This is an optimization exercise on Yosys and OpenROAD, whose aim is small area, not a production implementation.
Where RTL was checked, it was by simulation tests only, not by an equivalence proof against the original.
Not every run is shown, and edits may drop behaviour that the tests do not exercise.
The RTL of runs 2 and 3 was laid out without a check of its function.
Power figures rest on the tool's default switching activity, not on a simulated workload.

Fig. 1: run 1, PDN straps and rails
Pins as bars on the die edge.
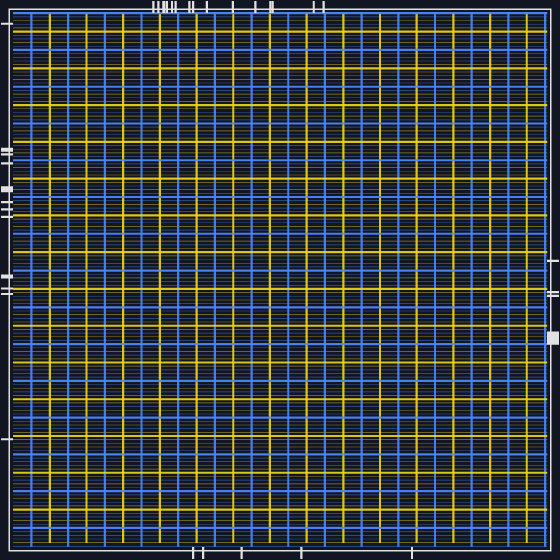
Fig. 2: run 1, cell classes on the final placement
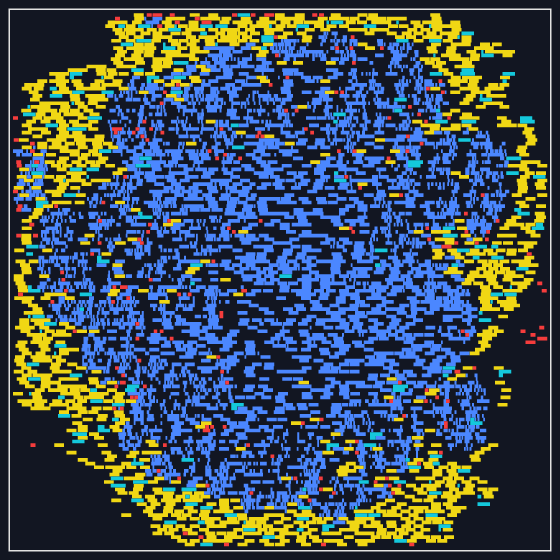
Fig. 3: run 1, clock network drawn from the DEF
The bar under the picture is 100 µm long.
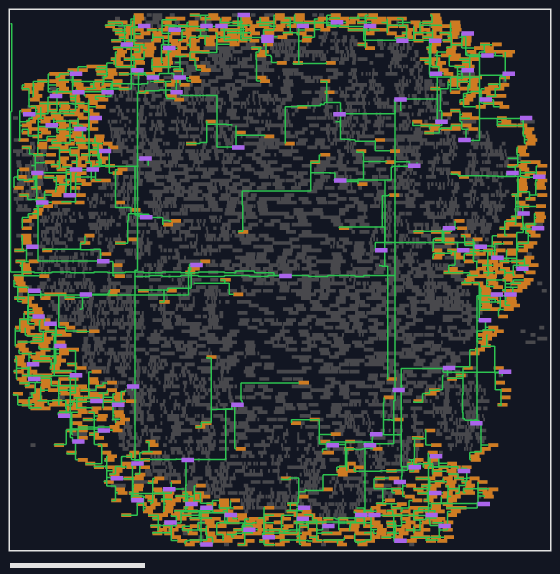
[config.mk]
export PLATFORM = sky130hd
export DESIGN_NAME = conv1_layer
export DESIGN_NICKNAME = conv1_layer
export VERILOG_FILES = /design/flow/design.v
export SDC_FILE = /design/flow/constraint.sdc
export NUM_CORES = 4
export LEC_CHECK = 0
export ABC_AREA = 1
export CAP_MARGIN = 20
export CORE_MARGIN = 2
export CORE_UTILIZATION = 40
export SLEW_MARGIN = 20
export SYNTH_HIERARCHICAL = 1
[constraint.sdc]
create_clock -name core_clock -period 15.0 [get_ports {clk}]
set_input_delay 3.0000 -clock core_clock [delete_from_list [all_inputs] [get_ports {clk}]]
set_output_delay 3.0000 -clock core_clock [all_outputs]
set_load 0.01 [all_outputs]
[design.v]
module fa3(input a, input b, input c, output s, output co);
  assign s = a ^ b ^ c;
  assign co = (a & b) | (a & c) | (b & c);
endmodule
module ha2(input a, input b, output s, output co);
  assign s = a ^ b;
  assign co = a & b;
endmodule
module conv1_layer (
  input clk,
  input rst_n,
  input [7:0] data_in,
  output [11:0] conv_out_1, conv_out_2, conv_out_3,
  output valid_out_conv
);
  reg [8*141-1:0] sr;
  always @(posedge clk) sr <= {sr[8*140-1:0], data_in};
  reg [4:0] col, row;
  always @(posedge clk) begin
    if (!rst_n) begin col <= 5'd26; row <= 5'd0; end
    else if (col == 5'd27) begin col <= 5'd0; row <= row + 5'd1; end
    else col <= col + 5'd1;
  end
  wire [7:0] t00 = sr[1127:1120];
  wire [7:0] t01 = sr[1119:1112];
  wire [7:0] t02 = sr[1111:1104];
  wire [7:0] t03 = sr[1103:1096];
  wire [7:0] t04 = sr[1095:1088];
  wire [7:0] t10 = sr[903:896];
  wire [7:0] t11 = sr[895:888];
  wire [7:0] t12 = sr[887:880];
  wire [7:0] t13 = sr[879:872];
  wire [7:0] t14 = sr[871:864];
  wire [7:0] t20 = sr[679:672];
  wire [7:0] t21 = sr[671:664];
  wire [7:0] t22 = sr[663:656];
  wire [7:0] t23 = sr[655:648];
  wire [7:0] t24 = sr[647:640];
  wire [7:0] t30 = sr[455:448];
  wire [7:0] t31 = sr[447:440];
  wire [7:0] t32 = sr[439:432];
  wire [7:0] t33 = sr[431:424];
  wire [7:0] t34 = sr[423:416];
  wire [7:0] t40 = sr[231:224];
  wire [7:0] t41 = sr[223:216];
  wire [7:0] t42 = sr[215:208];
  wire [7:0] t43 = sr[207:200];
  wire [7:0] t44 = sr[199:192];
  wire f1 = (16'haaaa >> t00[3:0]) & 1'b1;
  wire f2 = (16'h6666 >> t00[3:0]) & 1'b1;
  wire f3 = (16'hb4b4 >> t00[3:0]) & 1'b1;
  wire f4 = (16'hc738 >> t00[3:0]) & 1'b1;
  wire f5 = (16'h07c0 >> t00[3:0]) & 1'b1;
  wire f6 = (16'hf800 >> t00[3:0]) & 1'b1;
  wire f7 = (16'h1e1e >> t00[3:0]) & 1'b1;
  wire f8 = (16'hab54 >> t00[3:0]) & 1'b1;
  wire f9 = (16'h3398 >> t00[3:0]) & 1'b1;
  wire f10 = (16'hc3e0 >> t00[3:0]) & 1'b1;
  wire f11 = (16'hfc00 >> t00[3:0]) & 1'b1;
  wire f12 = (16'haaaa >> t00[7:4]) & 1'b1;
  wire f13 = (16'h6666 >> t00[7:4]) & 1'b1;
  wire f14 = (16'hb4b4 >> t00[7:4]) & 1'b1;
  wire f15 = (16'hc738 >> t00[7:4]) & 1'b1;
  wire f16 = (16'h07c0 >> t00[7:4]) & 1'b1;
  wire f17 = (16'hf800 >> t00[7:4]) & 1'b1;
  wire f18 = (16'h1e1e >> t00[7:4]) & 1'b1;
  wire f19 = (16'hab54 >> t00[7:4]) & 1'b1;
  wire f20 = (16'h3398 >> t00[7:4]) & 1'b1;
  wire f21 = (16'hc3e0 >> t00[7:4]) & 1'b1;
  wire f22 = (16'hfc00 >> t00[7:4]) & 1'b1;
  wire f23 = (16'h01fe >> t00[7:4]) & 1'b1;
  wire f24 = (16'h0001 >> t00[7:4]) & 1'b1;
  wire f25 = (16'haaaa >> t01[3:0]) & 1'b1;
  wire f26 = (16'hcccc >> t01[3:0]) & 1'b1;
  wire f27 = (16'hf0f0 >> t01[3:0]) & 1'b1;
  wire f28 = (16'hff00 >> t01[3:0]) & 1'b1;
  wire f29 = (16'h6666 >> t01[3:0]) & 1'b1;
  wire f30 = (16'h9e9e >> t01[3:0]) & 1'b1;
  wire f31 = (16'h817e >> t01[3:0]) & 1'b1;
  wire f32 = (16'hd554 >> t01[3:0]) & 1'b1;
  wire f33 = (16'h1998 >> t01[3:0]) & 1'b1;
  wire f34 = (16'he1e0 >> t01[3:0]) & 1'b1;
  wire f35 = (16'hfe00 >> t01[3:0]) & 1'b1;
  wire f36 = (16'haaaa >> t01[7:4]) & 1'b1;
  wire f37 = (16'hcccc >> t01[7:4]) & 1'b1;
  wire f38 = (16'hf0f0 >> t01[7:4]) & 1'b1;
  wire f39 = (16'hff00 >> t01[7:4]) & 1'b1;
  wire f40 = (16'h6666 >> t01[7:4]) & 1'b1;
  wire f41 = (16'h9e9e >> t01[7:4]) & 1'b1;
  wire f42 = (16'h817e >> t01[7:4]) & 1'b1;
  wire f43 = (16'hd554 >> t01[7:4]) & 1'b1;
  wire f44 = (16'h1998 >> t01[7:4]) & 1'b1;
  wire f45 = (16'he1e0 >> t01[7:4]) & 1'b1;
  wire f46 = (16'hfe00 >> t01[7:4]) & 1'b1;
  wire f47 = (16'h7ffe >> t01[7:4]) & 1'b1;
  wire f48 = (16'h0001 >> t01[7:4]) & 1'b1;
  wire f49 = (16'haaaa >> t02[3:0]) & 1'b1;
  wire f50 = (16'hcccc >> t02[3:0]) & 1'b1;
  wire f51 = (16'hf0f0 >> t02[3:0]) & 1'b1;
  wire f52 = (16'hff00 >> t02[3:0]) & 1'b1;
  wire f53 = (16'h6666 >> t02[3:0]) & 1'b1;
  wire f54 = (16'hb4b4 >> t02[3:0]) & 1'b1;
  wire f55 = (16'hc738 >> t02[3:0]) & 1'b1;
  wire f56 = (16'h07c0 >> t02[3:0]) & 1'b1;
  wire f57 = (16'hf800 >> t02[3:0]) & 1'b1;
  wire f58 = (16'haaaa >> t02[7:4]) & 1'b1;
  wire f59 = (16'hcccc >> t02[7:4]) & 1'b1;
  wire f60 = (16'hf0f0 >> t02[7:4]) & 1'b1;
  wire f61 = (16'hff00 >> t02[7:4]) & 1'b1;
  wire f62 = (16'h6666 >> t02[7:4]) & 1'b1;
  wire f63 = (16'hb4b4 >> t02[7:4]) & 1'b1;
  wire f64 = (16'hc738 >> t02[7:4]) & 1'b1;
  wire f65 = (16'h07c0 >> t02[7:4]) & 1'b1;
  wire f66 = (16'hf800 >> t02[7:4]) & 1'b1;
  wire f67 = (16'haaaa >> t03[3:0]) & 1'b1;
  wire f68 = (16'hcccc >> t03[3:0]) & 1'b1;
  wire f69 = (16'hf0f0 >> t03[3:0]) & 1'b1;
  wire f70 = (16'hff00 >> t03[3:0]) & 1'b1;
  wire f71 = (16'haaaa >> t03[7:4]) & 1'b1;
  wire f72 = (16'hcccc >> t03[7:4]) & 1'b1;
  wire f73 = (16'hf0f0 >> t03[7:4]) & 1'b1;
  wire f74 = (16'hff00 >> t03[7:4]) & 1'b1;
  wire f75 = (16'haaaa >> t04[3:0]) & 1'b1;
  wire f76 = (16'hcccc >> t04[3:0]) & 1'b1;
  wire f77 = (16'hf0f0 >> t04[3:0]) & 1'b1;
  wire f78 = (16'hff00 >> t04[3:0]) & 1'b1;
  wire f79 = (16'haaaa >> t04[7:4]) & 1'b1;
  wire f80 = (16'hcccc >> t04[7:4]) & 1'b1;
  wire f81 = (16'hf0f0 >> t04[7:4]) & 1'b1;
  wire f82 = (16'hff00 >> t04[7:4]) & 1'b1;
  wire f83 = (16'haaaa >> t10[3:0]) & 1'b1;
  wire f84 = (16'h6666 >> t10[3:0]) & 1'b1;
  wire f85 = (16'h9e9e >> t10[3:0]) & 1'b1;
  wire f86 = (16'h2bd4 >> t10[3:0]) & 1'b1;
  wire f87 = (16'h3318 >> t10[3:0]) & 1'b1;
  wire f88 = (16'hc3e0 >> t10[3:0]) & 1'b1;
  wire f89 = (16'hfc00 >> t10[3:0]) & 1'b1;
  wire f90 = (16'h817e >> t10[3:0]) & 1'b1;
  wire f91 = (16'hd554 >> t10[3:0]) & 1'b1;
  wire f92 = (16'h1998 >> t10[3:0]) & 1'b1;
  wire f93 = (16'he1e0 >> t10[3:0]) & 1'b1;
  wire f94 = (16'hfe00 >> t10[3:0]) & 1'b1;
  wire f95 = (16'haaaa >> t10[7:4]) & 1'b1;
  wire f96 = (16'h6666 >> t10[7:4]) & 1'b1;
  wire f97 = (16'h9e9e >> t10[7:4]) & 1'b1;
  wire f98 = (16'h2bd4 >> t10[7:4]) & 1'b1;
  wire f99 = (16'h3318 >> t10[7:4]) & 1'b1;
  wire f100 = (16'hc3e0 >> t10[7:4]) & 1'b1;
  wire f101 = (16'hfc00 >> t10[7:4]) & 1'b1;
  wire f102 = (16'h817e >> t10[7:4]) & 1'b1;
  wire f103 = (16'hd554 >> t10[7:4]) & 1'b1;
  wire f104 = (16'h1998 >> t10[7:4]) & 1'b1;
  wire f105 = (16'he1e0 >> t10[7:4]) & 1'b1;
  wire f106 = (16'hfe00 >> t10[7:4]) & 1'b1;
  wire f107 = (16'h7ffe >> t10[7:4]) & 1'b1;
  wire f108 = (16'h0001 >> t10[7:4]) & 1'b1;
  wire f109 = (16'haaaa >> t11[3:0]) & 1'b1;
  wire f110 = (16'h6666 >> t11[3:0]) & 1'b1;
  wire f111 = (16'hb4b4 >> t11[3:0]) & 1'b1;
  wire f112 = (16'hc738 >> t11[3:0]) & 1'b1;
  wire f113 = (16'h07c0 >> t11[3:0]) & 1'b1;
  wire f114 = (16'hf800 >> t11[3:0]) & 1'b1;
  wire f115 = (16'hcccc >> t11[3:0]) & 1'b1;
  wire f116 = (16'hf0f0 >> t11[3:0]) & 1'b1;
  wire f117 = (16'hff00 >> t11[3:0]) & 1'b1;
  wire f118 = (16'haaaa >> t11[7:4]) & 1'b1;
  wire f119 = (16'h6666 >> t11[7:4]) & 1'b1;
  wire f120 = (16'hb4b4 >> t11[7:4]) & 1'b1;
  wire f121 = (16'hc738 >> t11[7:4]) & 1'b1;
  wire f122 = (16'h07c0 >> t11[7:4]) & 1'b1;
  wire f123 = (16'hf800 >> t11[7:4]) & 1'b1;
  wire f124 = (16'hcccc >> t11[7:4]) & 1'b1;
  wire f125 = (16'hf0f0 >> t11[7:4]) & 1'b1;
  wire f126 = (16'hff00 >> t11[7:4]) & 1'b1;
  wire f127 = (16'haaaa >> t12[3:0]) & 1'b1;
  wire f128 = (16'h6666 >> t12[3:0]) & 1'b1;
  wire f129 = (16'hb4b4 >> t12[3:0]) & 1'b1;
  wire f130 = (16'hc738 >> t12[3:0]) & 1'b1;
  wire f131 = (16'h07c0 >> t12[3:0]) & 1'b1;
  wire f132 = (16'hf800 >> t12[3:0]) & 1'b1;
  wire f133 = (16'haaaa >> t12[7:4]) & 1'b1;
  wire f134 = (16'h6666 >> t12[7:4]) & 1'b1;
  wire f135 = (16'hb4b4 >> t12[7:4]) & 1'b1;
  wire f136 = (16'hc738 >> t12[7:4]) & 1'b1;
  wire f137 = (16'h07c0 >> t12[7:4]) & 1'b1;
  wire f138 = (16'hf800 >> t12[7:4]) & 1'b1;
  wire f139 = (16'haaaa >> t13[3:0]) & 1'b1;
  wire f140 = (16'hcccc >> t13[3:0]) & 1'b1;
  wire f141 = (16'hf0f0 >> t13[3:0]) & 1'b1;
  wire f142 = (16'h55aa >> t13[3:0]) & 1'b1;
  wire f143 = (16'h66cc >> t13[3:0]) & 1'b1;
  wire f144 = (16'h78f0 >> t13[3:0]) & 1'b1;
  wire f145 = (16'h7f00 >> t13[3:0]) & 1'b1;
  wire f146 = (16'h8000 >> t13[3:0]) & 1'b1;
  wire f147 = (16'h6666 >> t13[3:0]) & 1'b1;
  wire f148 = (16'hb4b4 >> t13[3:0]) & 1'b1;
  wire f149 = (16'hc738 >> t13[3:0]) & 1'b1;
  wire f150 = (16'h07c0 >> t13[3:0]) & 1'b1;
  wire f151 = (16'hf800 >> t13[3:0]) & 1'b1;
  wire f152 = (16'haaaa >> t13[7:4]) & 1'b1;
  wire f153 = (16'hcccc >> t13[7:4]) & 1'b1;
  wire f154 = (16'hf0f0 >> t13[7:4]) & 1'b1;
  wire f155 = (16'h55aa >> t13[7:4]) & 1'b1;
  wire f156 = (16'h66cc >> t13[7:4]) & 1'b1;
  wire f157 = (16'h78f0 >> t13[7:4]) & 1'b1;
  wire f158 = (16'h7f00 >> t13[7:4]) & 1'b1;
  wire f159 = (16'h8000 >> t13[7:4]) & 1'b1;
  wire f160 = (16'h6666 >> t13[7:4]) & 1'b1;
  wire f161 = (16'hb4b4 >> t13[7:4]) & 1'b1;
  wire f162 = (16'hc738 >> t13[7:4]) & 1'b1;
  wire f163 = (16'h07c0 >> t13[7:4]) & 1'b1;
  wire f164 = (16'hf800 >> t13[7:4]) & 1'b1;
  wire f165 = (16'haaaa >> t14[3:0]) & 1'b1;
  wire f166 = (16'hcccc >> t14[3:0]) & 1'b1;
  wire f167 = (16'hf0f0 >> t14[3:0]) & 1'b1;
  wire f168 = (16'hff00 >> t14[3:0]) & 1'b1;
  wire f169 = (16'haaaa >> t14[7:4]) & 1'b1;
  wire f170 = (16'hcccc >> t14[7:4]) & 1'b1;
  wire f171 = (16'hf0f0 >> t14[7:4]) & 1'b1;
  wire f172 = (16'hff00 >> t14[7:4]) & 1'b1;
  wire f173 = (16'haaaa >> t20[3:0]) & 1'b1;
  wire f174 = (16'hcccc >> t20[3:0]) & 1'b1;
  wire f175 = (16'hf0f0 >> t20[3:0]) & 1'b1;
  wire f176 = (16'h55aa >> t20[3:0]) & 1'b1;
  wire f177 = (16'h66cc >> t20[3:0]) & 1'b1;
  wire f178 = (16'h78f0 >> t20[3:0]) & 1'b1;
  wire f179 = (16'h7f00 >> t20[3:0]) & 1'b1;
  wire f180 = (16'h8000 >> t20[3:0]) & 1'b1;
  wire f181 = (16'h6666 >> t20[3:0]) & 1'b1;
  wire f182 = (16'h9e9e >> t20[3:0]) & 1'b1;
  wire f183 = (16'h817e >> t20[3:0]) & 1'b1;
  wire f184 = (16'hd554 >> t20[3:0]) & 1'b1;
  wire f185 = (16'h1998 >> t20[3:0]) & 1'b1;
  wire f186 = (16'he1e0 >> t20[3:0]) & 1'b1;
  wire f187 = (16'hfe00 >> t20[3:0]) & 1'b1;
  wire f188 = (16'haaaa >> t20[7:4]) & 1'b1;
  wire f189 = (16'hcccc >> t20[7:4]) & 1'b1;
  wire f190 = (16'hf0f0 >> t20[7:4]) & 1'b1;
  wire f191 = (16'h55aa >> t20[7:4]) & 1'b1;
  wire f192 = (16'h66cc >> t20[7:4]) & 1'b1;
  wire f193 = (16'h78f0 >> t20[7:4]) & 1'b1;
  wire f194 = (16'h7f00 >> t20[7:4]) & 1'b1;
  wire f195 = (16'h8000 >> t20[7:4]) & 1'b1;
  wire f196 = (16'h6666 >> t20[7:4]) & 1'b1;
  wire f197 = (16'h9e9e >> t20[7:4]) & 1'b1;
  wire f198 = (16'h817e >> t20[7:4]) & 1'b1;
  wire f199 = (16'hd554 >> t20[7:4]) & 1'b1;
  wire f200 = (16'h1998 >> t20[7:4]) & 1'b1;
  wire f201 = (16'he1e0 >> t20[7:4]) & 1'b1;
  wire f202 = (16'hfe00 >> t20[7:4]) & 1'b1;
  wire f203 = (16'h7ffe >> t20[7:4]) & 1'b1;
  wire f204 = (16'h0001 >> t20[7:4]) & 1'b1;
  wire f205 = (16'haaaa >> t21[3:0]) & 1'b1;
  wire f206 = (16'h6666 >> t21[3:0]) & 1'b1;
  wire f207 = (16'hb4b4 >> t21[3:0]) & 1'b1;
  wire f208 = (16'h6d92 >> t21[3:0]) & 1'b1;
  wire f209 = (16'h4924 >> t21[3:0]) & 1'b1;
  wire f210 = (16'h8e38 >> t21[3:0]) & 1'b1;
  wire f211 = (16'h0fc0 >> t21[3:0]) & 1'b1;
  wire f212 = (16'hf000 >> t21[3:0]) & 1'b1;
  wire f213 = (16'h1e1e >> t21[3:0]) & 1'b1;
  wire f214 = (16'hab54 >> t21[3:0]) & 1'b1;
  wire f215 = (16'h3398 >> t21[3:0]) & 1'b1;
  wire f216 = (16'hc3e0 >> t21[3:0]) & 1'b1;
  wire f217 = (16'hfc00 >> t21[3:0]) & 1'b1;
  wire f218 = (16'haaaa >> t21[7:4]) & 1'b1;
  wire f219 = (16'h6666 >> t21[7:4]) & 1'b1;
  wire f220 = (16'hb4b4 >> t21[7:4]) & 1'b1;
  wire f221 = (16'h6d92 >> t21[7:4]) & 1'b1;
  wire f222 = (16'h4924 >> t21[7:4]) & 1'b1;
  wire f223 = (16'h8e38 >> t21[7:4]) & 1'b1;
  wire f224 = (16'h0fc0 >> t21[7:4]) & 1'b1;
  wire f225 = (16'hf000 >> t21[7:4]) & 1'b1;
  wire f226 = (16'h1e1e >> t21[7:4]) & 1'b1;
  wire f227 = (16'hab54 >> t21[7:4]) & 1'b1;
  wire f228 = (16'h3398 >> t21[7:4]) & 1'b1;
  wire f229 = (16'hc3e0 >> t21[7:4]) & 1'b1;
  wire f230 = (16'hfc00 >> t21[7:4]) & 1'b1;
  wire f231 = (16'h01fe >> t21[7:4]) & 1'b1;
  wire f232 = (16'h0001 >> t21[7:4]) & 1'b1;
  wire f233 = (16'haaaa >> t22[3:0]) & 1'b1;
  wire f234 = (16'hcccc >> t22[3:0]) & 1'b1;
  wire f235 = (16'h5a5a >> t22[3:0]) & 1'b1;
  wire f236 = (16'h39c6 >> t22[3:0]) & 1'b1;
  wire f237 = (16'h5294 >> t22[3:0]) & 1'b1;
  wire f238 = (16'h6318 >> t22[3:0]) & 1'b1;
  wire f239 = (16'h83e0 >> t22[3:0]) & 1'b1;
  wire f240 = (16'hfc00 >> t22[3:0]) & 1'b1;
  wire f241 = (16'haaaa >> t22[7:4]) & 1'b1;
  wire f242 = (16'hcccc >> t22[7:4]) & 1'b1;
  wire f243 = (16'h5a5a >> t22[7:4]) & 1'b1;
  wire f244 = (16'h39c6 >> t22[7:4]) & 1'b1;
  wire f245 = (16'h5294 >> t22[7:4]) & 1'b1;
  wire f246 = (16'h6318 >> t22[7:4]) & 1'b1;
  wire f247 = (16'h83e0 >> t22[7:4]) & 1'b1;
  wire f248 = (16'hfc00 >> t22[7:4]) & 1'b1;
  wire f249 = (16'haaaa >> t23[3:0]) & 1'b1;
  wire f250 = (16'hcccc >> t23[3:0]) & 1'b1;
  wire f251 = (16'hf0f0 >> t23[3:0]) & 1'b1;
  wire f252 = (16'hff00 >> t23[3:0]) & 1'b1;
  wire f253 = (16'h6666 >> t23[3:0]) & 1'b1;
  wire f254 = (16'h9e9e >> t23[3:0]) & 1'b1;
  wire f255 = (16'h817e >> t23[3:0]) & 1'b1;
  wire f256 = (16'hd554 >> t23[3:0]) & 1'b1;
  wire f257 = (16'h1998 >> t23[3:0]) & 1'b1;
  wire f258 = (16'he1e0 >> t23[3:0]) & 1'b1;
  wire f259 = (16'hfe00 >> t23[3:0]) & 1'b1;
  wire f260 = (16'haaaa >> t23[7:4]) & 1'b1;
  wire f261 = (16'hcccc >> t23[7:4]) & 1'b1;
  wire f262 = (16'hf0f0 >> t23[7:4]) & 1'b1;
  wire f263 = (16'hff00 >> t23[7:4]) & 1'b1;
  wire f264 = (16'h6666 >> t23[7:4]) & 1'b1;
  wire f265 = (16'h9e9e >> t23[7:4]) & 1'b1;
  wire f266 = (16'h817e >> t23[7:4]) & 1'b1;
  wire f267 = (16'hd554 >> t23[7:4]) & 1'b1;
  wire f268 = (16'h1998 >> t23[7:4]) & 1'b1;
  wire f269 = (16'he1e0 >> t23[7:4]) & 1'b1;
  wire f270 = (16'hfe00 >> t23[7:4]) & 1'b1;
  wire f271 = (16'h7ffe >> t23[7:4]) & 1'b1;
  wire f272 = (16'h0001 >> t23[7:4]) & 1'b1;
  wire f273 = (16'haaaa >> t24[3:0]) & 1'b1;
  wire f274 = (16'hcccc >> t24[3:0]) & 1'b1;
  wire f275 = (16'hf0f0 >> t24[3:0]) & 1'b1;
  wire f276 = (16'h55aa >> t24[3:0]) & 1'b1;
  wire f277 = (16'h66cc >> t24[3:0]) & 1'b1;
  wire f278 = (16'h78f0 >> t24[3:0]) & 1'b1;
  wire f279 = (16'h7f00 >> t24[3:0]) & 1'b1;
  wire f280 = (16'h8000 >> t24[3:0]) & 1'b1;
  wire f281 = (16'haaaa >> t24[7:4]) & 1'b1;
  wire f282 = (16'hcccc >> t24[7:4]) & 1'b1;
  wire f283 = (16'hf0f0 >> t24[7:4]) & 1'b1;
  wire f284 = (16'h55aa >> t24[7:4]) & 1'b1;
  wire f285 = (16'h66cc >> t24[7:4]) & 1'b1;
  wire f286 = (16'h78f0 >> t24[7:4]) & 1'b1;
  wire f287 = (16'h7f00 >> t24[7:4]) & 1'b1;
  wire f288 = (16'h8000 >> t24[7:4]) & 1'b1;
  wire f289 = (16'haaaa >> t30[3:0]) & 1'b1;
  wire f290 = (16'h6666 >> t30[3:0]) & 1'b1;
  wire f291 = (16'h9e9e >> t30[3:0]) & 1'b1;
  wire f292 = (16'h817e >> t30[3:0]) & 1'b1;
  wire f293 = (16'hd554 >> t30[3:0]) & 1'b1;
  wire f294 = (16'h1998 >> t30[3:0]) & 1'b1;
  wire f295 = (16'he1e0 >> t30[3:0]) & 1'b1;
  wire f296 = (16'hfe00 >> t30[3:0]) & 1'b1;
  wire f297 = (16'hb4b4 >> t30[3:0]) & 1'b1;
  wire f298 = (16'hc738 >> t30[3:0]) & 1'b1;
  wire f299 = (16'h07c0 >> t30[3:0]) & 1'b1;
  wire f300 = (16'hf800 >> t30[3:0]) & 1'b1;
  wire f301 = (16'haaaa >> t30[7:4]) & 1'b1;
  wire f302 = (16'h6666 >> t30[7:4]) & 1'b1;
  wire f303 = (16'h9e9e >> t30[7:4]) & 1'b1;
  wire f304 = (16'h817e >> t30[7:4]) & 1'b1;
  wire f305 = (16'hd554 >> t30[7:4]) & 1'b1;
  wire f306 = (16'h1998 >> t30[7:4]) & 1'b1;
  wire f307 = (16'he1e0 >> t30[7:4]) & 1'b1;
  wire f308 = (16'hfe00 >> t30[7:4]) & 1'b1;
  wire f309 = (16'hb4b4 >> t30[7:4]) & 1'b1;
  wire f310 = (16'hc738 >> t30[7:4]) & 1'b1;
  wire f311 = (16'h07c0 >> t30[7:4]) & 1'b1;
  wire f312 = (16'hf800 >> t30[7:4]) & 1'b1;
  wire f313 = (16'h1e1e >> t30[7:4]) & 1'b1;
  wire f314 = (16'h01fe >> t30[7:4]) & 1'b1;
  wire f315 = (16'h0001 >> t30[7:4]) & 1'b1;
  wire f316 = (16'haaaa >> t31[3:0]) & 1'b1;
  wire f317 = (16'hcccc >> t31[3:0]) & 1'b1;
  wire f318 = (16'h5a5a >> t31[3:0]) & 1'b1;
  wire f319 = (16'h39c6 >> t31[3:0]) & 1'b1;
  wire f320 = (16'h5294 >> t31[3:0]) & 1'b1;
  wire f321 = (16'h6318 >> t31[3:0]) & 1'b1;
  wire f322 = (16'h83e0 >> t31[3:0]) & 1'b1;
  wire f323 = (16'hfc00 >> t31[3:0]) & 1'b1;
  wire f324 = (16'h6666 >> t31[3:0]) & 1'b1;
  wire f325 = (16'hb4b4 >> t31[3:0]) & 1'b1;
  wire f326 = (16'hc738 >> t31[3:0]) & 1'b1;
  wire f327 = (16'h07c0 >> t31[3:0]) & 1'b1;
  wire f328 = (16'hf800 >> t31[3:0]) & 1'b1;
  wire f329 = (16'haaaa >> t31[7:4]) & 1'b1;
  wire f330 = (16'hcccc >> t31[7:4]) & 1'b1;
  wire f331 = (16'h5a5a >> t31[7:4]) & 1'b1;
  wire f332 = (16'h39c6 >> t31[7:4]) & 1'b1;
  wire f333 = (16'h5294 >> t31[7:4]) & 1'b1;
  wire f334 = (16'h6318 >> t31[7:4]) & 1'b1;
  wire f335 = (16'h83e0 >> t31[7:4]) & 1'b1;
  wire f336 = (16'hfc00 >> t31[7:4]) & 1'b1;
  wire f337 = (16'h6666 >> t31[7:4]) & 1'b1;
  wire f338 = (16'hb4b4 >> t31[7:4]) & 1'b1;
  wire f339 = (16'hc738 >> t31[7:4]) & 1'b1;
  wire f340 = (16'h07c0 >> t31[7:4]) & 1'b1;
  wire f341 = (16'hf800 >> t31[7:4]) & 1'b1;
  wire f342 = (16'h1e1e >> t31[7:4]) & 1'b1;
  wire f343 = (16'h01fe >> t31[7:4]) & 1'b1;
  wire f344 = (16'h0001 >> t31[7:4]) & 1'b1;
  wire f345 = (16'haaaa >> t32[3:0]) & 1'b1;
  wire f346 = (16'h6666 >> t32[3:0]) & 1'b1;
  wire f347 = (16'hb4b4 >> t32[3:0]) & 1'b1;
  wire f348 = (16'hc738 >> t32[3:0]) & 1'b1;
  wire f349 = (16'h07c0 >> t32[3:0]) & 1'b1;
  wire f350 = (16'hf800 >> t32[3:0]) & 1'b1;
  wire f351 = (16'h9e9e >> t32[3:0]) & 1'b1;
  wire f352 = (16'h817e >> t32[3:0]) & 1'b1;
  wire f353 = (16'hd554 >> t32[3:0]) & 1'b1;
  wire f354 = (16'h1998 >> t32[3:0]) & 1'b1;
  wire f355 = (16'he1e0 >> t32[3:0]) & 1'b1;
  wire f356 = (16'hfe00 >> t32[3:0]) & 1'b1;
  wire f357 = (16'haaaa >> t32[7:4]) & 1'b1;
  wire f358 = (16'h6666 >> t32[7:4]) & 1'b1;
  wire f359 = (16'hb4b4 >> t32[7:4]) & 1'b1;
  wire f360 = (16'hc738 >> t32[7:4]) & 1'b1;
  wire f361 = (16'h07c0 >> t32[7:4]) & 1'b1;
  wire f362 = (16'hf800 >> t32[7:4]) & 1'b1;
  wire f363 = (16'h9e9e >> t32[7:4]) & 1'b1;
  wire f364 = (16'h817e >> t32[7:4]) & 1'b1;
  wire f365 = (16'hd554 >> t32[7:4]) & 1'b1;
  wire f366 = (16'h1998 >> t32[7:4]) & 1'b1;
  wire f367 = (16'he1e0 >> t32[7:4]) & 1'b1;
  wire f368 = (16'hfe00 >> t32[7:4]) & 1'b1;
  wire f369 = (16'h7ffe >> t32[7:4]) & 1'b1;
  wire f370 = (16'h0001 >> t32[7:4]) & 1'b1;
  wire f371 = (16'haaaa >> t33[3:0]) & 1'b1;
  wire f372 = (16'h6666 >> t33[3:0]) & 1'b1;
  wire f373 = (16'hb4b4 >> t33[3:0]) & 1'b1;
  wire f374 = (16'hc738 >> t33[3:0]) & 1'b1;
  wire f375 = (16'h07c0 >> t33[3:0]) & 1'b1;
  wire f376 = (16'hf800 >> t33[3:0]) & 1'b1;
  wire f377 = (16'h1e1e >> t33[3:0]) & 1'b1;
  wire f378 = (16'hab54 >> t33[3:0]) & 1'b1;
  wire f379 = (16'h3398 >> t33[3:0]) & 1'b1;
  wire f380 = (16'hc3e0 >> t33[3:0]) & 1'b1;
  wire f381 = (16'hfc00 >> t33[3:0]) & 1'b1;
  wire f382 = (16'haaaa >> t33[7:4]) & 1'b1;
  wire f383 = (16'h6666 >> t33[7:4]) & 1'b1;
  wire f384 = (16'hb4b4 >> t33[7:4]) & 1'b1;
  wire f385 = (16'hc738 >> t33[7:4]) & 1'b1;
  wire f386 = (16'h07c0 >> t33[7:4]) & 1'b1;
  wire f387 = (16'hf800 >> t33[7:4]) & 1'b1;
  wire f388 = (16'h1e1e >> t33[7:4]) & 1'b1;
  wire f389 = (16'hab54 >> t33[7:4]) & 1'b1;
  wire f390 = (16'h3398 >> t33[7:4]) & 1'b1;
  wire f391 = (16'hc3e0 >> t33[7:4]) & 1'b1;
  wire f392 = (16'hfc00 >> t33[7:4]) & 1'b1;
  wire f393 = (16'h01fe >> t33[7:4]) & 1'b1;
  wire f394 = (16'h0001 >> t33[7:4]) & 1'b1;
  wire f395 = (16'haaaa >> t34[3:0]) & 1'b1;
  wire f396 = (16'h6666 >> t34[3:0]) & 1'b1;
  wire f397 = (16'h9e9e >> t34[3:0]) & 1'b1;
  wire f398 = (16'h817e >> t34[3:0]) & 1'b1;
  wire f399 = (16'hd554 >> t34[3:0]) & 1'b1;
  wire f400 = (16'h1998 >> t34[3:0]) & 1'b1;
  wire f401 = (16'he1e0 >> t34[3:0]) & 1'b1;
  wire f402 = (16'hfe00 >> t34[3:0]) & 1'b1;
  wire f403 = (16'hcccc >> t34[3:0]) & 1'b1;
  wire f404 = (16'h5a5a >> t34[3:0]) & 1'b1;
  wire f405 = (16'h39c6 >> t34[3:0]) & 1'b1;
  wire f406 = (16'h5294 >> t34[3:0]) & 1'b1;
  wire f407 = (16'h6318 >> t34[3:0]) & 1'b1;
  wire f408 = (16'h83e0 >> t34[3:0]) & 1'b1;
  wire f409 = (16'hfc00 >> t34[3:0]) & 1'b1;
  wire f410 = (16'haaaa >> t34[7:4]) & 1'b1;
  wire f411 = (16'h6666 >> t34[7:4]) & 1'b1;
  wire f412 = (16'h9e9e >> t34[7:4]) & 1'b1;
  wire f413 = (16'h817e >> t34[7:4]) & 1'b1;
  wire f414 = (16'hd554 >> t34[7:4]) & 1'b1;
  wire f415 = (16'h1998 >> t34[7:4]) & 1'b1;
  wire f416 = (16'he1e0 >> t34[7:4]) & 1'b1;
  wire f417 = (16'hfe00 >> t34[7:4]) & 1'b1;
  wire f418 = (16'hcccc >> t34[7:4]) & 1'b1;
  wire f419 = (16'h5a5a >> t34[7:4]) & 1'b1;
  wire f420 = (16'h39c6 >> t34[7:4]) & 1'b1;
  wire f421 = (16'h5294 >> t34[7:4]) & 1'b1;
  wire f422 = (16'h6318 >> t34[7:4]) & 1'b1;
  wire f423 = (16'h83e0 >> t34[7:4]) & 1'b1;
  wire f424 = (16'hfc00 >> t34[7:4]) & 1'b1;
  wire f425 = (16'h07c1 >> t34[7:4]) & 1'b1;
  wire f426 = (16'h003f >> t34[7:4]) & 1'b1;
  wire f427 = (16'haaaa >> t40[3:0]) & 1'b1;
  wire f428 = (16'hcccc >> t40[3:0]) & 1'b1;
  wire f429 = (16'hf0f0 >> t40[3:0]) & 1'b1;
  wire f430 = (16'h55aa >> t40[3:0]) & 1'b1;
  wire f431 = (16'h66cc >> t40[3:0]) & 1'b1;
  wire f432 = (16'h78f0 >> t40[3:0]) & 1'b1;
  wire f433 = (16'h7f00 >> t40[3:0]) & 1'b1;
  wire f434 = (16'h8000 >> t40[3:0]) & 1'b1;
  wire f435 = (16'h5a5a >> t40[3:0]) & 1'b1;
  wire f436 = (16'h39c6 >> t40[3:0]) & 1'b1;
  wire f437 = (16'h5294 >> t40[3:0]) & 1'b1;
  wire f438 = (16'h6318 >> t40[3:0]) & 1'b1;
  wire f439 = (16'h83e0 >> t40[3:0]) & 1'b1;
  wire f440 = (16'hfc00 >> t40[3:0]) & 1'b1;
  wire f441 = (16'haaaa >> t40[7:4]) & 1'b1;
  wire f442 = (16'hcccc >> t40[7:4]) & 1'b1;
  wire f443 = (16'hf0f0 >> t40[7:4]) & 1'b1;
  wire f444 = (16'h55aa >> t40[7:4]) & 1'b1;
  wire f445 = (16'h66cc >> t40[7:4]) & 1'b1;
  wire f446 = (16'h78f0 >> t40[7:4]) & 1'b1;
  wire f447 = (16'h7f00 >> t40[7:4]) & 1'b1;
  wire f448 = (16'h8000 >> t40[7:4]) & 1'b1;
  wire f449 = (16'h5a5a >> t40[7:4]) & 1'b1;
  wire f450 = (16'h39c6 >> t40[7:4]) & 1'b1;
  wire f451 = (16'h5294 >> t40[7:4]) & 1'b1;
  wire f452 = (16'h6318 >> t40[7:4]) & 1'b1;
  wire f453 = (16'h83e0 >> t40[7:4]) & 1'b1;
  wire f454 = (16'hfc00 >> t40[7:4]) & 1'b1;
  wire f455 = (16'h07c1 >> t40[7:4]) & 1'b1;
  wire f456 = (16'h003f >> t40[7:4]) & 1'b1;
  wire f457 = (16'haaaa >> t41[3:0]) & 1'b1;
  wire f458 = (16'hcccc >> t41[3:0]) & 1'b1;
  wire f459 = (16'h5a5a >> t41[3:0]) & 1'b1;
  wire f460 = (16'h936c >> t41[3:0]) & 1'b1;
  wire f461 = (16'h1c70 >> t41[3:0]) & 1'b1;
  wire f462 = (16'h1f80 >> t41[3:0]) & 1'b1;
  wire f463 = (16'he000 >> t41[3:0]) & 1'b1;
  wire f464 = (16'h39c6 >> t41[3:0]) & 1'b1;
  wire f465 = (16'h5294 >> t41[3:0]) & 1'b1;
  wire f466 = (16'h6318 >> t41[3:0]) & 1'b1;
  wire f467 = (16'h83e0 >> t41[3:0]) & 1'b1;
  wire f468 = (16'hfc00 >> t41[3:0]) & 1'b1;
  wire f469 = (16'haaaa >> t41[7:4]) & 1'b1;
  wire f470 = (16'hcccc >> t41[7:4]) & 1'b1;
  wire f471 = (16'h5a5a >> t41[7:4]) & 1'b1;
  wire f472 = (16'h936c >> t41[7:4]) & 1'b1;
  wire f473 = (16'h1c70 >> t41[7:4]) & 1'b1;
  wire f474 = (16'h1f80 >> t41[7:4]) & 1'b1;
  wire f475 = (16'he000 >> t41[7:4]) & 1'b1;
  wire f476 = (16'h39c6 >> t41[7:4]) & 1'b1;
  wire f477 = (16'h5294 >> t41[7:4]) & 1'b1;
  wire f478 = (16'h6318 >> t41[7:4]) & 1'b1;
  wire f479 = (16'h83e0 >> t41[7:4]) & 1'b1;
  wire f480 = (16'hfc00 >> t41[7:4]) & 1'b1;
  wire f481 = (16'h07c1 >> t41[7:4]) & 1'b1;
  wire f482 = (16'h003f >> t41[7:4]) & 1'b1;
  wire f483 = (16'haaaa >> t42[3:0]) & 1'b1;
  wire f484 = (16'h6666 >> t42[3:0]) & 1'b1;
  wire f485 = (16'h1e1e >> t42[3:0]) & 1'b1;
  wire f486 = (16'hab54 >> t42[3:0]) & 1'b1;
  wire f487 = (16'h3398 >> t42[3:0]) & 1'b1;
  wire f488 = (16'hc3e0 >> t42[3:0]) & 1'b1;
  wire f489 = (16'hfc00 >> t42[3:0]) & 1'b1;
  wire f490 = (16'haaaa >> t42[7:4]) & 1'b1;
  wire f491 = (16'h6666 >> t42[7:4]) & 1'b1;
  wire f492 = (16'h1e1e >> t42[7:4]) & 1'b1;
  wire f493 = (16'hab54 >> t42[7:4]) & 1'b1;
  wire f494 = (16'h3398 >> t42[7:4]) & 1'b1;
  wire f495 = (16'hc3e0 >> t42[7:4]) & 1'b1;
  wire f496 = (16'hfc00 >> t42[7:4]) & 1'b1;
  wire f497 = (16'h01fe >> t42[7:4]) & 1'b1;
  wire f498 = (16'h0001 >> t42[7:4]) & 1'b1;
  wire f499 = (16'haaaa >> t43[3:0]) & 1'b1;
  wire f500 = (16'h6666 >> t43[3:0]) & 1'b1;
  wire f501 = (16'h1e1e >> t43[3:0]) & 1'b1;
  wire f502 = (16'hab54 >> t43[3:0]) & 1'b1;
  wire f503 = (16'h3398 >> t43[3:0]) & 1'b1;
  wire f504 = (16'hc3e0 >> t43[3:0]) & 1'b1;
  wire f505 = (16'hfc00 >> t43[3:0]) & 1'b1;
  wire f506 = (16'h9e9e >> t43[3:0]) & 1'b1;
  wire f507 = (16'h817e >> t43[3:0]) & 1'b1;
  wire f508 = (16'hd554 >> t43[3:0]) & 1'b1;
  wire f509 = (16'h1998 >> t43[3:0]) & 1'b1;
  wire f510 = (16'he1e0 >> t43[3:0]) & 1'b1;
  wire f511 = (16'hfe00 >> t43[3:0]) & 1'b1;
  wire f512 = (16'haaaa >> t43[7:4]) & 1'b1;
  wire f513 = (16'h6666 >> t43[7:4]) & 1'b1;
  wire f514 = (16'h1e1e >> t43[7:4]) & 1'b1;
  wire f515 = (16'hab54 >> t43[7:4]) & 1'b1;
  wire f516 = (16'h3398 >> t43[7:4]) & 1'b1;
  wire f517 = (16'hc3e0 >> t43[7:4]) & 1'b1;
  wire f518 = (16'hfc00 >> t43[7:4]) & 1'b1;
  wire f519 = (16'h9e9e >> t43[7:4]) & 1'b1;
  wire f520 = (16'h817e >> t43[7:4]) & 1'b1;
  wire f521 = (16'hd554 >> t43[7:4]) & 1'b1;
  wire f522 = (16'h1998 >> t43[7:4]) & 1'b1;
  wire f523 = (16'he1e0 >> t43[7:4]) & 1'b1;
  wire f524 = (16'hfe00 >> t43[7:4]) & 1'b1;
  wire f525 = (16'h7ffe >> t43[7:4]) & 1'b1;
  wire f526 = (16'h0001 >> t43[7:4]) & 1'b1;
  wire f527 = (16'haaaa >> t44[3:0]) & 1'b1;
  wire f528 = (16'hcccc >> t44[3:0]) & 1'b1;
  wire f529 = (16'h5a5a >> t44[3:0]) & 1'b1;
  wire f530 = (16'h936c >> t44[3:0]) & 1'b1;
  wire f531 = (16'h1c70 >> t44[3:0]) & 1'b1;
  wire f532 = (16'h1f80 >> t44[3:0]) & 1'b1;
  wire f533 = (16'he000 >> t44[3:0]) & 1'b1;
  wire f534 = (16'hf0f0 >> t44[3:0]) & 1'b1;
  wire f535 = (16'hff00 >> t44[3:0]) & 1'b1;
  wire f536 = (16'haaaa >> t44[7:4]) & 1'b1;
  wire f537 = (16'hcccc >> t44[7:4]) & 1'b1;
  wire f538 = (16'h5a5a >> t44[7:4]) & 1'b1;
  wire f539 = (16'h936c >> t44[7:4]) & 1'b1;
  wire f540 = (16'h1c70 >> t44[7:4]) & 1'b1;
  wire f541 = (16'h1f80 >> t44[7:4]) & 1'b1;
  wire f542 = (16'he000 >> t44[7:4]) & 1'b1;
  wire f543 = (16'hf0f0 >> t44[7:4]) & 1'b1;
  wire f544 = (16'hff00 >> t44[7:4]) & 1'b1;
  wire s545, c546;
  fa3 us545(t00[0], t01[0], t10[0], s545, c546);
  wire s547, c548;
  fa3 us547(t20[0], t21[0], t23[0], s547, c548);
  wire s549, c550;
  fa3 us549(t30[0], t31[0], t32[0], s549, c550);
  wire s551, c552;
  fa3 us551(t33[0], t34[0], t40[0], s551, c552);
  wire s553, c554;
  fa3 us553(t41[0], t42[0], t43[0], s553, c554);
  wire s555, c556;
  fa3 us555((f8 | f15 | (f7 & f14)), (f32 | f39 | f36 | (f31 & f38)), (f56 | f58 | (f55 & f61)), s555, c556);
  wire s557, c558;
  ha2 us557(f71, (f79 | (f78 & f82)), s557, c558);
  wire s559, c560;
  fa3 us559(t00[1], t01[1], t10[1], s559, c560);
  wire s561, c562;
  fa3 us561(t20[1], t21[1], t23[1], s561, c562);
  wire s563, c564;
  fa3 us563(t30[1], t31[1], t32[1], s563, c564);
  wire s565, c566;
  fa3 us565(t33[1], t34[1], t40[1], s565, c566);
  wire s567, c568;
  fa3 us567(t41[1], t42[1], t43[1], s567, c568);
  wire s569, c570;
  fa3 us569((f9 | f16 | f12 | (f8 & f15)), (f33 | f40 | ((f32 & f39) | (f32 & f36) | (f39 & f36))), (f57 | f62 | (f56 & f58)), s569, c570);
  wire s571, c572;
  fa3 us571(f72, f80, (f92 | f100 | f96 | ((f91 & f99) | (f91 & f95) | (f99 & f95))), s571, c572);
  wire s573, c574;
  fa3 us573((f123 | f124 | (f122 & f118)), (f132 | f138 | f134 | ((f131 & f137) | (f131 & f133) | (f137 & f133))), (f151 | f157 | f160 | ((f150 & f156) | (f150 & f152) | (f156 & f152))), s573, c574);
  wire s575, c576;
  fa3 us575((f169 | (f168 & f172)), (f185 | f193 | f196 | ((f184 & f192) | (f184 & f188) | (f192 & f188))), (f215 | f223 | f218 | (f214 & f222)), s575, c576);
  wire s577, c578;
  fa3 us577(f246, (f257 | f262 | f264 | ((f256 & f261) | (f256 & f260) | (f261 & f260))), f286, s577, c578);
  wire s579, c580;
  fa3 us579(t00[2], t01[2], t10[2], s579, c580);
  wire s581, c582;
  fa3 us581(t20[2], t21[2], t23[2], s581, c582);
  wire s583, c584;
  fa3 us583(t30[2], t31[2], t32[2], s583, c584);
  wire s585, c586;
  fa3 us585(t33[2], t34[2], t40[2], s585, c586);
  wire s587, c588;
  fa3 us587(t41[2], t42[2], t43[2], s587, c588);
  wire s589, c590;
  fa3 us589((f10 | f17 | f13 | ((f9 & f16) | (f9 & f12) | (f16 & f12))), (f34 | f41 | (f33 & f40)), (f63 | (f57 & f62)), s589, c590);
  wire s591, c592;
  fa3 us591(f73, f81, (f93 | f101 | f97 | ((f92 & f100) | (f92 & f96) | (f100 & f96))), s591, c592);
  wire s593, c594;
  fa3 us593((f125 | (f123 & f124)), (f135 | ((f132 & f138) | (f132 & f134) | (f138 & f134))), (f158 | f161 | ((f151 & f157) | (f151 & f160) | (f157 & f160))), s593, c594);
  wire s595, c596;
  fa3 us595(f170, (f186 | f194 | f197 | ((f185 & f193) | (f185 & f196) | (f193 & f196))), (f216 | f224 | f219 | ((f215 & f223) | (f215 & f218) | (f223 & f218))), s595, c596);
  wire s597, c598;
  fa3 us597(f247, (f258 | f263 | f265 | ((f257 & f262) | (f257 & f264) | (f262 & f264))), f287, s597, c598);
  wire s599, c600;
  fa3 us599((f299 | f307 | f301 | (f298 & f306)), (f327 | f335 | f329 | (f326 & f334)), (f355 | f361 | f363 | ((f354 & f360) | (f354 & f358) | (f360 & f358))), s599, c600);
  wire s601, c602;
  fa3 us601(t00[3], t01[3], t10[3], s601, c602);
  wire s603, c604;
  fa3 us603(t20[3], t21[3], t23[3], s603, c604);
  wire s605, c606;
  fa3 us605(t30[3], t31[3], t32[3], s605, c606);
  wire s607, c608;
  fa3 us607(t33[3], t34[3], t40[3], s607, c608);
  wire s609, c610;
  fa3 us609(t41[3], t42[3], t43[3], s609, c610);
  wire s611, c612;
  fa3 us611((f11 | f18 | ((f10 & f17) | (f10 & f13) | (f17 & f13))), (f35 | f42 | (f34 & f41)), f64, s611, c612);
  wire s613, c614;
  fa3 us613(f74, f82, (f94 | f102 | ((f93 & f101) | (f93 & f97) | (f101 & f97))), s613, c614);
  wire s615, c616;
  fa3 us615(f126, f136, (f159 | f162 | (f158 & f161)), s615, c616);
  wire s617, c618;
  fa3 us617(f171, (f187 | f195 | f198 | ((f186 & f194) | (f186 & f197) | (f194 & f197))), (f217 | f225 | f226 | ((f216 & f224) | (f216 & f219) | (f224 & f219))), s617, c618);
  wire s619, c620;
  fa3 us619(f248, (f259 | f266 | ((f258 & f263) | (f258 & f265) | (f263 & f265))), f288, s619, c620);
  wire s621, c622;
  fa3 us621((f300 | f308 | f302 | ((f299 & f307) | (f299 & f301) | (f307 & f301))), (f328 | f336 | f337 | ((f327 & f335) | (f327 & f329) | (f335 & f329))), (f356 | f362 | f364 | ((f355 & f361) | (f355 & f363) | (f361 & f363))), s621, c622);
  wire s623, c624;
  ha2 us623((f381 | f387 | f388 | ((f380 & f386) | (f380 & f383) | (f386 & f383))), (f409 | f417 | f420 | ((f408 & f416) | (f408 & f419) | (f416 & f419))), s623, c624);
  wire s625, c626;
  fa3 us625(f23, f47, f65, s625, c626);
  wire s627, c628;
  fa3 us627(f107, f137, f163, s627, c628);
  wire s629, c630;
  ha2 us629(f1, f25, s629, c630);
  wire s631, c632;
  fa3 us631(f2, f26, f51, s631, c632);
  wire s633, c634;
  fa3 us633(f77, f85, f111, s633, c634);
  wire s635, c636;
  fa3 us635(f3, f27, f52, s635, c636);
  wire s637, c638;
  fa3 us637(f78, f86, f112, s637, c638);
  wire s639, c640;
  fa3 us639(f130, f142, f167, s639, c640);
  wire s641, c642;
  fa3 us641(f4, (f28 | f25), (f49 | f58), s641, c642);
  wire s643, c644;
  fa3 us643(f67, (f75 | f79), (f87 | f83 | f95), s643, c644);
  wire s645, c646;
  fa3 us645((f113 | f109 | f118), (f131 | f127 | f133), (f143 | f139 | f152), s645, c646);
  wire s647, c648;
  fa3 us647(f168, (f177 | f173 | f188), (f209 | f218), s647, c648);
  wire s649, c650;
  fa3 us649((f5 | f1 | f12), (f29 | f36), (f53 | f59), s649, c650);
  wire s651, c652;
  fa3 us651(f68, (f76 | f80), (f88 | f84 | f96), s651, c652);
  wire s653, c654;
  fa3 us653((f114 | f115 | f119), (f132 | f128 | f134), (f144 | f147 | f153), s653, c654);
  wire s655, c656;
  fa3 us655((f165 | f169), (f178 | f181 | f189), (f210 | f205 | f219), s655, c656);
  wire s657, c658;
  fa3 us657((f238 | f242), (f251 | f253), (f278 | f282), s657, c658);
  wire s659, c660;
  fa3 us659((f6 | f2 | f13), (f30 | f37), (f54 | f60), s659, c660);
  wire s661, c662;
  fa3 us661(f69, (f77 | f81), (f89 | f85 | f97), s661, c662);
  wire s663, c664;
  fa3 us663((f116 | f120), (f129 | f135), (f145 | f148 | f154), s663, c664);
  wire s665, c666;
  fa3 us665((f166 | f170), (f179 | f182 | f190), (f211 | f206 | f220), s665, c666);
  wire s667, c668;
  fa3 us667((f239 | f243), (f252 | f254), (f279 | f283), s667, c668);
  wire s669, c670;
  ha2 us669((f295 | f289 | f303), (f322 | f316 | f331), s669, c670);
  wire s671, c672;
  fa3 us671((f7 | f14 | ((f6 & f2) | (f6 & f13) | (f2 & f13))), (f31 | f38 | (f30 & f37)), (f55 | f61 | (f54 & f60)), s671, c672);
  wire s673, c674;
  fa3 us673(f70, (f78 | f82 | (f77 & f81)), (f90 | f98 | ((f89 & f85) | (f89 & f97) | (f85 & f97))), s673, c674);
  wire s675, c676;
  fa3 us675((f117 | f121 | (f116 & f120)), (f130 | f136 | (f129 & f135)), (f146 | f149 | f155 | ((f145 & f148) | (f145 & f154) | (f148 & f154))), s675, c676);
  wire s677, c678;
  fa3 us677((f167 | f171 | (f166 & f170)), (f180 | f183 | f191 | ((f179 & f182) | (f179 & f190) | (f182 & f190))), (f212 | f213 | f221 | ((f211 & f206) | (f211 & f220) | (f206 & f220))), s677, c678);
  wire s679, c680;
  fa3 us679((f240 | f244 | (f239 & f243)), (f255 | f260 | (f252 & f254)), (f280 | f284 | (f279 & f283)), s679, c680);
  wire s681, c682;
  fa3 us681((f296 | f290 | f304 | ((f295 & f289) | (f295 & f303) | (f289 & f303))), (f323 | f324 | f332 | ((f322 & f316) | (f322 & f331) | (f316 & f331))), (f350 | f352 | f358 | ((f349 & f351) | (f349 & f357) | (f351 & f357))), s681, c682);
  wire s683, c684;
  fa3 us683(s545, s547, s549, s683, c684);
  wire s685, c686;
  fa3 us685(s555, s557, (f91 | f99 | f95 | (f90 & f98)), s685, c686);
  wire s687, c688;
  fa3 us687((f122 | f118 | (f117 & f121)), (f131 | f137 | f133 | (f130 & f136)), (f150 | f156 | f152 | ((f146 & f149) | (f146 & f155) | (f149 & f155))), s687, c688);
  wire s689, c690;
  fa3 us689((f168 | f172 | (f167 & f171)), (f184 | f192 | f188 | ((f180 & f183) | (f180 & f191) | (f183 & f191))), (f214 | f222 | ((f212 & f213) | (f212 & f221) | (f213 & f221))), s689, c690);
  wire s691, c692;
  fa3 us691((f245 | (f240 & f244)), (f256 | f261 | f260 | (f255 & f260)), (f285 | (f280 & f284)), s691, c692);
  wire s693, c694;
  fa3 us693((f297 | f305 | ((f296 & f290) | (f296 & f304) | (f290 & f304))), (f325 | f333 | ((f323 & f324) | (f323 & f332) | (f324 & f332))), (f353 | f359 | f357 | ((f350 & f352) | (f350 & f358) | (f352 & f358))), s693, c694);
  wire s695, c696;
  fa3 us695((f378 | f384 | ((f376 & f377) | (f376 & f383) | (f377 & f383))), (f406 | f414 | f410 | ((f402 & f405) | (f402 & f413) | (f405 & f413))), (f437 | f445 | f441 | ((f434 & f436) | (f434 & f444) | (f436 & f444))), s695, c696);
  wire s697 = s551 ^ s553;
  wire c698 = s551 | s553;
  wire s699, c700;
  fa3 us699(c546, c548, c550, s699, c700);
  wire s701, c702;
  fa3 us701(c552, c554, s559, s701, c702);
  wire s703, c704;
  fa3 us703(s561, s563, s565, s703, c704);
  wire s705, c706;
  fa3 us705(c556, c558, s569, s705, c706);
  wire s707, c708;
  fa3 us707(s571, s573, s575, s707, c708);
  wire s709, c710;
  fa3 us709(s577, (f298 | f306 | (f297 & f305)), (f326 | f334 | (f325 & f333)), s709, c710);
  wire s711, c712;
  fa3 us711((f354 | f360 | f358 | ((f353 & f359) | (f353 & f357) | (f359 & f357))), (f379 | f385 | f382 | (f378 & f384)), (f407 | f415 | f418 | ((f406 & f414) | (f406 & f410) | (f414 & f410))), s711, c712);
  wire s713, c714;
  fa3 us713((f438 | f446 | f442 | ((f437 & f445) | (f437 & f441) | (f445 & f441))), (f466 | f474 | f470 | ((f465 & f473) | (f465 & f469) | (f473 & f469))), (f487 | f490), s713, c714);
  wire s715, c716;
  ha2 us715((f509 | f516 | f513 | ((f508 & f515) | (f508 & f512) | (f515 & f512))), (f540 | f537 | (f539 & f536)), s715, c716);
  wire s717, c718;
  fa3 us717(c560, c562, c564, s717, c718);
  wire s719, c720;
  fa3 us719(c566, c568, s579, s719, c720);
  wire s721, c722;
  fa3 us721(s581, s583, s585, s721, c722);
  wire s723, c724;
  fa3 us723(c570, c572, c574, s723, c724);
  wire s725, c726;
  fa3 us725(c576, c578, s589, s725, c726);
  wire s727, c728;
  fa3 us727(s591, s593, s595, s727, c728);
  wire s729, c730;
  fa3 us729(s597, s599, (f380 | f386 | f383 | ((f379 & f385) | (f379 & f382) | (f385 & f382))), s729, c730);
  wire s731, c732;
  fa3 us731((f408 | f416 | f419 | ((f407 & f415) | (f407 & f418) | (f415 & f418))), (f439 | f447 | f449 | ((f438 & f446) | (f438 & f442) | (f446 & f442))), (f467 | f475 | f471 | ((f466 & f474) | (f466 & f470) | (f474 & f470))), s731, c732);
  wire s733, c734;
  fa3 us733((f488 | f491 | (f487 & f490)), (f510 | f517 | f519 | ((f509 & f516) | (f509 & f513) | (f516 & f513))), (f541 | f543 | (f540 & f537)), s733, c734);
  wire s735, c736;
  fa3 us735(c580, c582, c584, s735, c736);
  wire s737, c738;
  fa3 us737(c586, c588, s601, s737, c738);
  wire s739, c740;
  fa3 us739(s603, s605, s607, s739, c740);
  wire s741, c742;
  fa3 us741(c590, c592, c594, s741, c742);
  wire s743, c744;
  fa3 us743(c596, c598, c600, s743, c744);
  wire s745, c746;
  fa3 us745(s611, s613, s615, s745, c746);
  wire s747, c748;
  fa3 us747(s617, s619, s621, s747, c748);
  wire s749, c750;
  fa3 us749(s623, (f440 | f448 | f450 | ((f439 & f447) | (f439 & f449) | (f447 & f449))), (f468 | f476 | ((f467 & f475) | (f467 & f471) | (f475 & f471))), s749, c750);
  wire s751, c752;
  fa3 us751((f489 | f492 | (f488 & f491)), (f511 | f518 | f520 | ((f510 & f517) | (f510 & f519) | (f517 & f519))), (f542 | f544 | (f541 & f543)), s751, c752);
  wire s753, c754;
  fa3 us753(c602, c604, c606, s753, c754);
  wire s755, c756;
  fa3 us755(c612, c614, c616, s755, c756);
  wire s757, c758;
  fa3 us757(c618, c620, c622, s757, c758);
  wire s759, c760;
  fa3 us759(c624, s625, s627, s759, c760);
  wire s761, c762;
  fa3 us761(f172, f203, f231, s761, c762);
  wire s763, c764;
  fa3 us763(f271, f313, f342, s763, c764);
  wire s765, c766;
  fa3 us765(f369, f393, f425, s765, c766);
  wire s767, c768;
  fa3 us767(f455, f481, f497, s767, c768);
  wire s769, c770;
  fa3 us769(c608, c610, ~f525, s769, c770);
  wire s771, c772;
  fa3 us771(c626, c628, f24, s771, c772);
  wire s773, c774;
  fa3 us773(f48, f66, f108, s773, c774);
  wire s775, c776;
  fa3 us775(f138, f164, f204, s775, c776);
  wire s777, c778;
  fa3 us777(f232, f272, f314, s777, c778);
  wire s779, c780;
  fa3 us779(f343, f370, f394, s779, c780);
  wire s781, c782;
  fa3 us781(f49, f75, f83, s781, c782);
  wire s783, c784;
  fa3 us783(s629, f50, f76, s783, c784);
  wire s785, c786;
  fa3 us785(f84, f110, f128, s785, c786);
  wire s787, c788;
  fa3 us787(f140, f165, f174, s787, c788);
  wire s789, c790;
  ha2 us789(f206, f234, s789, c790);
  wire s791, c792;
  fa3 us791(c630, s631, s633, s791, c792);
  wire s793, c794;
  fa3 us793(f129, f141, f166, s793, c794);
  wire s795, c796;
  fa3 us795(f175, f207, f235, s795, c796);
  wire s797, c798;
  fa3 us797(f275, f291, f318, s797, c798);
  wire s799, c800;
  fa3 us799(f345, f371, f397, s799, c800);
  wire s801, c802;
  fa3 us801(c632, c634, s635, s801, c802);
  wire s803, c804;
  fa3 us803(s637, s639, f176, s803, c804);
  wire s805, c806;
  fa3 us805(f208, f236, f249, s805, c806);
  wire s807, c808;
  fa3 us807(f276, f292, f319, s807, c808);
  wire s809, c810;
  fa3 us809(f346, f372, f398, s809, c810);
  wire s811, c812;
  ha2 us811(f430, f460, s811, c812);
  wire s813, c814;
  fa3 us813(c636, c638, c640, s813, c814);
  wire s815, c816;
  fa3 us815(s641, s643, s645, s815, c816);
  wire s817, c818;
  fa3 us817(s647, (f237 | f241), (f250 | f249), s817, c818);
  wire s819, c820;
  fa3 us819((f277 | f281), (f293 | f301), (f320 | f329), s819, c820);
  wire s821, c822;
  fa3 us821((f347 | f345), f373, (f399 | f395 | f410), s821, c822);
  wire s823, c824;
  fa3 us823((f431 | f427 | f441), (f461 | f457 | f469), (f502 | f499), s823, c824);
  wire s825, c826;
  fa3 us825(c642, c644, c646, s825, c826);
  wire s827, c828;
  fa3 us827(c648, s649, s651, s827, c828);
  wire s829, c830;
  fa3 us829(s653, s655, s657, s829, c830);
  wire s831, c832;
  fa3 us831((f294 | f302), (f321 | f330), (f348 | f346), s831, c832);
  wire s833, c834;
  fa3 us833((f374 | f371), (f400 | f403 | f411), (f432 | f428 | f442), s833, c834);
  wire s835, c836;
  fa3 us835((f462 | f458 | f470), f483, (f503 | f500 | f512), s835, c836);
  wire s837, c838;
  fa3 us837(c650, c652, c654, s837, c838);
  wire s839, c840;
  fa3 us839(c656, c658, s659, s839, c840);
  wire s841, c842;
  fa3 us841(s661, s663, s665, s841, c842);
  wire s843, c844;
  fa3 us843(s667, s669, (f349 | f351 | f357), s843, c844);
  wire s845, c846;
  fa3 us845((f375 | f372 | f382), (f401 | f404 | f412), (f433 | f435 | f443), s845, c846);
  wire s847, c848;
  fa3 us847((f463 | f459 | f471), f484, (f504 | f506 | f513), s847, c848);
  wire s849, c850;
  fa3 us849(c660, c662, c664, s849, c850);
  wire s851, c852;
  fa3 us851(c666, c668, c670, s851, c852);
  wire s853, c854;
  fa3 us853(s671, s673, s675, s853, c854);
  wire s855, c856;
  fa3 us855(s677, s679, s681, s855, c856);
  wire s857, c858;
  fa3 us857((f376 | f377 | f383 | ((f375 & f372) | (f375 & f382) | (f372 & f382))), (f402 | f405 | f413 | ((f401 & f404) | (f401 & f412) | (f404 & f412))), (f434 | f436 | f444 | ((f433 & f435) | (f433 & f443) | (f435 & f443))), s857, c858);
  wire s859, c860;
  fa3 us859((f464 | f472 | ((f463 & f459) | (f463 & f471) | (f459 & f471))), f485, (f505 | f507 | f514 | ((f504 & f506) | (f504 & f513) | (f506 & f513))), s859, c860);
  wire s861, c862;
  fa3 us861(c672, c674, c676, s861, c862);
  wire s863, c864;
  fa3 us863(c678, c680, c682, s863, c864);
  wire s865, c866;
  fa3 us865(s685, s687, s689, s865, c866);
  wire s867, c868;
  fa3 us867(s691, s693, s695, s867, c868);
  wire s869, c870;
  fa3 us869(s697, (f465 | f473 | f469 | (f464 & f472)), f486, s869, c870);
  wire s871, c872;
  fa3 us871((f508 | f515 | f512 | ((f505 & f507) | (f505 & f514) | (f507 & f514))), (f539 | f536 | ((f533 & f535) | (f533 & f538) | (f535 & f538))), 1'b1, s871, c872);
  wire s873, c874;
  fa3 us873(c684, c698, s699, s873, c874);
  wire s875, c876;
  fa3 us875(s701, s703, s567, s875, c876);
  wire s877, c878;
  fa3 us877(c686, c688, c690, s877, c878);
  wire s879, c880;
  fa3 us879(c692, c694, c696, s879, c880);
  wire s881, c882;
  fa3 us881(s705, s707, s709, s881, c882);
  wire s883, c884;
  fa3 us883(s711, s713, s715, s883, c884);
  wire s885, c886;
  fa3 us885(c700, c702, c704, s885, c886);
  wire s887, c888;
  fa3 us887(s717, s719, s721, s887, c888);
  wire s889, c890;
  fa3 us889(c706, c708, c710, s889, c890);
  wire s891, c892;
  fa3 us891(c712, c714, c716, s891, c892);
  wire s893, c894;
  fa3 us893(s723, s725, s727, s893, c894);
  wire s895, c896;
  fa3 us895(s729, s731, s733, s895, c896);
  wire s897, c898;
  fa3 us897(c718, c720, c722, s897, c898);
  wire s899, c900;
  fa3 us899(s735, s737, s739, s899, c900);
  wire s901, c902;
  fa3 us901(c724, c726, c728, s901, c902);
  wire s903, c904;
  fa3 us903(c730, c732, c734, s903, c904);
  wire s905, c906;
  fa3 us905(s741, s743, s745, s905, c906);
  wire s907, c908;
  fa3 us907(s747, s749, s751, s907, c908);
  wire s909, c910;
  fa3 us909(c736, c738, c740, s909, c910);
  wire s911, c912;
  fa3 us911(c742, c744, c746, s911, c912);
  wire s913, c914;
  fa3 us913(c748, c750, c752, s913, c914);
  wire s915, c916;
  fa3 us915(s755, s757, s759, s915, c916);
  wire s917, c918;
  fa3 us917(s761, s763, s765, s917, c918);
  wire s919, c920;
  fa3 us919(s753, ~s767, s769, s919, c920);
  wire s921, c922;
  fa3 us921(c756, c758, c760, s921, c922);
  wire s923, c924;
  fa3 us923(c762, c764, c766, s923, c924);
  wire s925, c926;
  fa3 us925(c768, s771, s773, s925, c926);
  wire s927, c928;
  fa3 us927(s775, s777, s779, s927, c928);
  wire s929, c930;
  fa3 us929(f426, f456, f482, s929, c930);
  wire s931, c932;
  fa3 us931(c754, c770, ~f498, s931, c932);
  wire s933, c934;
  ha2 us933(c772, c774, s933, c934);
  wire s935, c936;
  fa3 us935(s781, f109, f127, s935, c936);
  wire s937, c938;
  fa3 us937(f139, f173, f205, s937, c938);
  wire s939, c940;
  fa3 us939(c782, s783, s785, s939, c940);
  wire s941, c942;
  fa3 us941(s787, s789, f274, s941, c942);
  wire s943, c944;
  fa3 us943(f290, f317, f396, s943, c944);
  wire s945, c946;
  fa3 us945(c784, c786, c788, s945, c946);
  wire s947, c948;
  fa3 us947(c790, s791, s793, s947, c948);
  wire s949, c950;
  fa3 us949(s795, s797, s799, s949, c950);
  wire s951, c952;
  ha2 us951(f429, f459, s951, c952);
  wire s953, c954;
  fa3 us953(c792, c794, c796, s953, c954);
  wire s955, c956;
  fa3 us955(c798, c800, s801, s955, c956);
  wire s957, c958;
  fa3 us957(s803, s805, s807, s957, c958);
  wire s959, c960;
  fa3 us959(s809, s811, f501, s959, c960);
  wire s961, c962;
  fa3 us961(c802, c804, c806, s961, c962);
  wire s963, c964;
  fa3 us963(c808, c810, c812, s963, c964);
  wire s965, c966;
  fa3 us965(s813, s815, s817, s965, c966);
  wire s967, c968;
  fa3 us967(s819, s821, s823, s967, c968);
  wire s969, c970;
  fa3 us969(c814, c816, c818, s969, c970);
  wire s971, c972;
  fa3 us971(c820, c822, c824, s971, c972);
  wire s973, c974;
  fa3 us973(s825, s827, s829, s973, c974);
  wire s975, c976;
  fa3 us975(s831, s833, s835, s975, c976);
  wire s977, c978;
  fa3 us977(c826, c828, c830, s977, c978);
  wire s979, c980;
  fa3 us979(c832, c834, c836, s979, c980);
  wire s981, c982;
  fa3 us981(s837, s839, s841, s981, c982);
  wire s983, c984;
  fa3 us983(s843, s845, s847, s983, c984);
  wire s985, c986;
  fa3 us985(c838, c840, c842, s985, c986);
  wire s987, c988;
  fa3 us987(c844, c846, c848, s987, c988);
  wire s989, c990;
  fa3 us989(s849, s851, s853, s989, c990);
  wire s991, c992;
  fa3 us991(s855, s857, s859, s991, c992);
  wire s993, c994;
  fa3 us993(c850, c852, c854, s993, c994);
  wire s995, c996;
  fa3 us995(c856, c858, c860, s995, c996);
  wire s997, c998;
  fa3 us997(s861, s863, s865, s997, c998);
  wire s999, c1000;
  fa3 us999(s867, s869, s871, s999, c1000);
  wire s1001, c1002;
  fa3 us1001(c862, c864, c866, s1001, c1002);
  wire s1003, c1004;
  fa3 us1003(c868, c870, c872, s1003, c1004);
  wire s1005, c1006;
  fa3 us1005(s877, s879, s881, s1005, c1006);
  wire s1007, c1008;
  fa3 us1007(s873, s875, ~s883, s1007, c1008);
  wire s1009, c1010;
  fa3 us1009(c874, c876, s885, s1009, c1010);
  wire s1011, c1012;
  fa3 us1011(c878, c880, c882, s1011, c1012);
  wire s1013, c1014;
  fa3 us1013(c884, s889, s891, s1013, c1014);
  wire s1015, c1016;
  fa3 us1015(~s887, s893, s895, s1015, c1016);
  wire s1017, c1018;
  fa3 us1017(c886, c888, s897, s1017, c1018);
  wire s1019, c1020;
  fa3 us1019(c890, c892, c894, s1019, c1020);
  wire s1021, c1022;
  fa3 us1021(c896, s901, s903, s1021, c1022);
  wire s1023, c1024;
  fa3 us1023(~s899, s905, s907, s1023, c1024);
  wire s1025, c1026;
  fa3 us1025(c898, c900, s909, s1025, c1026);
  wire s1027, c1028;
  fa3 us1027(c902, c904, c906, s1027, c1028);
  wire s1029, c1030;
  fa3 us1029(c908, s911, s913, s1029, c1030);
  wire s1031, c1032;
  fa3 us1031(s915, s917, 1'b1, s1031, c1032);
  wire s1033, c1034;
  fa3 us1033(c910, c920, s931, s1033, c1034);
  wire s1035, c1036;
  fa3 us1035(c912, c914, c916, s1035, c1036);
  wire s1037, c1038;
  fa3 us1037(c918, s921, s923, s1037, c1038);
  wire s1039, c1040;
  fa3 us1039(s925, s927, s929, s1039, c1040);
  wire s1041, c1042;
  fa3 us1041(c922, c924, c926, s1041, c1042);
  wire s1043, c1044;
  fa3 us1043(c928, c930, s933, s1043, c1044);
  wire s1045, c1046;
  fa3 us1045(c776, c778, c780, s1045, c1046);
  wire s1047, c1048;
  fa3 us1047(f315, f344, 1'b1, s1047, c1048);
  wire s1049, c1050;
  fa3 us1049(s935, s937, f233, s1049, c1050);
  wire s1051, c1052;
  ha2 us1051(f273, f289, s1051, c1052);
  wire s1053, c1054;
  fa3 us1053(c936, c938, s939, s1053, c1054);
  wire s1055, c1056;
  fa3 us1055(s941, s943, f428, s1055, c1056);
  wire s1057, c1058;
  ha2 us1057(f458, f499, s1057, c1058);
  wire s1059, c1060;
  fa3 us1059(c940, c942, c944, s1059, c1060);
  wire s1061, c1062;
  fa3 us1061(s945, s947, s949, s1061, c1062);
  wire s1063, c1064;
  fa3 us1063(s951, f500, f528, s1063, c1064);
  wire s1065, c1066;
  fa3 us1065(c946, c948, c950, s1065, c1066);
  wire s1067, c1068;
  fa3 us1067(c952, s953, s955, s1067, c1068);
  wire s1069, c1070;
  fa3 us1069(s957, s959, f529, s1069, c1070);
  wire s1071, c1072;
  fa3 us1071(c954, c956, c958, s1071, c1072);
  wire s1073, c1074;
  fa3 us1073(c960, s961, s963, s1073, c1074);
  wire s1075, c1076;
  fa3 us1075(s965, s967, (f530 | f527), s1075, c1076);
  wire s1077, c1078;
  fa3 us1077(c962, c964, c966, s1077, c1078);
  wire s1079, c1080;
  fa3 us1079(c968, s969, s971, s1079, c1080);
  wire s1081, c1082;
  fa3 us1081(s973, s975, (f531 | f528 | f536), s1081, c1082);
  wire s1083, c1084;
  fa3 us1083(c970, c972, c974, s1083, c1084);
  wire s1085, c1086;
  fa3 us1085(c976, s977, s979, s1085, c1086);
  wire s1087, c1088;
  fa3 us1087(s981, s983, (f532 | f534 | f537), s1087, c1088);
  wire s1089, c1090;
  fa3 us1089(c978, c980, c982, s1089, c1090);
  wire s1091, c1092;
  fa3 us1091(c984, s985, s987, s1091, c1092);
  wire s1093, c1094;
  fa3 us1093(s989, s991, (f533 | f535 | f538 | ((f532 & f534) | (f532 & f537) | (f534 & f537))), s1093, c1094);
  wire s1095, c1096;
  fa3 us1095(c986, c988, c990, s1095, c1096);
  wire s1097, c1098;
  fa3 us1097(c992, s993, s995, s1097, c1098);
  wire s1099, c1100;
  fa3 us1099(s997, s999, ~s683, s1099, c1100);
  wire s1101, c1102;
  fa3 us1101(c994, c996, c998, s1101, c1102);
  wire s1103, c1104;
  fa3 us1103(c1000, s1001, s1003, s1103, c1104);
  wire s1105, c1106;
  fa3 us1105(s1005, ~s1007, 1'b1, s1105, c1106);
  wire s1107, c1108;
  fa3 us1107(c1008, s1009, s587, s1107, c1108);
  wire s1109, c1110;
  fa3 us1109(c1002, c1004, c1006, s1109, c1110);
  wire s1111, c1112;
  fa3 us1111(s1011, s1013, s1015, s1111, c1112);
  wire s1113, c1114;
  fa3 us1113(c1010, s1017, s609, s1113, c1114);
  wire s1115, c1116;
  fa3 us1115(c1012, c1014, c1016, s1115, c1116);
  wire s1117, c1118;
  fa3 us1117(s1019, s1021, s1023, s1117, c1118);
  wire s1119, c1120;
  fa3 us1119(c1018, s1025, s919, s1119, c1120);
  wire s1121, c1122;
  fa3 us1121(c1020, c1022, c1024, s1121, c1122);
  wire s1123, c1124;
  fa3 us1123(s1027, s1029, s1031, s1123, c1124);
  wire s1125, c1126;
  fa3 us1125(c1028, c1030, c1032, s1125, c1126);
  wire s1127, c1128;
  fa3 us1127(s1035, s1037, s1039, s1127, c1128);
  wire s1129, c1130;
  fa3 us1129(c1026, s1033, ~f526, s1129, c1130);
  wire s1131, c1132;
  fa3 us1131(c1036, c1038, c1040, s1131, c1132);
  wire s1133, c1134;
  fa3 us1133(s1041, s1043, s1045, s1133, c1134);
  wire s1135, c1136;
  fa3 us1135(c1034, ~s1047, c932, s1135, c1136);
  wire s1137, c1138;
  fa3 us1137(c1042, c1044, c1046, s1137, c1138);
  wire s1139, c1140;
  ha2 us1139(c1048, c934, s1139, c1140);
  wire s1141, c1142;
  fa3 us1141(s1049, s1051, f316, s1141, c1142);
  wire s1143, c1144;
  fa3 us1143(c1050, c1052, s1053, s1143, c1144);
  wire s1145, c1146;
  ha2 us1145(s1055, s1057, s1145, c1146);
  wire s1147, c1148;
  fa3 us1147(c1054, c1056, c1058, s1147, c1148);
  wire s1149, c1150;
  fa3 us1149(s1059, s1061, s1063, s1149, c1150);
  wire s1151, c1152;
  fa3 us1151(c1060, c1062, c1064, s1151, c1152);
  wire s1153, c1154;
  fa3 us1153(s1065, s1067, s1069, s1153, c1154);
  wire s1155, c1156;
  fa3 us1155(c1066, c1068, c1070, s1155, c1156);
  wire s1157, c1158;
  fa3 us1157(s1071, s1073, s1075, s1157, c1158);
  wire s1159, c1160;
  fa3 us1159(c1072, c1074, c1076, s1159, c1160);
  wire s1161, c1162;
  fa3 us1161(s1077, s1079, s1081, s1161, c1162);
  wire s1163, c1164;
  fa3 us1163(c1078, c1080, c1082, s1163, c1164);
  wire s1165, c1166;
  fa3 us1165(s1083, s1085, s1087, s1165, c1166);
  wire s1167, c1168;
  fa3 us1167(c1084, c1086, c1088, s1167, c1168);
  wire s1169, c1170;
  fa3 us1169(s1089, s1091, s1093, s1169, c1170);
  wire s1171, c1172;
  fa3 us1171(c1090, c1092, c1094, s1171, c1172);
  wire s1173, c1174;
  fa3 us1173(s1095, s1097, s1099, s1173, c1174);
  wire s1175, c1176;
  fa3 us1175(c1096, c1098, c1100, s1175, c1176);
  wire s1177, c1178;
  fa3 us1177(s1101, s1103, s1105, s1177, c1178);
  wire s1179, c1180;
  fa3 us1179(c1102, c1104, c1106, s1179, c1180);
  wire s1181, c1182;
  fa3 us1181(~s1107, s1109, s1111, s1181, c1182);
  wire s1183, c1184;
  fa3 us1183(c1110, c1112, s1115, s1183, c1184);
  wire s1185, c1186;
  fa3 us1185(c1108, s1113, ~s1117, s1185, c1186);
  wire s1187, c1188;
  fa3 us1187(c1116, c1118, s1121, s1187, c1188);
  wire s1189, c1190;
  fa3 us1189(c1114, s1119, ~s1123, s1189, c1190);
  wire s1191, c1192;
  fa3 us1191(c1122, c1124, s1125, s1191, c1192);
  wire s1193, c1194;
  fa3 us1193(c1120, ~s1127, s1129, s1193, c1194);
  wire s1195, c1196;
  fa3 us1195(c1126, c1128, s1131, s1195, c1196);
  wire s1197, c1198;
  fa3 us1197(c1130, ~s1133, s1135, s1197, c1198);
  wire s1199, c1200;
  fa3 us1199(c1132, c1134, s1137, s1199, c1200);
  wire s1201, c1202;
  fa3 us1201(~c1136, s1139, 1'b1, s1201, c1202);
  wire s1203, c1204;
  ha2 us1203(s1141, f395, s1203, c1204);
  wire s1205, c1206;
  fa3 us1205(c1142, s1143, s1145, s1205, c1206);
  wire s1207, c1208;
  fa3 us1207(c1144, c1146, s1147, s1207, c1208);
  wire s1209, c1210;
  fa3 us1209(c1148, c1150, s1151, s1209, c1210);
  wire s1211, c1212;
  fa3 us1211(c1152, c1154, s1155, s1211, c1212);
  wire s1213, c1214;
  fa3 us1213(c1156, c1158, s1159, s1213, c1214);
  wire s1215, c1216;
  fa3 us1215(c1160, c1162, s1163, s1215, c1216);
  wire s1217, c1218;
  fa3 us1217(c1164, c1166, s1167, s1217, c1218);
  wire s1219, c1220;
  fa3 us1219(c1168, c1170, s1171, s1219, c1220);
  wire s1221, c1222;
  fa3 us1221(c1172, c1174, s1175, s1221, c1222);
  wire s1223, c1224;
  fa3 us1223(c1176, c1178, s1179, s1223, c1224);
  wire s1225, c1226;
  fa3 us1225(c1180, c1182, s1183, s1225, c1226);
  wire s1227, c1228;
  fa3 us1227(c1184, ~c1186, s1187, s1227, c1228);
  wire s1229, c1230;
  fa3 us1229(c1188, ~c1190, s1191, s1229, c1230);
  wire s1231, c1232;
  fa3 us1231(c1192, ~c1194, s1195, s1231, c1232);
  wire s1233, c1234;
  fa3 us1233(c1196, s1199, s1201, s1233, c1234);
  wire s1235, c1236;
  fa3 us1235(c1200, c1202, c1138, s1235, c1236);
  wire s1237, c1238;
  ha2 us1237(s1203, f427, s1237, c1238);
  wire s1239, c1240;
  fa3 us1239(c1204, s1205, f527, s1239, c1240);
  wire s1241, c1242;
  fa3 us1241(c1206, s1207, s1149, s1241, c1242);
  wire s1243, c1244;
  fa3 us1243(c1208, s1209, s1153, s1243, c1244);
  wire s1245, c1246;
  fa3 us1245(c1210, s1211, s1157, s1245, c1246);
  wire s1247, c1248;
  fa3 us1247(c1212, s1213, s1161, s1247, c1248);
  wire s1249, c1250;
  fa3 us1249(c1214, s1215, s1165, s1249, c1250);
  wire s1251, c1252;
  fa3 us1251(c1216, s1217, s1169, s1251, c1252);
  wire s1253, c1254;
  fa3 us1253(c1218, s1219, s1173, s1253, c1254);
  wire s1255, c1256;
  fa3 us1255(c1220, s1221, s1177, s1255, c1256);
  wire s1257, c1258;
  fa3 us1257(c1222, s1223, s1181, s1257, c1258);
  wire s1259, c1260;
  fa3 us1259(c1224, s1225, ~s1185, s1259, c1260);
  wire s1261, c1262;
  fa3 us1261(c1226, s1227, ~s1189, s1261, c1262);
  wire s1263, c1264;
  fa3 us1263(c1228, s1229, ~s1193, s1263, c1264);
  wire s1265, c1266;
  fa3 us1265(c1230, s1231, ~s1197, s1265, c1266);
  wire s1267, c1268;
  fa3 us1267(c1232, s1233, ~c1198, s1267, c1268);
  wire s1269, c1270;
  fa3 us1269(c1234, s1235, c1140, s1269, c1270);
  wire k1271 = (s1237 & f457) | (1'b0 & (s1237 | f457));
  wire k1272 = (c1238 & s1239) | (k1271 & (c1238 | s1239));
  wire k1273 = (c1240 & s1241) | (k1272 & (c1240 | s1241));
  wire k1274 = (c1242 & s1243) | (k1273 & (c1242 | s1243));
  wire k1275 = (c1244 & s1245) | (k1274 & (c1244 | s1245));
  wire k1276 = (c1246 & s1247) | (k1275 & (c1246 | s1247));
  wire k1277 = (c1248 & s1249) | (k1276 & (c1248 | s1249));
  wire k1278 = (c1250 & s1251) | (k1277 & (c1250 | s1251));
  wire s1279, c1280;
  fa3 us1279(c1252, s1253, k1278, s1279, c1280);
  wire s1281, c1282;
  fa3 us1281(c1254, s1255, c1280, s1281, c1282);
  wire s1283, c1284;
  fa3 us1283(c1256, s1257, c1282, s1283, c1284);
  wire s1285, c1286;
  fa3 us1285(c1258, s1259, c1284, s1285, c1286);
  wire s1287, c1288;
  fa3 us1287(c1260, s1261, c1286, s1287, c1288);
  wire s1289, c1290;
  fa3 us1289(c1262, s1263, c1288, s1289, c1290);
  wire s1291, c1292;
  fa3 us1291(c1264, s1265, c1290, s1291, c1292);
  wire s1293, c1294;
  fa3 us1293(c1266, s1267, c1292, s1293, c1294);
  wire s1295, c1296;
  fa3 us1295(c1268, s1269, c1294, s1295, c1296);
  wire s1297, c1298;
  fa3 us1297(c1270, c1236, c1296, s1297, c1298);
  wire s1299, c1300;
  fa3 us1299(1'b1, 1'b0, c1298, s1299, c1300);
  wire s1301, c1302;
  fa3 us1301(1'b1, 1'b0, c1300, s1301, c1302);
  wire [11:0] res0 = {s1301, s1299, s1297, s1295, s1293, s1291, s1289, s1287, s1285, s1283, s1281, s1279};
  wire f1303 = (16'h9e9e >> t00[3:0]) & 1'b1;
  wire f1304 = (16'h817e >> t00[3:0]) & 1'b1;
  wire f1305 = (16'hd554 >> t00[3:0]) & 1'b1;
  wire f1306 = (16'h1998 >> t00[3:0]) & 1'b1;
  wire f1307 = (16'he1e0 >> t00[3:0]) & 1'b1;
  wire f1308 = (16'hfe00 >> t00[3:0]) & 1'b1;
  wire f1309 = (16'h9e9e >> t00[7:4]) & 1'b1;
  wire f1310 = (16'h817e >> t00[7:4]) & 1'b1;
  wire f1311 = (16'hd554 >> t00[7:4]) & 1'b1;
  wire f1312 = (16'h1998 >> t00[7:4]) & 1'b1;
  wire f1313 = (16'he1e0 >> t00[7:4]) & 1'b1;
  wire f1314 = (16'hfe00 >> t00[7:4]) & 1'b1;
  wire f1315 = (16'h7ffe >> t00[7:4]) & 1'b1;
  wire f1316 = (16'h6666 >> t03[3:0]) & 1'b1;
  wire f1317 = (16'hb4b4 >> t03[3:0]) & 1'b1;
  wire f1318 = (16'hc738 >> t03[3:0]) & 1'b1;
  wire f1319 = (16'h07c0 >> t03[3:0]) & 1'b1;
  wire f1320 = (16'hf800 >> t03[3:0]) & 1'b1;
  wire f1321 = (16'h9e9e >> t03[3:0]) & 1'b1;
  wire f1322 = (16'h817e >> t03[3:0]) & 1'b1;
  wire f1323 = (16'hd554 >> t03[3:0]) & 1'b1;
  wire f1324 = (16'h1998 >> t03[3:0]) & 1'b1;
  wire f1325 = (16'he1e0 >> t03[3:0]) & 1'b1;
  wire f1326 = (16'hfe00 >> t03[3:0]) & 1'b1;
  wire f1327 = (16'h6666 >> t03[7:4]) & 1'b1;
  wire f1328 = (16'hb4b4 >> t03[7:4]) & 1'b1;
  wire f1329 = (16'hc738 >> t03[7:4]) & 1'b1;
  wire f1330 = (16'h07c0 >> t03[7:4]) & 1'b1;
  wire f1331 = (16'hf800 >> t03[7:4]) & 1'b1;
  wire f1332 = (16'h9e9e >> t03[7:4]) & 1'b1;
  wire f1333 = (16'h817e >> t03[7:4]) & 1'b1;
  wire f1334 = (16'hd554 >> t03[7:4]) & 1'b1;
  wire f1335 = (16'h1998 >> t03[7:4]) & 1'b1;
  wire f1336 = (16'he1e0 >> t03[7:4]) & 1'b1;
  wire f1337 = (16'hfe00 >> t03[7:4]) & 1'b1;
  wire f1338 = (16'h7ffe >> t03[7:4]) & 1'b1;
  wire f1339 = (16'h0001 >> t03[7:4]) & 1'b1;
  wire f1340 = (16'h5a5a >> t04[3:0]) & 1'b1;
  wire f1341 = (16'h39c6 >> t04[3:0]) & 1'b1;
  wire f1342 = (16'h5294 >> t04[3:0]) & 1'b1;
  wire f1343 = (16'h6318 >> t04[3:0]) & 1'b1;
  wire f1344 = (16'h83e0 >> t04[3:0]) & 1'b1;
  wire f1345 = (16'hfc00 >> t04[3:0]) & 1'b1;
  wire f1346 = (16'h6666 >> t04[3:0]) & 1'b1;
  wire f1347 = (16'h9e9e >> t04[3:0]) & 1'b1;
  wire f1348 = (16'h817e >> t04[3:0]) & 1'b1;
  wire f1349 = (16'hd554 >> t04[3:0]) & 1'b1;
  wire f1350 = (16'h1998 >> t04[3:0]) & 1'b1;
  wire f1351 = (16'he1e0 >> t04[3:0]) & 1'b1;
  wire f1352 = (16'hfe00 >> t04[3:0]) & 1'b1;
  wire f1353 = (16'h5a5a >> t04[7:4]) & 1'b1;
  wire f1354 = (16'h39c6 >> t04[7:4]) & 1'b1;
  wire f1355 = (16'h5294 >> t04[7:4]) & 1'b1;
  wire f1356 = (16'h6318 >> t04[7:4]) & 1'b1;
  wire f1357 = (16'h83e0 >> t04[7:4]) & 1'b1;
  wire f1358 = (16'hfc00 >> t04[7:4]) & 1'b1;
  wire f1359 = (16'h6666 >> t04[7:4]) & 1'b1;
  wire f1360 = (16'h9e9e >> t04[7:4]) & 1'b1;
  wire f1361 = (16'h817e >> t04[7:4]) & 1'b1;
  wire f1362 = (16'hd554 >> t04[7:4]) & 1'b1;
  wire f1363 = (16'h1998 >> t04[7:4]) & 1'b1;
  wire f1364 = (16'he1e0 >> t04[7:4]) & 1'b1;
  wire f1365 = (16'hfe00 >> t04[7:4]) & 1'b1;
  wire f1366 = (16'h7ffe >> t04[7:4]) & 1'b1;
  wire f1367 = (16'h0001 >> t04[7:4]) & 1'b1;
  wire f1368 = (16'h1e1e >> t10[3:0]) & 1'b1;
  wire f1369 = (16'hab54 >> t10[3:0]) & 1'b1;
  wire f1370 = (16'h3398 >> t10[3:0]) & 1'b1;
  wire f1371 = (16'h1e1e >> t10[7:4]) & 1'b1;
  wire f1372 = (16'hab54 >> t10[7:4]) & 1'b1;
  wire f1373 = (16'h3398 >> t10[7:4]) & 1'b1;
  wire f1374 = (16'h01fe >> t10[7:4]) & 1'b1;
  wire f1375 = (16'h55aa >> t11[3:0]) & 1'b1;
  wire f1376 = (16'h66cc >> t11[3:0]) & 1'b1;
  wire f1377 = (16'h78f0 >> t11[3:0]) & 1'b1;
  wire f1378 = (16'h7f00 >> t11[3:0]) & 1'b1;
  wire f1379 = (16'h8000 >> t11[3:0]) & 1'b1;
  wire f1380 = (16'h1e1e >> t11[3:0]) & 1'b1;
  wire f1381 = (16'hab54 >> t11[3:0]) & 1'b1;
  wire f1382 = (16'h3398 >> t11[3:0]) & 1'b1;
  wire f1383 = (16'hc3e0 >> t11[3:0]) & 1'b1;
  wire f1384 = (16'hfc00 >> t11[3:0]) & 1'b1;
  wire f1385 = (16'h55aa >> t11[7:4]) & 1'b1;
  wire f1386 = (16'h66cc >> t11[7:4]) & 1'b1;
  wire f1387 = (16'h78f0 >> t11[7:4]) & 1'b1;
  wire f1388 = (16'h7f00 >> t11[7:4]) & 1'b1;
  wire f1389 = (16'h8000 >> t11[7:4]) & 1'b1;
  wire f1390 = (16'h1e1e >> t11[7:4]) & 1'b1;
  wire f1391 = (16'hab54 >> t11[7:4]) & 1'b1;
  wire f1392 = (16'h3398 >> t11[7:4]) & 1'b1;
  wire f1393 = (16'hc3e0 >> t11[7:4]) & 1'b1;
  wire f1394 = (16'hfc00 >> t11[7:4]) & 1'b1;
  wire f1395 = (16'h01fe >> t11[7:4]) & 1'b1;
  wire f1396 = (16'h0001 >> t11[7:4]) & 1'b1;
  wire f1397 = (16'h9e9e >> t13[3:0]) & 1'b1;
  wire f1398 = (16'h817e >> t13[3:0]) & 1'b1;
  wire f1399 = (16'hd554 >> t13[3:0]) & 1'b1;
  wire f1400 = (16'h1998 >> t13[3:0]) & 1'b1;
  wire f1401 = (16'he1e0 >> t13[3:0]) & 1'b1;
  wire f1402 = (16'hfe00 >> t13[3:0]) & 1'b1;
  wire f1403 = (16'h9e9e >> t13[7:4]) & 1'b1;
  wire f1404 = (16'h817e >> t13[7:4]) & 1'b1;
  wire f1405 = (16'hd554 >> t13[7:4]) & 1'b1;
  wire f1406 = (16'h1998 >> t13[7:4]) & 1'b1;
  wire f1407 = (16'he1e0 >> t13[7:4]) & 1'b1;
  wire f1408 = (16'hfe00 >> t13[7:4]) & 1'b1;
  wire f1409 = (16'h7ffe >> t13[7:4]) & 1'b1;
  wire f1410 = (16'h0001 >> t13[7:4]) & 1'b1;
  wire f1411 = (16'h5a5a >> t14[3:0]) & 1'b1;
  wire f1412 = (16'h936c >> t14[3:0]) & 1'b1;
  wire f1413 = (16'h1c70 >> t14[3:0]) & 1'b1;
  wire f1414 = (16'h1f80 >> t14[3:0]) & 1'b1;
  wire f1415 = (16'he000 >> t14[3:0]) & 1'b1;
  wire f1416 = (16'h6666 >> t14[3:0]) & 1'b1;
  wire f1417 = (16'h1e1e >> t14[3:0]) & 1'b1;
  wire f1418 = (16'hab54 >> t14[3:0]) & 1'b1;
  wire f1419 = (16'h3398 >> t14[3:0]) & 1'b1;
  wire f1420 = (16'hc3e0 >> t14[3:0]) & 1'b1;
  wire f1421 = (16'hfc00 >> t14[3:0]) & 1'b1;
  wire f1422 = (16'h5a5a >> t14[7:4]) & 1'b1;
  wire f1423 = (16'h936c >> t14[7:4]) & 1'b1;
  wire f1424 = (16'h1c70 >> t14[7:4]) & 1'b1;
  wire f1425 = (16'h1f80 >> t14[7:4]) & 1'b1;
  wire f1426 = (16'he000 >> t14[7:4]) & 1'b1;
  wire f1427 = (16'h6666 >> t14[7:4]) & 1'b1;
  wire f1428 = (16'h1e1e >> t14[7:4]) & 1'b1;
  wire f1429 = (16'hab54 >> t14[7:4]) & 1'b1;
  wire f1430 = (16'h3398 >> t14[7:4]) & 1'b1;
  wire f1431 = (16'hc3e0 >> t14[7:4]) & 1'b1;
  wire f1432 = (16'hfc00 >> t14[7:4]) & 1'b1;
  wire f1433 = (16'h01fe >> t14[7:4]) & 1'b1;
  wire f1434 = (16'h0001 >> t14[7:4]) & 1'b1;
  wire f1435 = (16'hb4b4 >> t20[3:0]) & 1'b1;
  wire f1436 = (16'hc738 >> t20[3:0]) & 1'b1;
  wire f1437 = (16'h07c0 >> t20[3:0]) & 1'b1;
  wire f1438 = (16'hf800 >> t20[3:0]) & 1'b1;
  wire f1439 = (16'h1e1e >> t20[3:0]) & 1'b1;
  wire f1440 = (16'hab54 >> t20[3:0]) & 1'b1;
  wire f1441 = (16'h3398 >> t20[3:0]) & 1'b1;
  wire f1442 = (16'hc3e0 >> t20[3:0]) & 1'b1;
  wire f1443 = (16'hfc00 >> t20[3:0]) & 1'b1;
  wire f1444 = (16'hb4b4 >> t20[7:4]) & 1'b1;
  wire f1445 = (16'hc738 >> t20[7:4]) & 1'b1;
  wire f1446 = (16'h07c0 >> t20[7:4]) & 1'b1;
  wire f1447 = (16'hf800 >> t20[7:4]) & 1'b1;
  wire f1448 = (16'h1e1e >> t20[7:4]) & 1'b1;
  wire f1449 = (16'hab54 >> t20[7:4]) & 1'b1;
  wire f1450 = (16'h3398 >> t20[7:4]) & 1'b1;
  wire f1451 = (16'hc3e0 >> t20[7:4]) & 1'b1;
  wire f1452 = (16'hfc00 >> t20[7:4]) & 1'b1;
  wire f1453 = (16'h01fe >> t20[7:4]) & 1'b1;
  wire f1454 = (16'h6666 >> t22[3:0]) & 1'b1;
  wire f1455 = (16'h9e9e >> t22[3:0]) & 1'b1;
  wire f1456 = (16'h2bd4 >> t22[3:0]) & 1'b1;
  wire f1457 = (16'h3318 >> t22[3:0]) & 1'b1;
  wire f1458 = (16'hc3e0 >> t22[3:0]) & 1'b1;
  wire f1459 = (16'h1e1e >> t22[3:0]) & 1'b1;
  wire f1460 = (16'hab54 >> t22[3:0]) & 1'b1;
  wire f1461 = (16'h3398 >> t22[3:0]) & 1'b1;
  wire f1462 = (16'h6666 >> t22[7:4]) & 1'b1;
  wire f1463 = (16'h9e9e >> t22[7:4]) & 1'b1;
  wire f1464 = (16'h2bd4 >> t22[7:4]) & 1'b1;
  wire f1465 = (16'h3318 >> t22[7:4]) & 1'b1;
  wire f1466 = (16'hc3e0 >> t22[7:4]) & 1'b1;
  wire f1467 = (16'h1e1e >> t22[7:4]) & 1'b1;
  wire f1468 = (16'hab54 >> t22[7:4]) & 1'b1;
  wire f1469 = (16'h3398 >> t22[7:4]) & 1'b1;
  wire f1470 = (16'h01fe >> t22[7:4]) & 1'b1;
  wire f1471 = (16'h0001 >> t22[7:4]) & 1'b1;
  wire f1472 = (16'hb4b4 >> t23[3:0]) & 1'b1;
  wire f1473 = (16'hc738 >> t23[3:0]) & 1'b1;
  wire f1474 = (16'h07c0 >> t23[3:0]) & 1'b1;
  wire f1475 = (16'hf800 >> t23[3:0]) & 1'b1;
  wire f1476 = (16'hb4b4 >> t23[7:4]) & 1'b1;
  wire f1477 = (16'hc738 >> t23[7:4]) & 1'b1;
  wire f1478 = (16'h07c0 >> t23[7:4]) & 1'b1;
  wire f1479 = (16'hf800 >> t23[7:4]) & 1'b1;
  wire f1480 = (16'hff00 >> t24[3:0]) & 1'b1;
  wire f1481 = (16'h6666 >> t24[3:0]) & 1'b1;
  wire f1482 = (16'h9e9e >> t24[3:0]) & 1'b1;
  wire f1483 = (16'h817e >> t24[3:0]) & 1'b1;
  wire f1484 = (16'hd554 >> t24[3:0]) & 1'b1;
  wire f1485 = (16'h1998 >> t24[3:0]) & 1'b1;
  wire f1486 = (16'he1e0 >> t24[3:0]) & 1'b1;
  wire f1487 = (16'hfe00 >> t24[3:0]) & 1'b1;
  wire f1488 = (16'hff00 >> t24[7:4]) & 1'b1;
  wire f1489 = (16'h6666 >> t24[7:4]) & 1'b1;
  wire f1490 = (16'h9e9e >> t24[7:4]) & 1'b1;
  wire f1491 = (16'h817e >> t24[7:4]) & 1'b1;
  wire f1492 = (16'hd554 >> t24[7:4]) & 1'b1;
  wire f1493 = (16'h1998 >> t24[7:4]) & 1'b1;
  wire f1494 = (16'he1e0 >> t24[7:4]) & 1'b1;
  wire f1495 = (16'hfe00 >> t24[7:4]) & 1'b1;
  wire f1496 = (16'h7ffe >> t24[7:4]) & 1'b1;
  wire f1497 = (16'h0001 >> t24[7:4]) & 1'b1;
  wire f1498 = (16'h1e1e >> t30[3:0]) & 1'b1;
  wire f1499 = (16'hab54 >> t30[3:0]) & 1'b1;
  wire f1500 = (16'h3398 >> t30[3:0]) & 1'b1;
  wire f1501 = (16'hc3e0 >> t30[3:0]) & 1'b1;
  wire f1502 = (16'hfc00 >> t30[3:0]) & 1'b1;
  wire f1503 = (16'hab54 >> t30[7:4]) & 1'b1;
  wire f1504 = (16'h3398 >> t30[7:4]) & 1'b1;
  wire f1505 = (16'hc3e0 >> t30[7:4]) & 1'b1;
  wire f1506 = (16'hfc00 >> t30[7:4]) & 1'b1;
  wire f1507 = (16'hcccc >> t33[3:0]) & 1'b1;
  wire f1508 = (16'h5a5a >> t33[3:0]) & 1'b1;
  wire f1509 = (16'h936c >> t33[3:0]) & 1'b1;
  wire f1510 = (16'h1c70 >> t33[3:0]) & 1'b1;
  wire f1511 = (16'h1f80 >> t33[3:0]) & 1'b1;
  wire f1512 = (16'he000 >> t33[3:0]) & 1'b1;
  wire f1513 = (16'hcccc >> t33[7:4]) & 1'b1;
  wire f1514 = (16'h5a5a >> t33[7:4]) & 1'b1;
  wire f1515 = (16'h936c >> t33[7:4]) & 1'b1;
  wire f1516 = (16'h1c70 >> t33[7:4]) & 1'b1;
  wire f1517 = (16'h1f80 >> t33[7:4]) & 1'b1;
  wire f1518 = (16'he000 >> t33[7:4]) & 1'b1;
  wire f1519 = (16'hb4b4 >> t34[3:0]) & 1'b1;
  wire f1520 = (16'h6d92 >> t34[3:0]) & 1'b1;
  wire f1521 = (16'h4924 >> t34[3:0]) & 1'b1;
  wire f1522 = (16'h8e38 >> t34[3:0]) & 1'b1;
  wire f1523 = (16'h0fc0 >> t34[3:0]) & 1'b1;
  wire f1524 = (16'hf000 >> t34[3:0]) & 1'b1;
  wire f1525 = (16'hb4b4 >> t34[7:4]) & 1'b1;
  wire f1526 = (16'h6d92 >> t34[7:4]) & 1'b1;
  wire f1527 = (16'h4924 >> t34[7:4]) & 1'b1;
  wire f1528 = (16'h8e38 >> t34[7:4]) & 1'b1;
  wire f1529 = (16'h0fc0 >> t34[7:4]) & 1'b1;
  wire f1530 = (16'hf000 >> t34[7:4]) & 1'b1;
  wire f1531 = (16'h6666 >> t40[3:0]) & 1'b1;
  wire f1532 = (16'h1e1e >> t40[3:0]) & 1'b1;
  wire f1533 = (16'hab54 >> t40[3:0]) & 1'b1;
  wire f1534 = (16'h3398 >> t40[3:0]) & 1'b1;
  wire f1535 = (16'hc3e0 >> t40[3:0]) & 1'b1;
  wire f1536 = (16'h9e9e >> t40[3:0]) & 1'b1;
  wire f1537 = (16'h817e >> t40[3:0]) & 1'b1;
  wire f1538 = (16'hd554 >> t40[3:0]) & 1'b1;
  wire f1539 = (16'h1998 >> t40[3:0]) & 1'b1;
  wire f1540 = (16'he1e0 >> t40[3:0]) & 1'b1;
  wire f1541 = (16'hfe00 >> t40[3:0]) & 1'b1;
  wire f1542 = (16'h6666 >> t40[7:4]) & 1'b1;
  wire f1543 = (16'h1e1e >> t40[7:4]) & 1'b1;
  wire f1544 = (16'hab54 >> t40[7:4]) & 1'b1;
  wire f1545 = (16'h3398 >> t40[7:4]) & 1'b1;
  wire f1546 = (16'hc3e0 >> t40[7:4]) & 1'b1;
  wire f1547 = (16'h9e9e >> t40[7:4]) & 1'b1;
  wire f1548 = (16'h817e >> t40[7:4]) & 1'b1;
  wire f1549 = (16'hd554 >> t40[7:4]) & 1'b1;
  wire f1550 = (16'h1998 >> t40[7:4]) & 1'b1;
  wire f1551 = (16'he1e0 >> t40[7:4]) & 1'b1;
  wire f1552 = (16'hfe00 >> t40[7:4]) & 1'b1;
  wire f1553 = (16'h7ffe >> t40[7:4]) & 1'b1;
  wire f1554 = (16'h0001 >> t40[7:4]) & 1'b1;
  wire f1555 = (16'h6666 >> t41[3:0]) & 1'b1;
  wire f1556 = (16'h1e1e >> t41[3:0]) & 1'b1;
  wire f1557 = (16'hab54 >> t41[3:0]) & 1'b1;
  wire f1558 = (16'h3398 >> t41[3:0]) & 1'b1;
  wire f1559 = (16'hc3e0 >> t41[3:0]) & 1'b1;
  wire f1560 = (16'h9e9e >> t41[3:0]) & 1'b1;
  wire f1561 = (16'h817e >> t41[3:0]) & 1'b1;
  wire f1562 = (16'hd554 >> t41[3:0]) & 1'b1;
  wire f1563 = (16'h1998 >> t41[3:0]) & 1'b1;
  wire f1564 = (16'he1e0 >> t41[3:0]) & 1'b1;
  wire f1565 = (16'hfe00 >> t41[3:0]) & 1'b1;
  wire f1566 = (16'h6666 >> t41[7:4]) & 1'b1;
  wire f1567 = (16'h1e1e >> t41[7:4]) & 1'b1;
  wire f1568 = (16'hab54 >> t41[7:4]) & 1'b1;
  wire f1569 = (16'h3398 >> t41[7:4]) & 1'b1;
  wire f1570 = (16'hc3e0 >> t41[7:4]) & 1'b1;
  wire f1571 = (16'h9e9e >> t41[7:4]) & 1'b1;
  wire f1572 = (16'h817e >> t41[7:4]) & 1'b1;
  wire f1573 = (16'hd554 >> t41[7:4]) & 1'b1;
  wire f1574 = (16'h1998 >> t41[7:4]) & 1'b1;
  wire f1575 = (16'he1e0 >> t41[7:4]) & 1'b1;
  wire f1576 = (16'hfe00 >> t41[7:4]) & 1'b1;
  wire f1577 = (16'h7ffe >> t41[7:4]) & 1'b1;
  wire f1578 = (16'h0001 >> t41[7:4]) & 1'b1;
  wire f1579 = (16'hcccc >> t42[3:0]) & 1'b1;
  wire f1580 = (16'hf0f0 >> t42[3:0]) & 1'b1;
  wire f1581 = (16'hff00 >> t42[3:0]) & 1'b1;
  wire f1582 = (16'hcccc >> t42[7:4]) & 1'b1;
  wire f1583 = (16'hf0f0 >> t42[7:4]) & 1'b1;
  wire f1584 = (16'hff00 >> t42[7:4]) & 1'b1;
  wire f1585 = (16'hcccc >> t43[3:0]) & 1'b1;
  wire f1586 = (16'hf0f0 >> t43[3:0]) & 1'b1;
  wire f1587 = (16'hff00 >> t43[3:0]) & 1'b1;
  wire f1588 = (16'hcccc >> t43[7:4]) & 1'b1;
  wire f1589 = (16'hf0f0 >> t43[7:4]) & 1'b1;
  wire f1590 = (16'hff00 >> t43[7:4]) & 1'b1;
  wire f1591 = (16'h6666 >> t44[3:0]) & 1'b1;
  wire f1592 = (16'h9e9e >> t44[3:0]) & 1'b1;
  wire f1593 = (16'h817e >> t44[3:0]) & 1'b1;
  wire f1594 = (16'hd554 >> t44[3:0]) & 1'b1;
  wire f1595 = (16'h1998 >> t44[3:0]) & 1'b1;
  wire f1596 = (16'he1e0 >> t44[3:0]) & 1'b1;
  wire f1597 = (16'hfe00 >> t44[3:0]) & 1'b1;
  wire f1598 = (16'h6666 >> t44[7:4]) & 1'b1;
  wire f1599 = (16'h9e9e >> t44[7:4]) & 1'b1;
  wire f1600 = (16'h817e >> t44[7:4]) & 1'b1;
  wire f1601 = (16'hd554 >> t44[7:4]) & 1'b1;
  wire f1602 = (16'h1998 >> t44[7:4]) & 1'b1;
  wire f1603 = (16'he1e0 >> t44[7:4]) & 1'b1;
  wire f1604 = (16'hfe00 >> t44[7:4]) & 1'b1;
  wire f1605 = (16'h7ffe >> t44[7:4]) & 1'b1;
  wire f1606 = (16'h0001 >> t44[7:4]) & 1'b1;
  wire s1607, c1608;
  fa3 us1607(t00[0], t03[0], t04[0], s1607, c1608);
  wire s1609, c1610;
  fa3 us1609(t10[0], t11[0], t13[0], s1609, c1610);
  wire s1611, c1612;
  fa3 us1611(t14[0], t20[0], t22[0], s1611, c1612);
  wire s1613, c1614;
  fa3 us1613(t24[0], t30[0], t32[0], s1613, c1614);
  wire s1615, c1616;
  fa3 us1615(t33[0], t40[0], t41[0], s1615, c1616);
  wire s1617, c1618;
  fa3 us1617((f1305 | f1311 | f12 | ((f1308 & f1304) | (f1308 & f1310) | (f1304 & f1310))), (f28 | f39 | (f27 & f38)), f65, s1617, c1618);
  wire s1619, c1620;
  fa3 us1619(t00[1], t03[1], t04[1], s1619, c1620);
  wire s1621, c1622;
  fa3 us1621(t10[1], t11[1], t13[1], s1621, c1622);
  wire s1623, c1624;
  fa3 us1623(t14[1], t20[1], t22[1], s1623, c1624);
  wire s1625, c1626;
  fa3 us1625(t24[1], t30[1], t32[1], s1625, c1626);
  wire s1627, c1628;
  fa3 us1627(t33[1], t40[1], t41[1], s1627, c1628);
  wire s1629, c1630;
  fa3 us1629((f1306 | f1312 | f13 | ((f1305 & f1311) | (f1305 & f12) | (f1311 & f12))), (f36 | (f28 & f39)), f66, s1629, c1630);
  wire s1631, c1632;
  fa3 us1631((f1324 | f1331 | f1327 | ((f1323 & f1330) | (f1323 & f71) | (f1330 & f71))), (f1350 | f1356 | f1359 | ((f1349 & f1355) | (f1349 & f79) | (f1355 & f79))), (f1370 | f1373 | f95 | (f1369 & f1372)), s1631, c1632);
  wire s1633, c1634;
  fa3 us1633((f1382 | f1387 | f118 | (f1381 & f1386)), (f1400 | f162 | f160 | ((f1399 & f161) | (f1399 & f152) | (f161 & f152))), (f1419 | f1425 | f169 | (f1418 & f1424)), s1633, c1634);
  wire s1635, c1636;
  ha2 us1635((f1441 | f1445 | f188 | (f1440 & f1444)), (f1461 | f1466 | f241 | (f1460 & f1465)), s1635, c1636);
  wire s1637, c1638;
  fa3 us1637(t00[2], t03[2], t04[2], s1637, c1638);
  wire s1639, c1640;
  fa3 us1639(t10[2], t11[2], t13[2], s1639, c1640);
  wire s1641, c1642;
  fa3 us1641(t14[2], t20[2], t22[2], s1641, c1642);
  wire s1643, c1644;
  fa3 us1643(t24[2], t30[2], t32[2], s1643, c1644);
  wire s1645, c1646;
  fa3 us1645(t33[2], t40[2], t41[2], s1645, c1646);
  wire s1647, c1648;
  fa3 us1647((f1307 | f1313 | f1309 | ((f1306 & f1312) | (f1306 & f13) | (f1312 & f13))), f37, (f1325 | f1332 | ((f1324 & f1331) | (f1324 & f1327) | (f1331 & f1327))), s1647, c1648);
  wire s1649, c1650;
  fa3 us1649((f1351 | f1357 | f1360 | ((f1350 & f1356) | (f1350 & f1359) | (f1356 & f1359))), (f88 | f100 | f96 | ((f1370 & f1373) | (f1370 & f95) | (f1373 & f95))), (f1383 | f1388 | f119 | ((f1382 & f1387) | (f1382 & f118) | (f1387 & f118))), s1649, c1650);
  wire s1651, c1652;
  fa3 us1651((f1401 | f163 | f1403 | ((f1400 & f162) | (f1400 & f160) | (f162 & f160))), (f1420 | f1426 | f1427 | ((f1419 & f1425) | (f1419 & f169) | (f1425 & f169))), (f1442 | f1446 | f196 | ((f1441 & f1445) | (f1441 & f188) | (f1445 & f188))), s1651, c1652);
  wire s1653, c1654;
  ha2 us1653((f1458 | f248 | f1462 | ((f1461 & f1466) | (f1461 & f241) | (f1466 & f241))), (f262 | (f1479 & f261)), s1653, c1654);
  wire s1655, c1656;
  fa3 us1655(t00[3], t03[3], t04[3], s1655, c1656);
  wire s1657, c1658;
  fa3 us1657(t10[3], t11[3], t13[3], s1657, c1658);
  wire s1659, c1660;
  fa3 us1659(t14[3], t20[3], t22[3], s1659, c1660);
  wire s1661, c1662;
  fa3 us1661(t24[3], t30[3], t32[3], s1661, c1662);
  wire s1663, c1664;
  fa3 us1663(t33[3], t40[3], t41[3], s1663, c1664);
  wire s1665, c1666;
  fa3 us1665((f1308 | f1314 | f1310 | ((f1307 & f1313) | (f1307 & f1309) | (f1313 & f1309))), f38, (f1326 | f1333 | (f1325 & f1332)), s1665, c1666);
  wire s1667, c1668;
  fa3 us1667((f1352 | f1358 | f1361 | ((f1351 & f1357) | (f1351 & f1360) | (f1357 & f1360))), (f89 | f101 | f1371 | ((f88 & f100) | (f88 & f96) | (f100 & f96))), (f1384 | f1389 | f1390 | ((f1383 & f1388) | (f1383 & f119) | (f1388 & f119))), s1667, c1668);
  wire s1669, c1670;
  fa3 us1669((f1402 | f164 | f1404 | ((f1401 & f163) | (f1401 & f1403) | (f163 & f1403))), (f1421 | f1428 | ((f1420 & f1426) | (f1420 & f1427) | (f1426 & f1427))), (f1443 | f1447 | f1448 | ((f1442 & f1446) | (f1442 & f196) | (f1446 & f196))), s1669, c1670);
  wire s1671, c1672;
  ha2 us1671((f240 | f1467 | ((f1458 & f248) | (f1458 & f1462) | (f248 & f1462))), f263, s1671, c1672);
  wire s1673, c1674;
  fa3 us1673(f1303, f26, f54, s1673, c1674);
  wire s1675, c1676;
  fa3 us1675(f1304, f27, f55, s1675, c1676);
  wire s1677, c1678;
  fa3 us1677(f1318, f1341, f1368, s1677, c1678);
  wire s1679, c1680;
  fa3 us1679((f1305 | f1 | f12), f28, (f56 | f58), s1679, c1680);
  wire s1681, c1682;
  fa3 us1681((f1319 | f67 | f71), (f1342 | f75 | f79), f1369, s1681, c1682);
  wire s1683, c1684;
  fa3 us1683((f1376 | f118), (f148 | f139), (f1413 | f169), s1683, c1684);
  wire s1685, c1686;
  fa3 us1685((f1306 | f2 | f13), (f25 | f36), (f57 | f62), s1685, c1686);
  wire s1687, c1688;
  fa3 us1687((f1320 | f1316 | f1327), (f1343 | f1346 | f80), (f1370 | f83 | f95), s1687, c1688);
  wire s1689, c1690;
  fa3 us1689((f1377 | f109 | f124), (f149 | f147), (f1414 | f165 | f170), s1689, c1690);
  wire s1691, c1692;
  ha2 us1691((f1436 | f173), (f1458 | f233 | f1462), s1691, c1692);
  wire s1693, c1694;
  fa3 us1693((f1307 | f1303 | f1309), (f26 | f37), f63, s1693, c1694);
  wire s1695, c1696;
  fa3 us1695((f1321 | f1328), (f1344 | f1347 | f1353), (f88 | f84 | f96), s1695, c1696);
  wire s1697, c1698;
  fa3 us1697((f1378 | f110 | f125), (f150 | f1397 | f152), (f1415 | f1416 | f1422), s1697, c1698);
  wire s1699, c1700;
  fa3 us1699((f1437 | f181 | f188), (f240 | f1454 | f1463), (f251 | f1476), s1699, c1700);
  wire s1701, c1702;
  fa3 us1701((f1308 | f1304 | f1310 | ((f1307 & f1303) | (f1307 & f1309) | (f1303 & f1309))), (f27 | f38 | (f26 & f37)), f64, s1701, c1702);
  wire s1703, c1704;
  fa3 us1703((f1322 | f1329 | (f1321 & f1328)), (f1345 | f1348 | f1354 | ((f1344 & f1347) | (f1344 & f1353) | (f1347 & f1353))), (f89 | f1368 | f1371 | ((f88 & f84) | (f88 & f96) | (f84 & f96))), s1703, c1704);
  wire s1705, c1706;
  fa3 us1705((f1379 | f1380 | f1385 | ((f1378 & f110) | (f1378 & f125) | (f110 & f125))), (f151 | f1398 | f160 | ((f150 & f1397) | (f150 & f152) | (f1397 & f152))), (f1417 | f1423 | ((f1415 & f1416) | (f1415 & f1422) | (f1416 & f1422))), s1705, c1706);
  wire s1707, c1708;
  fa3 us1707((f1438 | f1439 | f196 | ((f1437 & f181) | (f1437 & f188) | (f181 & f188))), (f1459 | f1464 | ((f240 & f1454) | (f240 & f1463) | (f1454 & f1463))), (f252 | f1477 | (f251 & f1476)), s1707, c1708);
  wire s1709, c1710;
  fa3 us1709(s1607, s1609, s1611, s1709, c1710);
  wire s1711, c1712;
  fa3 us1711(s1613, s1615, t44[0], s1711, c1712);
  wire s1713, c1714;
  fa3 us1713(s1617, (f1323 | f1330 | f71 | (f1322 & f1329)), (f1349 | f1355 | f79 | ((f1345 & f1348) | (f1345 & f1354) | (f1348 & f1354))), s1713, c1714);
  wire s1715, c1716;
  fa3 us1715((f1369 | f1372 | ((f89 & f1368) | (f89 & f1371) | (f1368 & f1371))), (f1381 | f1386 | ((f1379 & f1380) | (f1379 & f1385) | (f1380 & f1385))), (f1399 | f161 | f152 | ((f151 & f1398) | (f151 & f160) | (f1398 & f160))), s1715, c1716);
  wire s1717, c1718;
  fa3 us1717((f1418 | f1424 | (f1417 & f1423)), (f1440 | f1444 | ((f1438 & f1439) | (f1438 & f196) | (f1439 & f196))), (f1460 | f1465 | (f1459 & f1464)), s1717, c1718);
  wire s1719, c1720;
  fa3 us1719((f1478 | f260 | (f252 & f1477)), (f1484 | f282 | f281 | (f1483 & f281)), (f1499 | f1503 | ((f1502 & f1498) | (f1502 & f313) | (f1498 & f313))), s1719, c1720);
  wire s1721, c1722;
  ha2 us1721(f339, (f353 | f357), s1721, c1722);
  wire s1723, c1724;
  fa3 us1723(c1608, c1610, c1612, s1723, c1724);
  wire s1725, c1726;
  fa3 us1725(c1614, c1616, s1619, s1725, c1726);
  wire s1727, c1728;
  fa3 us1727(s1621, s1623, s1625, s1727, c1728);
  wire s1729, c1730;
  fa3 us1729(c1618, s1629, s1631, s1729, c1730);
  wire s1731, c1732;
  fa3 us1731(s1633, s1635, (f1479 | f261 | (f1478 & f260)), s1731, c1732);
  wire s1733, c1734;
  fa3 us1733((f1485 | f283 | f1489 | ((f1484 & f282) | (f1484 & f281) | (f282 & f281))), (f1500 | f1504 | f301 | (f1499 & f1503)), f340, s1733, c1734);
  wire s1735, c1736;
  fa3 us1735((f354 | f358 | (f353 & f357)), (f379 | f1516 | f382 | (f378 & f1515)), f1528, s1735, c1736);
  wire s1737, c1738;
  fa3 us1737((f1539 | f1545 | f1542 | ((f1538 & f1544) | (f1538 & f441) | (f1544 & f441))), (f1563 | f1569 | f1566 | ((f1562 & f1568) | (f1562 & f469) | (f1568 & f469))), f1590, s1737, c1738);
  wire s1739, c1740;
  fa3 us1739(c1620, c1622, c1624, s1739, c1740);
  wire s1741, c1742;
  fa3 us1741(c1626, c1628, s1637, s1741, c1742);
  wire s1743, c1744;
  fa3 us1743(s1639, s1641, s1643, s1743, c1744);
  wire s1745, c1746;
  fa3 us1745(c1630, c1632, c1634, s1745, c1746);
  wire s1747, c1748;
  fa3 us1747(c1636, s1647, s1649, s1747, c1748);
  wire s1749, c1750;
  fa3 us1749(s1651, s1653, (f1486 | f1488 | f1490 | ((f1485 & f283) | (f1485 & f1489) | (f283 & f1489))), s1749, c1750);
  wire s1751, c1752;
  fa3 us1751((f1501 | f1505 | f302 | ((f1500 & f1504) | (f1500 & f301) | (f1504 & f301))), f341, (f355 | f363 | (f354 & f358)), s1751, c1752);
  wire s1753, c1754;
  fa3 us1753((f380 | f1517 | f383 | ((f379 & f1516) | (f379 & f382) | (f1516 & f382))), f1529, (f1540 | f1546 | f1547 | ((f1539 & f1545) | (f1539 & f1542) | (f1545 & f1542))), s1753, c1754);
  wire s1755 = s1645 ^ t44[2];
  wire c1756 = s1645 | t44[2];
  wire s1757, c1758;
  fa3 us1757(c1638, c1640, c1642, s1757, c1758);
  wire s1759, c1760;
  fa3 us1759(c1644, c1646, s1655, s1759, c1760);
  wire s1761, c1762;
  fa3 us1761(s1657, s1659, s1661, s1761, c1762);
  wire s1763, c1764;
  fa3 us1763(c1648, c1650, c1652, s1763, c1764);
  wire s1765, c1766;
  fa3 us1765(c1654, s1665, s1667, s1765, c1766);
  wire s1767, c1768;
  fa3 us1767(s1669, s1671, (f1487 | f1491 | ((f1486 & f1488) | (f1486 & f1490) | (f1488 & f1490))), s1767, c1768);
  wire s1769, c1770;
  fa3 us1769((f1502 | f1506 | f313 | ((f1501 & f1505) | (f1501 & f302) | (f1505 & f302))), (f356 | f364 | (f355 & f363)), (f381 | f1518 | f388 | ((f380 & f1517) | (f380 & f383) | (f1517 & f383))), s1769, c1770);
  wire s1771, c1772;
  fa3 us1771(f1530, (f1541 | f454 | f1548 | ((f1540 & f1546) | (f1540 & f1547) | (f1546 & f1547))), (f1565 | f480 | f1572 | ((f1564 & f1570) | (f1564 & f1571) | (f1570 & f1571))), s1771, c1772);
  wire s1773, c1774;
  fa3 us1773(s1663, t44[3], ~(f1597 | f1600 | (f1596 & f1599)), s1773, c1774);
  wire s1775, c1776;
  fa3 us1775(c1656, c1658, c1660, s1775, c1776);
  wire s1777, c1778;
  fa3 us1777(c1666, c1668, c1670, s1777, c1778);
  wire s1779, c1780;
  fa3 us1779(c1672, f1315, f39, s1779, c1780);
  wire s1781, c1782;
  fa3 us1781(f1338, f1366, f1374, s1781, c1782);
  wire s1783, c1784;
  fa3 us1783(f1395, f1409, f1433, s1783, c1784);
  wire s1785, c1786;
  fa3 us1785(f1453, f1470, f1496, s1785, c1786);
  wire s1787, c1788;
  fa3 us1787(f314, f369, f393, s1787, c1788);
  wire s1789, c1790;
  fa3 us1789(f1553, f1577, f1605, s1789, c1790);
  wire s1791, c1792;
  fa3 us1791(f24, f1339, f1367, s1791, c1792);
  wire s1793, c1794;
  fa3 us1793(f108, f1396, f1410, s1793, c1794);
  wire s1795, c1796;
  fa3 us1795(f1434, f204, f1471, s1795, c1796);
  wire s1797, c1798;
  fa3 us1797(f2, f25, f53, s1797, c1798);
  wire s1799, c1800;
  fa3 us1799(f1316, f76, f83, s1799, c1800);
  wire s1801, c1802;
  fa3 us1801(s1673, f1317, f1340, s1801, c1802);
  wire s1803, c1804;
  fa3 us1803(f84, f116, f139, s1803, c1804);
  wire s1805, c1806;
  fa3 us1805(f1411, f173, f1455, s1805, c1806);
  wire s1807, c1808;
  fa3 us1807(f1472, f290, f324, s1807, c1808);
  wire s1809, c1810;
  fa3 us1809(c1674, s1675, s1677, s1809, c1810);
  wire s1811, c1812;
  fa3 us1811(f1375, f147, f1412, s1811, c1812);
  wire s1813, c1814;
  fa3 us1813(f181, f1456, f1473, s1813, c1814);
  wire s1815, c1816;
  fa3 us1815(f273, f1498, f325, s1815, c1816);
  wire s1817, c1818;
  fa3 us1817(f1508, f1520, f1532, s1817, c1818);
  wire s1819, c1820;
  fa3 us1819(c1676, c1678, s1679, s1819, c1820);
  wire s1821, c1822;
  fa3 us1821(s1681, s1683, f1435, s1821, c1822);
  wire s1823, c1824;
  fa3 us1823((f1457 | f241), (f1474 | f249 | f260), (f274 | f273), s1823, c1824);
  wire s1825, c1826;
  fa3 us1825(f1499, f326, f345, s1825, c1826);
  wire s1827, c1828;
  fa3 us1827(f1509, (f1521 | f410), (f1533 | f427), s1827, c1828);
  wire s1829, c1830;
  ha2 us1829((f1557 | f457), f1581, s1829, c1830);
  wire s1831, c1832;
  fa3 us1831(c1680, c1682, c1684, s1831, c1832);
  wire s1833, c1834;
  fa3 us1833(s1685, s1687, s1689, s1833, c1834);
  wire s1835, c1836;
  fa3 us1835(s1691, (f1475 | f250 | f264), (f275 | f1481), s1835, c1836);
  wire s1837, c1838;
  fa3 us1837((f1500 | f289 | f301), (f327 | f329), f346, s1837, c1838);
  wire s1839, c1840;
  fa3 us1839((f1510 | f371 | f382), (f1522 | f411), (f1534 | f1531 | f441), s1839, c1840);
  wire s1841, c1842;
  fa3 us1841((f1558 | f1555 | f469), f490, f1587, s1841, c1842);
  wire s1843, c1844;
  fa3 us1843(c1686, c1688, c1690, s1843, c1844);
  wire s1845, c1846;
  fa3 us1845(c1692, s1693, s1695, s1845, c1846);
  wire s1847, c1848;
  fa3 us1847(s1697, s1699, (f1480 | f1482), s1847, c1848);
  wire s1849, c1850;
  fa3 us1849((f1501 | f290 | f302), (f328 | f337), f351, s1849, c1850);
  wire s1851, c1852;
  fa3 us1851((f1511 | f372 | f1513), (f1523 | f1525), (f1535 | f1536 | f1542), s1851, c1852);
  wire s1853, c1854;
  fa3 us1853((f1559 | f1560 | f1566), f1582, f512, s1853, c1854);
  wire s1855, c1856;
  fa3 us1855(c1694, c1696, c1698, s1855, c1856);
  wire s1857, c1858;
  fa3 us1857(c1700, s1701, s1703, s1857, c1858);
  wire s1859, c1860;
  fa3 us1859(s1705, s1707, (f1483 | f281 | (f1480 & f1482)), s1859, c1860);
  wire s1861, c1862;
  fa3 us1861((f1502 | f1498 | f313 | ((f1501 & f290) | (f1501 & f302) | (f290 & f302))), (f338 | (f328 & f337)), f352, s1861, c1862);
  wire s1863, c1864;
  fa3 us1863((f1512 | f377 | f1514 | ((f1511 & f372) | (f1511 & f1513) | (f372 & f1513))), (f1524 | f1526 | (f1523 & f1525)), (f440 | f1537 | f1543 | ((f1535 & f1536) | (f1535 & f1542) | (f1536 & f1542))), s1863, c1864);
  wire s1865, c1866;
  fa3 us1865((f468 | f1561 | f1567 | ((f1559 & f1560) | (f1559 & f1566) | (f1560 & f1566))), f1583, f1588, s1865, c1866);
  wire s1867, c1868;
  fa3 us1867(c1702, c1704, c1706, s1867, c1868);
  wire s1869, c1870;
  fa3 us1869(c1708, s1713, s1715, s1869, c1870);
  wire s1871, c1872;
  fa3 us1871(s1717, s1719, s1721, s1871, c1872);
  wire s1873, c1874;
  fa3 us1873((f378 | f1515 | ((f1512 & f377) | (f1512 & f1514) | (f377 & f1514))), (f1527 | (f1524 & f1526)), (f1538 | f1544 | f441 | ((f440 & f1537) | (f440 & f1543) | (f1537 & f1543))), s1873, c1874);
  wire s1875, c1876;
  fa3 us1875((f1562 | f1568 | f469 | ((f468 & f1561) | (f468 & f1567) | (f1561 & f1567))), f1584, f1589, s1875, c1876);
  wire s1877, c1878;
  fa3 us1877(s1709, s1711, ~(f1594 | f543 | f536 | (f1593 & f537)), s1877, c1878);
  wire s1879, c1880;
  fa3 us1879(c1710, c1712, s1723, s1879, c1880);
  wire s1881, c1882;
  fa3 us1881(s1725, s1727, s1627, s1881, c1882);
  wire s1883, c1884;
  fa3 us1883(c1714, c1716, c1718, s1883, c1884);
  wire s1885, c1886;
  fa3 us1885(c1720, c1722, s1729, s1885, c1886);
  wire s1887, c1888;
  fa3 us1887(s1731, s1733, s1735, s1887, c1888);
  wire s1889, c1890;
  fa3 us1889(s1737, (f1595 | f544 | f1598 | ((f1594 & f543) | (f1594 & f536) | (f543 & f536))), 1'b1, s1889, c1890);
  wire s1891, c1892;
  fa3 us1891(c1724, c1726, c1728, s1891, c1892);
  wire s1893, c1894;
  fa3 us1893(s1739, s1741, s1743, s1893, c1894);
  wire s1895, c1896;
  fa3 us1895(c1730, c1732, c1734, s1895, c1896);
  wire s1897, c1898;
  fa3 us1897(c1736, c1738, s1745, s1897, c1898);
  wire s1899, c1900;
  fa3 us1899(s1747, s1749, s1751, s1899, c1900);
  wire s1901, c1902;
  fa3 us1901(s1753, s1755, (f1564 | f1570 | f1571 | ((f1563 & f1569) | (f1563 & f1566) | (f1569 & f1566))), s1901, c1902);
  wire s1903, c1904;
  fa3 us1903(c1740, c1742, c1744, s1903, c1904);
  wire s1905, c1906;
  fa3 us1905(c1756, s1757, s1759, s1905, c1906);
  wire s1907, c1908;
  fa3 us1907(c1746, c1748, c1750, s1907, c1908);
  wire s1909, c1910;
  fa3 us1909(c1752, c1754, s1763, s1909, c1910);
  wire s1911, c1912;
  fa3 us1911(s1765, s1767, s1769, s1911, c1912);
  wire s1913, c1914;
  fa3 us1913(s1761, ~s1771, s1773, s1913, c1914);
  wire s1915, c1916;
  fa3 us1915(c1758, c1760, c1762, s1915, c1916);
  wire s1917, c1918;
  fa3 us1917(c1774, s1775, c1662, s1917, c1918);
  wire s1919, c1920;
  fa3 us1919(c1764, c1766, c1768, s1919, c1920);
  wire s1921, c1922;
  fa3 us1921(c1770, c1772, s1777, s1921, c1922);
  wire s1923, c1924;
  fa3 us1923(s1779, s1781, s1783, s1923, c1924);
  wire s1925, c1926;
  fa3 us1925(s1785, s1787, s1789, s1925, c1926);
  wire s1927, c1928;
  fa3 us1927(c1778, c1780, c1782, s1927, c1928);
  wire s1929, c1930;
  fa3 us1929(c1784, c1786, c1788, s1929, c1930);
  wire s1931, c1932;
  fa3 us1931(c1790, s1791, s1793, s1931, c1932);
  wire s1933, c1934;
  fa3 us1933(s1795, f1497, f315, s1933, c1934);
  wire s1935, c1936;
  fa3 us1935(f370, f394, f1554, s1935, c1936);
  wire s1937, c1938;
  fa3 us1937(f1578, f1606, 1'b1, s1937, c1938);
  wire s1939, c1940;
  fa3 us1939(s1797, s1799, f115, s1939, c1940);
  wire s1941, c1942;
  fa3 us1941(f166, f1454, f253, s1941, c1942);
  wire s1943, c1944;
  fa3 us1943(c1798, c1800, s1801, s1943, c1944);
  wire s1945, c1946;
  fa3 us1945(s1803, s1805, s1807, s1945, c1946);
  wire s1947, c1948;
  fa3 us1947(f1507, f1519, f1531, s1947, c1948);
  wire s1949, c1950;
  fa3 us1949(c1802, c1804, c1806, s1949, c1950);
  wire s1951, c1952;
  fa3 us1951(c1808, s1809, s1811, s1951, c1952);
  wire s1953, c1954;
  fa3 us1953(s1813, s1815, s1817, s1953, c1954);
  wire s1955, c1956;
  ha2 us1955(f1556, f1580, s1955, c1956);
  wire s1957, c1958;
  fa3 us1957(c1810, c1812, c1814, s1957, c1958);
  wire s1959, c1960;
  fa3 us1959(c1816, c1818, s1819, s1959, c1960);
  wire s1961, c1962;
  fa3 us1961(s1821, s1823, s1825, s1961, c1962);
  wire s1963, c1964;
  fa3 us1963(s1827, s1829, f1586, s1963, c1964);
  wire s1965, c1966;
  fa3 us1965(c1820, c1822, c1824, s1965, c1966);
  wire s1967, c1968;
  fa3 us1967(c1826, c1828, c1830, s1967, c1968);
  wire s1969, c1970;
  fa3 us1969(s1831, s1833, s1835, s1969, c1970);
  wire s1971, c1972;
  fa3 us1971(s1837, s1839, s1841, s1971, c1972);
  wire s1973, c1974;
  fa3 us1973(c1832, c1834, c1836, s1973, c1974);
  wire s1975, c1976;
  fa3 us1975(c1838, c1840, c1842, s1975, c1976);
  wire s1977, c1978;
  fa3 us1977(s1843, s1845, s1847, s1977, c1978);
  wire s1979, c1980;
  fa3 us1979(s1849, s1851, s1853, s1979, c1980);
  wire s1981, c1982;
  fa3 us1981(c1844, c1846, c1848, s1981, c1982);
  wire s1983, c1984;
  fa3 us1983(c1850, c1852, c1854, s1983, c1984);
  wire s1985, c1986;
  fa3 us1985(s1855, s1857, s1859, s1985, c1986);
  wire s1987, c1988;
  fa3 us1987(s1861, s1863, s1865, s1987, c1988);
  wire s1989, c1990;
  fa3 us1989(c1856, c1858, c1860, s1989, c1990);
  wire s1991, c1992;
  fa3 us1991(c1862, c1864, c1866, s1991, c1992);
  wire s1993, c1994;
  fa3 us1993(s1867, s1869, s1871, s1993, c1994);
  wire s1995, c1996;
  fa3 us1995(s1873, s1875, 1'b1, s1995, c1996);
  wire s1997, c1998;
  fa3 us1997(c1878, s1879, s1881, s1997, c1998);
  wire s1999, c2000;
  fa3 us1999(c1868, c1870, c1872, s1999, c2000);
  wire s2001, c2002;
  fa3 us2001(c1874, c1876, s1883, s2001, c2002);
  wire s2003, c2004;
  fa3 us2003(s1885, s1887, s1889, s2003, c2004);
  wire s2005, c2006;
  fa3 us2005(c1880, c1882, s1891, s2005, c2006);
  wire s2007, c2008;
  fa3 us2007(c1884, c1886, c1888, s2007, c2008);
  wire s2009, c2010;
  fa3 us2009(c1890, s1895, s1897, s2009, c2010);
  wire s2011, c2012;
  fa3 us2011(s1899, s1901, (f1596 | f1599 | ((f1595 & f544) | (f1595 & f1598) | (f544 & f1598))), s2011, c2012);
  wire s2013, c2014;
  fa3 us2013(c1892, c1894, s1903, s2013, c2014);
  wire s2015, c2016;
  fa3 us2015(c1896, c1898, c1900, s2015, c2016);
  wire s2017, c2018;
  fa3 us2017(c1902, s1907, s1909, s2017, c2018);
  wire s2019, c2020;
  fa3 us2019(s1905, ~s1911, s1913, s2019, c2020);
  wire s2021, c2022;
  fa3 us2021(c1904, c1906, c1914, s2021, c2022);
  wire s2023, c2024;
  fa3 us2023(s1915, s1917, c1664, s2023, c2024);
  wire s2025, c2026;
  fa3 us2025(c1908, c1910, c1912, s2025, c2026);
  wire s2027, c2028;
  fa3 us2027(s1919, s1921, s1923, s2027, c2028);
  wire s2029, c2030;
  fa3 us2029(c1916, c1918, c1776, s2029, c2030);
  wire s2031, c2032;
  fa3 us2031(c1920, c1922, c1924, s2031, c2032);
  wire s2033, c2034;
  fa3 us2033(c1926, s1927, s1929, s2033, c2034);
  wire s2035, c2036;
  fa3 us2035(s1931, s1933, s1935, s2035, c2036);
  wire s2037, c2038;
  fa3 us2037(c1928, c1930, c1932, s2037, c2038);
  wire s2039, c2040;
  fa3 us2039(c1934, c1936, c1938, s2039, c2040);
  wire s2041, c2042;
  fa3 us2041(f1, f49, f67, s2041, c2042);
  wire s2043, c2044;
  ha2 us2043(f75, f109, s2043, c2044);
  wire s2045, c2046;
  fa3 us2045(s1939, s1941, f289, s2045, c2046);
  wire s2047, c2048;
  fa3 us2047(f316, f371, f396, s2047, c2048);
  wire s2049, c2050;
  ha2 us2049(f427, f457, s2049, c2050);
  wire s2051, c2052;
  fa3 us2051(c1940, c1942, s1943, s2051, c2052);
  wire s2053, c2054;
  fa3 us2053(s1945, s1947, f1555, s2053, c2054);
  wire s2055, c2056;
  fa3 us2055(f1579, f499, f527, s2055, c2056);
  wire s2057, c2058;
  fa3 us2057(c1944, c1946, c1948, s2057, c2058);
  wire s2059, c2060;
  fa3 us2059(s1949, s1951, s1953, s2059, c2060);
  wire s2061, c2062;
  fa3 us2061(s1955, f1585, f528, s2061, c2062);
  wire s2063, c2064;
  fa3 us2063(c1950, c1952, c1954, s2063, c2064);
  wire s2065, c2066;
  fa3 us2065(c1956, s1957, s1959, s2065, c2066);
  wire s2067, c2068;
  fa3 us2067(s1961, s1963, (f534 | f527), s2067, c2068);
  wire s2069, c2070;
  fa3 us2069(c1958, c1960, c1962, s2069, c2070);
  wire s2071, c2072;
  fa3 us2071(c1964, s1965, s1967, s2071, c2072);
  wire s2073, c2074;
  fa3 us2073(s1969, s1971, (f535 | f1591), s2073, c2074);
  wire s2075, c2076;
  fa3 us2075(c1966, c1968, c1970, s2075, c2076);
  wire s2077, c2078;
  fa3 us2077(c1972, s1973, s1975, s2077, c2078);
  wire s2079, c2080;
  fa3 us2079(s1977, s1979, (f1592 | f536), s2079, c2080);
  wire s2081, c2082;
  fa3 us2081(c1974, c1976, c1978, s2081, c2082);
  wire s2083, c2084;
  fa3 us2083(c1980, s1981, s1983, s2083, c2084);
  wire s2085, c2086;
  fa3 us2085(s1985, s1987, (f1593 | f537 | (f1592 & f536)), s2085, c2086);
  wire s2087, c2088;
  fa3 us2087(c1982, c1984, c1986, s2087, c2088);
  wire s2089, c2090;
  fa3 us2089(c1988, s1989, s1991, s2089, c2090);
  wire s2091, c2092;
  fa3 us2091(s1993, s1995, ~s1877, s2091, c2092);
  wire s2093, c2094;
  fa3 us2093(c1990, c1992, c1994, s2093, c2094);
  wire s2095, c2096;
  fa3 us2095(c1996, s1999, s2001, s2095, c2096);
  wire s2097, c2098;
  fa3 us2097(s1997, ~s2003, t44[1], s2097, c2098);
  wire s2099, c2100;
  fa3 us2099(c1998, s2005, s1893, s2099, c2100);
  wire s2101, c2102;
  fa3 us2101(c2000, c2002, c2004, s2101, c2102);
  wire s2103, c2104;
  fa3 us2103(s2007, s2009, s2011, s2103, c2104);
  wire s2105, c2106;
  fa3 us2105(c2006, s2013, s2019, s2105, c2106);
  wire s2107, c2108;
  fa3 us2107(c2008, c2010, c2012, s2107, c2108);
  wire s2109, c2110;
  fa3 us2109(s2015, s2017, 1'b1, s2109, c2110);
  wire s2111, c2112;
  fa3 us2111(c2014, c2020, s2021, s2111, c2112);
  wire s2113, c2114;
  fa3 us2113(c2016, c2018, s2025, s2113, c2114);
  wire s2115, c2116;
  fa3 us2115(~s2023, s2027, s1925, s2115, c2116);
  wire s2117, c2118;
  fa3 us2117(c2022, c2024, s2029, s2117, c2118);
  wire s2119, c2120;
  fa3 us2119(c2026, c2028, s2031, s2119, c2120);
  wire s2121, c2122;
  fa3 us2121(s2033, s2035, s1937, s2121, c2122);
  wire s2123, c2124;
  fa3 us2123(c2032, c2034, c2036, s2123, c2124);
  wire s2125, c2126;
  fa3 us2125(s2037, s2039, c1792, s2125, c2126);
  wire s2127, c2128;
  fa3 us2127(~c2030, c1794, c1796, s2127, c2128);
  wire s2129, c2130;
  fa3 us2129(s2041, s2043, f165, s2129, c2130);
  wire s2131, c2132;
  fa3 us2131(c2042, c2044, s2045, s2131, c2132);
  wire s2133, c2134;
  ha2 us2133(s2047, s2049, s2133, c2134);
  wire s2135, c2136;
  fa3 us2135(c2046, c2048, c2050, s2135, c2136);
  wire s2137, c2138;
  fa3 us2137(s2051, s2053, s2055, s2137, c2138);
  wire s2139, c2140;
  fa3 us2139(c2052, c2054, c2056, s2139, c2140);
  wire s2141, c2142;
  fa3 us2141(s2057, s2059, s2061, s2141, c2142);
  wire s2143, c2144;
  fa3 us2143(c2058, c2060, c2062, s2143, c2144);
  wire s2145, c2146;
  fa3 us2145(s2063, s2065, s2067, s2145, c2146);
  wire s2147, c2148;
  fa3 us2147(c2064, c2066, c2068, s2147, c2148);
  wire s2149, c2150;
  fa3 us2149(s2069, s2071, s2073, s2149, c2150);
  wire s2151, c2152;
  fa3 us2151(c2070, c2072, c2074, s2151, c2152);
  wire s2153, c2154;
  fa3 us2153(s2075, s2077, s2079, s2153, c2154);
  wire s2155, c2156;
  fa3 us2155(c2076, c2078, c2080, s2155, c2156);
  wire s2157, c2158;
  fa3 us2157(s2081, s2083, s2085, s2157, c2158);
  wire s2159, c2160;
  fa3 us2159(c2082, c2084, c2086, s2159, c2160);
  wire s2161, c2162;
  fa3 us2161(s2087, s2089, s2091, s2161, c2162);
  wire s2163, c2164;
  fa3 us2163(c2088, c2090, c2092, s2163, c2164);
  wire s2165, c2166;
  fa3 us2165(s2093, s2095, ~s2097, s2165, c2166);
  wire s2167, c2168;
  fa3 us2167(c2094, c2096, s2101, s2167, c2168);
  wire s2169, c2170;
  fa3 us2169(c2098, s2099, ~s2103, s2169, c2170);
  wire s2171, c2172;
  fa3 us2171(c2102, c2104, s2107, s2171, c2172);
  wire s2173, c2174;
  fa3 us2173(c2100, s2105, ~s2109, s2173, c2174);
  wire s2175, c2176;
  fa3 us2175(c2108, c2110, s2113, s2175, c2176);
  wire s2177, c2178;
  fa3 us2177(c2106, s2111, ~s2115, s2177, c2178);
  wire s2179, c2180;
  fa3 us2179(c2114, c2116, s2119, s2179, c2180);
  wire s2181, c2182;
  fa3 us2181(c2112, s2117, ~s2121, s2181, c2182);
  wire s2183, c2184;
  fa3 us2183(c2120, c2122, s2123, s2183, c2184);
  wire s2185, c2186;
  fa3 us2185(~c2118, s2125, s2127, s2185, c2186);
  wire s2187, c2188;
  fa3 us2187(c2124, c2126, c2128, s2187, c2188);
  wire s2189, c2190;
  ha2 us2189(c2038, c2040, s2189, c2190);
  wire s2191, c2192;
  ha2 us2191(s2129, f233, s2191, c2192);
  wire s2193, c2194;
  fa3 us2193(c2130, s2131, s2133, s2193, c2194);
  wire s2195, c2196;
  fa3 us2195(c2132, c2134, s2135, s2195, c2196);
  wire s2197, c2198;
  fa3 us2197(c2136, c2138, s2139, s2197, c2198);
  wire s2199, c2200;
  fa3 us2199(c2140, c2142, s2143, s2199, c2200);
  wire s2201, c2202;
  fa3 us2201(c2144, c2146, s2147, s2201, c2202);
  wire s2203, c2204;
  fa3 us2203(c2148, c2150, s2151, s2203, c2204);
  wire s2205, c2206;
  fa3 us2205(c2152, c2154, s2155, s2205, c2206);
  wire s2207, c2208;
  fa3 us2207(c2156, c2158, s2159, s2207, c2208);
  wire s2209, c2210;
  fa3 us2209(c2160, c2162, s2163, s2209, c2210);
  wire s2211, c2212;
  fa3 us2211(c2164, c2166, s2167, s2211, c2212);
  wire s2213, c2214;
  fa3 us2213(c2168, ~c2170, s2171, s2213, c2214);
  wire s2215, c2216;
  fa3 us2215(c2172, ~c2174, s2175, s2215, c2216);
  wire s2217, c2218;
  fa3 us2217(c2176, ~c2178, s2179, s2217, c2218);
  wire s2219, c2220;
  fa3 us2219(c2180, s2183, s2185, s2219, c2220);
  wire s2221, c2222;
  fa3 us2221(c2184, c2186, s2187, s2221, c2222);
  wire s2223, c2224;
  ha2 us2223(c2188, c2190, s2223, c2224);
  wire s2225, c2226;
  ha2 us2225(s2191, f249, s2225, c2226);
  wire s2227, c2228;
  fa3 us2227(c2192, s2193, f483, s2227, c2228);
  wire s2229, c2230;
  fa3 us2229(c2194, s2195, s2137, s2229, c2230);
  wire s2231, c2232;
  fa3 us2231(c2196, s2197, s2141, s2231, c2232);
  wire s2233, c2234;
  fa3 us2233(c2198, s2199, s2145, s2233, c2234);
  wire s2235, c2236;
  fa3 us2235(c2200, s2201, s2149, s2235, c2236);
  wire s2237, c2238;
  fa3 us2237(c2202, s2203, s2153, s2237, c2238);
  wire s2239, c2240;
  fa3 us2239(c2204, s2205, s2157, s2239, c2240);
  wire s2241, c2242;
  fa3 us2241(c2206, s2207, s2161, s2241, c2242);
  wire s2243, c2244;
  fa3 us2243(c2208, s2209, s2165, s2243, c2244);
  wire s2245, c2246;
  fa3 us2245(c2210, s2211, ~s2169, s2245, c2246);
  wire s2247, c2248;
  fa3 us2247(c2212, s2213, ~s2173, s2247, c2248);
  wire s2249, c2250;
  fa3 us2249(c2214, s2215, ~s2177, s2249, c2250);
  wire s2251, c2252;
  fa3 us2251(c2216, s2217, ~s2181, s2251, c2252);
  wire s2253, c2254;
  fa3 us2253(c2218, s2219, ~c2182, s2253, c2254);
  wire s2255, c2256;
  fa3 us2255(c2220, s2221, s2189, s2255, c2256);
  wire s2257, c2258;
  fa3 us2257(c2222, s2223, 1'b1, s2257, c2258);
  wire k2259 = (s2225 & f395) | (1'b0 & (s2225 | f395));
  wire k2260 = (c2226 & s2227) | (k2259 & (c2226 | s2227));
  wire k2261 = (c2228 & s2229) | (k2260 & (c2228 | s2229));
  wire k2262 = (c2230 & s2231) | (k2261 & (c2230 | s2231));
  wire k2263 = (c2232 & s2233) | (k2262 & (c2232 | s2233));
  wire k2264 = (c2234 & s2235) | (k2263 & (c2234 | s2235));
  wire k2265 = (c2236 & s2237) | (k2264 & (c2236 | s2237));
  wire k2266 = (c2238 & s2239) | (k2265 & (c2238 | s2239));
  wire s2267, c2268;
  fa3 us2267(c2240, s2241, k2266, s2267, c2268);
  wire s2269, c2270;
  fa3 us2269(c2242, s2243, c2268, s2269, c2270);
  wire s2271, c2272;
  fa3 us2271(c2244, s2245, c2270, s2271, c2272);
  wire s2273, c2274;
  fa3 us2273(c2246, s2247, c2272, s2273, c2274);
  wire s2275, c2276;
  fa3 us2275(c2248, s2249, c2274, s2275, c2276);
  wire s2277, c2278;
  fa3 us2277(c2250, s2251, c2276, s2277, c2278);
  wire s2279, c2280;
  fa3 us2279(c2252, s2253, c2278, s2279, c2280);
  wire s2281, c2282;
  fa3 us2281(c2254, s2255, c2280, s2281, c2282);
  wire s2283, c2284;
  fa3 us2283(c2256, s2257, c2282, s2283, c2284);
  wire s2285, c2286;
  fa3 us2285(c2258, c2224, c2284, s2285, c2286);
  wire s2287, c2288;
  fa3 us2287(1'b1, 1'b0, c2286, s2287, c2288);
  wire s2289, c2290;
  fa3 us2289(1'b1, 1'b0, c2288, s2289, c2290);
  wire [11:0] res1 = {s2289, s2287, s2285, s2283, s2281, s2279, s2277, s2275, s2273, s2271, s2269, s2267};
  wire f2291 = (16'hcccc >> t00[3:0]) & 1'b1;
  wire f2292 = (16'hf0f0 >> t00[3:0]) & 1'b1;
  wire f2293 = (16'h55aa >> t00[3:0]) & 1'b1;
  wire f2294 = (16'h66cc >> t00[3:0]) & 1'b1;
  wire f2295 = (16'h78f0 >> t00[3:0]) & 1'b1;
  wire f2296 = (16'h7f00 >> t00[3:0]) & 1'b1;
  wire f2297 = (16'h8000 >> t00[3:0]) & 1'b1;
  wire f2298 = (16'hcccc >> t00[7:4]) & 1'b1;
  wire f2299 = (16'hf0f0 >> t00[7:4]) & 1'b1;
  wire f2300 = (16'h55aa >> t00[7:4]) & 1'b1;
  wire f2301 = (16'h66cc >> t00[7:4]) & 1'b1;
  wire f2302 = (16'h78f0 >> t00[7:4]) & 1'b1;
  wire f2303 = (16'h7f00 >> t00[7:4]) & 1'b1;
  wire f2304 = (16'h8000 >> t00[7:4]) & 1'b1;
  wire f2305 = (16'hb4b4 >> t01[3:0]) & 1'b1;
  wire f2306 = (16'hc738 >> t01[3:0]) & 1'b1;
  wire f2307 = (16'h07c0 >> t01[3:0]) & 1'b1;
  wire f2308 = (16'hf800 >> t01[3:0]) & 1'b1;
  wire f2309 = (16'hb4b4 >> t01[7:4]) & 1'b1;
  wire f2310 = (16'hc738 >> t01[7:4]) & 1'b1;
  wire f2311 = (16'h07c0 >> t01[7:4]) & 1'b1;
  wire f2312 = (16'hf800 >> t01[7:4]) & 1'b1;
  wire f2313 = (16'h1e1e >> t02[3:0]) & 1'b1;
  wire f2314 = (16'hab54 >> t02[3:0]) & 1'b1;
  wire f2315 = (16'h3398 >> t02[3:0]) & 1'b1;
  wire f2316 = (16'hc3e0 >> t02[3:0]) & 1'b1;
  wire f2317 = (16'hfc00 >> t02[3:0]) & 1'b1;
  wire f2318 = (16'h1e1e >> t02[7:4]) & 1'b1;
  wire f2319 = (16'hab54 >> t02[7:4]) & 1'b1;
  wire f2320 = (16'h3398 >> t02[7:4]) & 1'b1;
  wire f2321 = (16'hc3e0 >> t02[7:4]) & 1'b1;
  wire f2322 = (16'hfc00 >> t02[7:4]) & 1'b1;
  wire f2323 = (16'hb4b4 >> t04[3:0]) & 1'b1;
  wire f2324 = (16'hc738 >> t04[3:0]) & 1'b1;
  wire f2325 = (16'h07c0 >> t04[3:0]) & 1'b1;
  wire f2326 = (16'hf800 >> t04[3:0]) & 1'b1;
  wire f2327 = (16'hb4b4 >> t04[7:4]) & 1'b1;
  wire f2328 = (16'hc738 >> t04[7:4]) & 1'b1;
  wire f2329 = (16'h07c0 >> t04[7:4]) & 1'b1;
  wire f2330 = (16'hf800 >> t04[7:4]) & 1'b1;
  wire f2331 = (16'hcccc >> t10[3:0]) & 1'b1;
  wire f2332 = (16'hf0f0 >> t10[3:0]) & 1'b1;
  wire f2333 = (16'hff00 >> t10[3:0]) & 1'b1;
  wire f2334 = (16'hcccc >> t10[7:4]) & 1'b1;
  wire f2335 = (16'hf0f0 >> t10[7:4]) & 1'b1;
  wire f2336 = (16'hff00 >> t10[7:4]) & 1'b1;
  wire f2337 = (16'h6d92 >> t12[3:0]) & 1'b1;
  wire f2338 = (16'h4924 >> t12[3:0]) & 1'b1;
  wire f2339 = (16'h8e38 >> t12[3:0]) & 1'b1;
  wire f2340 = (16'h0fc0 >> t12[3:0]) & 1'b1;
  wire f2341 = (16'hf000 >> t12[3:0]) & 1'b1;
  wire f2342 = (16'h6d92 >> t12[7:4]) & 1'b1;
  wire f2343 = (16'h4924 >> t12[7:4]) & 1'b1;
  wire f2344 = (16'h8e38 >> t12[7:4]) & 1'b1;
  wire f2345 = (16'h0fc0 >> t12[7:4]) & 1'b1;
  wire f2346 = (16'hf000 >> t12[7:4]) & 1'b1;
  wire f2347 = (16'hff00 >> t13[3:0]) & 1'b1;
  wire f2348 = (16'h5a5a >> t13[3:0]) & 1'b1;
  wire f2349 = (16'h936c >> t13[3:0]) & 1'b1;
  wire f2350 = (16'h1c70 >> t13[3:0]) & 1'b1;
  wire f2351 = (16'h1f80 >> t13[3:0]) & 1'b1;
  wire f2352 = (16'he000 >> t13[3:0]) & 1'b1;
  wire f2353 = (16'hff00 >> t13[7:4]) & 1'b1;
  wire f2354 = (16'h5a5a >> t13[7:4]) & 1'b1;
  wire f2355 = (16'h936c >> t13[7:4]) & 1'b1;
  wire f2356 = (16'h1c70 >> t13[7:4]) & 1'b1;
  wire f2357 = (16'h1f80 >> t13[7:4]) & 1'b1;
  wire f2358 = (16'he000 >> t13[7:4]) & 1'b1;
  wire f2359 = (16'h39c6 >> t14[3:0]) & 1'b1;
  wire f2360 = (16'h5294 >> t14[3:0]) & 1'b1;
  wire f2361 = (16'h6318 >> t14[3:0]) & 1'b1;
  wire f2362 = (16'h83e0 >> t14[3:0]) & 1'b1;
  wire f2363 = (16'h39c6 >> t14[7:4]) & 1'b1;
  wire f2364 = (16'h5294 >> t14[7:4]) & 1'b1;
  wire f2365 = (16'h6318 >> t14[7:4]) & 1'b1;
  wire f2366 = (16'h83e0 >> t14[7:4]) & 1'b1;
  wire f2367 = (16'hff00 >> t20[3:0]) & 1'b1;
  wire f2368 = (16'hff00 >> t20[7:4]) & 1'b1;
  wire f2369 = (16'hcccc >> t21[3:0]) & 1'b1;
  wire f2370 = (16'h5a5a >> t21[3:0]) & 1'b1;
  wire f2371 = (16'h936c >> t21[3:0]) & 1'b1;
  wire f2372 = (16'h1c70 >> t21[3:0]) & 1'b1;
  wire f2373 = (16'h1f80 >> t21[3:0]) & 1'b1;
  wire f2374 = (16'he000 >> t21[3:0]) & 1'b1;
  wire f2375 = (16'hcccc >> t21[7:4]) & 1'b1;
  wire f2376 = (16'h5a5a >> t21[7:4]) & 1'b1;
  wire f2377 = (16'h936c >> t21[7:4]) & 1'b1;
  wire f2378 = (16'h1c70 >> t21[7:4]) & 1'b1;
  wire f2379 = (16'h1f80 >> t21[7:4]) & 1'b1;
  wire f2380 = (16'he000 >> t21[7:4]) & 1'b1;
  wire f2381 = (16'hf0f0 >> t22[3:0]) & 1'b1;
  wire f2382 = (16'hff00 >> t22[3:0]) & 1'b1;
  wire f2383 = (16'h55aa >> t22[3:0]) & 1'b1;
  wire f2384 = (16'h66cc >> t22[3:0]) & 1'b1;
  wire f2385 = (16'h78f0 >> t22[3:0]) & 1'b1;
  wire f2386 = (16'h7f00 >> t22[3:0]) & 1'b1;
  wire f2387 = (16'h8000 >> t22[3:0]) & 1'b1;
  wire f2388 = (16'hf0f0 >> t22[7:4]) & 1'b1;
  wire f2389 = (16'hff00 >> t22[7:4]) & 1'b1;
  wire f2390 = (16'h55aa >> t22[7:4]) & 1'b1;
  wire f2391 = (16'h66cc >> t22[7:4]) & 1'b1;
  wire f2392 = (16'h78f0 >> t22[7:4]) & 1'b1;
  wire f2393 = (16'h7f00 >> t22[7:4]) & 1'b1;
  wire f2394 = (16'h8000 >> t22[7:4]) & 1'b1;
  wire f2395 = (16'h3399 >> t22[7:4]) & 1'b1;
  wire f2396 = (16'h0f87 >> t22[7:4]) & 1'b1;
  wire f2397 = (16'h007f >> t22[7:4]) & 1'b1;
  wire f2398 = (16'h5a5a >> t23[3:0]) & 1'b1;
  wire f2399 = (16'h936c >> t23[3:0]) & 1'b1;
  wire f2400 = (16'h1c70 >> t23[3:0]) & 1'b1;
  wire f2401 = (16'h1f80 >> t23[3:0]) & 1'b1;
  wire f2402 = (16'he000 >> t23[3:0]) & 1'b1;
  wire f2403 = (16'h5a5a >> t23[7:4]) & 1'b1;
  wire f2404 = (16'h936c >> t23[7:4]) & 1'b1;
  wire f2405 = (16'h1c70 >> t23[7:4]) & 1'b1;
  wire f2406 = (16'h1f80 >> t23[7:4]) & 1'b1;
  wire f2407 = (16'he000 >> t23[7:4]) & 1'b1;
  wire f2408 = (16'hb4b4 >> t24[3:0]) & 1'b1;
  wire f2409 = (16'hc738 >> t24[3:0]) & 1'b1;
  wire f2410 = (16'h07c0 >> t24[3:0]) & 1'b1;
  wire f2411 = (16'hf800 >> t24[3:0]) & 1'b1;
  wire f2412 = (16'hb4b4 >> t24[7:4]) & 1'b1;
  wire f2413 = (16'hc738 >> t24[7:4]) & 1'b1;
  wire f2414 = (16'h07c0 >> t24[7:4]) & 1'b1;
  wire f2415 = (16'hf800 >> t24[7:4]) & 1'b1;
  wire f2416 = (16'hcccc >> t30[3:0]) & 1'b1;
  wire f2417 = (16'hf0f0 >> t30[3:0]) & 1'b1;
  wire f2418 = (16'hff00 >> t30[3:0]) & 1'b1;
  wire f2419 = (16'hcccc >> t30[7:4]) & 1'b1;
  wire f2420 = (16'hf0f0 >> t30[7:4]) & 1'b1;
  wire f2421 = (16'hff00 >> t30[7:4]) & 1'b1;
  wire f2422 = (16'hf0f0 >> t31[3:0]) & 1'b1;
  wire f2423 = (16'hff00 >> t31[3:0]) & 1'b1;
  wire f2424 = (16'hf0f0 >> t31[7:4]) & 1'b1;
  wire f2425 = (16'hff00 >> t31[7:4]) & 1'b1;
  wire f2426 = (16'hcccc >> t32[3:0]) & 1'b1;
  wire f2427 = (16'h5a5a >> t32[3:0]) & 1'b1;
  wire f2428 = (16'h936c >> t32[3:0]) & 1'b1;
  wire f2429 = (16'h1c70 >> t32[3:0]) & 1'b1;
  wire f2430 = (16'h1f80 >> t32[3:0]) & 1'b1;
  wire f2431 = (16'he000 >> t32[3:0]) & 1'b1;
  wire f2432 = (16'hcccc >> t32[7:4]) & 1'b1;
  wire f2433 = (16'h5a5a >> t32[7:4]) & 1'b1;
  wire f2434 = (16'h936c >> t32[7:4]) & 1'b1;
  wire f2435 = (16'h1c70 >> t32[7:4]) & 1'b1;
  wire f2436 = (16'h1f80 >> t32[7:4]) & 1'b1;
  wire f2437 = (16'he000 >> t32[7:4]) & 1'b1;
  wire f2438 = (16'hf0f0 >> t33[3:0]) & 1'b1;
  wire f2439 = (16'hff00 >> t33[3:0]) & 1'b1;
  wire f2440 = (16'hf0f0 >> t33[7:4]) & 1'b1;
  wire f2441 = (16'hff00 >> t33[7:4]) & 1'b1;
  wire f2442 = (16'hf0f0 >> t34[3:0]) & 1'b1;
  wire f2443 = (16'hff00 >> t34[3:0]) & 1'b1;
  wire f2444 = (16'hf0f0 >> t34[7:4]) & 1'b1;
  wire f2445 = (16'hff00 >> t34[7:4]) & 1'b1;
  wire f2446 = (16'hb4b4 >> t40[3:0]) & 1'b1;
  wire f2447 = (16'hc738 >> t40[3:0]) & 1'b1;
  wire f2448 = (16'h07c0 >> t40[3:0]) & 1'b1;
  wire f2449 = (16'hf800 >> t40[3:0]) & 1'b1;
  wire f2450 = (16'hb4b4 >> t40[7:4]) & 1'b1;
  wire f2451 = (16'hc738 >> t40[7:4]) & 1'b1;
  wire f2452 = (16'h07c0 >> t40[7:4]) & 1'b1;
  wire f2453 = (16'hf800 >> t40[7:4]) & 1'b1;
  wire f2454 = (16'h01fe >> t40[7:4]) & 1'b1;
  wire f2455 = (16'hb4b4 >> t41[3:0]) & 1'b1;
  wire f2456 = (16'h6d92 >> t41[3:0]) & 1'b1;
  wire f2457 = (16'h4924 >> t41[3:0]) & 1'b1;
  wire f2458 = (16'h8e38 >> t41[3:0]) & 1'b1;
  wire f2459 = (16'h0fc0 >> t41[3:0]) & 1'b1;
  wire f2460 = (16'hf000 >> t41[3:0]) & 1'b1;
  wire f2461 = (16'hb4b4 >> t41[7:4]) & 1'b1;
  wire f2462 = (16'h6d92 >> t41[7:4]) & 1'b1;
  wire f2463 = (16'h4924 >> t41[7:4]) & 1'b1;
  wire f2464 = (16'h8e38 >> t41[7:4]) & 1'b1;
  wire f2465 = (16'h0fc0 >> t41[7:4]) & 1'b1;
  wire f2466 = (16'hf000 >> t41[7:4]) & 1'b1;
  wire f2467 = (16'hb4b4 >> t42[3:0]) & 1'b1;
  wire f2468 = (16'hc738 >> t42[3:0]) & 1'b1;
  wire f2469 = (16'h07c0 >> t42[3:0]) & 1'b1;
  wire f2470 = (16'hf800 >> t42[3:0]) & 1'b1;
  wire f2471 = (16'hb4b4 >> t42[7:4]) & 1'b1;
  wire f2472 = (16'hc738 >> t42[7:4]) & 1'b1;
  wire f2473 = (16'h07c0 >> t42[7:4]) & 1'b1;
  wire f2474 = (16'hf800 >> t42[7:4]) & 1'b1;
  wire f2475 = (16'hb4b4 >> t43[3:0]) & 1'b1;
  wire f2476 = (16'hc738 >> t43[3:0]) & 1'b1;
  wire f2477 = (16'h07c0 >> t43[3:0]) & 1'b1;
  wire f2478 = (16'hf800 >> t43[3:0]) & 1'b1;
  wire f2479 = (16'hb4b4 >> t43[7:4]) & 1'b1;
  wire f2480 = (16'hc738 >> t43[7:4]) & 1'b1;
  wire f2481 = (16'h07c0 >> t43[7:4]) & 1'b1;
  wire f2482 = (16'hf800 >> t43[7:4]) & 1'b1;
  wire f2483 = (16'hb4b4 >> t44[3:0]) & 1'b1;
  wire f2484 = (16'hc738 >> t44[3:0]) & 1'b1;
  wire f2485 = (16'h07c0 >> t44[3:0]) & 1'b1;
  wire f2486 = (16'hf800 >> t44[3:0]) & 1'b1;
  wire f2487 = (16'hb4b4 >> t44[7:4]) & 1'b1;
  wire f2488 = (16'hc738 >> t44[7:4]) & 1'b1;
  wire f2489 = (16'h07c0 >> t44[7:4]) & 1'b1;
  wire f2490 = (16'hf800 >> t44[7:4]) & 1'b1;
  wire s2491 = t04[0] ^ t22[0];
  wire c2492 = t04[0] | t22[0];
  wire s2493, c2494;
  fa3 us2493(t04[1], t22[1], t24[1], s2493, c2494);
  wire s2495, c2496;
  fa3 us2495(t04[2], t22[2], t24[2], s2495, c2496);
  wire s2497, c2498;
  ha2 us2497(f2303, (f37 | (f2312 & f36)), s2497, c2498);
  wire s2499, c2500;
  fa3 us2499(t04[3], t22[3], t24[3], s2499, c2500);
  wire s2501, c2502;
  ha2 us2501(f2304, f38, s2501, c2502);
  wire s2503, c2504;
  fa3 us2503(f2292, f2305, f53, s2503, c2504);
  wire s2505, c2506;
  ha2 us2505(f1317, f75, s2505, c2506);
  wire s2507, c2508;
  fa3 us2507(f2293, f2306, f2313, s2507, c2508);
  wire s2509, c2510;
  fa3 us2509(f1318, f1346, f86, s2509, c2510);
  wire s2511, c2512;
  fa3 us2511(f2337, f140, f2359, s2511, c2512);
  wire s2513, c2514;
  fa3 us2513((f2294 | f12), (f2307 | f36), f2314, s2513, c2514);
  wire s2515, c2516;
  fa3 us2515((f1319 | f67 | f71), (f2323 | f75), (f87 | f83 | f95), s2515, c2516);
  wire s2517, c2518;
  fa3 us2517(f109, (f2338 | f127 | f133), (f141 | f139), s2517, c2518);
  wire s2519, c2520;
  fa3 us2519((f2360 | f169), (f184 | f188), (f214 | f205), s2519, c2520);
  wire s2521, c2522;
  fa3 us2521((f2295 | f2298), (f2308 | f25 | f40), (f2315 | f49 | f58), s2521, c2522);
  wire s2523, c2524;
  fa3 us2523((f1320 | f68 | f1327), (f2324 | f1346), (f88 | f2331 | f96), s2523, c2524);
  wire s2525, c2526;
  fa3 us2525(f110, (f2339 | f128 | f134), (f2347 | f140), s2525, c2526);
  wire s2527, c2528;
  fa3 us2527((f2361 | f170), (f185 | f173 | f196), (f215 | f2369 | f218), s2527, c2528);
  wire s2529, c2530;
  ha2 us2529((f2381 | f234), (f2400 | f249 | f260), s2529, c2530);
  wire s2531, c2532;
  fa3 us2531((f2296 | f2299), (f26 | f2309), (f2316 | f50 | f62), s2531, c2532);
  wire s2533, c2534;
  fa3 us2533((f69 | f1328), (f2325 | f1347 | f79), (f89 | f2332 | f97), s2533, c2534);
  wire s2535, c2536;
  fa3 us2535(f111, (f2340 | f129 | f135), (f2348 | f152), s2535, c2536);
  wire s2537, c2538;
  fa3 us2537((f2362 | f1422), (f186 | f174 | f197), (f216 | f2370 | f219), s2537, c2538);
  wire s2539, c2540;
  fa3 us2539((f2382 | f2381), (f2401 | f253 | f261), (f2410 | f1482 | f281), s2539, c2540);
  wire s2541, c2542;
  ha2 us2541((f2416 | f2419), (f316 | f329), s2541, c2542);
  wire s2543, c2544;
  fa3 us2543((f2297 | f2300 | (f2296 & f2299)), (f27 | f2310 | (f26 & f2309)), (f2317 | f51 | f2318 | ((f2316 & f50) | (f2316 & f62) | (f50 & f62))), s2543, c2544);
  wire s2545, c2546;
  fa3 us2545((f70 | f1329 | (f69 & f1328)), (f2326 | f1348 | f1359 | ((f2325 & f1347) | (f2325 & f79) | (f1347 & f79))), (f2333 | f98 | ((f89 & f2332) | (f89 & f97) | (f2332 & f97))), s2545, c2546);
  wire s2547, c2548;
  fa3 us2547(f112, (f2341 | f130 | f2342 | ((f2340 & f129) | (f2340 & f135) | (f129 & f135))), (f2349 | f153 | (f2348 & f152)), s2547, c2548);
  wire s2549, c2550;
  fa3 us2549((f1421 | f2363 | (f2362 & f1422)), (f187 | f175 | f198 | ((f186 & f174) | (f186 & f197) | (f174 & f197))), (f217 | f2371 | f226 | ((f216 & f2370) | (f216 & f219) | (f2370 & f219))), s2549, c2550);
  wire s2551, c2552;
  fa3 us2551((f2383 | f241 | (f2382 & f2381)), (f2402 | f1472 | f2403 | ((f2401 & f253) | (f2401 & f261) | (f253 & f261))), (f2411 | f1483 | f1489 | ((f2410 & f1482) | (f2410 & f281) | (f1482 & f281))), s2551, c2552);
  wire s2553, c2554;
  fa3 us2553((f2417 | f2420 | (f2416 & f2419)), (f317 | f330 | (f316 & f329)), (f2428 | f360 | (f2427 & f359)), s2553, c2554);
  wire s2555, c2556;
  fa3 us2555(s2491, (f2301 | (f2297 & f2300)), (f28 | f2311 | (f27 & f2310)), s2555, c2556);
  wire s2557, c2558;
  fa3 us2557((f52 | f2319 | ((f2317 & f51) | (f2317 & f2318) | (f51 & f2318))), (f1330 | f71 | (f70 & f1329)), (f1349 | f2327 | f79 | ((f2326 & f1348) | (f2326 & f1359) | (f1348 & f1359))), s2557, c2558);
  wire s2559, c2560;
  fa3 us2559((f99 | f95 | (f2333 & f98)), (f113 | f118), (f131 | f2343 | f133 | ((f2341 & f130) | (f2341 & f2342) | (f130 & f2342))), s2559, c2560);
  wire s2561, c2562;
  fa3 us2561((f2350 | f154 | f152 | (f2349 & f153)), (f2364 | (f1421 & f2363)), (f2367 | f199 | ((f187 & f175) | (f187 & f198) | (f175 & f198))), s2561, c2562);
  wire s2563, c2564;
  fa3 us2563((f2372 | f227 | f218 | ((f217 & f2371) | (f217 & f226) | (f2371 & f226))), (f2384 | f242 | f241 | (f2383 & f241)), (f1473 | f2404 | ((f2402 & f1472) | (f2402 & f2403) | (f1472 & f2403))), s2563, c2564);
  wire s2565, c2566;
  fa3 us2565((f1484 | f2412 | f281 | ((f2411 & f1483) | (f2411 & f1489) | (f1483 & f1489))), (f2418 | f2421 | (f2417 & f2420)), (f2422 | f2424 | (f317 & f330)), s2565, c2566);
  wire s2567, c2568;
  fa3 us2567((f2429 | f361 | f357 | (f2428 & f360)), f2438, (f2443 | f2444 | (f2442 & f418)), s2567, c2568);
  wire s2569 = t24[0] ^ t40[0];
  wire c2570 = t24[0] | t40[0];
  wire s2571, c2572;
  fa3 us2571(c2492, s2493, t40[1], s2571, c2572);
  wire s2573, c2574;
  fa3 us2573(f2302, (f2312 | f36 | (f28 & f2311)), (f2320 | f58 | (f52 & f2319)), s2573, c2574);
  wire s2575, c2576;
  fa3 us2575((f1331 | f72 | (f1330 & f71)), (f1350 | f2328 | f1359 | ((f1349 & f2327) | (f1349 & f79) | (f2327 & f79))), (f100 | f2334 | (f99 & f95)), s2575, c2576);
  wire s2577, c2578;
  fa3 us2577((f114 | f119 | (f113 & f118)), (f132 | f2344 | f134 | ((f131 & f2343) | (f131 & f133) | (f2343 & f133))), (f2351 | f2353 | f153 | ((f2350 & f154) | (f2350 & f152) | (f154 & f152))), s2577, c2578);
  wire s2579, c2580;
  fa3 us2579(f2365, (f200 | f188 | (f2367 & f199)), (f2373 | f228 | f2375 | ((f2372 & f227) | (f2372 & f218) | (f227 & f218))), s2579, c2580);
  wire s2581, c2582;
  fa3 us2581((f2385 | f2388 | f242 | ((f2384 & f242) | (f2384 & f241) | (f242 & f241))), (f1474 | f2405 | f260 | (f1473 & f2404)), (f1485 | f2413 | f1489 | ((f1484 & f2412) | (f1484 & f281) | (f2412 & f281))), s2581, c2582);
  wire s2583, c2584;
  fa3 us2583((f301 | (f2418 & f2421)), (f2423 | f2425 | (f2422 & f2424)), (f2430 | f362 | f2432 | ((f2429 & f361) | (f2429 & f357) | (f361 & f357))), s2583, c2584);
  wire s2585, c2586;
  fa3 us2585(f2439, (f2445 | f410 | (f2443 & f2444)), (f1534 | f2452 | f441 | (f1533 & f2451)), s2585, c2586);
  wire s2587, c2588;
  ha2 us2587(f2464, (f2470 | f491 | (f2469 & f490)), s2587, c2588);
  wire s2589, c2590;
  fa3 us2589(c2494, s2495, t40[2], s2589, c2590);
  wire s2591, c2592;
  fa3 us2591(s2497, (f2321 | f59 | (f2320 & f58)), (f73 | (f1331 & f72)), s2591, c2592);
  wire s2593, c2594;
  fa3 us2593((f1351 | f2329 | f1360 | ((f1350 & f2328) | (f1350 & f1359) | (f2328 & f1359))), (f101 | f2335 | (f100 & f2334)), (f120 | (f114 & f119)), s2593, c2594);
  wire s2595, c2596;
  fa3 us2595((f2345 | f135 | ((f132 & f2344) | (f132 & f134) | (f2344 & f134))), (f2352 | f2354 | ((f2351 & f2353) | (f2351 & f153) | (f2353 & f153))), f2366, s2595, c2596);
  wire s2597, c2598;
  fa3 us2597((f201 | f189 | (f200 & f188)), (f2374 | f229 | f2376 | ((f2373 & f228) | (f2373 & f2375) | (f228 & f2375))), (f2386 | f2389 | f2388 | ((f2385 & f2388) | (f2385 & f242) | (f2388 & f242))), s2597, c2598);
  wire s2599, c2600;
  fa3 us2599((f1475 | f2406 | f264 | ((f1474 & f2405) | (f1474 & f260) | (f2405 & f260))), (f1486 | f2414 | f1490 | ((f1485 & f2413) | (f1485 & f1489) | (f2413 & f1489))), f2419, s2599, c2600);
  wire s2601, c2602;
  fa3 us2601((f329 | (f2423 & f2425)), (f2431 | f2433 | ((f2430 & f362) | (f2430 & f2432) | (f362 & f2432))), f382, s2601, c2602);
  wire s2603, c2604;
  fa3 us2603((f418 | (f2445 & f410)), (f1535 | f2453 | f1542 | ((f1534 & f2452) | (f1534 & f441) | (f2452 & f441))), f2465, s2603, c2604);
  wire s2605, c2606;
  fa3 us2605((f2471 | (f2470 & f491)), (f2482 | f1588 | (f2481 & f512)), (f2487 | (f2486 & f1598)), s2605, c2606);
  wire s2607, c2608;
  fa3 us2607(c2496, s2499, t40[3], s2607, c2608);
  wire s2609, c2610;
  fa3 us2609(c2498, s2501, (f2322 | f60 | (f2321 & f59)), s2609, c2610);
  wire s2611, c2612;
  fa3 us2611(f74, (f1352 | f2330 | f1361 | ((f1351 & f2329) | (f1351 & f1360) | (f2329 & f1360))), (f2336 | (f101 & f2335)), s2611, c2612);
  wire s2613, c2614;
  fa3 us2613(f121, (f2346 | f136 | (f2345 & f135)), (f2355 | (f2352 & f2354)), s2613, c2614);
  wire s2615, c2616;
  fa3 us2615(f1432, (f202 | f190 | (f201 & f189)), (f230 | f2377 | ((f2374 & f229) | (f2374 & f2376) | (f229 & f2376))), s2615, c2616);
  wire s2617, c2618;
  fa3 us2617((f2387 | f2390 | ((f2386 & f2389) | (f2386 & f2388) | (f2389 & f2388))), (f2407 | f1476 | ((f1475 & f2406) | (f1475 & f264) | (f2406 & f264))), (f1487 | f2415 | f1491 | ((f1486 & f2414) | (f1486 & f1490) | (f2414 & f1490))), s2617, c2618);
  wire s2619, c2620;
  fa3 us2619(f2420, f330, (f2434 | (f2431 & f2433)), s2619, c2620);
  wire s2621, c2622;
  fa3 us2621(f1513, f2444, (f440 | f1543 | ((f1535 & f2453) | (f1535 & f1542) | (f2453 & f1542))), s2621, c2622);
  wire s2623, c2624;
  fa3 us2623(f2466, f2472, (f1589 | (f2482 & f1588)), s2623, c2624);
  wire s2625, c2626;
  fa3 us2625(c2502, f39, f61, s2625, c2626);
  wire s2627, c2628;
  fa3 us2627(f1366, f122, f137, s2627, c2628);
  wire s2629, c2630;
  fa3 us2629(f2356, f2368, f2378, s2629, c2630);
  wire s2631, c2632;
  fa3 us2631(f2395, f1477, f1496, s2631, c2632);
  wire s2633, c2634;
  fa3 us2633(f2421, f2424, f2435, s2633, c2634);
  wire s2635, c2636;
  fa3 us2635(f2440, f2445, f2454, s2635, c2636);
  wire s2637, c2638;
  ha2 us2637(f2473, f1590, s2637, c2638);
  wire s2639, c2640;
  fa3 us2639(f1367, f123, f138, s2639, c2640);
  wire s2641, c2642;
  ha2 us2641(f2357, f2379, s2641, c2642);
  wire s2643, c2644;
  fa3 us2643(f2291, f29, f49, s2643, c2644);
  wire s2645, c2646;
  fa3 us2645(f1316, f84, f128, s2645, c2646);
  wire s2647, c2648;
  fa3 us2647(s2503, s2505, f85, s2647, c2648);
  wire s2649, c2650;
  fa3 us2649(f129, f139, f1411, s2649, c2650);
  wire s2651, c2652;
  fa3 us2651(f182, f206, f250, s2651, c2652);
  wire s2653, c2654;
  fa3 us2653(f273, f2416, f316, s2653, c2654);
  wire s2655, c2656;
  fa3 us2655(c2504, c2506, s2507, s2655, c2656);
  wire s2657, c2658;
  fa3 us2657(s2509, s2511, f183, s2657, c2658);
  wire s2659, c2660;
  fa3 us2659(f213, f233, f2398, s2659, c2660);
  wire s2661, c2662;
  fa3 us2661(f1481, f2417, f317, s2661, c2662);
  wire s2663, c2664;
  fa3 us2663(f348, f403, f2446, s2663, c2664);
  wire s2665, c2666;
  fa3 us2665(c2508, c2510, c2512, s2665, c2666);
  wire s2667, c2668;
  fa3 us2667(s2513, s2515, s2517, s2667, c2668);
  wire s2669, c2670;
  fa3 us2669(s2519, (f234 | f233), f2399, s2669, c2670);
  wire s2671, c2672;
  fa3 us2671((f2408 | f273), f2418, f2422, s2671, c2672);
  wire s2673, c2674;
  fa3 us2673((f349 | f345 | f357), f2442, f2447, s2673, c2674);
  wire s2675, c2676;
  ha2 us2675((f2457 | f469), (f483 | f490), s2675, c2676);
  wire s2677, c2678;
  fa3 us2677(c2514, c2516, c2518, s2677, c2678);
  wire s2679, c2680;
  fa3 us2679(c2520, s2521, s2523, s2679, c2680);
  wire s2681, c2682;
  fa3 us2681(s2525, s2527, s2529, s2681, c2682);
  wire s2683, c2684;
  fa3 us2683((f2409 | f1481), (f289 | f301), f2423, s2683, c2684);
  wire s2685, c2686;
  fa3 us2685((f350 | f2426 | f358), (f2443 | f395), (f2448 | f427 | f441), s2685, c2686);
  wire s2687, c2688;
  fa3 us2687((f2458 | f1566), (f484 | f1582), (f2477 | f499 | f512), s2687, c2688);
  wire s2689, c2690;
  fa3 us2689(c2522, c2524, c2526, s2689, c2690);
  wire s2691, c2692;
  fa3 us2691(c2528, c2530, s2531, s2691, c2692);
  wire s2693, c2694;
  fa3 us2693(s2533, s2535, s2537, s2693, c2694);
  wire s2695, c2696;
  fa3 us2695(s2539, s2541, (f2427 | f359), s2695, c2696);
  wire s2697, c2698;
  fa3 us2697(f371, (f403 | f410), (f2449 | f1531 | f1542), s2697, c2698);
  wire s2699, c2700;
  fa3 us2699((f2459 | f2461), (f2467 | f1583), (f2478 | f1585 | f513), s2699, c2700);
  wire s2701, c2702;
  fa3 us2701(c2532, c2534, c2536, s2701, c2702);
  wire s2703, c2704;
  fa3 us2703(c2538, c2540, c2542, s2703, c2704);
  wire s2705, c2706;
  fa3 us2705(s2543, s2545, s2547, s2705, c2706);
  wire s2707, c2708;
  fa3 us2707(s2549, s2551, s2553, s2707, c2708);
  wire s2709, c2710;
  fa3 us2709(f1507, (f2442 | f418 | (f403 & f410)), (f1532 | f2450 | ((f2449 & f1531) | (f2449 & f1542) | (f1531 & f1542))), s2709, c2710);
  wire s2711, c2712;
  fa3 us2711((f2460 | f2462 | (f2459 & f2461)), (f2468 | f1584 | (f2467 & f1583)), (f1586 | f2479 | ((f2478 & f1585) | (f2478 & f513) | (f1585 & f513))), s2711, c2712);
  wire s2713, c2714;
  fa3 us2713(c2544, c2546, c2548, s2713, c2714);
  wire s2715, c2716;
  fa3 us2715(c2550, c2552, c2554, s2715, c2716);
  wire s2717, c2718;
  fa3 us2717(s2555, s2557, s2559, s2717, c2718);
  wire s2719, c2720;
  fa3 us2719(s2561, s2563, s2565, s2719, c2720);
  wire s2721, c2722;
  fa3 us2721(s2567, s2569, (f1533 | f2451 | (f1532 & f2450)), s2721, c2722);
  wire s2723, c2724;
  fa3 us2723((f2463 | (f2460 & f2462)), (f2469 | f490 | (f2468 & f1584)), (f1587 | f2480 | (f1586 & f2479)), s2723, c2724);
  wire s2725, c2726;
  fa3 us2725(c2556, c2558, c2560, s2725, c2726);
  wire s2727, c2728;
  fa3 us2727(c2562, c2564, c2566, s2727, c2728);
  wire s2729, c2730;
  fa3 us2729(c2568, s2573, s2575, s2729, c2730);
  wire s2731, c2732;
  fa3 us2731(s2577, s2579, s2581, s2731, c2732);
  wire s2733, c2734;
  fa3 us2733(s2583, s2585, s2587, s2733, c2734);
  wire s2735, c2736;
  fa3 us2735(c2570, s2571, ~(f2481 | f512 | (f1587 & f2480)), s2735, c2736);
  wire s2737, c2738;
  fa3 us2737(c2574, c2576, c2578, s2737, c2738);
  wire s2739, c2740;
  fa3 us2739(c2580, c2582, c2584, s2739, c2740);
  wire s2741, c2742;
  fa3 us2741(c2586, c2588, s2591, s2741, c2742);
  wire s2743, c2744;
  fa3 us2743(s2593, s2595, s2597, s2743, c2744);
  wire s2745, c2746;
  fa3 us2745(s2599, s2601, s2603, s2745, c2746);
  wire s2747, c2748;
  fa3 us2747(c2572, s2589, ~s2605, s2747, c2748);
  wire s2749, c2750;
  fa3 us2749(c2592, c2594, c2596, s2749, c2750);
  wire s2751, c2752;
  fa3 us2751(c2598, c2600, c2602, s2751, c2752);
  wire s2753, c2754;
  fa3 us2753(c2604, c2606, s2609, s2753, c2754);
  wire s2755, c2756;
  fa3 us2755(s2611, s2613, s2615, s2755, c2756);
  wire s2757, c2758;
  fa3 us2757(s2617, s2619, s2621, s2757, c2758);
  wire s2759, c2760;
  fa3 us2759(c2590, s2607, ~s2623, s2759, c2760);
  wire s2761, c2762;
  fa3 us2761(c2610, c2612, c2614, s2761, c2762);
  wire s2763, c2764;
  fa3 us2763(c2616, c2618, c2620, s2763, c2764);
  wire s2765, c2766;
  fa3 us2765(c2622, c2624, s2625, s2765, c2766);
  wire s2767, c2768;
  fa3 us2767(s2627, s2629, s2631, s2767, c2768);
  wire s2769, c2770;
  fa3 us2769(s2633, s2635, s2637, s2769, c2770);
  wire s2771, c2772;
  fa3 us2771(c2608, c2500, ~f2489, s2771, c2772);
  wire s2773, c2774;
  fa3 us2773(c2626, c2628, c2630, s2773, c2774);
  wire s2775, c2776;
  fa3 us2775(c2632, c2634, c2636, s2775, c2776);
  wire s2777, c2778;
  fa3 us2777(c2638, s2639, s2641, s2777, c2778);
  wire s2779, c2780;
  fa3 us2779(f2396, f1478, f1497, s2779, c2780);
  wire s2781, c2782;
  fa3 us2781(f2425, f2436, f2441, s2781, c2782);
  wire s2783, c2784;
  fa3 us2783(f1554, f2474, f2490, s2783, c2784);
  wire s2785, c2786;
  ha2 us2785(c2640, c2642, s2785, c2786);
  wire s2787, c2788;
  ha2 us2787(f1, f25, s2787, c2788);
  wire s2789, c2790;
  fa3 us2789(s2643, s2645, f166, s2789, c2790);
  wire s2791, c2792;
  fa3 us2791(f181, f205, f249, s2791, c2792);
  wire s2793, c2794;
  ha2 us2793(f289, f346, s2793, c2794);
  wire s2795, c2796;
  fa3 us2795(c2644, c2646, s2647, s2795, c2796);
  wire s2797, c2798;
  fa3 us2797(s2649, s2651, s2653, s2797, c2798);
  wire s2799, c2800;
  fa3 us2799(f347, f395, f1531, s2799, c2800);
  wire s2801, c2802;
  ha2 us2801(f2455, f1580, s2801, c2802);
  wire s2803, c2804;
  fa3 us2803(c2648, c2650, c2652, s2803, c2804);
  wire s2805, c2806;
  fa3 us2805(c2654, s2655, s2657, s2805, c2806);
  wire s2807, c2808;
  fa3 us2807(s2659, s2661, s2663, s2807, c2808);
  wire s2809, c2810;
  fa3 us2809(f2456, f1581, f2475, s2809, c2810);
  wire s2811, c2812;
  fa3 us2811(c2656, c2658, c2660, s2811, c2812);
  wire s2813, c2814;
  fa3 us2813(c2662, c2664, s2665, s2813, c2814);
  wire s2815, c2816;
  fa3 us2815(s2667, s2669, s2671, s2815, c2816);
  wire s2817, c2818;
  fa3 us2817(s2673, s2675, f2476, s2817, c2818);
  wire s2819, c2820;
  fa3 us2819(c2666, c2668, c2670, s2819, c2820);
  wire s2821, c2822;
  fa3 us2821(c2672, c2674, c2676, s2821, c2822);
  wire s2823, c2824;
  fa3 us2823(s2677, s2679, s2681, s2823, c2824);
  wire s2825, c2826;
  fa3 us2825(s2683, s2685, s2687, s2825, c2826);
  wire s2827, c2828;
  fa3 us2827(c2678, c2680, c2682, s2827, c2828);
  wire s2829, c2830;
  fa3 us2829(c2684, c2686, c2688, s2829, c2830);
  wire s2831, c2832;
  fa3 us2831(s2689, s2691, s2693, s2831, c2832);
  wire s2833, c2834;
  fa3 us2833(s2695, s2697, s2699, s2833, c2834);
  wire s2835, c2836;
  fa3 us2835(c2690, c2692, c2694, s2835, c2836);
  wire s2837, c2838;
  fa3 us2837(c2696, c2698, c2700, s2837, c2838);
  wire s2839, c2840;
  fa3 us2839(s2701, s2703, s2705, s2839, c2840);
  wire s2841, c2842;
  fa3 us2841(s2707, s2709, s2711, s2841, c2842);
  wire s2843, c2844;
  fa3 us2843(c2702, c2704, c2706, s2843, c2844);
  wire s2845, c2846;
  fa3 us2845(c2708, c2710, c2712, s2845, c2846);
  wire s2847, c2848;
  fa3 us2847(s2713, s2715, s2717, s2847, c2848);
  wire s2849, c2850;
  fa3 us2849(s2719, s2721, s2723, s2849, c2850);
  wire s2851, c2852;
  fa3 us2851(c2714, c2716, c2718, s2851, c2852);
  wire s2853, c2854;
  fa3 us2853(c2720, c2722, c2724, s2853, c2854);
  wire s2855, c2856;
  fa3 us2855(s2725, s2727, s2729, s2855, c2856);
  wire s2857, c2858;
  fa3 us2857(s2731, s2733, (f2486 | f1598 | ((f2485 & f544) | (f2485 & f536) | (f544 & f536))), s2857, c2858);
  wire s2859, c2860;
  fa3 us2859(c2726, c2728, c2730, s2859, c2860);
  wire s2861, c2862;
  fa3 us2861(c2732, c2734, s2737, s2861, c2862);
  wire s2863, c2864;
  fa3 us2863(s2739, s2741, s2743, s2863, c2864);
  wire s2865, c2866;
  fa3 us2865(c2736, ~s2745, s2747, s2865, c2866);
  wire s2867, c2868;
  fa3 us2867(c2738, c2740, c2742, s2867, c2868);
  wire s2869, c2870;
  fa3 us2869(c2744, c2746, s2749, s2869, c2870);
  wire s2871, c2872;
  fa3 us2871(s2751, s2753, s2755, s2871, c2872);
  wire s2873, c2874;
  fa3 us2873(c2748, ~s2757, s2759, s2873, c2874);
  wire s2875, c2876;
  fa3 us2875(c2750, c2752, c2754, s2875, c2876);
  wire s2877, c2878;
  fa3 us2877(c2756, c2758, s2761, s2877, c2878);
  wire s2879, c2880;
  fa3 us2879(s2763, s2765, s2767, s2879, c2880);
  wire s2881, c2882;
  fa3 us2881(c2760, ~s2769, s2771, s2881, c2882);
  wire s2883, c2884;
  fa3 us2883(c2762, c2764, c2766, s2883, c2884);
  wire s2885, c2886;
  fa3 us2885(c2768, c2770, s2773, s2885, c2886);
  wire s2887, c2888;
  fa3 us2887(s2775, s2777, s2779, s2887, c2888);
  wire s2889, c2890;
  fa3 us2889(s2781, s2783, 1'b1, s2889, c2890);
  wire s2891, c2892;
  fa3 us2891(c2774, c2776, c2778, s2891, c2892);
  wire s2893, c2894;
  fa3 us2893(c2780, c2782, c2784, s2893, c2894);
  wire s2895, c2896;
  fa3 us2895(s2785, f2358, f2380, s2895, c2896);
  wire s2897, c2898;
  fa3 us2897(f2397, f1479, f2437, s2897, c2898);
  wire s2899, c2900;
  fa3 us2899(s2787, f67, f83, s2899, c2900);
  wire s2901, c2902;
  ha2 us2901(f127, f165, s2901, c2902);
  wire s2903, c2904;
  fa3 us2903(c2788, s2789, s2791, s2903, c2904);
  wire s2905, c2906;
  fa3 us2905(s2793, f427, f1555, s2905, c2906);
  wire s2907, c2908;
  ha2 us2907(f1579, f499, s2907, c2908);
  wire s2909, c2910;
  fa3 us2909(c2790, c2792, c2794, s2909, c2910);
  wire s2911, c2912;
  fa3 us2911(s2795, s2797, s2799, s2911, c2912);
  wire s2913, c2914;
  fa3 us2913(s2801, f500, f528, s2913, c2914);
  wire s2915, c2916;
  fa3 us2915(c2796, c2798, c2800, s2915, c2916);
  wire s2917, c2918;
  fa3 us2917(c2802, s2803, s2805, s2917, c2918);
  wire s2919, c2920;
  fa3 us2919(s2807, s2809, f534, s2919, c2920);
  wire s2921, c2922;
  fa3 us2921(c2804, c2806, c2808, s2921, c2922);
  wire s2923, c2924;
  fa3 us2923(c2810, s2811, s2813, s2923, c2924);
  wire s2925, c2926;
  fa3 us2925(s2815, s2817, (f535 | f527), s2925, c2926);
  wire s2927, c2928;
  fa3 us2927(c2812, c2814, c2816, s2927, c2928);
  wire s2929, c2930;
  fa3 us2929(c2818, s2819, s2821, s2929, c2930);
  wire s2931, c2932;
  fa3 us2931(s2823, s2825, (f1591 | f536), s2931, c2932);
  wire s2933, c2934;
  fa3 us2933(c2820, c2822, c2824, s2933, c2934);
  wire s2935, c2936;
  fa3 us2935(c2826, s2827, s2829, s2935, c2936);
  wire s2937, c2938;
  fa3 us2937(s2831, s2833, (f2483 | f537), s2937, c2938);
  wire s2939, c2940;
  fa3 us2939(c2828, c2830, c2832, s2939, c2940);
  wire s2941, c2942;
  fa3 us2941(c2834, s2835, s2837, s2941, c2942);
  wire s2943, c2944;
  fa3 us2943(s2839, s2841, (f2484 | f543 | (f2483 & f537)), s2943, c2944);
  wire s2945, c2946;
  fa3 us2945(c2836, c2838, c2840, s2945, c2946);
  wire s2947, c2948;
  fa3 us2947(c2842, s2843, s2845, s2947, c2948);
  wire s2949, c2950;
  fa3 us2949(s2847, s2849, (f2485 | f544 | f536 | (f2484 & f543)), s2949, c2950);
  wire s2951, c2952;
  fa3 us2951(c2844, c2846, c2848, s2951, c2952);
  wire s2953, c2954;
  fa3 us2953(c2850, s2851, s2853, s2953, c2954);
  wire s2955, c2956;
  fa3 us2955(s2855, s2857, ~s2735, s2955, c2956);
  wire s2957, c2958;
  fa3 us2957(c2852, c2854, c2856, s2957, c2958);
  wire s2959, c2960;
  fa3 us2959(c2858, s2859, s2861, s2959, c2960);
  wire s2961, c2962;
  fa3 us2961(s2863, ~s2865, 1'b1, s2961, c2962);
  wire s2963, c2964;
  fa3 us2963(c2860, c2862, c2864, s2963, c2964);
  wire s2965, c2966;
  fa3 us2965(s2867, s2869, s2871, s2965, c2966);
  wire s2967, c2968;
  fa3 us2967(c2866, s2873, ~f2488, s2967, c2968);
  wire s2969, c2970;
  fa3 us2969(c2868, c2870, c2872, s2969, c2970);
  wire s2971, c2972;
  fa3 us2971(s2875, s2877, s2879, s2971, c2972);
  wire s2973, c2974;
  fa3 us2973(c2874, s2881, ~1'b1, s2973, c2974);
  wire s2975, c2976;
  fa3 us2975(c2876, c2878, c2880, s2975, c2976);
  wire s2977, c2978;
  fa3 us2977(s2883, s2885, s2887, s2977, c2978);
  wire s2979, c2980;
  fa3 us2979(c2882, ~s2889, c2772, s2979, c2980);
  wire s2981, c2982;
  fa3 us2981(c2884, c2886, c2888, s2981, c2982);
  wire s2983, c2984;
  fa3 us2983(c2890, s2891, s2893, s2983, c2984);
  wire s2985, c2986;
  fa3 us2985(s2895, s2897, 1'b1, s2985, c2986);
  wire s2987, c2988;
  fa3 us2987(c2892, c2894, c2896, s2987, c2988);
  wire s2989, c2990;
  ha2 us2989(c2898, c2786, s2989, c2990);
  wire s2991, c2992;
  fa3 us2991(s2899, s2901, f173, s2991, c2992);
  wire s2993, c2994;
  fa3 us2993(c2900, c2902, s2903, s2993, c2994);
  wire s2995, c2996;
  ha2 us2995(s2905, s2907, s2995, c2996);
  wire s2997, c2998;
  fa3 us2997(c2904, c2906, c2908, s2997, c2998);
  wire s2999, c3000;
  fa3 us2999(s2909, s2911, s2913, s2999, c3000);
  wire s3001, c3002;
  fa3 us3001(c2910, c2912, c2914, s3001, c3002);
  wire s3003, c3004;
  fa3 us3003(s2915, s2917, s2919, s3003, c3004);
  wire s3005, c3006;
  fa3 us3005(c2916, c2918, c2920, s3005, c3006);
  wire s3007, c3008;
  fa3 us3007(s2921, s2923, s2925, s3007, c3008);
  wire s3009, c3010;
  fa3 us3009(c2922, c2924, c2926, s3009, c3010);
  wire s3011, c3012;
  fa3 us3011(s2927, s2929, s2931, s3011, c3012);
  wire s3013, c3014;
  fa3 us3013(c2928, c2930, c2932, s3013, c3014);
  wire s3015, c3016;
  fa3 us3015(s2933, s2935, s2937, s3015, c3016);
  wire s3017, c3018;
  fa3 us3017(c2934, c2936, c2938, s3017, c3018);
  wire s3019, c3020;
  fa3 us3019(s2939, s2941, s2943, s3019, c3020);
  wire s3021, c3022;
  fa3 us3021(c2940, c2942, c2944, s3021, c3022);
  wire s3023, c3024;
  fa3 us3023(s2945, s2947, s2949, s3023, c3024);
  wire s3025, c3026;
  fa3 us3025(c2946, c2948, c2950, s3025, c3026);
  wire s3027, c3028;
  fa3 us3027(s2951, s2953, s2955, s3027, c3028);
  wire s3029, c3030;
  fa3 us3029(c2952, c2954, c2956, s3029, c3030);
  wire s3031, c3032;
  fa3 us3031(s2957, s2959, s2961, s3031, c3032);
  wire s3033, c3034;
  fa3 us3033(c2958, c2960, c2962, s3033, c3034);
  wire s3035, c3036;
  fa3 us3035(s2963, s2965, ~s2967, s3035, c3036);
  wire s3037, c3038;
  fa3 us3037(c2964, c2966, s2969, s3037, c3038);
  wire s3039, c3040;
  fa3 us3039(c2968, ~s2971, s2973, s3039, c3040);
  wire s3041, c3042;
  fa3 us3041(c2970, c2972, s2975, s3041, c3042);
  wire s3043, c3044;
  fa3 us3043(c2974, ~s2977, s2979, s3043, c3044);
  wire s3045, c3046;
  fa3 us3045(c2976, c2978, s2981, s3045, c3046);
  wire s3047, c3048;
  fa3 us3047(~c2980, s2983, s2985, s3047, c3048);
  wire s3049, c3050;
  fa3 us3049(c2982, c2984, c2986, s3049, c3050);
  wire s3051, c3052;
  fa3 us3051(s2987, s2989, 1'b1, s3051, c3052);
  wire s3053, c3054;
  ha2 us3053(s2991, f345, s3053, c3054);
  wire s3055, c3056;
  fa3 us3055(c2992, s2993, s2995, s3055, c3056);
  wire s3057, c3058;
  fa3 us3057(c2994, c2996, s2997, s3057, c3058);
  wire s3059, c3060;
  fa3 us3059(c2998, c3000, s3001, s3059, c3060);
  wire s3061, c3062;
  fa3 us3061(c3002, c3004, s3005, s3061, c3062);
  wire s3063, c3064;
  fa3 us3063(c3006, c3008, s3009, s3063, c3064);
  wire s3065, c3066;
  fa3 us3065(c3010, c3012, s3013, s3065, c3066);
  wire s3067, c3068;
  fa3 us3067(c3014, c3016, s3017, s3067, c3068);
  wire s3069, c3070;
  fa3 us3069(c3018, c3020, s3021, s3069, c3070);
  wire s3071, c3072;
  fa3 us3071(c3022, c3024, s3025, s3071, c3072);
  wire s3073, c3074;
  fa3 us3073(c3026, c3028, s3029, s3073, c3074);
  wire s3075, c3076;
  fa3 us3075(c3030, c3032, s3033, s3075, c3076);
  wire s3077, c3078;
  fa3 us3077(c3034, c3036, s3037, s3077, c3078);
  wire s3079, c3080;
  fa3 us3079(c3038, ~c3040, s3041, s3079, c3080);
  wire s3081, c3082;
  fa3 us3081(c3042, s3045, s3047, s3081, c3082);
  wire s3083, c3084;
  fa3 us3083(c3046, c3048, s3049, s3083, c3084);
  wire s3085, c3086;
  fa3 us3085(c3050, c3052, c2988, s3085, c3086);
  wire s3087, c3088;
  ha2 us3087(s3053, f457, s3087, c3088);
  wire s3089, c3090;
  fa3 us3089(c3054, s3055, f527, s3089, c3090);
  wire s3091, c3092;
  fa3 us3091(c3056, s3057, s2999, s3091, c3092);
  wire s3093, c3094;
  fa3 us3093(c3058, s3059, s3003, s3093, c3094);
  wire s3095, c3096;
  fa3 us3095(c3060, s3061, s3007, s3095, c3096);
  wire s3097, c3098;
  fa3 us3097(c3062, s3063, s3011, s3097, c3098);
  wire s3099, c3100;
  fa3 us3099(c3064, s3065, s3015, s3099, c3100);
  wire s3101, c3102;
  fa3 us3101(c3066, s3067, s3019, s3101, c3102);
  wire s3103, c3104;
  fa3 us3103(c3068, s3069, s3023, s3103, c3104);
  wire s3105, c3106;
  fa3 us3105(c3070, s3071, s3027, s3105, c3106);
  wire s3107, c3108;
  fa3 us3107(c3072, s3073, s3031, s3107, c3108);
  wire s3109, c3110;
  fa3 us3109(c3074, s3075, s3035, s3109, c3110);
  wire s3111, c3112;
  fa3 us3111(c3076, s3077, ~s3039, s3111, c3112);
  wire s3113, c3114;
  fa3 us3113(c3078, s3079, ~s3043, s3113, c3114);
  wire s3115, c3116;
  fa3 us3115(c3080, s3081, ~c3044, s3115, c3116);
  wire s3117, c3118;
  fa3 us3117(c3082, s3083, s3051, s3117, c3118);
  wire s3119, c3120;
  fa3 us3119(c3084, s3085, c2990, s3119, c3120);
  wire s3121, c3122;
  ha2 us3121(c3086, 1'b1, s3121, c3122);
  wire k3123 = (s3087 & f483) | (1'b0 & (s3087 | f483));
  wire k3124 = (c3088 & s3089) | (k3123 & (c3088 | s3089));
  wire k3125 = (c3090 & s3091) | (k3124 & (c3090 | s3091));
  wire k3126 = (c3092 & s3093) | (k3125 & (c3092 | s3093));
  wire k3127 = (c3094 & s3095) | (k3126 & (c3094 | s3095));
  wire k3128 = (c3096 & s3097) | (k3127 & (c3096 | s3097));
  wire k3129 = (c3098 & s3099) | (k3128 & (c3098 | s3099));
  wire k3130 = (c3100 & s3101) | (k3129 & (c3100 | s3101));
  wire s3131, c3132;
  fa3 us3131(c3102, s3103, k3130, s3131, c3132);
  wire s3133, c3134;
  fa3 us3133(c3104, s3105, c3132, s3133, c3134);
  wire s3135, c3136;
  fa3 us3135(c3106, s3107, c3134, s3135, c3136);
  wire s3137, c3138;
  fa3 us3137(c3108, s3109, c3136, s3137, c3138);
  wire s3139, c3140;
  fa3 us3139(c3110, s3111, c3138, s3139, c3140);
  wire s3141, c3142;
  fa3 us3141(c3112, s3113, c3140, s3141, c3142);
  wire s3143, c3144;
  fa3 us3143(c3114, s3115, c3142, s3143, c3144);
  wire s3145, c3146;
  fa3 us3145(c3116, s3117, c3144, s3145, c3146);
  wire s3147, c3148;
  fa3 us3147(c3118, s3119, c3146, s3147, c3148);
  wire s3149, c3150;
  fa3 us3149(c3120, s3121, c3148, s3149, c3150);
  wire s3151, c3152;
  fa3 us3151(c3122, 1'b1, c3150, s3151, c3152);
  wire s3153, c3154;
  fa3 us3153(1'b1, 1'b0, c3152, s3153, c3154);
  wire [11:0] res2 = {s3153, s3151, s3149, s3147, s3145, s3143, s3141, s3139, s3137, s3135, s3133, s3131};
  wire valid_c = (col < 5'd24) && (row >= 5'd6) && (row <= 5'd29);
  assign conv_out_1=res0; assign conv_out_2=res1; assign conv_out_3=res2;
  assign valid_out_conv = valid_c;
endmodule
[run.sh]
#!/bin/bash
# synth_recipe.tcl (not shown) runs the flow's synth.tcl, then flattens the netlist and writes it again
# the make line also repeats each setting of config.mk as NAME=value (left out here)
make -C /OpenROAD-flow-scripts/flow DESIGN_CONFIG=/design/flow/config.mk WORK_HOME=/design/flow/orfs CLKGATE_MAP_FILE= SYNTH_SCRIPT=/design/flow/synth_recipe.tcl finish
==> run summary, run 1 <==
* Nature of the critical path startpoint: register
* Highest Signal Layer: met5
* HP Class: reg -> reg
* Most common cell after layout, fill and taps aside: sky130_fd_sc_hd__dfxtp_1
* Main power-consuming group: combinational logic
* Share of post-route cells with drive strength above 1 at about 8.6%
* Post-route insts no fill at 8,165
* Leak Pwr at ~0.03 µW
* Worst setup path startpoint: sr[658]$_DFF_P_
* Die Footprint at approximately 160,000 µm²
* Antenna-violating nets left at 0
* Internal Pwr Total at 6591 µW
* Largest registers: sr x1128, col x5, row x5
* Post-detailed-route via-to-cell ratio at 5.308
* Mapped cell area at 62,560 µm²
* Area after detailed placement at between 60,000 and 70,000 µm²
* Clock network power at just under 3000 µW
* Post-synthesis area per instance at roughly 11 µm²
* Cell total after placement at about 8.0k
* Area delta synth->final at 12.38%
* Largest buffer count on any clock path at 3
* DR pass1 iterations at 6
* CTS tree: yes
* RePlAce Congestion at 1.089
* HPWL Detailed at ~200,000 µm
* Clock root buffer master: sky130_fd_sc_hd__clkbuf_16
* Number of gates resized after cts at 40
* Maximum number of pins on one net before global-route repair at 21
* Dominant cell by count in the synthesized netlist: sky130_fd_sc_hd__dfxtp_1
* Seq pwr share at between 30% and 40%
* Final worst setup slack at ~0.20 ns
* Worst-path cell with the longest stage delay: sky130_fd_sc_hd__fa_1
* Number of synthesis warnings at 7
* Switching share of power at between 30% and 40%
* Worst hold slack after final layout at a little under 0.3 ns
* Number of placement rows at around 150
* Critical path data required time at approximately 12 ns
* Final number of max-transition violations at 0
* Worst Clk Skew at about 0.062 ns
* Number of H-tree levels at 3
* Total power at just over 10,000 µW
* Minimum clock period at approximately 15 ns
* Final setup vio count at 0
* Max-Cap Viols at 0
* Area fraction of the dominant cell type after synthesis at approximately 36%
* Register bank with the most flops: sr
* Register area share after synthesis at between 30% and 40%
* Die boundary height at around 400 µm
* Maximum clock frequency at ~68 MHz
* Delay contributed by the slowest stage of the critical path at 0.72 ns
* Initial antenna violation count at 11
* Launch instance of the worst min-delay path: sr[50]$_DFF_P_
* Status: finished clean
* Cell type with the highest aggregate area in the netlist: sky130_fd_sc_hd__dfxtp_1
* Switching power at 3617 µW
* Number of flip-flops under the largest register name at around 1.1k
* Maximum net fanout on the critical path at 9
* DRC violation count after routing at 0
* Reported sequential group power at between 3000 and 4000 µW
* Buffer count from post-CTS setup fixing at 0
* Count of mapped cells out of synthesis at roughly 6k
* I/O Buffers at 46
* Overall fraction of global-route tracks in use at a little under 30%
* Number of global-route vias before repair at roughly 43k
* Metal3 WL at ~21,000 µm
* Worst Setup Slack post-DPL at 0.4206 ns
* Synth area leaders: sky130_fd_sc_hd__dfxtp_1 36%, sky130_fd_sc_hd__fa_1 32%, sky130_fd_sc_hd__ha_1 6.7%
* Commonest cells post-synth: 1,138 x sky130_fd_sc_hd__dfxtp_1, 988 x sky130_fd_sc_hd__fa_1, 933 x sky130_fd_sc_hd__nand2_1, 544 x sky130_fd_sc_hd__inv_1, 430 x sky130_fd_sc_hd__nor2_1
* Insertion delay of the later-clocked pin in the worst-skew pair at ~0.79 ns
* Ys flop type: sky130_fd_sc_hd__dfxtp_1
* Met3 Usage GRT at under 10%
* Headroom to the max-slew limit at between 20 and 30%
* Worst-path clk slew at approximately 0.070 ns
* Number of buffers inserted during clock tree synthesis at around 110
* Gr busiest metal: met2
* Power Combinational at between 4000 and 5000 µW
* Global-route track usage on met2 at between 40 and 50%
* Final hold vios at 0
* Die extent in x at ~400 µm
* Fraction of power consumed by combinational cells at roughly two fifths
* Worst R2R Start: col[0]$_SDFF_PP0_
* Number of clock sinks seen by CTS at about 1.1k
* Global-route wire length before repair at ~320,000 µm
* Commonest non-fill, non-tap cells in the layout: 1,103 x sky130_fd_sc_hd__dfxtp_1, 965 x sky130_fd_sc_hd__fa_1, 929 x sky130_fd_sc_hd__nand2_1, 536 x sky130_fd_sc_hd__inv_1, 421 x sky130_fd_sc_hd__nor2_1
* Pwr dens at roughly 150 nW/µm²
* Number of distinct library cells after synthesis at 62
* Routed WL at 230,200 µm
* Overflow after GRT at 0
* Final-layout setup total negative slack at 0 ns
* Average wire per standard cell at 28.19 µm
* Effective utilization at floorplan at between 40 and 50%
* Wire length on met2 at about 94,000 µm
* Power share of the clock group at ~29%
* EDFF count, synth at 0
* Register bit count reported by yosys at roughly 1.1k
* Met1 track demand over resource at 40.82%
* Peak ir drop on the vdd network at around 0.00037 V
* Core ar. at roughly 160,000 µm²
* Unrepaired setup endpoints after global routing: true
* Type of the setup path with the least slack: reg -> out
* Ratio of final minimum period to clock period at a little over nine tenths
* Final Net Count at approximately 7.4k
* Total I/O pin count at 47
* Type of destination of the critical path: output pin
* Proportion of register bits with asynchronous set or reset after synthesis at 0%
* CP bufs+invs at 4
* Data arrival at the endpoint of the critical path at 11.80 ns
* Transition time at the pin with the least slew margin at 1.111 ns
* Count of routing violations after the opening detailed-route iteration at between 5k and 6k
* DRT met1 WL at approximately 100,000 µm
* CTS hold repair buffers at 0
* Cell with the most instances on the worst path: sky130_fd_sc_hd__fa_1
* Family with the most delay on the worst path: adder cells
* Vias after detailed routing at roughly 43k
## Picture notes: Fig. 1
net	color
VSS	blue
VDD	yellow
met1 rails	146
rows	145
met5 straps	29
signal pins	47
met4 straps	29

## Picture notes: Fig. 2
class	color	cells	share of their area
remaining buffers and delay cells	red	199	2.5%
clock drivers and dummy loads	cyan	205	5.8%
combinational and other logic	blue	4,563	58%
sequential cells	yellow	1,138	34%
post-route core utilization: 45.11%
design area: 70,300 µm²

## Picture notes: Fig. 3
[flip-flops] orange | count: 1,138
[clock wires] green | length: 13,600 µm
[clock drivers] purple | count: 113
routed clock nets	114

-- run 1: cell type report --
type                            count  area (µm²)
Timing Repair Buffer              199        1660
Clock buffer                      151        3171
Antenna cell                        2       5.005
Fill cell                       14471       85540
Inverter                          589        2230
Tap cell                         2058        2575
Multi-Input combinational cell   3974       37050
Clock inverter                     54       770.7
Sequential cell                  1138       22840
-- run 1: final timing paths --
path / slack (ns) / endpoint / depth (start not counted)
max: 0.20 / conv_out_2[11] / 27
min: 0.30 / sr[58]$_DFF_P_ / 0
max reg2reg: 13.53 / row[4]$_SDFFE_PN0N_ / 8
min reg2reg: 0.30 / sr[58]$_DFF_P_ / 0
-- run 1: cell families (layout without fill, tap and decap cells) --
group	count (synthesis)	in the layout	share of synthesized area, %
simple gates	1670	1670	10.87
other cells	2	29	0.01200
buf+inv	742	993	4.964
fa+ha+maj	1331	1331	38.46
flops	1138	1138	36.42
compound gates	843	843	7.834
xor+xnor	103	103	1.442
-- run 1: modules after synthesis (local to each module, per instance) --
module / copies in the design / flip-flops and latches / cells inside
conv1_layer: 1 / 1138 / 4792
fa3: 988 / 0 / 1
ha2: 49 / 0 / 1
==> run 2: too many edits to list; what changed since run 1 <==
design.v: 3209 -> 3655 lines; modules unchanged: 2
  ha2n: new, 4 lines
  conv1_layer: edited, 3201 -> 3643 lines
==> module ha2n as of run 2 <==
module ha2n(input a, input b, output s, output co);
  assign s = a ^ b;
  assign co = a | b;
endmodule
==> flow/run.sh (new file) <==
#!/bin/bash
# Standard ORFS layout, with one extra step after synthesis: the combinational
# logic of the standard netlist is re-mapped by ABC for area (registers and
# adder cells are kept as synthesized), then the standard flow continues.
set -euo pipefail
R=orfs/results/$FLOW_PLATFORM/conv1_layer/base
LOGD=orfs/logs/$FLOW_PLATFORM/conv1_layer/base
bash standard.sh synth > 1_standard_synth.log 2>&1
python3 flow/clean.py $R/1_2_yosys.v pre.v > 2_clean.log 2>&1
LIB=$FLOW_HOME/platforms/sky130hd/lib/sky130_fd_sc_hd__tt_025C_1v80.lib
DU=$(grep "^abc -script" $LOGD/1_2_yosys.log | grep -o "\-dont_use [^ ]*" | tr '\n' ' ')
KEEP=$(grep -o "sky130_fd_sc_hd__\(df\|fa_\|ha_\|conb\|dl\|sdf\|edf\)[a-z0-9_]*" $R/1_2_yosys.v | sort -u | tr '\n' ' ')
sed -e "s|@LIB@|$LIB|g" -e "s|@DU@|$DU|g" -e "s|@KEEP@|$KEEP|g" -e "s|@ABCSCRIPT@|$FLOW_HOME/scripts/abc_area.script|g" flow/post.ys.in > post.ys
yosys -s post.ys > 3_post_yosys.log 2>&1
cp $R/1_2_yosys.v 1_2_yosys.standard.v
cp post.v $R/1_2_yosys.v
rm -f $R/1_synth.odb $R/1_synth.sdc
bash standard.sh finish > 4_standard_finish.log 2>&1
==> flow/clean.py (new file) <==
import re,sys
# Replace half adders whose SUM output is unused by plain AND gates.
src=open(sys.argv[1]).read()
cells=list(re.finditer(r'(sky130_fd_sc_hd__ha_1)\s+(\S+)\s*\((.*?)\);',src,re.S))
# count net references
refs={}
for m in re.finditer(r'\.(\w+)\(([^()]*)\)',src):
    n=m.group(2).strip(); refs[n]=refs.get(n,0)+1
out=[];last=0;nrep=0
for m in cells:
    pins=dict((p,n.strip()+' ') for p,n in re.findall(r'\.(\w+)\(([^()]*)\)',m.group(3)))
    s=pins.get('SUM','').strip()
    if s=='' or refs.get(s,0)<=1:
        out.append(src[last:m.start()])
        out.append(f"sky130_fd_sc_hd__and2_1 {m.group(2)} (\n    .A({pins['A']}),\n    .B({pins['B']}),\n    .X({pins['COUT']})\n  );")
        last=m.end(); nrep+=1
out.append(src[last:])
open(sys.argv[2],'w').write(''.join(out))
print('replaced',nrep,'half adders',file=sys.stderr)
==> flow/post.ys.in (new file) <==
# Re-map the combinational logic of the standard synthesis netlist with ABC's
# area script. Registers, full adders and half adders stay as they are.
read_liberty -ignore_miss_func @LIB@
read_verilog pre.v
hierarchy -top conv1_layer
setattr -mod -set keep_hierarchy 1 @KEEP@
flatten
select conv1_layer
opt_clean -purge
abc -script @ABCSCRIPT@ -liberty @LIB@ @DU@ -D 10000
opt_clean -purge
splitnets
opt_clean -purge
hilomap -singleton -hicell sky130_fd_sc_hd__conb_1 HI -locell sky130_fd_sc_hd__conb_1 LO
insbuf -buf sky130_fd_sc_hd__buf_4 A X
opt_clean -purge
select -clear
select conv1_layer
stat -liberty @LIB@
check
write_verilog -noattr -nohex -nodec -selected post.v
==> standard.sh (new file) <==
#!/bin/bash
# synth_recipe.tcl (not shown) runs the flow's synth.tcl, then flattens the netlist and writes it again
# the make line also repeats each setting of config.mk as NAME=value (left out here)
make -C /OpenROAD-flow-scripts/flow DESIGN_CONFIG=/design/flow/config.mk WORK_HOME=/design/flow/orfs CLKGATE_MAP_FILE= SYNTH_SCRIPT=/design/flow/synth_recipe.tcl "${@:-finish}"
--- a/config.mk
+++ b/config.mk
@@ -10,4 +10,5 @@
 export CORE_MARGIN = 2
 export CORE_UTILIZATION = 40
+export CTS_BUF_LIST = sky130_fd_sc_hd__clkbuf_8
 export SLEW_MARGIN = 20
 export SYNTH_HIERARCHICAL = 1
removed: run.sh
==> run summary, run 2 <==
* Leak Pwr at around 0.028 µW
* Initial antenna violation count at 12
* Worst setup path startpoint: sr[424]$_DFF_P_
* Delay contributed by the slowest stage of the critical path at slightly above 0.9 ns
* Final number of max-transition violations at 0
* Multi-input gate area in the final layout at between 30,000 and 40,000 µm²
* Area after detailed placement at between 60,000 and 70,000 µm²
* Nature of the critical path startpoint: register
* Final Net Count at slightly below 7k
* Headroom to the max-slew limit at between 10% and 20%
* Number of buffers inserted during clock tree synthesis at approximately 190
* HP Class: reg -> reg
* Worst reg-to-reg path cell count at 25
* Global-route wire length before repair at 338,400 µm
* Pwr dens at 129.3 nW/µm²
* Unrepaired setup endpoints after global routing: false
* Largest registers: sr x1120, o3 x12
* DR pass1 iterations at 6
* Number of cells on the critical path at 25
* Final worst setup slack at between 3 and 4 ns
* Transition time at the pin with the least slew margin at 1.266 ns
* Number of clock sinks seen by CTS at 1,164
* Ratio of final minimum period to clock period at between 70% and 80%
* Most common cell after layout, fill and taps aside: sky130_fd_sc_hd__dfxtp_1
* Effective utilization at floorplan at between 40% and 50%
* Number of synthesis warnings at 7
* Commonest non-fill, non-tap cells in the layout: 1,164 x sky130_fd_sc_hd__dfxtp_1, 983 x sky130_fd_sc_hd__fa_1, 919 x sky130_fd_sc_hd__nand2_1, 517 x sky130_fd_sc_hd__inv_1, 445 x sky130_fd_sc_hd__nor2_1
* Family with the most delay on the worst path: adder cells
* Power Combinational at approximately 2400 µW
* Maximum number of pins on one net before global-route repair at 20
* Global-route track usage on met2 at roughly half
* Final hold vios at 0
* Maximum net fanout on the critical path at 12
* Power share of the clock group at 33.2%
* Routed WL at roughly 250,000 µm
* Design area at about 66,000 µm²
* Worst-path clk slew at 0.07 ns
* Share of post-route cells with drive strength above 1 at a little under 10%
* CTS hold repair buffers at 0
* Insertion delay of the later-clocked pin in the worst-skew pair at approximately 0.93 ns
* Vias after detailed routing at 41.96k
* Reg-to-reg setup timing slack at 3.91 ns
* Worst Clk Skew at 0.04195 ns
* Area taken by flip-flops and latches at ~23,000 µm²
* Terminus of the critical flop-to-flop path: o3[10]$_DFF_P_
* Number of fill cells in the layout at 14.05k
* Mapped cell area at slightly below 60,000 µm²
* Register bank with the most flops: sr
* Met3 Usage GRT at under 10%
* Data arrival at the endpoint of the critical path at 11.89 ns
* Count of mapped cells out of synthesis at ~5.6k
* Cell with the most instances on the worst path: sky130_fd_sc_hd__fa_1
* Average wire per standard cell at around 31 µm
* Worst-path cell with the longest stage delay: sky130_fd_sc_hd__nor3_1
* Cell total after placement at 7,552
* Maximum clock frequency at ~90 MHz
* Switching share of power at around a third
* Worst Setup EP: o3[10]$_DFF_P_
* Worst hold slack after final layout at 0.2861 ns
* Status: finished clean
* Main power-consuming group: sequential cells
* Reported sequential group power at 3300 µW
* Final setup vio count at 0
* Internal Pwr Total at 5743 µW
* Overflow after GRT at 0
* Number of placement rows at ~140
* CP bufs+invs at 2
* Minimum clock period at roughly 11 ns
* Critical path data required time at around 16 ns
* Fraction of power consumed by combinational cells at between 20% and 30%
* Die Footprint at between 150,000 and 200,000 µm²
* Seq pwr share at about two fifths
* HPWL Detailed at around 210,000 µm
* Type of the setup path with the least slack: reg -> reg
* Area delta synth->final at 11.96%
* RePlAce Congestion at 1.082
* Number of flip-flops under the largest register name at between 1k and 1.5k
* Buffer count from post-CTS setup fixing at 0
* Antenna-violating nets left at 0
* Number of global-route vias before repair at 42.11k
* Post-route insts no fill at about 7.9k
* Number of gates resized after cts at 0
* CTS tree: yes
* Worst R2R Start: sr[424]$_DFF_P_
* Clock network power at 2850 µW
* DRC violation count after routing at 0
* Gr busiest metal: met2
* Met1 track demand over resource at between 40% and 50%
* Post-detailed-route via-to-cell ratio at about 5.3
* Total I/O pin count at 47
* Count of routing violations after the opening detailed-route iteration at ~4.5k
* I/O Buffers at 46
* Post-route core utilization at between 40% and 50%
* Post-synthesis area per instance at between 10 and 15 µm²
* Total power at 8584 µW
* Switching power at 2841 µW
* Type of destination of the critical path: register
* Clock root buffer master: sky130_fd_sc_hd__clkbuf_8
* Final-layout setup total negative slack at 0 ns
* Number of cells traversed by the worst hold path at 0
* Worst Setup Slack post-DPL at between 3 and 4 ns
* Max-Cap Viols at 0
* Number of H-tree levels at 4
* Largest buffer count on any clock path at 3
-- run 2: changes by cell type in the layout (fill, tap and decap cells not counted), sizes merged, moves of 29 or more --
cell | previous run | this run
o211ai | 103 | 49
clkbuf | 151 | 225
buf | 153 | 31
a21oi | 201 | 259
ha | 337 | 121
o21ai | 399 | 365
nor2 | 436 | 474
xor2 | 99 | 68
nand3 | 146 | 177
or2 | 42 | 6
inv | 591 | 759
o2111ai | 30 | 1
-- run 2: worst min-delay path by stage --
stage,end,startpoint,slack [ns]
4_1_cts,sr[1002]$_DFF_P_,sr[994]$_DFF_P_,0.27
2_1_floorplan,sr[1000]$_DFF_P_,sr[992]$_DFF_P_,0.31
6_report,sr[152]$_DFF_P_,sr[144]$_DFF_P_,0.29
5_1_grt,sr[1002]$_DFF_P_,sr[994]$_DFF_P_,0.28
3_3_place_gp,sr[49]$_DFF_P_,sr[41]$_DFF_P_,0.31
3_5_place_dp,sr[414]$_DFF_P_,sr[406]$_DFF_P_,0.31
-- run 2: layout make-up --
class	count	share of cell area, %
diodes	3	0.01131
clock buffers	225	4.665
clock inverters	102	1.401
inverters	702	4.039
multi-input cells	3679	50.10
flip-flops and latches	1164	35.11
well taps	1930	3.638
repair buffers	77	1.044
Fig. 4: run 2, PDN straps and rails
Pins as bars on the die edge.
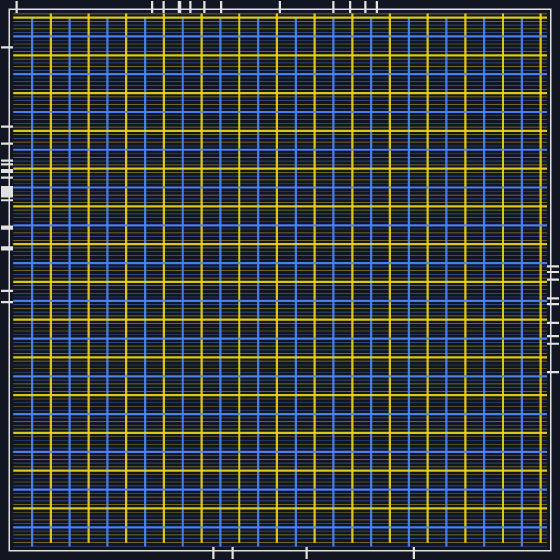
net	color
VSS	blue
VDD	yellow
met4 straps	28
rows	141
peak ir drop on the vdd network: 0.0001936 V
die boundary height: 389.0 µm
die extent in x: 389.0 µm
Core ar.: 147,500 µm²

Fig. 5: run 2, signal wires by layer
Only two layers are drawn.
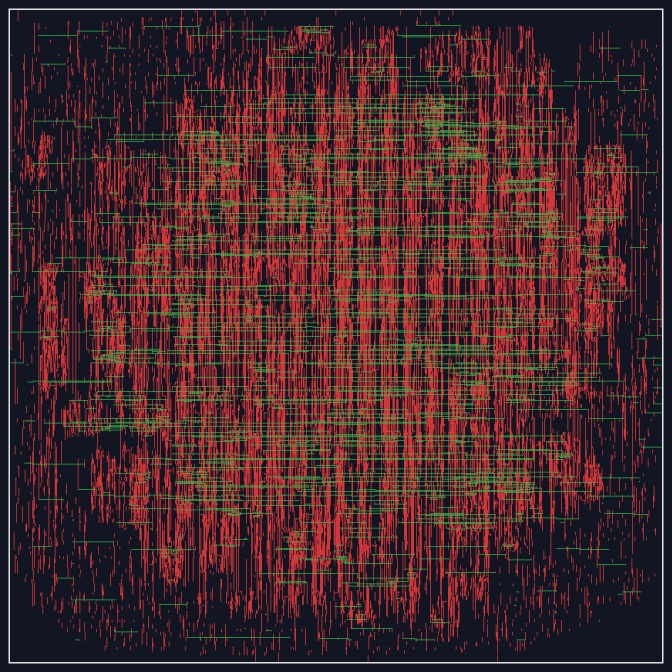
layer	color	wire length
metal 2	red	104 mm
metal 3	green	23.7 mm

Fig. 6: run 2, signal routing as the flow saved it
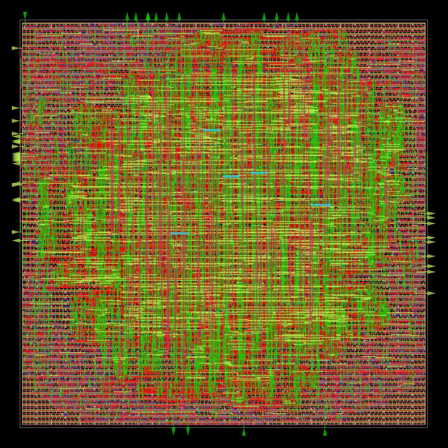
Highest Signal Layer: met5
overall fraction of global-route tracks in use: 33.03%
metal3 WL: 23,720 µm
wire length on met2: 103,900 µm
DRT met1 WL: 103,200 µm

--- run 3 (diff from run 2) ---
--- a/config.mk
+++ b/config.mk
@@ -11,3 +11,3 @@
 export CORE_UTILIZATION = 40
-export CTS_BUF_LIST = sky130_fd_sc_hd__clkbuf_8
+export CTS_BUF_LIST = sky130_fd_sc_hd__clkbuf_4
 export SLEW_MARGIN = 20
==> run summary, run 3 <==
* Cell with the most instances on the worst path: sky130_fd_sc_hd__fa_1
* Global-route track usage on met2 at a little under half
* Data arrival at the endpoint of the critical path at around 12 ns
* Type of destination of the critical path: register
* Terminus of the critical flop-to-flop path: o3[10]$_DFF_P_
* Post-route core utilization at 44.86%
* CTS hold repair buffers at 0
* Final worst setup slack at ~3.8 ns
* Final setup vio count at 0
* Worst-path cell with the longest stage delay: sky130_fd_sc_hd__nor3_1
* Status: finished clean
* Number of H-tree levels at 5
* Power Combinational at between 2000 and 2500 µW
* Worst Setup EP: o3[10]$_DFF_P_
* Family with the most delay on the worst path: adder cells
* Transition time at the pin with the least slew margin at 1.297 ns
* Maximum number of pins on one net before global-route repair at 20
* CTS tree: yes
* Number of fill cells in the layout at ~14k
* Core ar. at roughly 150,000 µm²
* Overflow after GRT at 0
* Worst hold slack after final layout at around 0.25 ns
* Main power-consuming group: sequential cells
* Ratio of final minimum period to clock period at 74.37%
* Pwr dens at 127.4 nW/µm²
* Worst Setup Slack post-DPL at 3.893 ns
* Cell total after placement at roughly 7.6k
* Area delta synth->final at 11.61%
* Wire length on met2 at about 100,000 µm
* Count of mapped cells out of synthesis at approximately 5.6k
* Switching share of power at 33.31%
* Reg-to-reg setup timing slack at 3.85 ns
* Area after detailed placement at 62,340 µm²
* Final number of max-transition violations at 0
* Max-Cap Viols at 0
* Worst-path clk slew at 0.07 ns
* Register bank with the most flops: sr
* Met1 track demand over resource at between 40% and 50%
* Met3 Usage GRT at a little under 9%
* Die Footprint at roughly 150,000 µm²
* Maximum net fanout on the critical path at 12
* Die extent in x at between 300 and 400 µm
* Post-synthesis area per instance at 10.68 µm²
* Commonest non-fill, non-tap cells in the layout: 1,164 x sky130_fd_sc_hd__dfxtp_1, 983 x sky130_fd_sc_hd__fa_1, 919 x sky130_fd_sc_hd__nand2_1, 463 x sky130_fd_sc_hd__inv_1, 445 x sky130_fd_sc_hd__nor2_1
* Worst R2R Start: sr[424]$_DFF_P_
* Die boundary height at between 300 and 400 µm
* DR pass1 iterations at 7
* Headroom to the max-slew limit at approximately an eighth
* Metal3 WL at between 20,000 and 25,000 µm
* Antenna-violating nets left at 0
* Worst reg-to-reg path cell count at 25
* Global-route wire length before repair at ~340,000 µm
* Unrepaired setup endpoints after global routing: false
* Gr busiest metal: met2
* Total I/O pin count at 47
* Minimum clock period at approximately 11 ns
* Internal Pwr Total at roughly 5600 µW
* Critical path data required time at around 16 ns
* Switching power at between 2000 and 3000 µW
* Reported sequential group power at roughly 3300 µW
* Seq pwr share at between 30 and 40%
* HPWL Detailed at ~210,000 µm
* Number of global-route vias before repair at around 43k
* Number of cells on the critical path at 25
* Highest Signal Layer: met5
* Number of gates resized after cts at 0
* Final Net Count at 7,055
* Number of flip-flops under the largest register name at between 1k and 1.5k
* Worst setup path startpoint: sr[424]$_DFF_P_
* Largest registers: sr x1120, o3 x12
* Post-route insts no fill at around 8.1k
* Type of the setup path with the least slack: reg -> reg
* Effective utilization at floorplan at between 40% and 50%
* CP bufs+invs at 2
* Buffer count from post-CTS setup fixing at 0
* Leak Pwr at ~0.028 µW
* Initial antenna violation count at 9
* RePlAce Congestion at between 1 and 1.5
* Most common cell after layout, fill and taps aside: sky130_fd_sc_hd__dfxtp_1
* Maximum clock frequency at around 90 MHz
* I/O Buffers at 46
* Final-layout setup total negative slack at 0 ns
* Number of synthesis warnings at 7
* Peak ir drop on the vdd network at ~0.00019 V
* Share of post-route cells with drive strength above 1 at approximately 13%
* DRT met1 WL at approximately 100,000 µm
* Clock root buffer master: sky130_fd_sc_hd__clkbuf_4
* Design area at 66,170 µm²
* Delay contributed by the slowest stage of the critical path at 0.96 ns
* HP Class: reg -> reg
* DRC violation count after routing at 0
* Total power at about 8400 µW
* Nature of the critical path startpoint: register
* Post-detailed-route via-to-cell ratio at around 5.3
* Number of clock sinks seen by CTS at between 1k and 1.5k
* Largest buffer count on any clock path at 4
* Count of routing violations after the opening detailed-route iteration at approximately 4.5k
* Fraction of power consumed by combinational cells at between 20% and 30%
* Final hold vios at 0
* Power share of the clock group at between 30% and 40%
* Mapped cell area at roughly 59,000 µm²
* Number of buffers inserted during clock tree synthesis at about 320
* Number of placement rows at between 100 and 150
[run 3: how the worst min path moves through the flow]
stage                      from                to  slack [ns]  cells past startpoint
3_3_place_gp     sr[41]$_DFF_P_    sr[49]$_DFF_P_        0.31                      0
4_1_cts         sr[763]$_DFF_P_   sr[771]$_DFF_P_        0.24                      0
6_report        sr[174]$_DFF_P_   sr[182]$_DFF_P_        0.25                      0
2_1_floorplan   sr[992]$_DFF_P_  sr[1000]$_DFF_P_        0.31                      0
5_1_grt        sr[1019]$_DFF_P_  sr[1027]$_DFF_P_        0.22                      0
3_5_place_dp    sr[406]$_DFF_P_   sr[414]$_DFF_P_        0.31                      0
[run 3: area by class of cell]
| cell class | count | area (µm²) | share of cell area, % |
|---|---|---|---|
| Sequential cell | 1164 | 23300 | 35.22 |
| Antenna cell | 13 | 32.53 | 0.04917 |
| Multi-Input combinational cell | 3679 | 33250 | 50.26 |
| Inverter | 702 | 2681 | 4.052 |
| Clock buffer | 441 | 3311 | 5.004 |
| Clock inverter | 91 | 478.0 | 0.7224 |
| Tap cell | 1930 | 2415 | 3.650 |
| Timing Repair Buffer | 77 | 693.2 | 1.048 |
Fig. 7: run 3, signal wires by layer
Only two layers are drawn.
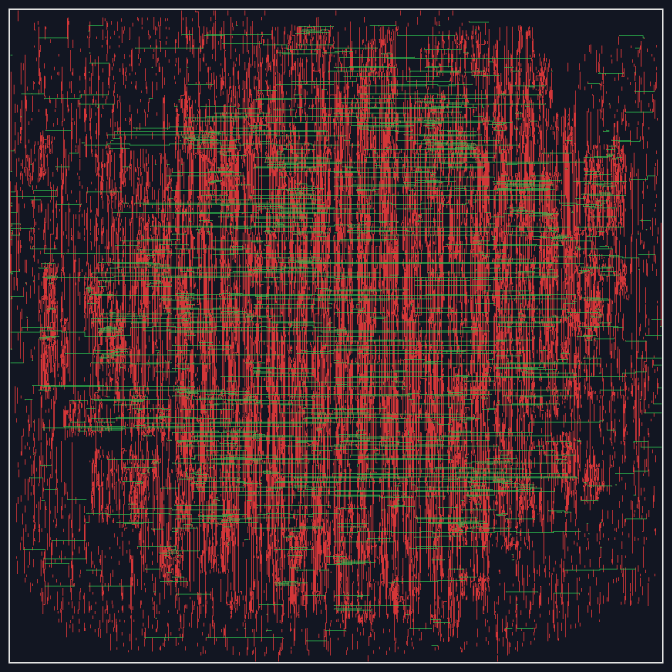
layer	color	wire length
metal 2	red	104 mm
metal 3	green	23.1 mm
average wire per standard cell: 30.59 µm
overall fraction of global-route tracks in use: 33.22%
Routed WL: 247,700 µm
vias after detailed routing: 42.86k

Fig. 8: run 3, clock network drawn from the DEF
The bar under the picture is 100 µm long.
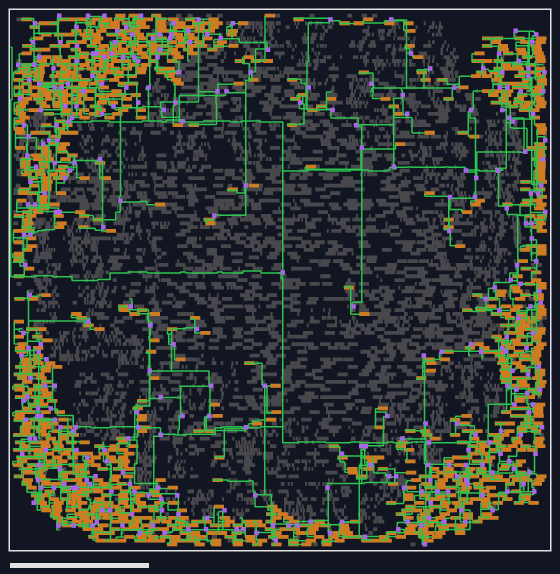
[flip-flops] orange | count: 1,164
[clock wires] green | length: 16,100 µm
[clock drivers] purple | count: 317
routed clock nets	318
flops lie	all over the die
clock network power: 2690 µW
Worst Clk Skew: 0.1655 ns
insertion delay of the later-clocked pin in the worst-skew pair: 1.36 ns

Fig. 9: run 3, cell classes on the final placement
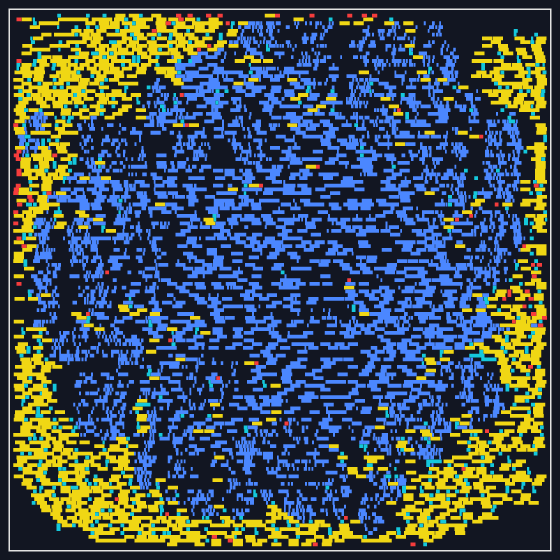
class	color	cells	share of their area
clock drivers and dummy loads	cyan	532	5.9%
sequential cells	yellow	1,164	37%
combinational and other logic	blue	4,381	56%
remaining buffers and delay cells	red	77	1.1%

==> run 4: too many edits to list; what changed since run 3 <==
design.v: 3655 -> 3585 lines; modules unchanged: 3
  conv1_layer: edited, 3643 -> 3573 lines
--- a/flow/run.sh
+++ b/flow/run.sh
@@ -11,8 +11,9 @@
 DU=$(grep "^abc -script" $LOGD/1_2_yosys.log | grep -o "\-dont_use [^ ]*" | tr '\n' ' ')
 KEEP=$(grep -o "sky130_fd_sc_hd__\(df\|fa_\|ha_\|conb\|dl\|sdf\|edf\)[a-z0-9_]*" $R/1_2_yosys.v | sort -u | tr '\n' ' ')
-sed -e "s|@LIB@|$LIB|g" -e "s|@DU@|$DU|g" -e "s|@KEEP@|$KEEP|g" -e "s|@ABCSCRIPT@|$FLOW_HOME/scripts/abc_area.script|g" flow/post.ys.in > post.ys
+sed -e "s|@LIB@|$LIB|g" -e "s|@DU@|$DU|g" -e "s|@KEEP@|$KEEP|g" -e "s|@ABCSCRIPT@|flow/abc_min.script|g" flow/post.ys.in > post.ys
 yosys -s post.ys > 3_post_yosys.log 2>&1
 cp $R/1_2_yosys.v 1_2_yosys.standard.v
 cp post.v $R/1_2_yosys.v
 rm -f $R/1_synth.odb $R/1_synth.sdc
+if [[ -f flow/cts_args.txt ]]; then export CTS_ARGS="$(cat flow/cts_args.txt)"; fi
 bash standard.sh finish > 4_standard_finish.log 2>&1
==> flow/abc_min.script (new file) <==
strash
dch -f
map -a
topo
dnsize -c
==> flow/cts_args.txt (new file) <==
-sink_clustering_enable -repair_clock_nets -dont_use_dummy_load
--- a/config.mk
+++ b/config.mk
@@ -10,5 +10,4 @@
 export CORE_MARGIN = 2
 export CORE_UTILIZATION = 40
-export CTS_BUF_LIST = sky130_fd_sc_hd__clkbuf_4
 export SLEW_MARGIN = 20
 export SYNTH_HIERARCHICAL = 1
==> run summary, run 4 <==
* Unrepaired setup endpoints after global routing: false
* Register fraction of the total cell area at between 30% and 40%
* CTS hold repair buffers at 0
* Seq pwr share at 41.8%
* Main power-consuming group: sequential cells
* Data arrival at the endpoint of the critical path at approximately 12 ns
* Cell with the most instances on the worst path: sky130_fd_sc_hd__fa_1
* Power share of the clock group at a little under a third
* Post-synthesis area per instance at approximately 11 µm²
* Number of buffers inserted during clock tree synthesis at ~110
* Fraction of power consumed by combinational cells at between 20 and 30%
* Non-clock buffers at between 100 and 150
* Post-route insts no fill at between 7k and 8k
* Buffer count from post-CTS setup fixing at 0
* Terminus of the critical flop-to-flop path: o2[9]$_DFF_P_
* Worst R2R Start: sr[888]$_DFF_P_
* Worst hold slack after final layout at between 0.2 and 0.3 ns
* Highest Signal Layer: met5
* Nature of the critical path startpoint: register
* Share of final layout cell area taken by clock buffers and inverters at 4.458%
* CP bufs+invs at 1
* Final number of max-transition violations at 0
* Largest buffer count on any clock path at 3
* Die Footprint at ~150,000 µm²
* Gr busiest metal: met2
* Antenna-violating nets left at 0
* I/O Buffers at 46
* Final worst setup slack at 3.282 ns
* Overflow after GRT at 0
* Number of tap cells inserted at 1,890
* Clock network power at ~2400 µW
* Diodes inserted at 8
* Global-route track usage on met2 at a little under half
* Post-route core utilization at 44.69%
* Cell total after placement at between 7k and 8k
* Maximum net fanout on the critical path at 12
* DRC violation count after routing at 0
* Initial antenna violation count at 11
* Wire length on met2 at about 100,000 µm
* Minimum clock period at approximately 12 ns
* Share of post-route cells with drive strength above 1 at 3.446%
* Count of clock-net buffers in the final layout at about 110
* Maximum number of pins on one net before global-route repair at 19
* Global-route wire length before repair at around 320,000 µm
* Switching share of power at a little under a third
* Count of mapped cells out of synthesis at about 5k
* Worst Setup Slack post-DPL at 3.161 ns
* Leak Pwr at 0.02536 µW
* Final hold vios at 0
* Total power at 7873 µW
* Final sequential cell count at 1,164
* RePlAce Congestion at around 1.1
* Type of the setup path with the least slack: reg -> reg
* Status: finished clean
* Critical path data required time at approximately 16 ns
* Power Combinational at between 2000 and 2500 µW
* Number of fill cells in the layout at approximately 13k
* Max-Cap Viols at 0
* Number of placement rows at between 100 and 150
* Design area at around 63,000 µm²
* Launch instance of the worst min-delay path: sr[739]$_DFF_P_
* Worst reg-to-reg path cell count at 23
* Register bank with the most flops: sr
* Reg-to-reg setup timing slack at about 3.3 ns
* Commonest non-fill, non-tap cells in the layout: 1,164 x sky130_fd_sc_hd__dfxtp_1, 948 x sky130_fd_sc_hd__fa_1, 707 x sky130_fd_sc_hd__nor2_1, 660 x sky130_fd_sc_hd__clkinv_1, 334 x sky130_fd_sc_hd__a21oi_1
* Worst Setup EP: o2[9]$_DFF_P_
* Most common cell after layout, fill and taps aside: sky130_fd_sc_hd__dfxtp_1
run 4: worst reg2reg max path, cell delays in order (launching register included):
cell and delay, ns:
sky130_fd_sc_hd__dfxtp_1 0.78, sky130_fd_sc_hd__fa_1 0.58, sky130_fd_sc_hd__fa_1 0.47, sky130_fd_sc_hd__fa_1 0.58, sky130_fd_sc_hd__fa_1 0.46, sky130_fd_sc_hd__fa_1 0.90
sky130_fd_sc_hd__fa_1 0.53, sky130_fd_sc_hd__fa_1 0.55, sky130_fd_sc_hd__fa_1 0.46, sky130_fd_sc_hd__fa_1 0.50, sky130_fd_sc_hd__fa_1 0.50, sky130_fd_sc_hd__clkinv_1 0.08
sky130_fd_sc_hd__fa_1 0.46, sky130_fd_sc_hd__fa_1 0.54, sky130_fd_sc_hd__fa_1 0.44, sky130_fd_sc_hd__fa_1 0.42, sky130_fd_sc_hd__fa_1 0.39, sky130_fd_sc_hd__fa_1 0.39
sky130_fd_sc_hd__fa_1 0.52, sky130_fd_sc_hd__fa_1 0.50, sky130_fd_sc_hd__fa_1 0.41, sky130_fd_sc_hd__fa_1 0.40, sky130_fd_sc_hd__fa_1 0.39, sky130_fd_sc_hd__fa_1 0.43
Fig. 10: run 4, signal wires by layer
Only two layers are drawn.
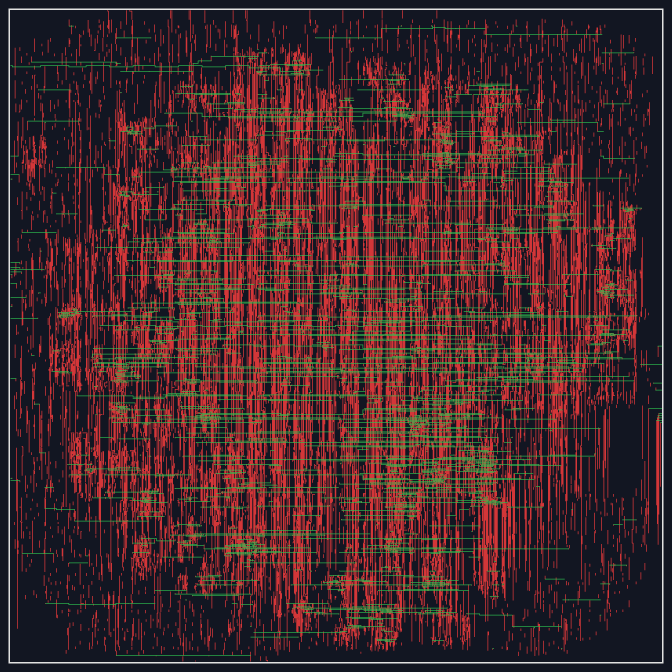
overall fraction of global-route tracks in use: 32.85%
Routed WL: 238,100 µm
vias after detailed routing: 40.00k
average wire per standard cell: 32.90 µm

Fig. 11: run 4, PDN straps and rails
Pins as bars on the die edge.
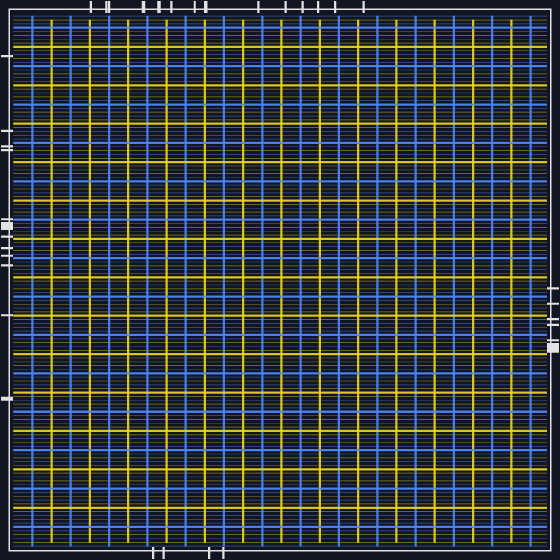
Core ar.: 141,900 µm²
peak ir drop on the vdd network: 0.0001833 V
die boundary height: 382.5 µm
die extent in x: 382.5 µm

Fig. 12: run 4, clock network drawn from the DEF
The bar under the picture is 100 µm long.
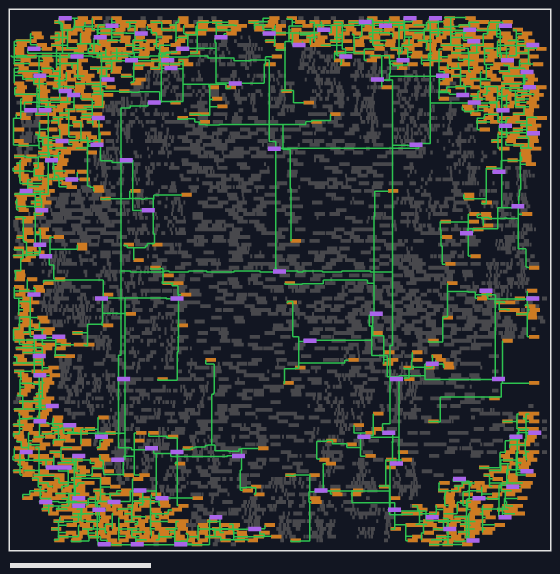
[clock drivers] purple | count: 113
[flip-flops] orange | count: 1,164
[clock wires] green | length: 13,700 µm
flops lie	all over the die

--- run 5 (diff from run 4) ---
==> flow/cts_args.txt (replaced) <==
-sink_clustering_enable -repair_clock_nets -dont_use_dummy_load -buf_list sky130_fd_sc_hd__clkbuf_8 -sink_clustering_size 20 -sink_clustering_max_diameter 60
==> run summary, run 5 <==
* Post-route core utilization at a little over two fifths
* Maximum net fanout on the critical path at 12
* Switching power at 2322 µW
* Worst-path cell with the longest stage delay: sky130_fd_sc_hd__fa_1
* Pwr dens at between 100 and 150 nW/µm²
* Internal Pwr Total at between 4000 and 5000 µW
* CTS hold repair buffers at 0
* Die boundary height at approximately 380 µm
* Status: finished clean
* Area delta synth->final at 8.126%
* Number of cells traversed by the worst hold path at 0
* Maximum number of pins on one net before global-route repair at 21
* Share of post-route cells with drive strength above 1 at under 10%
* Peak ir drop on the vdd network at ~0.00020 V
* CP bufs+invs at 1
* Worst hold slack after final layout at between 0.2 and 0.3 ns
* Final Net Count at between 6k and 7k
* Worst reg-to-reg path cell count at 23
* Post-route insts no fill at just over 7k
* Largest buffer count on any clock path at 3
* Endpoint with the worst hold slack: sr[697]$_DFF_P_
* Unrepaired setup endpoints after global routing: false
* Leak Pwr at 0.02467 µW
* Overflow after GRT at 0
* Headroom to the max-slew limit at 8.526%
* HPWL Detailed at around 200,000 µm
* Launch instance of the worst min-delay path: sr[689]$_DFF_P_
* Delay contributed by the slowest stage of the critical path at roughly 0.88 ns
* Register bank with the most flops: sr
* Most common cell after layout, fill and taps aside: sky130_fd_sc_hd__dfxtp_1
* Commonest non-fill, non-tap cells in the layout: 1,164 x sky130_fd_sc_hd__dfxtp_1, 948 x sky130_fd_sc_hd__fa_1, 707 x sky130_fd_sc_hd__nor2_1, 660 x sky130_fd_sc_hd__clkinv_1, 334 x sky130_fd_sc_hd__a21oi_1
* Antenna-violating nets left at 0
* Post-synthesis area per instance at 11.19 µm²
* Number of clock sinks seen by CTS at about 1.2k
* Number of cells on the critical path at 23
* Cell total after placement at slightly above 7k
* Number of gates resized after cts at 0
* Transition time at the pin with the least slew margin at approximately 1.4 ns
* Effective utilization at floorplan at approximately two fifths
* Buffer count from post-CTS setup fixing at 0
* Cell with the most instances on the worst path: sky130_fd_sc_hd__fa_1
* Critical path data required time at around 16 ns
* Fraction of power consumed by combinational cells at between 30% and 40%
* RePlAce Congestion at 1.129
* Data arrival at the endpoint of the critical path at approximately 12 ns
* Worst Setup EP: o2[9]$_DFF_P_
* Clock root buffer master: sky130_fd_sc_hd__clkbuf_8
* Final hold vios at 0
* Number of H-tree levels at 3
* Switching share of power at 33.05%
* Largest registers: sr x1120, o3 x12
* Total I/O pin count at 47
* Die extent in x at between 300 and 400 µm
* Count of routing violations after the opening detailed-route iteration at 4,847
* Core ar. at between 100,000 and 150,000 µm²
* Worst setup path startpoint: sr[888]$_DFF_P_
* Number of synthesis warnings at 7
* Terminus of the critical flop-to-flop path: o2[9]$_DFF_P_
* Seq pwr share at between 40% and 50%
* Number of placement rows at between 100 and 150
* CTS tree: yes
* DR pass1 iterations at 6
* Global-route wire length before repair at 321,800 µm
* Minimum clock period at around 12 ns
* Family with the most delay on the worst path: adder cells
* Final setup vio count at 0
* Post-detailed-route via-to-cell ratio at approximately 5.5
* Max-Cap Viols at 0
* Worst-path clk slew at 0.11 ns
* Maximum clock frequency at about 85 MHz
-- run 5: final cells by class --
class                   count  area [µm²]  share of cell area, %
diodes                      9       22.52                0.03635
multi-input cells        3297       31530                  50.89
repair buffers            105       908.4                  1.466
flip-flops and latches   1164       23300                  37.61
well taps                1890        2365                  3.817
inverters                 660        2477                  3.999
clock buffers              98        1349                  2.177
-- run 5: power by group through the flow --
stage                     Sequential [µW]  Combinational, µW  Clock [µW]
after floorplan                      3360               1060           0
after global placement               3360               2190           0
after detailed placement             3360               2160           0
after CTS                            3290               2180        1620
after global routing                 3300               2390        1720
final                                3290               2200        1540
-- run 5: stage by stage --
stage	cell area [µm²]	power, µW	setup WS, ns
finish	61950	7024	3.233
global route	61940	7411	2.935
CTS	61920	7096	3.181
detailed placement	60570	5522	3.161
global placement	60560	5551	3.177
floorplan	57340	4424	4.379
-- run 5: layer usage --
layer / GRT usage (%) / share of wire (%) / up-vias
met4: 14.81 / 5.7 / 8
met1: 46.51 / 43 / 20352
met3: 7.814 / 9.6 / 419
li1: - / - / 17013
met5: 0 / 0.019 / -
met2: 47.13 / 42 / 2031
Fig. 13: run 5, clock network drawn from the DEF
The bar under the picture is 100 µm long.
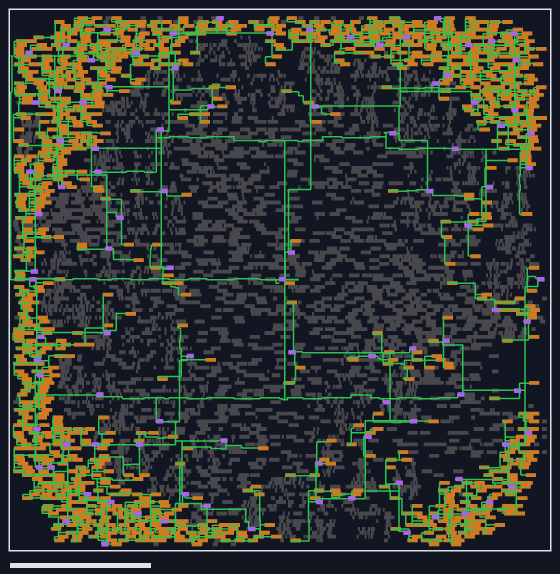
[clock wires] green | length: 13,200 µm
[flip-flops] orange | count: 1,164
[clock drivers] purple | count: 98
routed clock nets	99
flops lie	all over the die
clock network power: 1540 µW
power share of the clock group: 21.9%
Worst Clk Skew: 0.09855 ns
insertion delay of the later-clocked pin in the worst-skew pair: 0.87 ns

Fig. 14: run 5, cell classes on the final placement
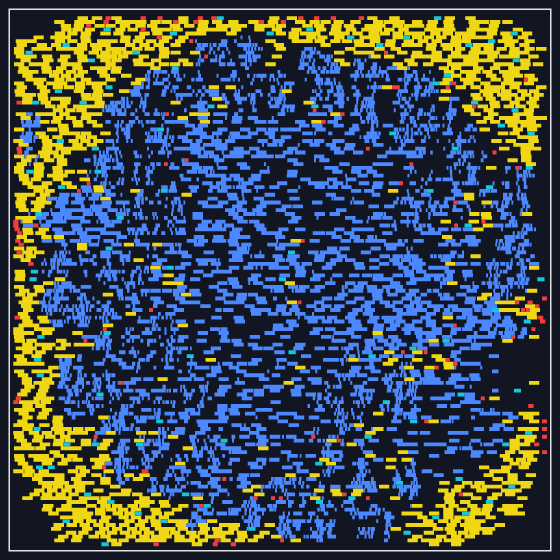
class	color	cells	share of their area
remaining buffers and delay cells	red	105	1.5%
clock drivers	cyan	98	2.3%
sequential cells	yellow	1,164	39%
combinational and other logic	blue	3,957	57%

Fig. 15: run 5, signal routing as the flow saved it
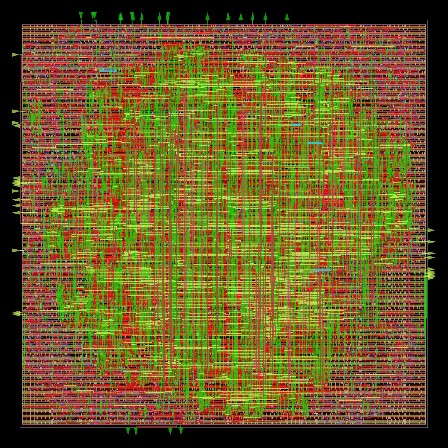
wire length on met2: 99,140 µm
metal3 WL: 22,780 µm
Routed WL: 237,200 µm
vias after detailed routing: 39.82k
DRT met1 WL: 101,800 µm

--- run 6 (diff from run 5) ---
--- a/config.mk
+++ b/config.mk
@@ -11,2 +11,3 @@
 export CORE_UTILIZATION = 40
+export GPL_TIMING_DRIVEN = 0
 export SLEW_MARGIN = 20
==> run summary, run 6 <==
* Status: finished clean
* Headroom to the max-slew limit at a little over a fifth
* Share of post-route cells with drive strength above 1 at approximately 2.3%
* Pwr dens at around 120 nW/µm²
* Final-layout setup total negative slack at 0 ns
* Area delta synth->final at 7.424%
* Clock root buffer master: sky130_fd_sc_hd__clkbuf_8
* Number of buffers inserted during clock tree synthesis at 94
* Ratio of final minimum period to clock period at 83.74%
* HP Class: reg -> reg
* Nature of the critical path startpoint: register
* Met1 track demand over resource at 39.65%
* Maximum clock frequency at about 80 MHz
* Count of mapped cells out of synthesis at approximately 5.1k
* Design area at between 60,000 and 70,000 µm²
* Post-route insts no fill at roughly 7k
* Family with the most delay on the worst path: adder cells
* Delay contributed by the slowest stage of the critical path at 1.07 ns
* Peak ir drop on the vdd network at 0.0001330 V
* Final Net Count at approximately 6.4k
* Number of global-route vias before repair at 38.44k
* Type of the setup path with the least slack: reg -> reg
* I/O Buffers at 46
* Initial antenna violation count at 13
* Area after detailed placement at 60,230 µm²
* Final worst setup slack at about 2.4 ns
* Critical path data required time at approximately 16 ns
* CTS hold repair buffers at 0
* Number of placement rows at around 140
* Global-route track usage on met2 at 40.56%
* Buffer count from post-CTS setup fixing at 0
* Unrepaired setup endpoints after global routing: false
* Register bank with the most flops: sr
* Final number of max-transition violations at 0
* Most common cell after layout, fill and taps aside: sky130_fd_sc_hd__dfxtp_1
* Worst-path clk slew at approximately 0.11 ns
* Mapped cell area at ~57,000 µm²
* Die Footprint at about 150,000 µm²
* RePlAce Congestion at 1.113
* Data arrival at the endpoint of the critical path at 13.24 ns
* Number of H-tree levels at 3
* Type of destination of the critical path: register
* Number of synthesis warnings at 7
* CTS tree: yes
* Leak Pwr at 0.02436 µW
* CP bufs+invs at 4
* Number of flip-flops under the largest register name at ~1.1k
* Antenna-violating nets left at 0
* HPWL Detailed at roughly 180,000 µm
* Gr busiest metal: met2
* Largest registers: sr x1120, o3 x12
* Cell total after placement at around 7k
* Post-detailed-route via-to-cell ratio at approximately 5.5
* Worst Setup Slack post-DPL at 2.567 ns
* Transition time at the pin with the least slew margin at between 1 and 1.5 ns
* Post-route core utilization at between 40 and 50%
* Overflow after GRT at 0
* Commonest non-fill, non-tap cells in the layout: 1,162 x sky130_fd_sc_hd__dfxtp_1, 948 x sky130_fd_sc_hd__fa_1, 707 x sky130_fd_sc_hd__nor2_1, 660 x sky130_fd_sc_hd__clkinv_1, 334 x sky130_fd_sc_hd__a21oi_1
* Cell with the most instances on the worst path: sky130_fd_sc_hd__fa_1
* Maximum net fanout on the critical path at 10
* Final setup vio count at 0
* Worst hold slack after final layout at around 0.25 ns
* Die extent in x at about 380 µm
* Post-synthesis area per instance at ~11 µm²
* Total power at 7130 µW
## run 6: power breakdown
group	switching, µW	internal [µW]	total (µW)
combinational	1410	950	2360
sequential	53.1	3240	3290
clock	924	555	1480
## run 6: layout make-up
class,count,area [µm²]
Antenna cell,7,17.52
Buffer,9,48.80
Clock buffer,94,1294
Fill cell,13491,80380
Inverter,660,2477
Multi-Input combinational cell,3297,31560
Sequential cell,1164,23300
Tap cell,1890,2365
Timing Repair Buffer,49,480.5
## run 6: path summary, 6_finish.rpt
check | endpoint | startpoint | slack, ns | cells after the start
max | o3[10]$_DFF_P_ | sr[424]$_DFF_P_ | 2.44 | 27
min | sr[150]$_DFF_P_ | sr[142]$_DFF_P_ | 0.25 | 0
max reg2reg | o3[10]$_DFF_P_ | sr[424]$_DFF_P_ | 2.44 | 27
min reg2reg | sr[150]$_DFF_P_ | sr[142]$_DFF_P_ | 0.25 | 0
## run 6: layer usage
layer	up-vias	part of all wire (%)
met2	2175	41
li1	16921	-
met5	-	0.010
met1	19682	41
met3	485	11
met4	4	7.7
Fig. 16: run 6, clock network drawn from the DEF
The bar under the picture is 100 µm long.
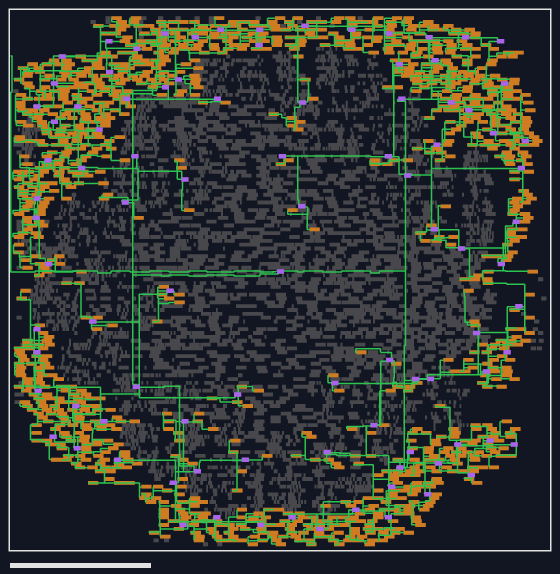
[clock drivers] purple | count: 94
[clock wires] green | length: 12,500 µm
[flip-flops] orange | count: 1,164
routed clock nets	95
flops lie	all over the die
clock network power: 1480 µW
insertion delay of the later-clocked pin in the worst-skew pair: 0.86 ns
power share of the clock group: 20.8%
Worst Clk Skew: 0.1179 ns

Fig. 17: run 6, signal wires by layer
Only two layers are drawn.
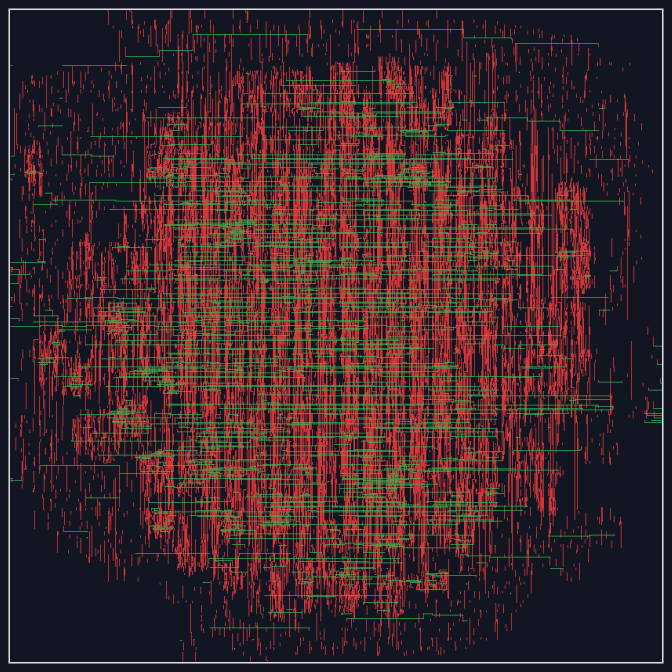
layer	color	wire length
metal 2	red	85.9 mm
metal 3	green	22.8 mm
average wire per standard cell: 29.48 µm
Routed WL: 211,400 µm
vias after detailed routing: 39.27k
overall fraction of global-route tracks in use: 29.15%

Fig. 18: run 6, cell classes on the final placement
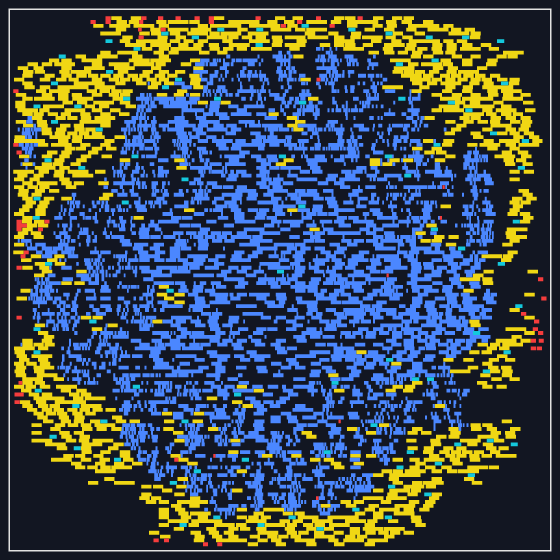
class	color	cells	share of their area
combinational and other logic	blue	3,957	58%
remaining buffers and delay cells	red	58	0.89%
clock drivers	cyan	94	2.2%
sequential cells	yellow	1,164	39%

--- run 7 (diff from run 6) ---
--- a/config.mk
+++ b/config.mk
@@ -10,3 +10,3 @@
 export CORE_MARGIN = 2
-export CORE_UTILIZATION = 40
+export CORE_UTILIZATION = 55
 export GPL_TIMING_DRIVEN = 0
==> run summary, run 7 <==
* Type of the setup path with the least slack: reg -> reg
* Delay contributed by the slowest stage of the critical path at 1.08 ns
* Most common cell after layout, fill and taps aside: sky130_fd_sc_hd__dfxtp_1
* Number of cells on the critical path at 23
* Largest registers: sr x1120, o3 x12
* Minimum clock period at ~12 ns
* Worst-path clk slew at around 0.11 ns
* Switching share of power at around a third
* RePlAce Congestion at approximately 1.1
* Number of global-route vias before repair at just under 40k
* Worst reg-to-reg path cell count at 23
* Worst Setup Slack post-DPL at around 3.0 ns
* CTS hold repair buffers at 0
* Final-layout setup total negative slack at 0 ns
* Terminus of the critical flop-to-flop path: o1[9]$_DFF_P_
* Launch instance of the worst min-delay path: sr[908]$_DFF_P_
* Non-clock inverter count in the final layout at 660
* Design area at around 61,000 µm²
* Leak Pwr at between 0.02 and 0.025 µW
* Initial antenna violation count at 8
* Switching power at ~2300 µW
* Commonest non-fill, non-tap cells in the layout: 1,162 x sky130_fd_sc_hd__dfxtp_1, 948 x sky130_fd_sc_hd__fa_1, 707 x sky130_fd_sc_hd__nor2_1, 660 x sky130_fd_sc_hd__clkinv_1, 334 x sky130_fd_sc_hd__a21oi_1
* Mapped cell area at around 57,000 µm²
* Family with the most delay on the worst path: adder cells
* Cell with the most instances on the worst path: sky130_fd_sc_hd__fa_1
* Die extent in x at between 300 and 400 µm
* Max-Cap Viols at 0
* Largest buffer count on any clock path at 3
* Final worst setup slack at between 2 and 3 ns
* Worst setup path startpoint: sr[664]$_DFF_P_
* DR pass1 iterations at 8
* Ratio of final minimum period to clock period at 81.79%
* Overall fraction of global-route tracks in use at 39.51%
* Count of mapped cells out of synthesis at about 5k
* Die Footprint at about 110,000 µm²
* Effective utilization at floorplan at between 50 and 60%
* Global-route wire length before repair at 290,000 µm
* Number of gates resized after cts at 0
* Multi-input gate area in the final layout at around 32,000 µm²
* Post-synthesis area per instance at ~11 µm²
* Maximum clock frequency at slightly above 80 MHz
* Worst hold slack after final layout at around 0.26 ns
* Critical path data required time at about 16 ns
* Die boundary height at 326.8 µm
* Count of routing violations after the opening detailed-route iteration at approximately 4.6k
* Number of synthesis warnings at 7
* Cell total after placement at about 6.6k
* Area taken by flip-flops and latches at roughly 23,000 µm²
* Number of buffers inserted during clock tree synthesis at slightly above 80
* Worst Clk Skew at around 0.11 ns
* Area delta synth->final at 5.996%
* Post-route core utilization at between 50% and 60%
* Status: finished clean
* Number of H-tree levels at 3
* Final number of max-transition violations at 0
* Final setup vio count at 0
* Crit-path cells: fa_1 -> fa_1 -> fa_1 -> fa_1 -> fa_1 -> fa_1 -> fa_1 -> fa_1 -> fa_1 -> fa_1 -> fa_1 -> clkinv_1 -> fa_1 -> fa_1 -> fa_1 -> fa_1 -> fa_1 -> fa_1 -> fa_1 -> fa_1 -> fa_1 -> fa_1 -> fa_1
* Register bank with the most flops: sr
* Register fraction of the total cell area at around two fifths
* Clock root buffer master: sky130_fd_sc_hd__clkbuf_8
* Maximum number of pins on one net before global-route repair at 21
* Headroom to the max-slew limit at about 14%
* Number of flip-flops under the largest register name at about 1.1k
* Data arrival at the endpoint of the critical path at 12.85 ns
* Number of fill cells in the layout at between 8k and 9k
* Pwr dens at approximately 120 nW/µm²
* Fraction of power consumed by combinational cells at between 30 and 40%
* HPWL Detailed at approximately 180,000 µm
* Fraction of cell area in non-clock buffers at less than 1%
* HP Class: reg -> reg
* Seq pwr share at 47.0%
* Average wire per standard cell at 31.19 µm
* Worst R2R Start: sr[664]$_DFF_P_
* Nature of the critical path startpoint: register
* Power share of the clock group at approximately a fifth
* Post-detailed-route via-to-cell ratio at roughly 5.9
* Worst-path cell with the longest stage delay: sky130_fd_sc_hd__dfxtp_1
* Transition time at the pin with the least slew margin at ~1.3 ns
* Unrepaired setup endpoints after global routing: false
* CP bufs+invs at 1
* Insertion delay of the later-clocked pin in the worst-skew pair at 0.78 ns
* Largest class: multi-input gates
* I/O Buffers at 46
* Total power at 7016 µW
* Worst Setup EP: o1[9]$_DFF_P_
* Maximum net fanout on the critical path at 10
* Count of clock-net buffers in the final layout at 82
* Overflow after GRT at 0
* Number of tap cells inserted at around 1.4k
* CTS tree: yes
* Area after detailed placement at between 50,000 and 60,000 µm²
* Total I/O pin count at between 40 and 50
* Non-clock buffers at between 50 and 60
* Final hold vios at 0
* Reg-to-reg setup timing slack at between 2 and 3 ns
* Buffer count from post-CTS setup fixing at 0
* DRC violation count after routing at 0
* Layout multi-input combinational cell count at 3,297
* Number of cells traversed by the worst hold path at 0
* Final Net Count at ~6.3k
* Post-route insts no fill at 6,646
* Share of final layout cell area taken by clock buffers and inverters at 1.858%
* Share of post-route cells with drive strength above 1 at ~2.0%
* Antenna-violating nets left at 0
* Diodes inserted at 4
* Final sequential cell count at around 1.2k
* Internal Pwr Total at between 4000 and 5000 µW
* Multi-input gate share of total cell area at about half
* Type of destination of the critical path: register
* Number of clock sinks seen by CTS at between 1k and 1.5k
* Number of placement rows at approximately 120
run 7: routing by layer:
| metal | global-route usage [%] | vias to the layer above | wire length, µm | part of all wire, % |
|---|---|---|---|---|
| li1 | - | 16887 | - | - |
| met1 | 52.79 | 19648 | 80380 | 39 |
| met2 | 54.79 | 2415 | 84310 | 41 |
| met3 | 13.81 | 589 | 25620 | 12 |
| met4 | 25.38 | 0 | 16940 | 8.2 |
| met5 | 0 | - | 0 | 0 |
run 7: how the worst min path moves through the flow:
stage	to	slack (ns)
after floorplan	sr[1000]$_DFF_P_	0.31
after global placement	sr[1013]$_DFF_P_	0.31
after detailed placement	sr[1018]$_DFF_P_	0.31
after CTS	sr[275]$_DFF_P_	0.26
after global routing	sr[251]$_DFF_P_	0.25
final	sr[916]$_DFF_P_	0.26
run 7: power by group through the flow:
stage | clock [µW] | combinational, µW | sequential [µW]
after floorplan | 0 | 1060 | 3360
after global placement | 0 | 2240 | 3360
after detailed placement | 0 | 2250 | 3360
after CTS | 1430 | 2270 | 3300
after global routing | 1530 | 2430 | 3310
final | 1380 | 2340 | 3290
Fig. 19: run 7, signal routing as the flow saved it
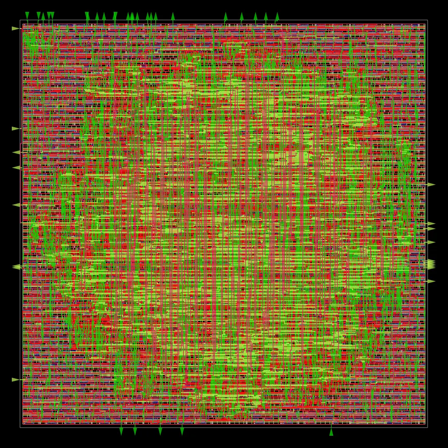
vias after detailed routing: 39.54k
Highest Signal Layer: met4
Routed WL: 207,300 µm

Fig. 20: run 7, cell classes on the final placement
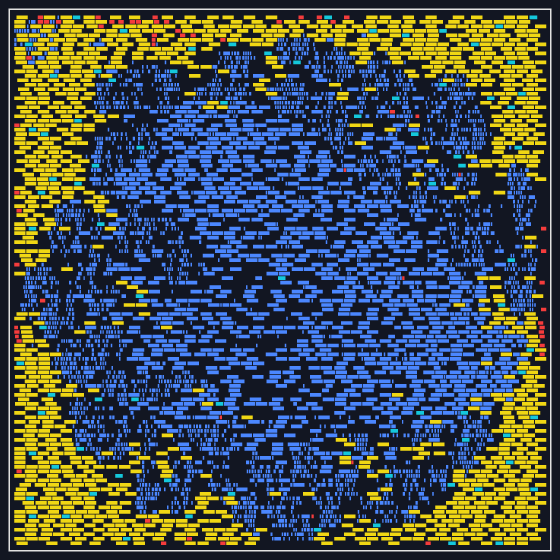
class	color	cells	share of their area
combinational and other logic	blue	3,957	58%
clock drivers	cyan	82	1.9%
sequential cells	yellow	1,164	40%
remaining buffers and delay cells	red	59	0.92%

Fig. 21: run 7, PDN straps and rails
Pins as bars on the die edge.
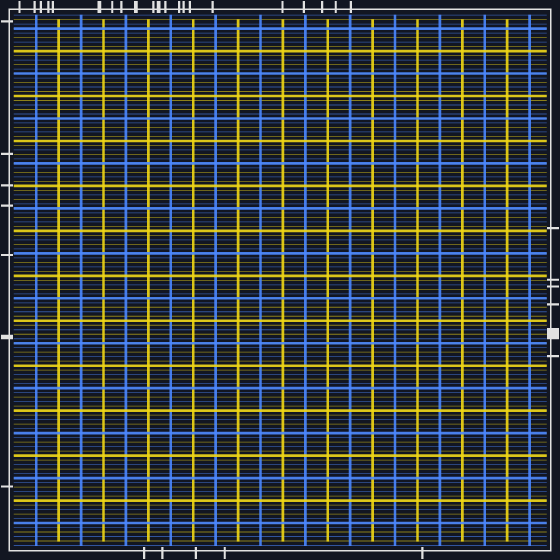
peak ir drop on the vdd network: 0.0001428 V
Core ar.: 103,500 µm²

--- run 8 (diff from run 7) ---
==> flow/cts_args.txt (replaced) <==
-sink_clustering_enable -repair_clock_nets -dont_use_dummy_load -buf_list sky130_fd_sc_hd__clkbuf_16 -sink_clustering_size 32 -sink_clustering_max_diameter 90
--- a/config.mk
+++ b/config.mk
@@ -10,4 +10,3 @@
 export CORE_MARGIN = 2
-export CORE_UTILIZATION = 55
-export GPL_TIMING_DRIVEN = 0
+export CORE_UTILIZATION = 40
 export SLEW_MARGIN = 20
==> run summary, run 8 <==
* Status: finished clean
* Critical path data required time at ~16 ns
* Count of mapped cells out of synthesis at 5,120
* Worst reg-to-reg path cell count at 23
* Number of fill cells in the layout at 13.53k
* HPWL Detailed at between 200,000 and 250,000 µm
* Internal Pwr Total at slightly below 5000 µW
* Multi-input gate area in the final layout at 31,530 µm²
* Seq pwr share at 46.1%
* Number of gates resized after cts at 0
* Worst R2R Start: sr[888]$_DFF_P_
* Number of synthesis warnings at 7
* Headroom to the max-slew limit at 12.58%
* Count of routing violations after the opening detailed-route iteration at between 4k and 5k
* Area taken by flip-flops and latches at between 20,000 and 25,000 µm²
* Post-detailed-route via-to-cell ratio at roughly 5.5
* Share of post-route cells with drive strength above 1 at 2.460%
* Average wire per standard cell at between 30 and 40 µm
* Number of buffers inserted during clock tree synthesis at 59
* Share of final layout cell area taken by clock buffers and inverters at under 10%
* Largest registers: sr x1120, o3 x12
* Effective utilization at floorplan at about 40%
* Worst-path cell with the longest stage delay: sky130_fd_sc_hd__fa_1
* Data arrival at the endpoint of the critical path at 12.34 ns
* DR pass1 iterations at 8
* Die boundary height at between 300 and 400 µm
* Commonest non-fill, non-tap cells in the layout: 1,164 x sky130_fd_sc_hd__dfxtp_1, 948 x sky130_fd_sc_hd__fa_1, 707 x sky130_fd_sc_hd__nor2_1, 660 x sky130_fd_sc_hd__clkinv_1, 334 x sky130_fd_sc_hd__a21oi_1
* Core ar. at around 140,000 µm²
* Number of flip-flops under the largest register name at 1,120
* Pwr dens at around 110 nW/µm²
* HP Class: reg -> reg
* Number of global-route vias before repair at around 39k
* Leak Pwr at about 0.025 µW
* Diodes inserted at 6
* CTS tree: yes
* Post-synthesis area per instance at between 10 and 15 µm²
* Register bank with the most flops: sr
* Launch instance of the worst min-delay path: sr[242]$_DFF_P_
* Number of cells on the critical path at 23
* Non-clock inverter count in the final layout at 660
* Total I/O pin count at 47
* Wire length on met2 at 99,830 µm
* Transition time at the pin with the least slew margin at between 1 and 1.5 ns
* Reg-to-reg setup timing slack at roughly 3.2 ns
* Final Net Count at about 6.4k
* Die Footprint at approximately 150,000 µm²
* Switching power at approximately 2300 µW
* Worst-path clk slew at 0.11 ns
* Fraction of cell area in non-clock buffers at 1.463%
* Number of H-tree levels at 2
* Fraction of power consumed by combinational cells at a little under a third
* Number of clock sinks seen by CTS at 1,164
* Metal3 WL at around 22,000 µm
* Terminus of the critical flop-to-flop path: o2[9]$_DFF_P_
* Delay contributed by the slowest stage of the critical path at 0.90 ns
* Worst Clk Skew at around 0.089 ns
* DRC violation count after routing at 0
* Nature of the critical path startpoint: register
* Met1 track demand over resource at 46.53%
* Peak ir drop on the vdd network at 0.0001925 V
* Highest Signal Layer: met5
* Crit-path cells: fa_1 -> fa_1 -> fa_1 -> fa_1 -> fa_1 -> fa_1 -> fa_1 -> fa_1 -> fa_1 -> fa_1 -> clkinv_1 -> fa_1 -> fa_1 -> fa_1 -> fa_1 -> fa_1 -> fa_1 -> fa_1 -> fa_1 -> fa_1 -> fa_1 -> fa_1 -> fa_1
* Vias after detailed routing at approximately 40k
* Maximum number of pins on one net before global-route repair at 33
* DRT met1 WL at slightly above 100,000 µm
* Area delta synth->final at 8.335%
* Overflow after GRT at 0
* Final sequential cell count at 1,164
* Unrepaired setup endpoints after global routing: false
* Final-layout setup total negative slack at 0 ns
* Ratio of final minimum period to clock period at 78.35%
* Final number of max-transition violations at 0
* Largest buffer count on any clock path at 3
* Number of cells traversed by the worst hold path at 0
* Final setup vio count at 0
* I/O Buffers at 46
* Switching share of power at around 32%
* CTS hold repair buffers at 0
* Mapped cell area at 57,300 µm²
* Endpoint with the worst hold slack: sr[250]$_DFF_P_
* Family with the most delay on the worst path: adder cells
* Type of destination of the critical path: register
* Gr busiest metal: met2
* Count of clock-net buffers in the final layout at 59
* Antenna-violating nets left at 0
* Overall fraction of global-route tracks in use at 32.56%
* Maximum net fanout on the critical path at 12
* Most common cell after layout, fill and taps aside: sky130_fd_sc_hd__dfxtp_1
* Die extent in x at between 300 and 400 µm
* RePlAce Congestion at 1.129
* Multi-input gate share of total cell area at 50.79%
* Layout multi-input combinational cell count at 3,297
* Clock root buffer master: sky130_fd_sc_hd__clkbuf_16
* Cell with the most instances on the worst path: sky130_fd_sc_hd__fa_1
* Final hold vios at 0
* Global-route wire length before repair at about 320,000 µm
* CP bufs+invs at 1
* Buffer count from post-CTS setup fixing at 0
* Routed WL at between 200,000 and 250,000 µm
* Met3 Usage GRT at ~7.3%
* Number of tap cells inserted at approximately 1.9k
* Type of the setup path with the least slack: reg -> reg
* Maximum clock frequency at ~85 MHz
* Minimum clock period at approximately 12 ns
* Number of placement rows at ~140
* Initial antenna violation count at 12
* Global-route track usage on met2 at around 47%
* Largest class: multi-input gates
* Non-clock buffers at roughly 110
* Max-Cap Viols at 0
[run 8: metrics by stage]
stage	hold WS [ns]	area, µm²	cells	power [µW]	worst slack, ns
2_1_floorplan	0.3096	57340	5130	4424	4.379
3_3_place_gp	0.3096	60560	7115	5551	3.177
3_5_place_dp	0.3121	60570	7115	5522	3.161
4_1_cts	0.2830	62050	7174	7191	3.198
5_1_grt	0.2812	62060	7175	7512	2.895
6_report	0.2879	62070	7181	7137	3.247
[run 8: worst max-delay path by stage]
stage,startpoint,end
floorplan,sr[888]$_DFF_P_,o1[9]$_DFF_P_
CTS,sr[888]$_DFF_P_,o2[9]$_DFF_P_
finish,sr[888]$_DFF_P_,o2[9]$_DFF_P_
global route,sr[888]$_DFF_P_,o2[9]$_DFF_P_
detailed placement,sr[888]$_DFF_P_,o2[9]$_DFF_P_
global placement,sr[888]$_DFF_P_,o2[9]$_DFF_P_
[run 8: power groups by stage]
stage	combinational, µW	clock (µW)	sequential (µW)
final	2190	1650	3290
after global routing	2390	1820	3300
after CTS	2190	1720	3290
after detailed placement	2160	0	3360
after global placement	2190	0	3360
after floorplan	1060	0	3360
Fig. 22: run 8, cell classes on the final placement
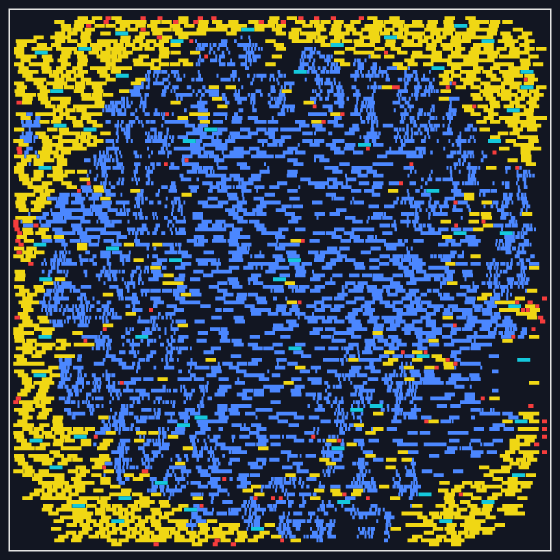
post-route core utilization: 43.73%
register fraction of the total cell area: 37.54%

Fig. 23: run 8, clock network drawn from the DEF
The bar under the picture is 100 µm long.
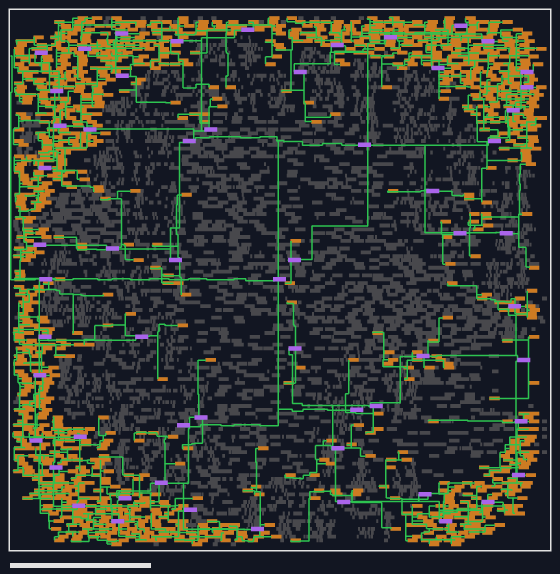
[flip-flops] orange | count: 1,164
[clock drivers] purple | count: 59
[clock wires] green | length: 12,700 µm
flops lie	all over the die
insertion delay of the later-clocked pin in the worst-skew pair: 0.73 ns
clock network power: 1650 µW
power share of the clock group: 23.2%

Fig. 24: run 8, signal wires by layer
Only two layers are drawn.
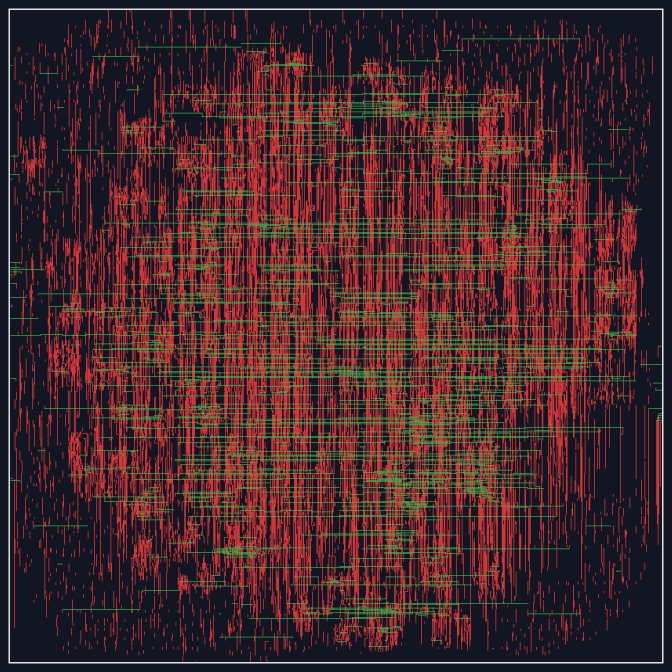
layer	color	wire length
metal 2	red	99.8 mm
metal 3	green	22.4 mm


==> notes/layouts.md <==
Pictures saved along the way, in no particular order.

Signal wires by layer.
Only two layers are drawn.
(a)
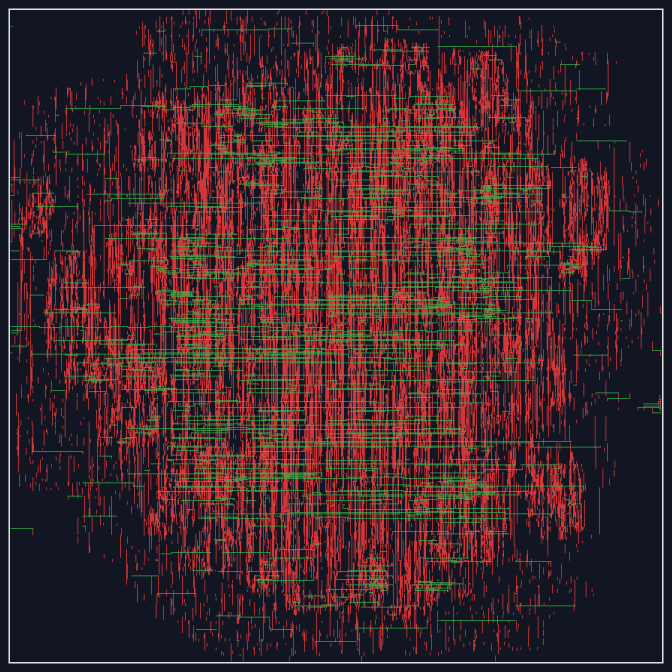
(b)
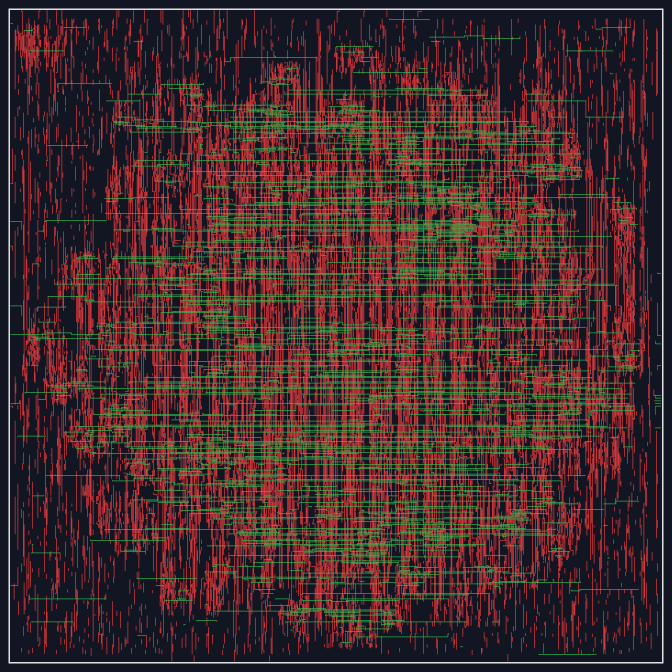
(c)
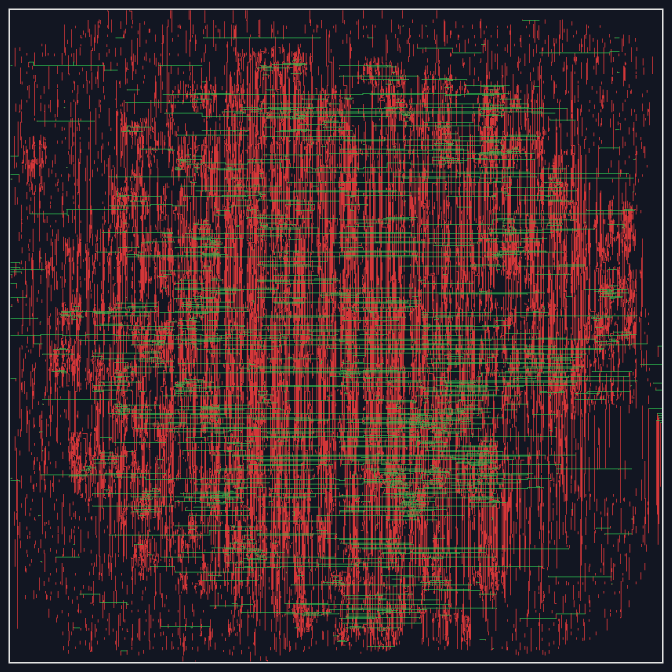
| picture | from |
|---|---|
| (b) | run 7 |
| (c) | run 5 |
| (a) | run 1 |

afterwards: timing with drivers on the ports:
Ports are ideal in the flow. The routed layouts listed here were re-timed in OpenROAD.
Step 1 (the two cells are an assumption about what drives the block):
set clk [get_ports {clk}]
set_driving_cell -lib_cell sky130_fd_sc_hd__clkbuf_16 $clk
set_driving_cell -lib_cell sky130_fd_sc_hd__buf_2 [delete_from_list [all_inputs] $clk]
Step 2 also shifts input and output timing later by t, the mid clock arrival at the registers, as if the neighbouring blocks saw the same clock.
Slacks: ideal ports / drivers / drivers and shift; pairs: ideal ports / drivers.
run	shift t [ns]	setup WS [ns]	latest minus earliest clock arrival (ns)
run 1	0.838	0.197 / 0.116 / 0.954	0.073 / 0.072
run 2	0.990	3.911 / 3.911 / 3.911	0.047 / 0.048
run 3	1.352	3.845 / 3.845 / 3.845	0.167 / 0.167
run 4	0.794	3.282 / 3.282 / 3.282	0.081 / 0.080
run 5	0.896	3.233 / 3.233 / 3.233	0.100 / 0.100
run 6	0.871	2.440 / 2.440 / 2.440	0.121 / 0.120
run 7	0.799	2.732 / 2.732 / 2.732	0.117 / 0.117
run 8	0.762	3.247 / 3.247 / 3.247	0.096 / 0.097
After both steps every run listed still meets setup and hold.
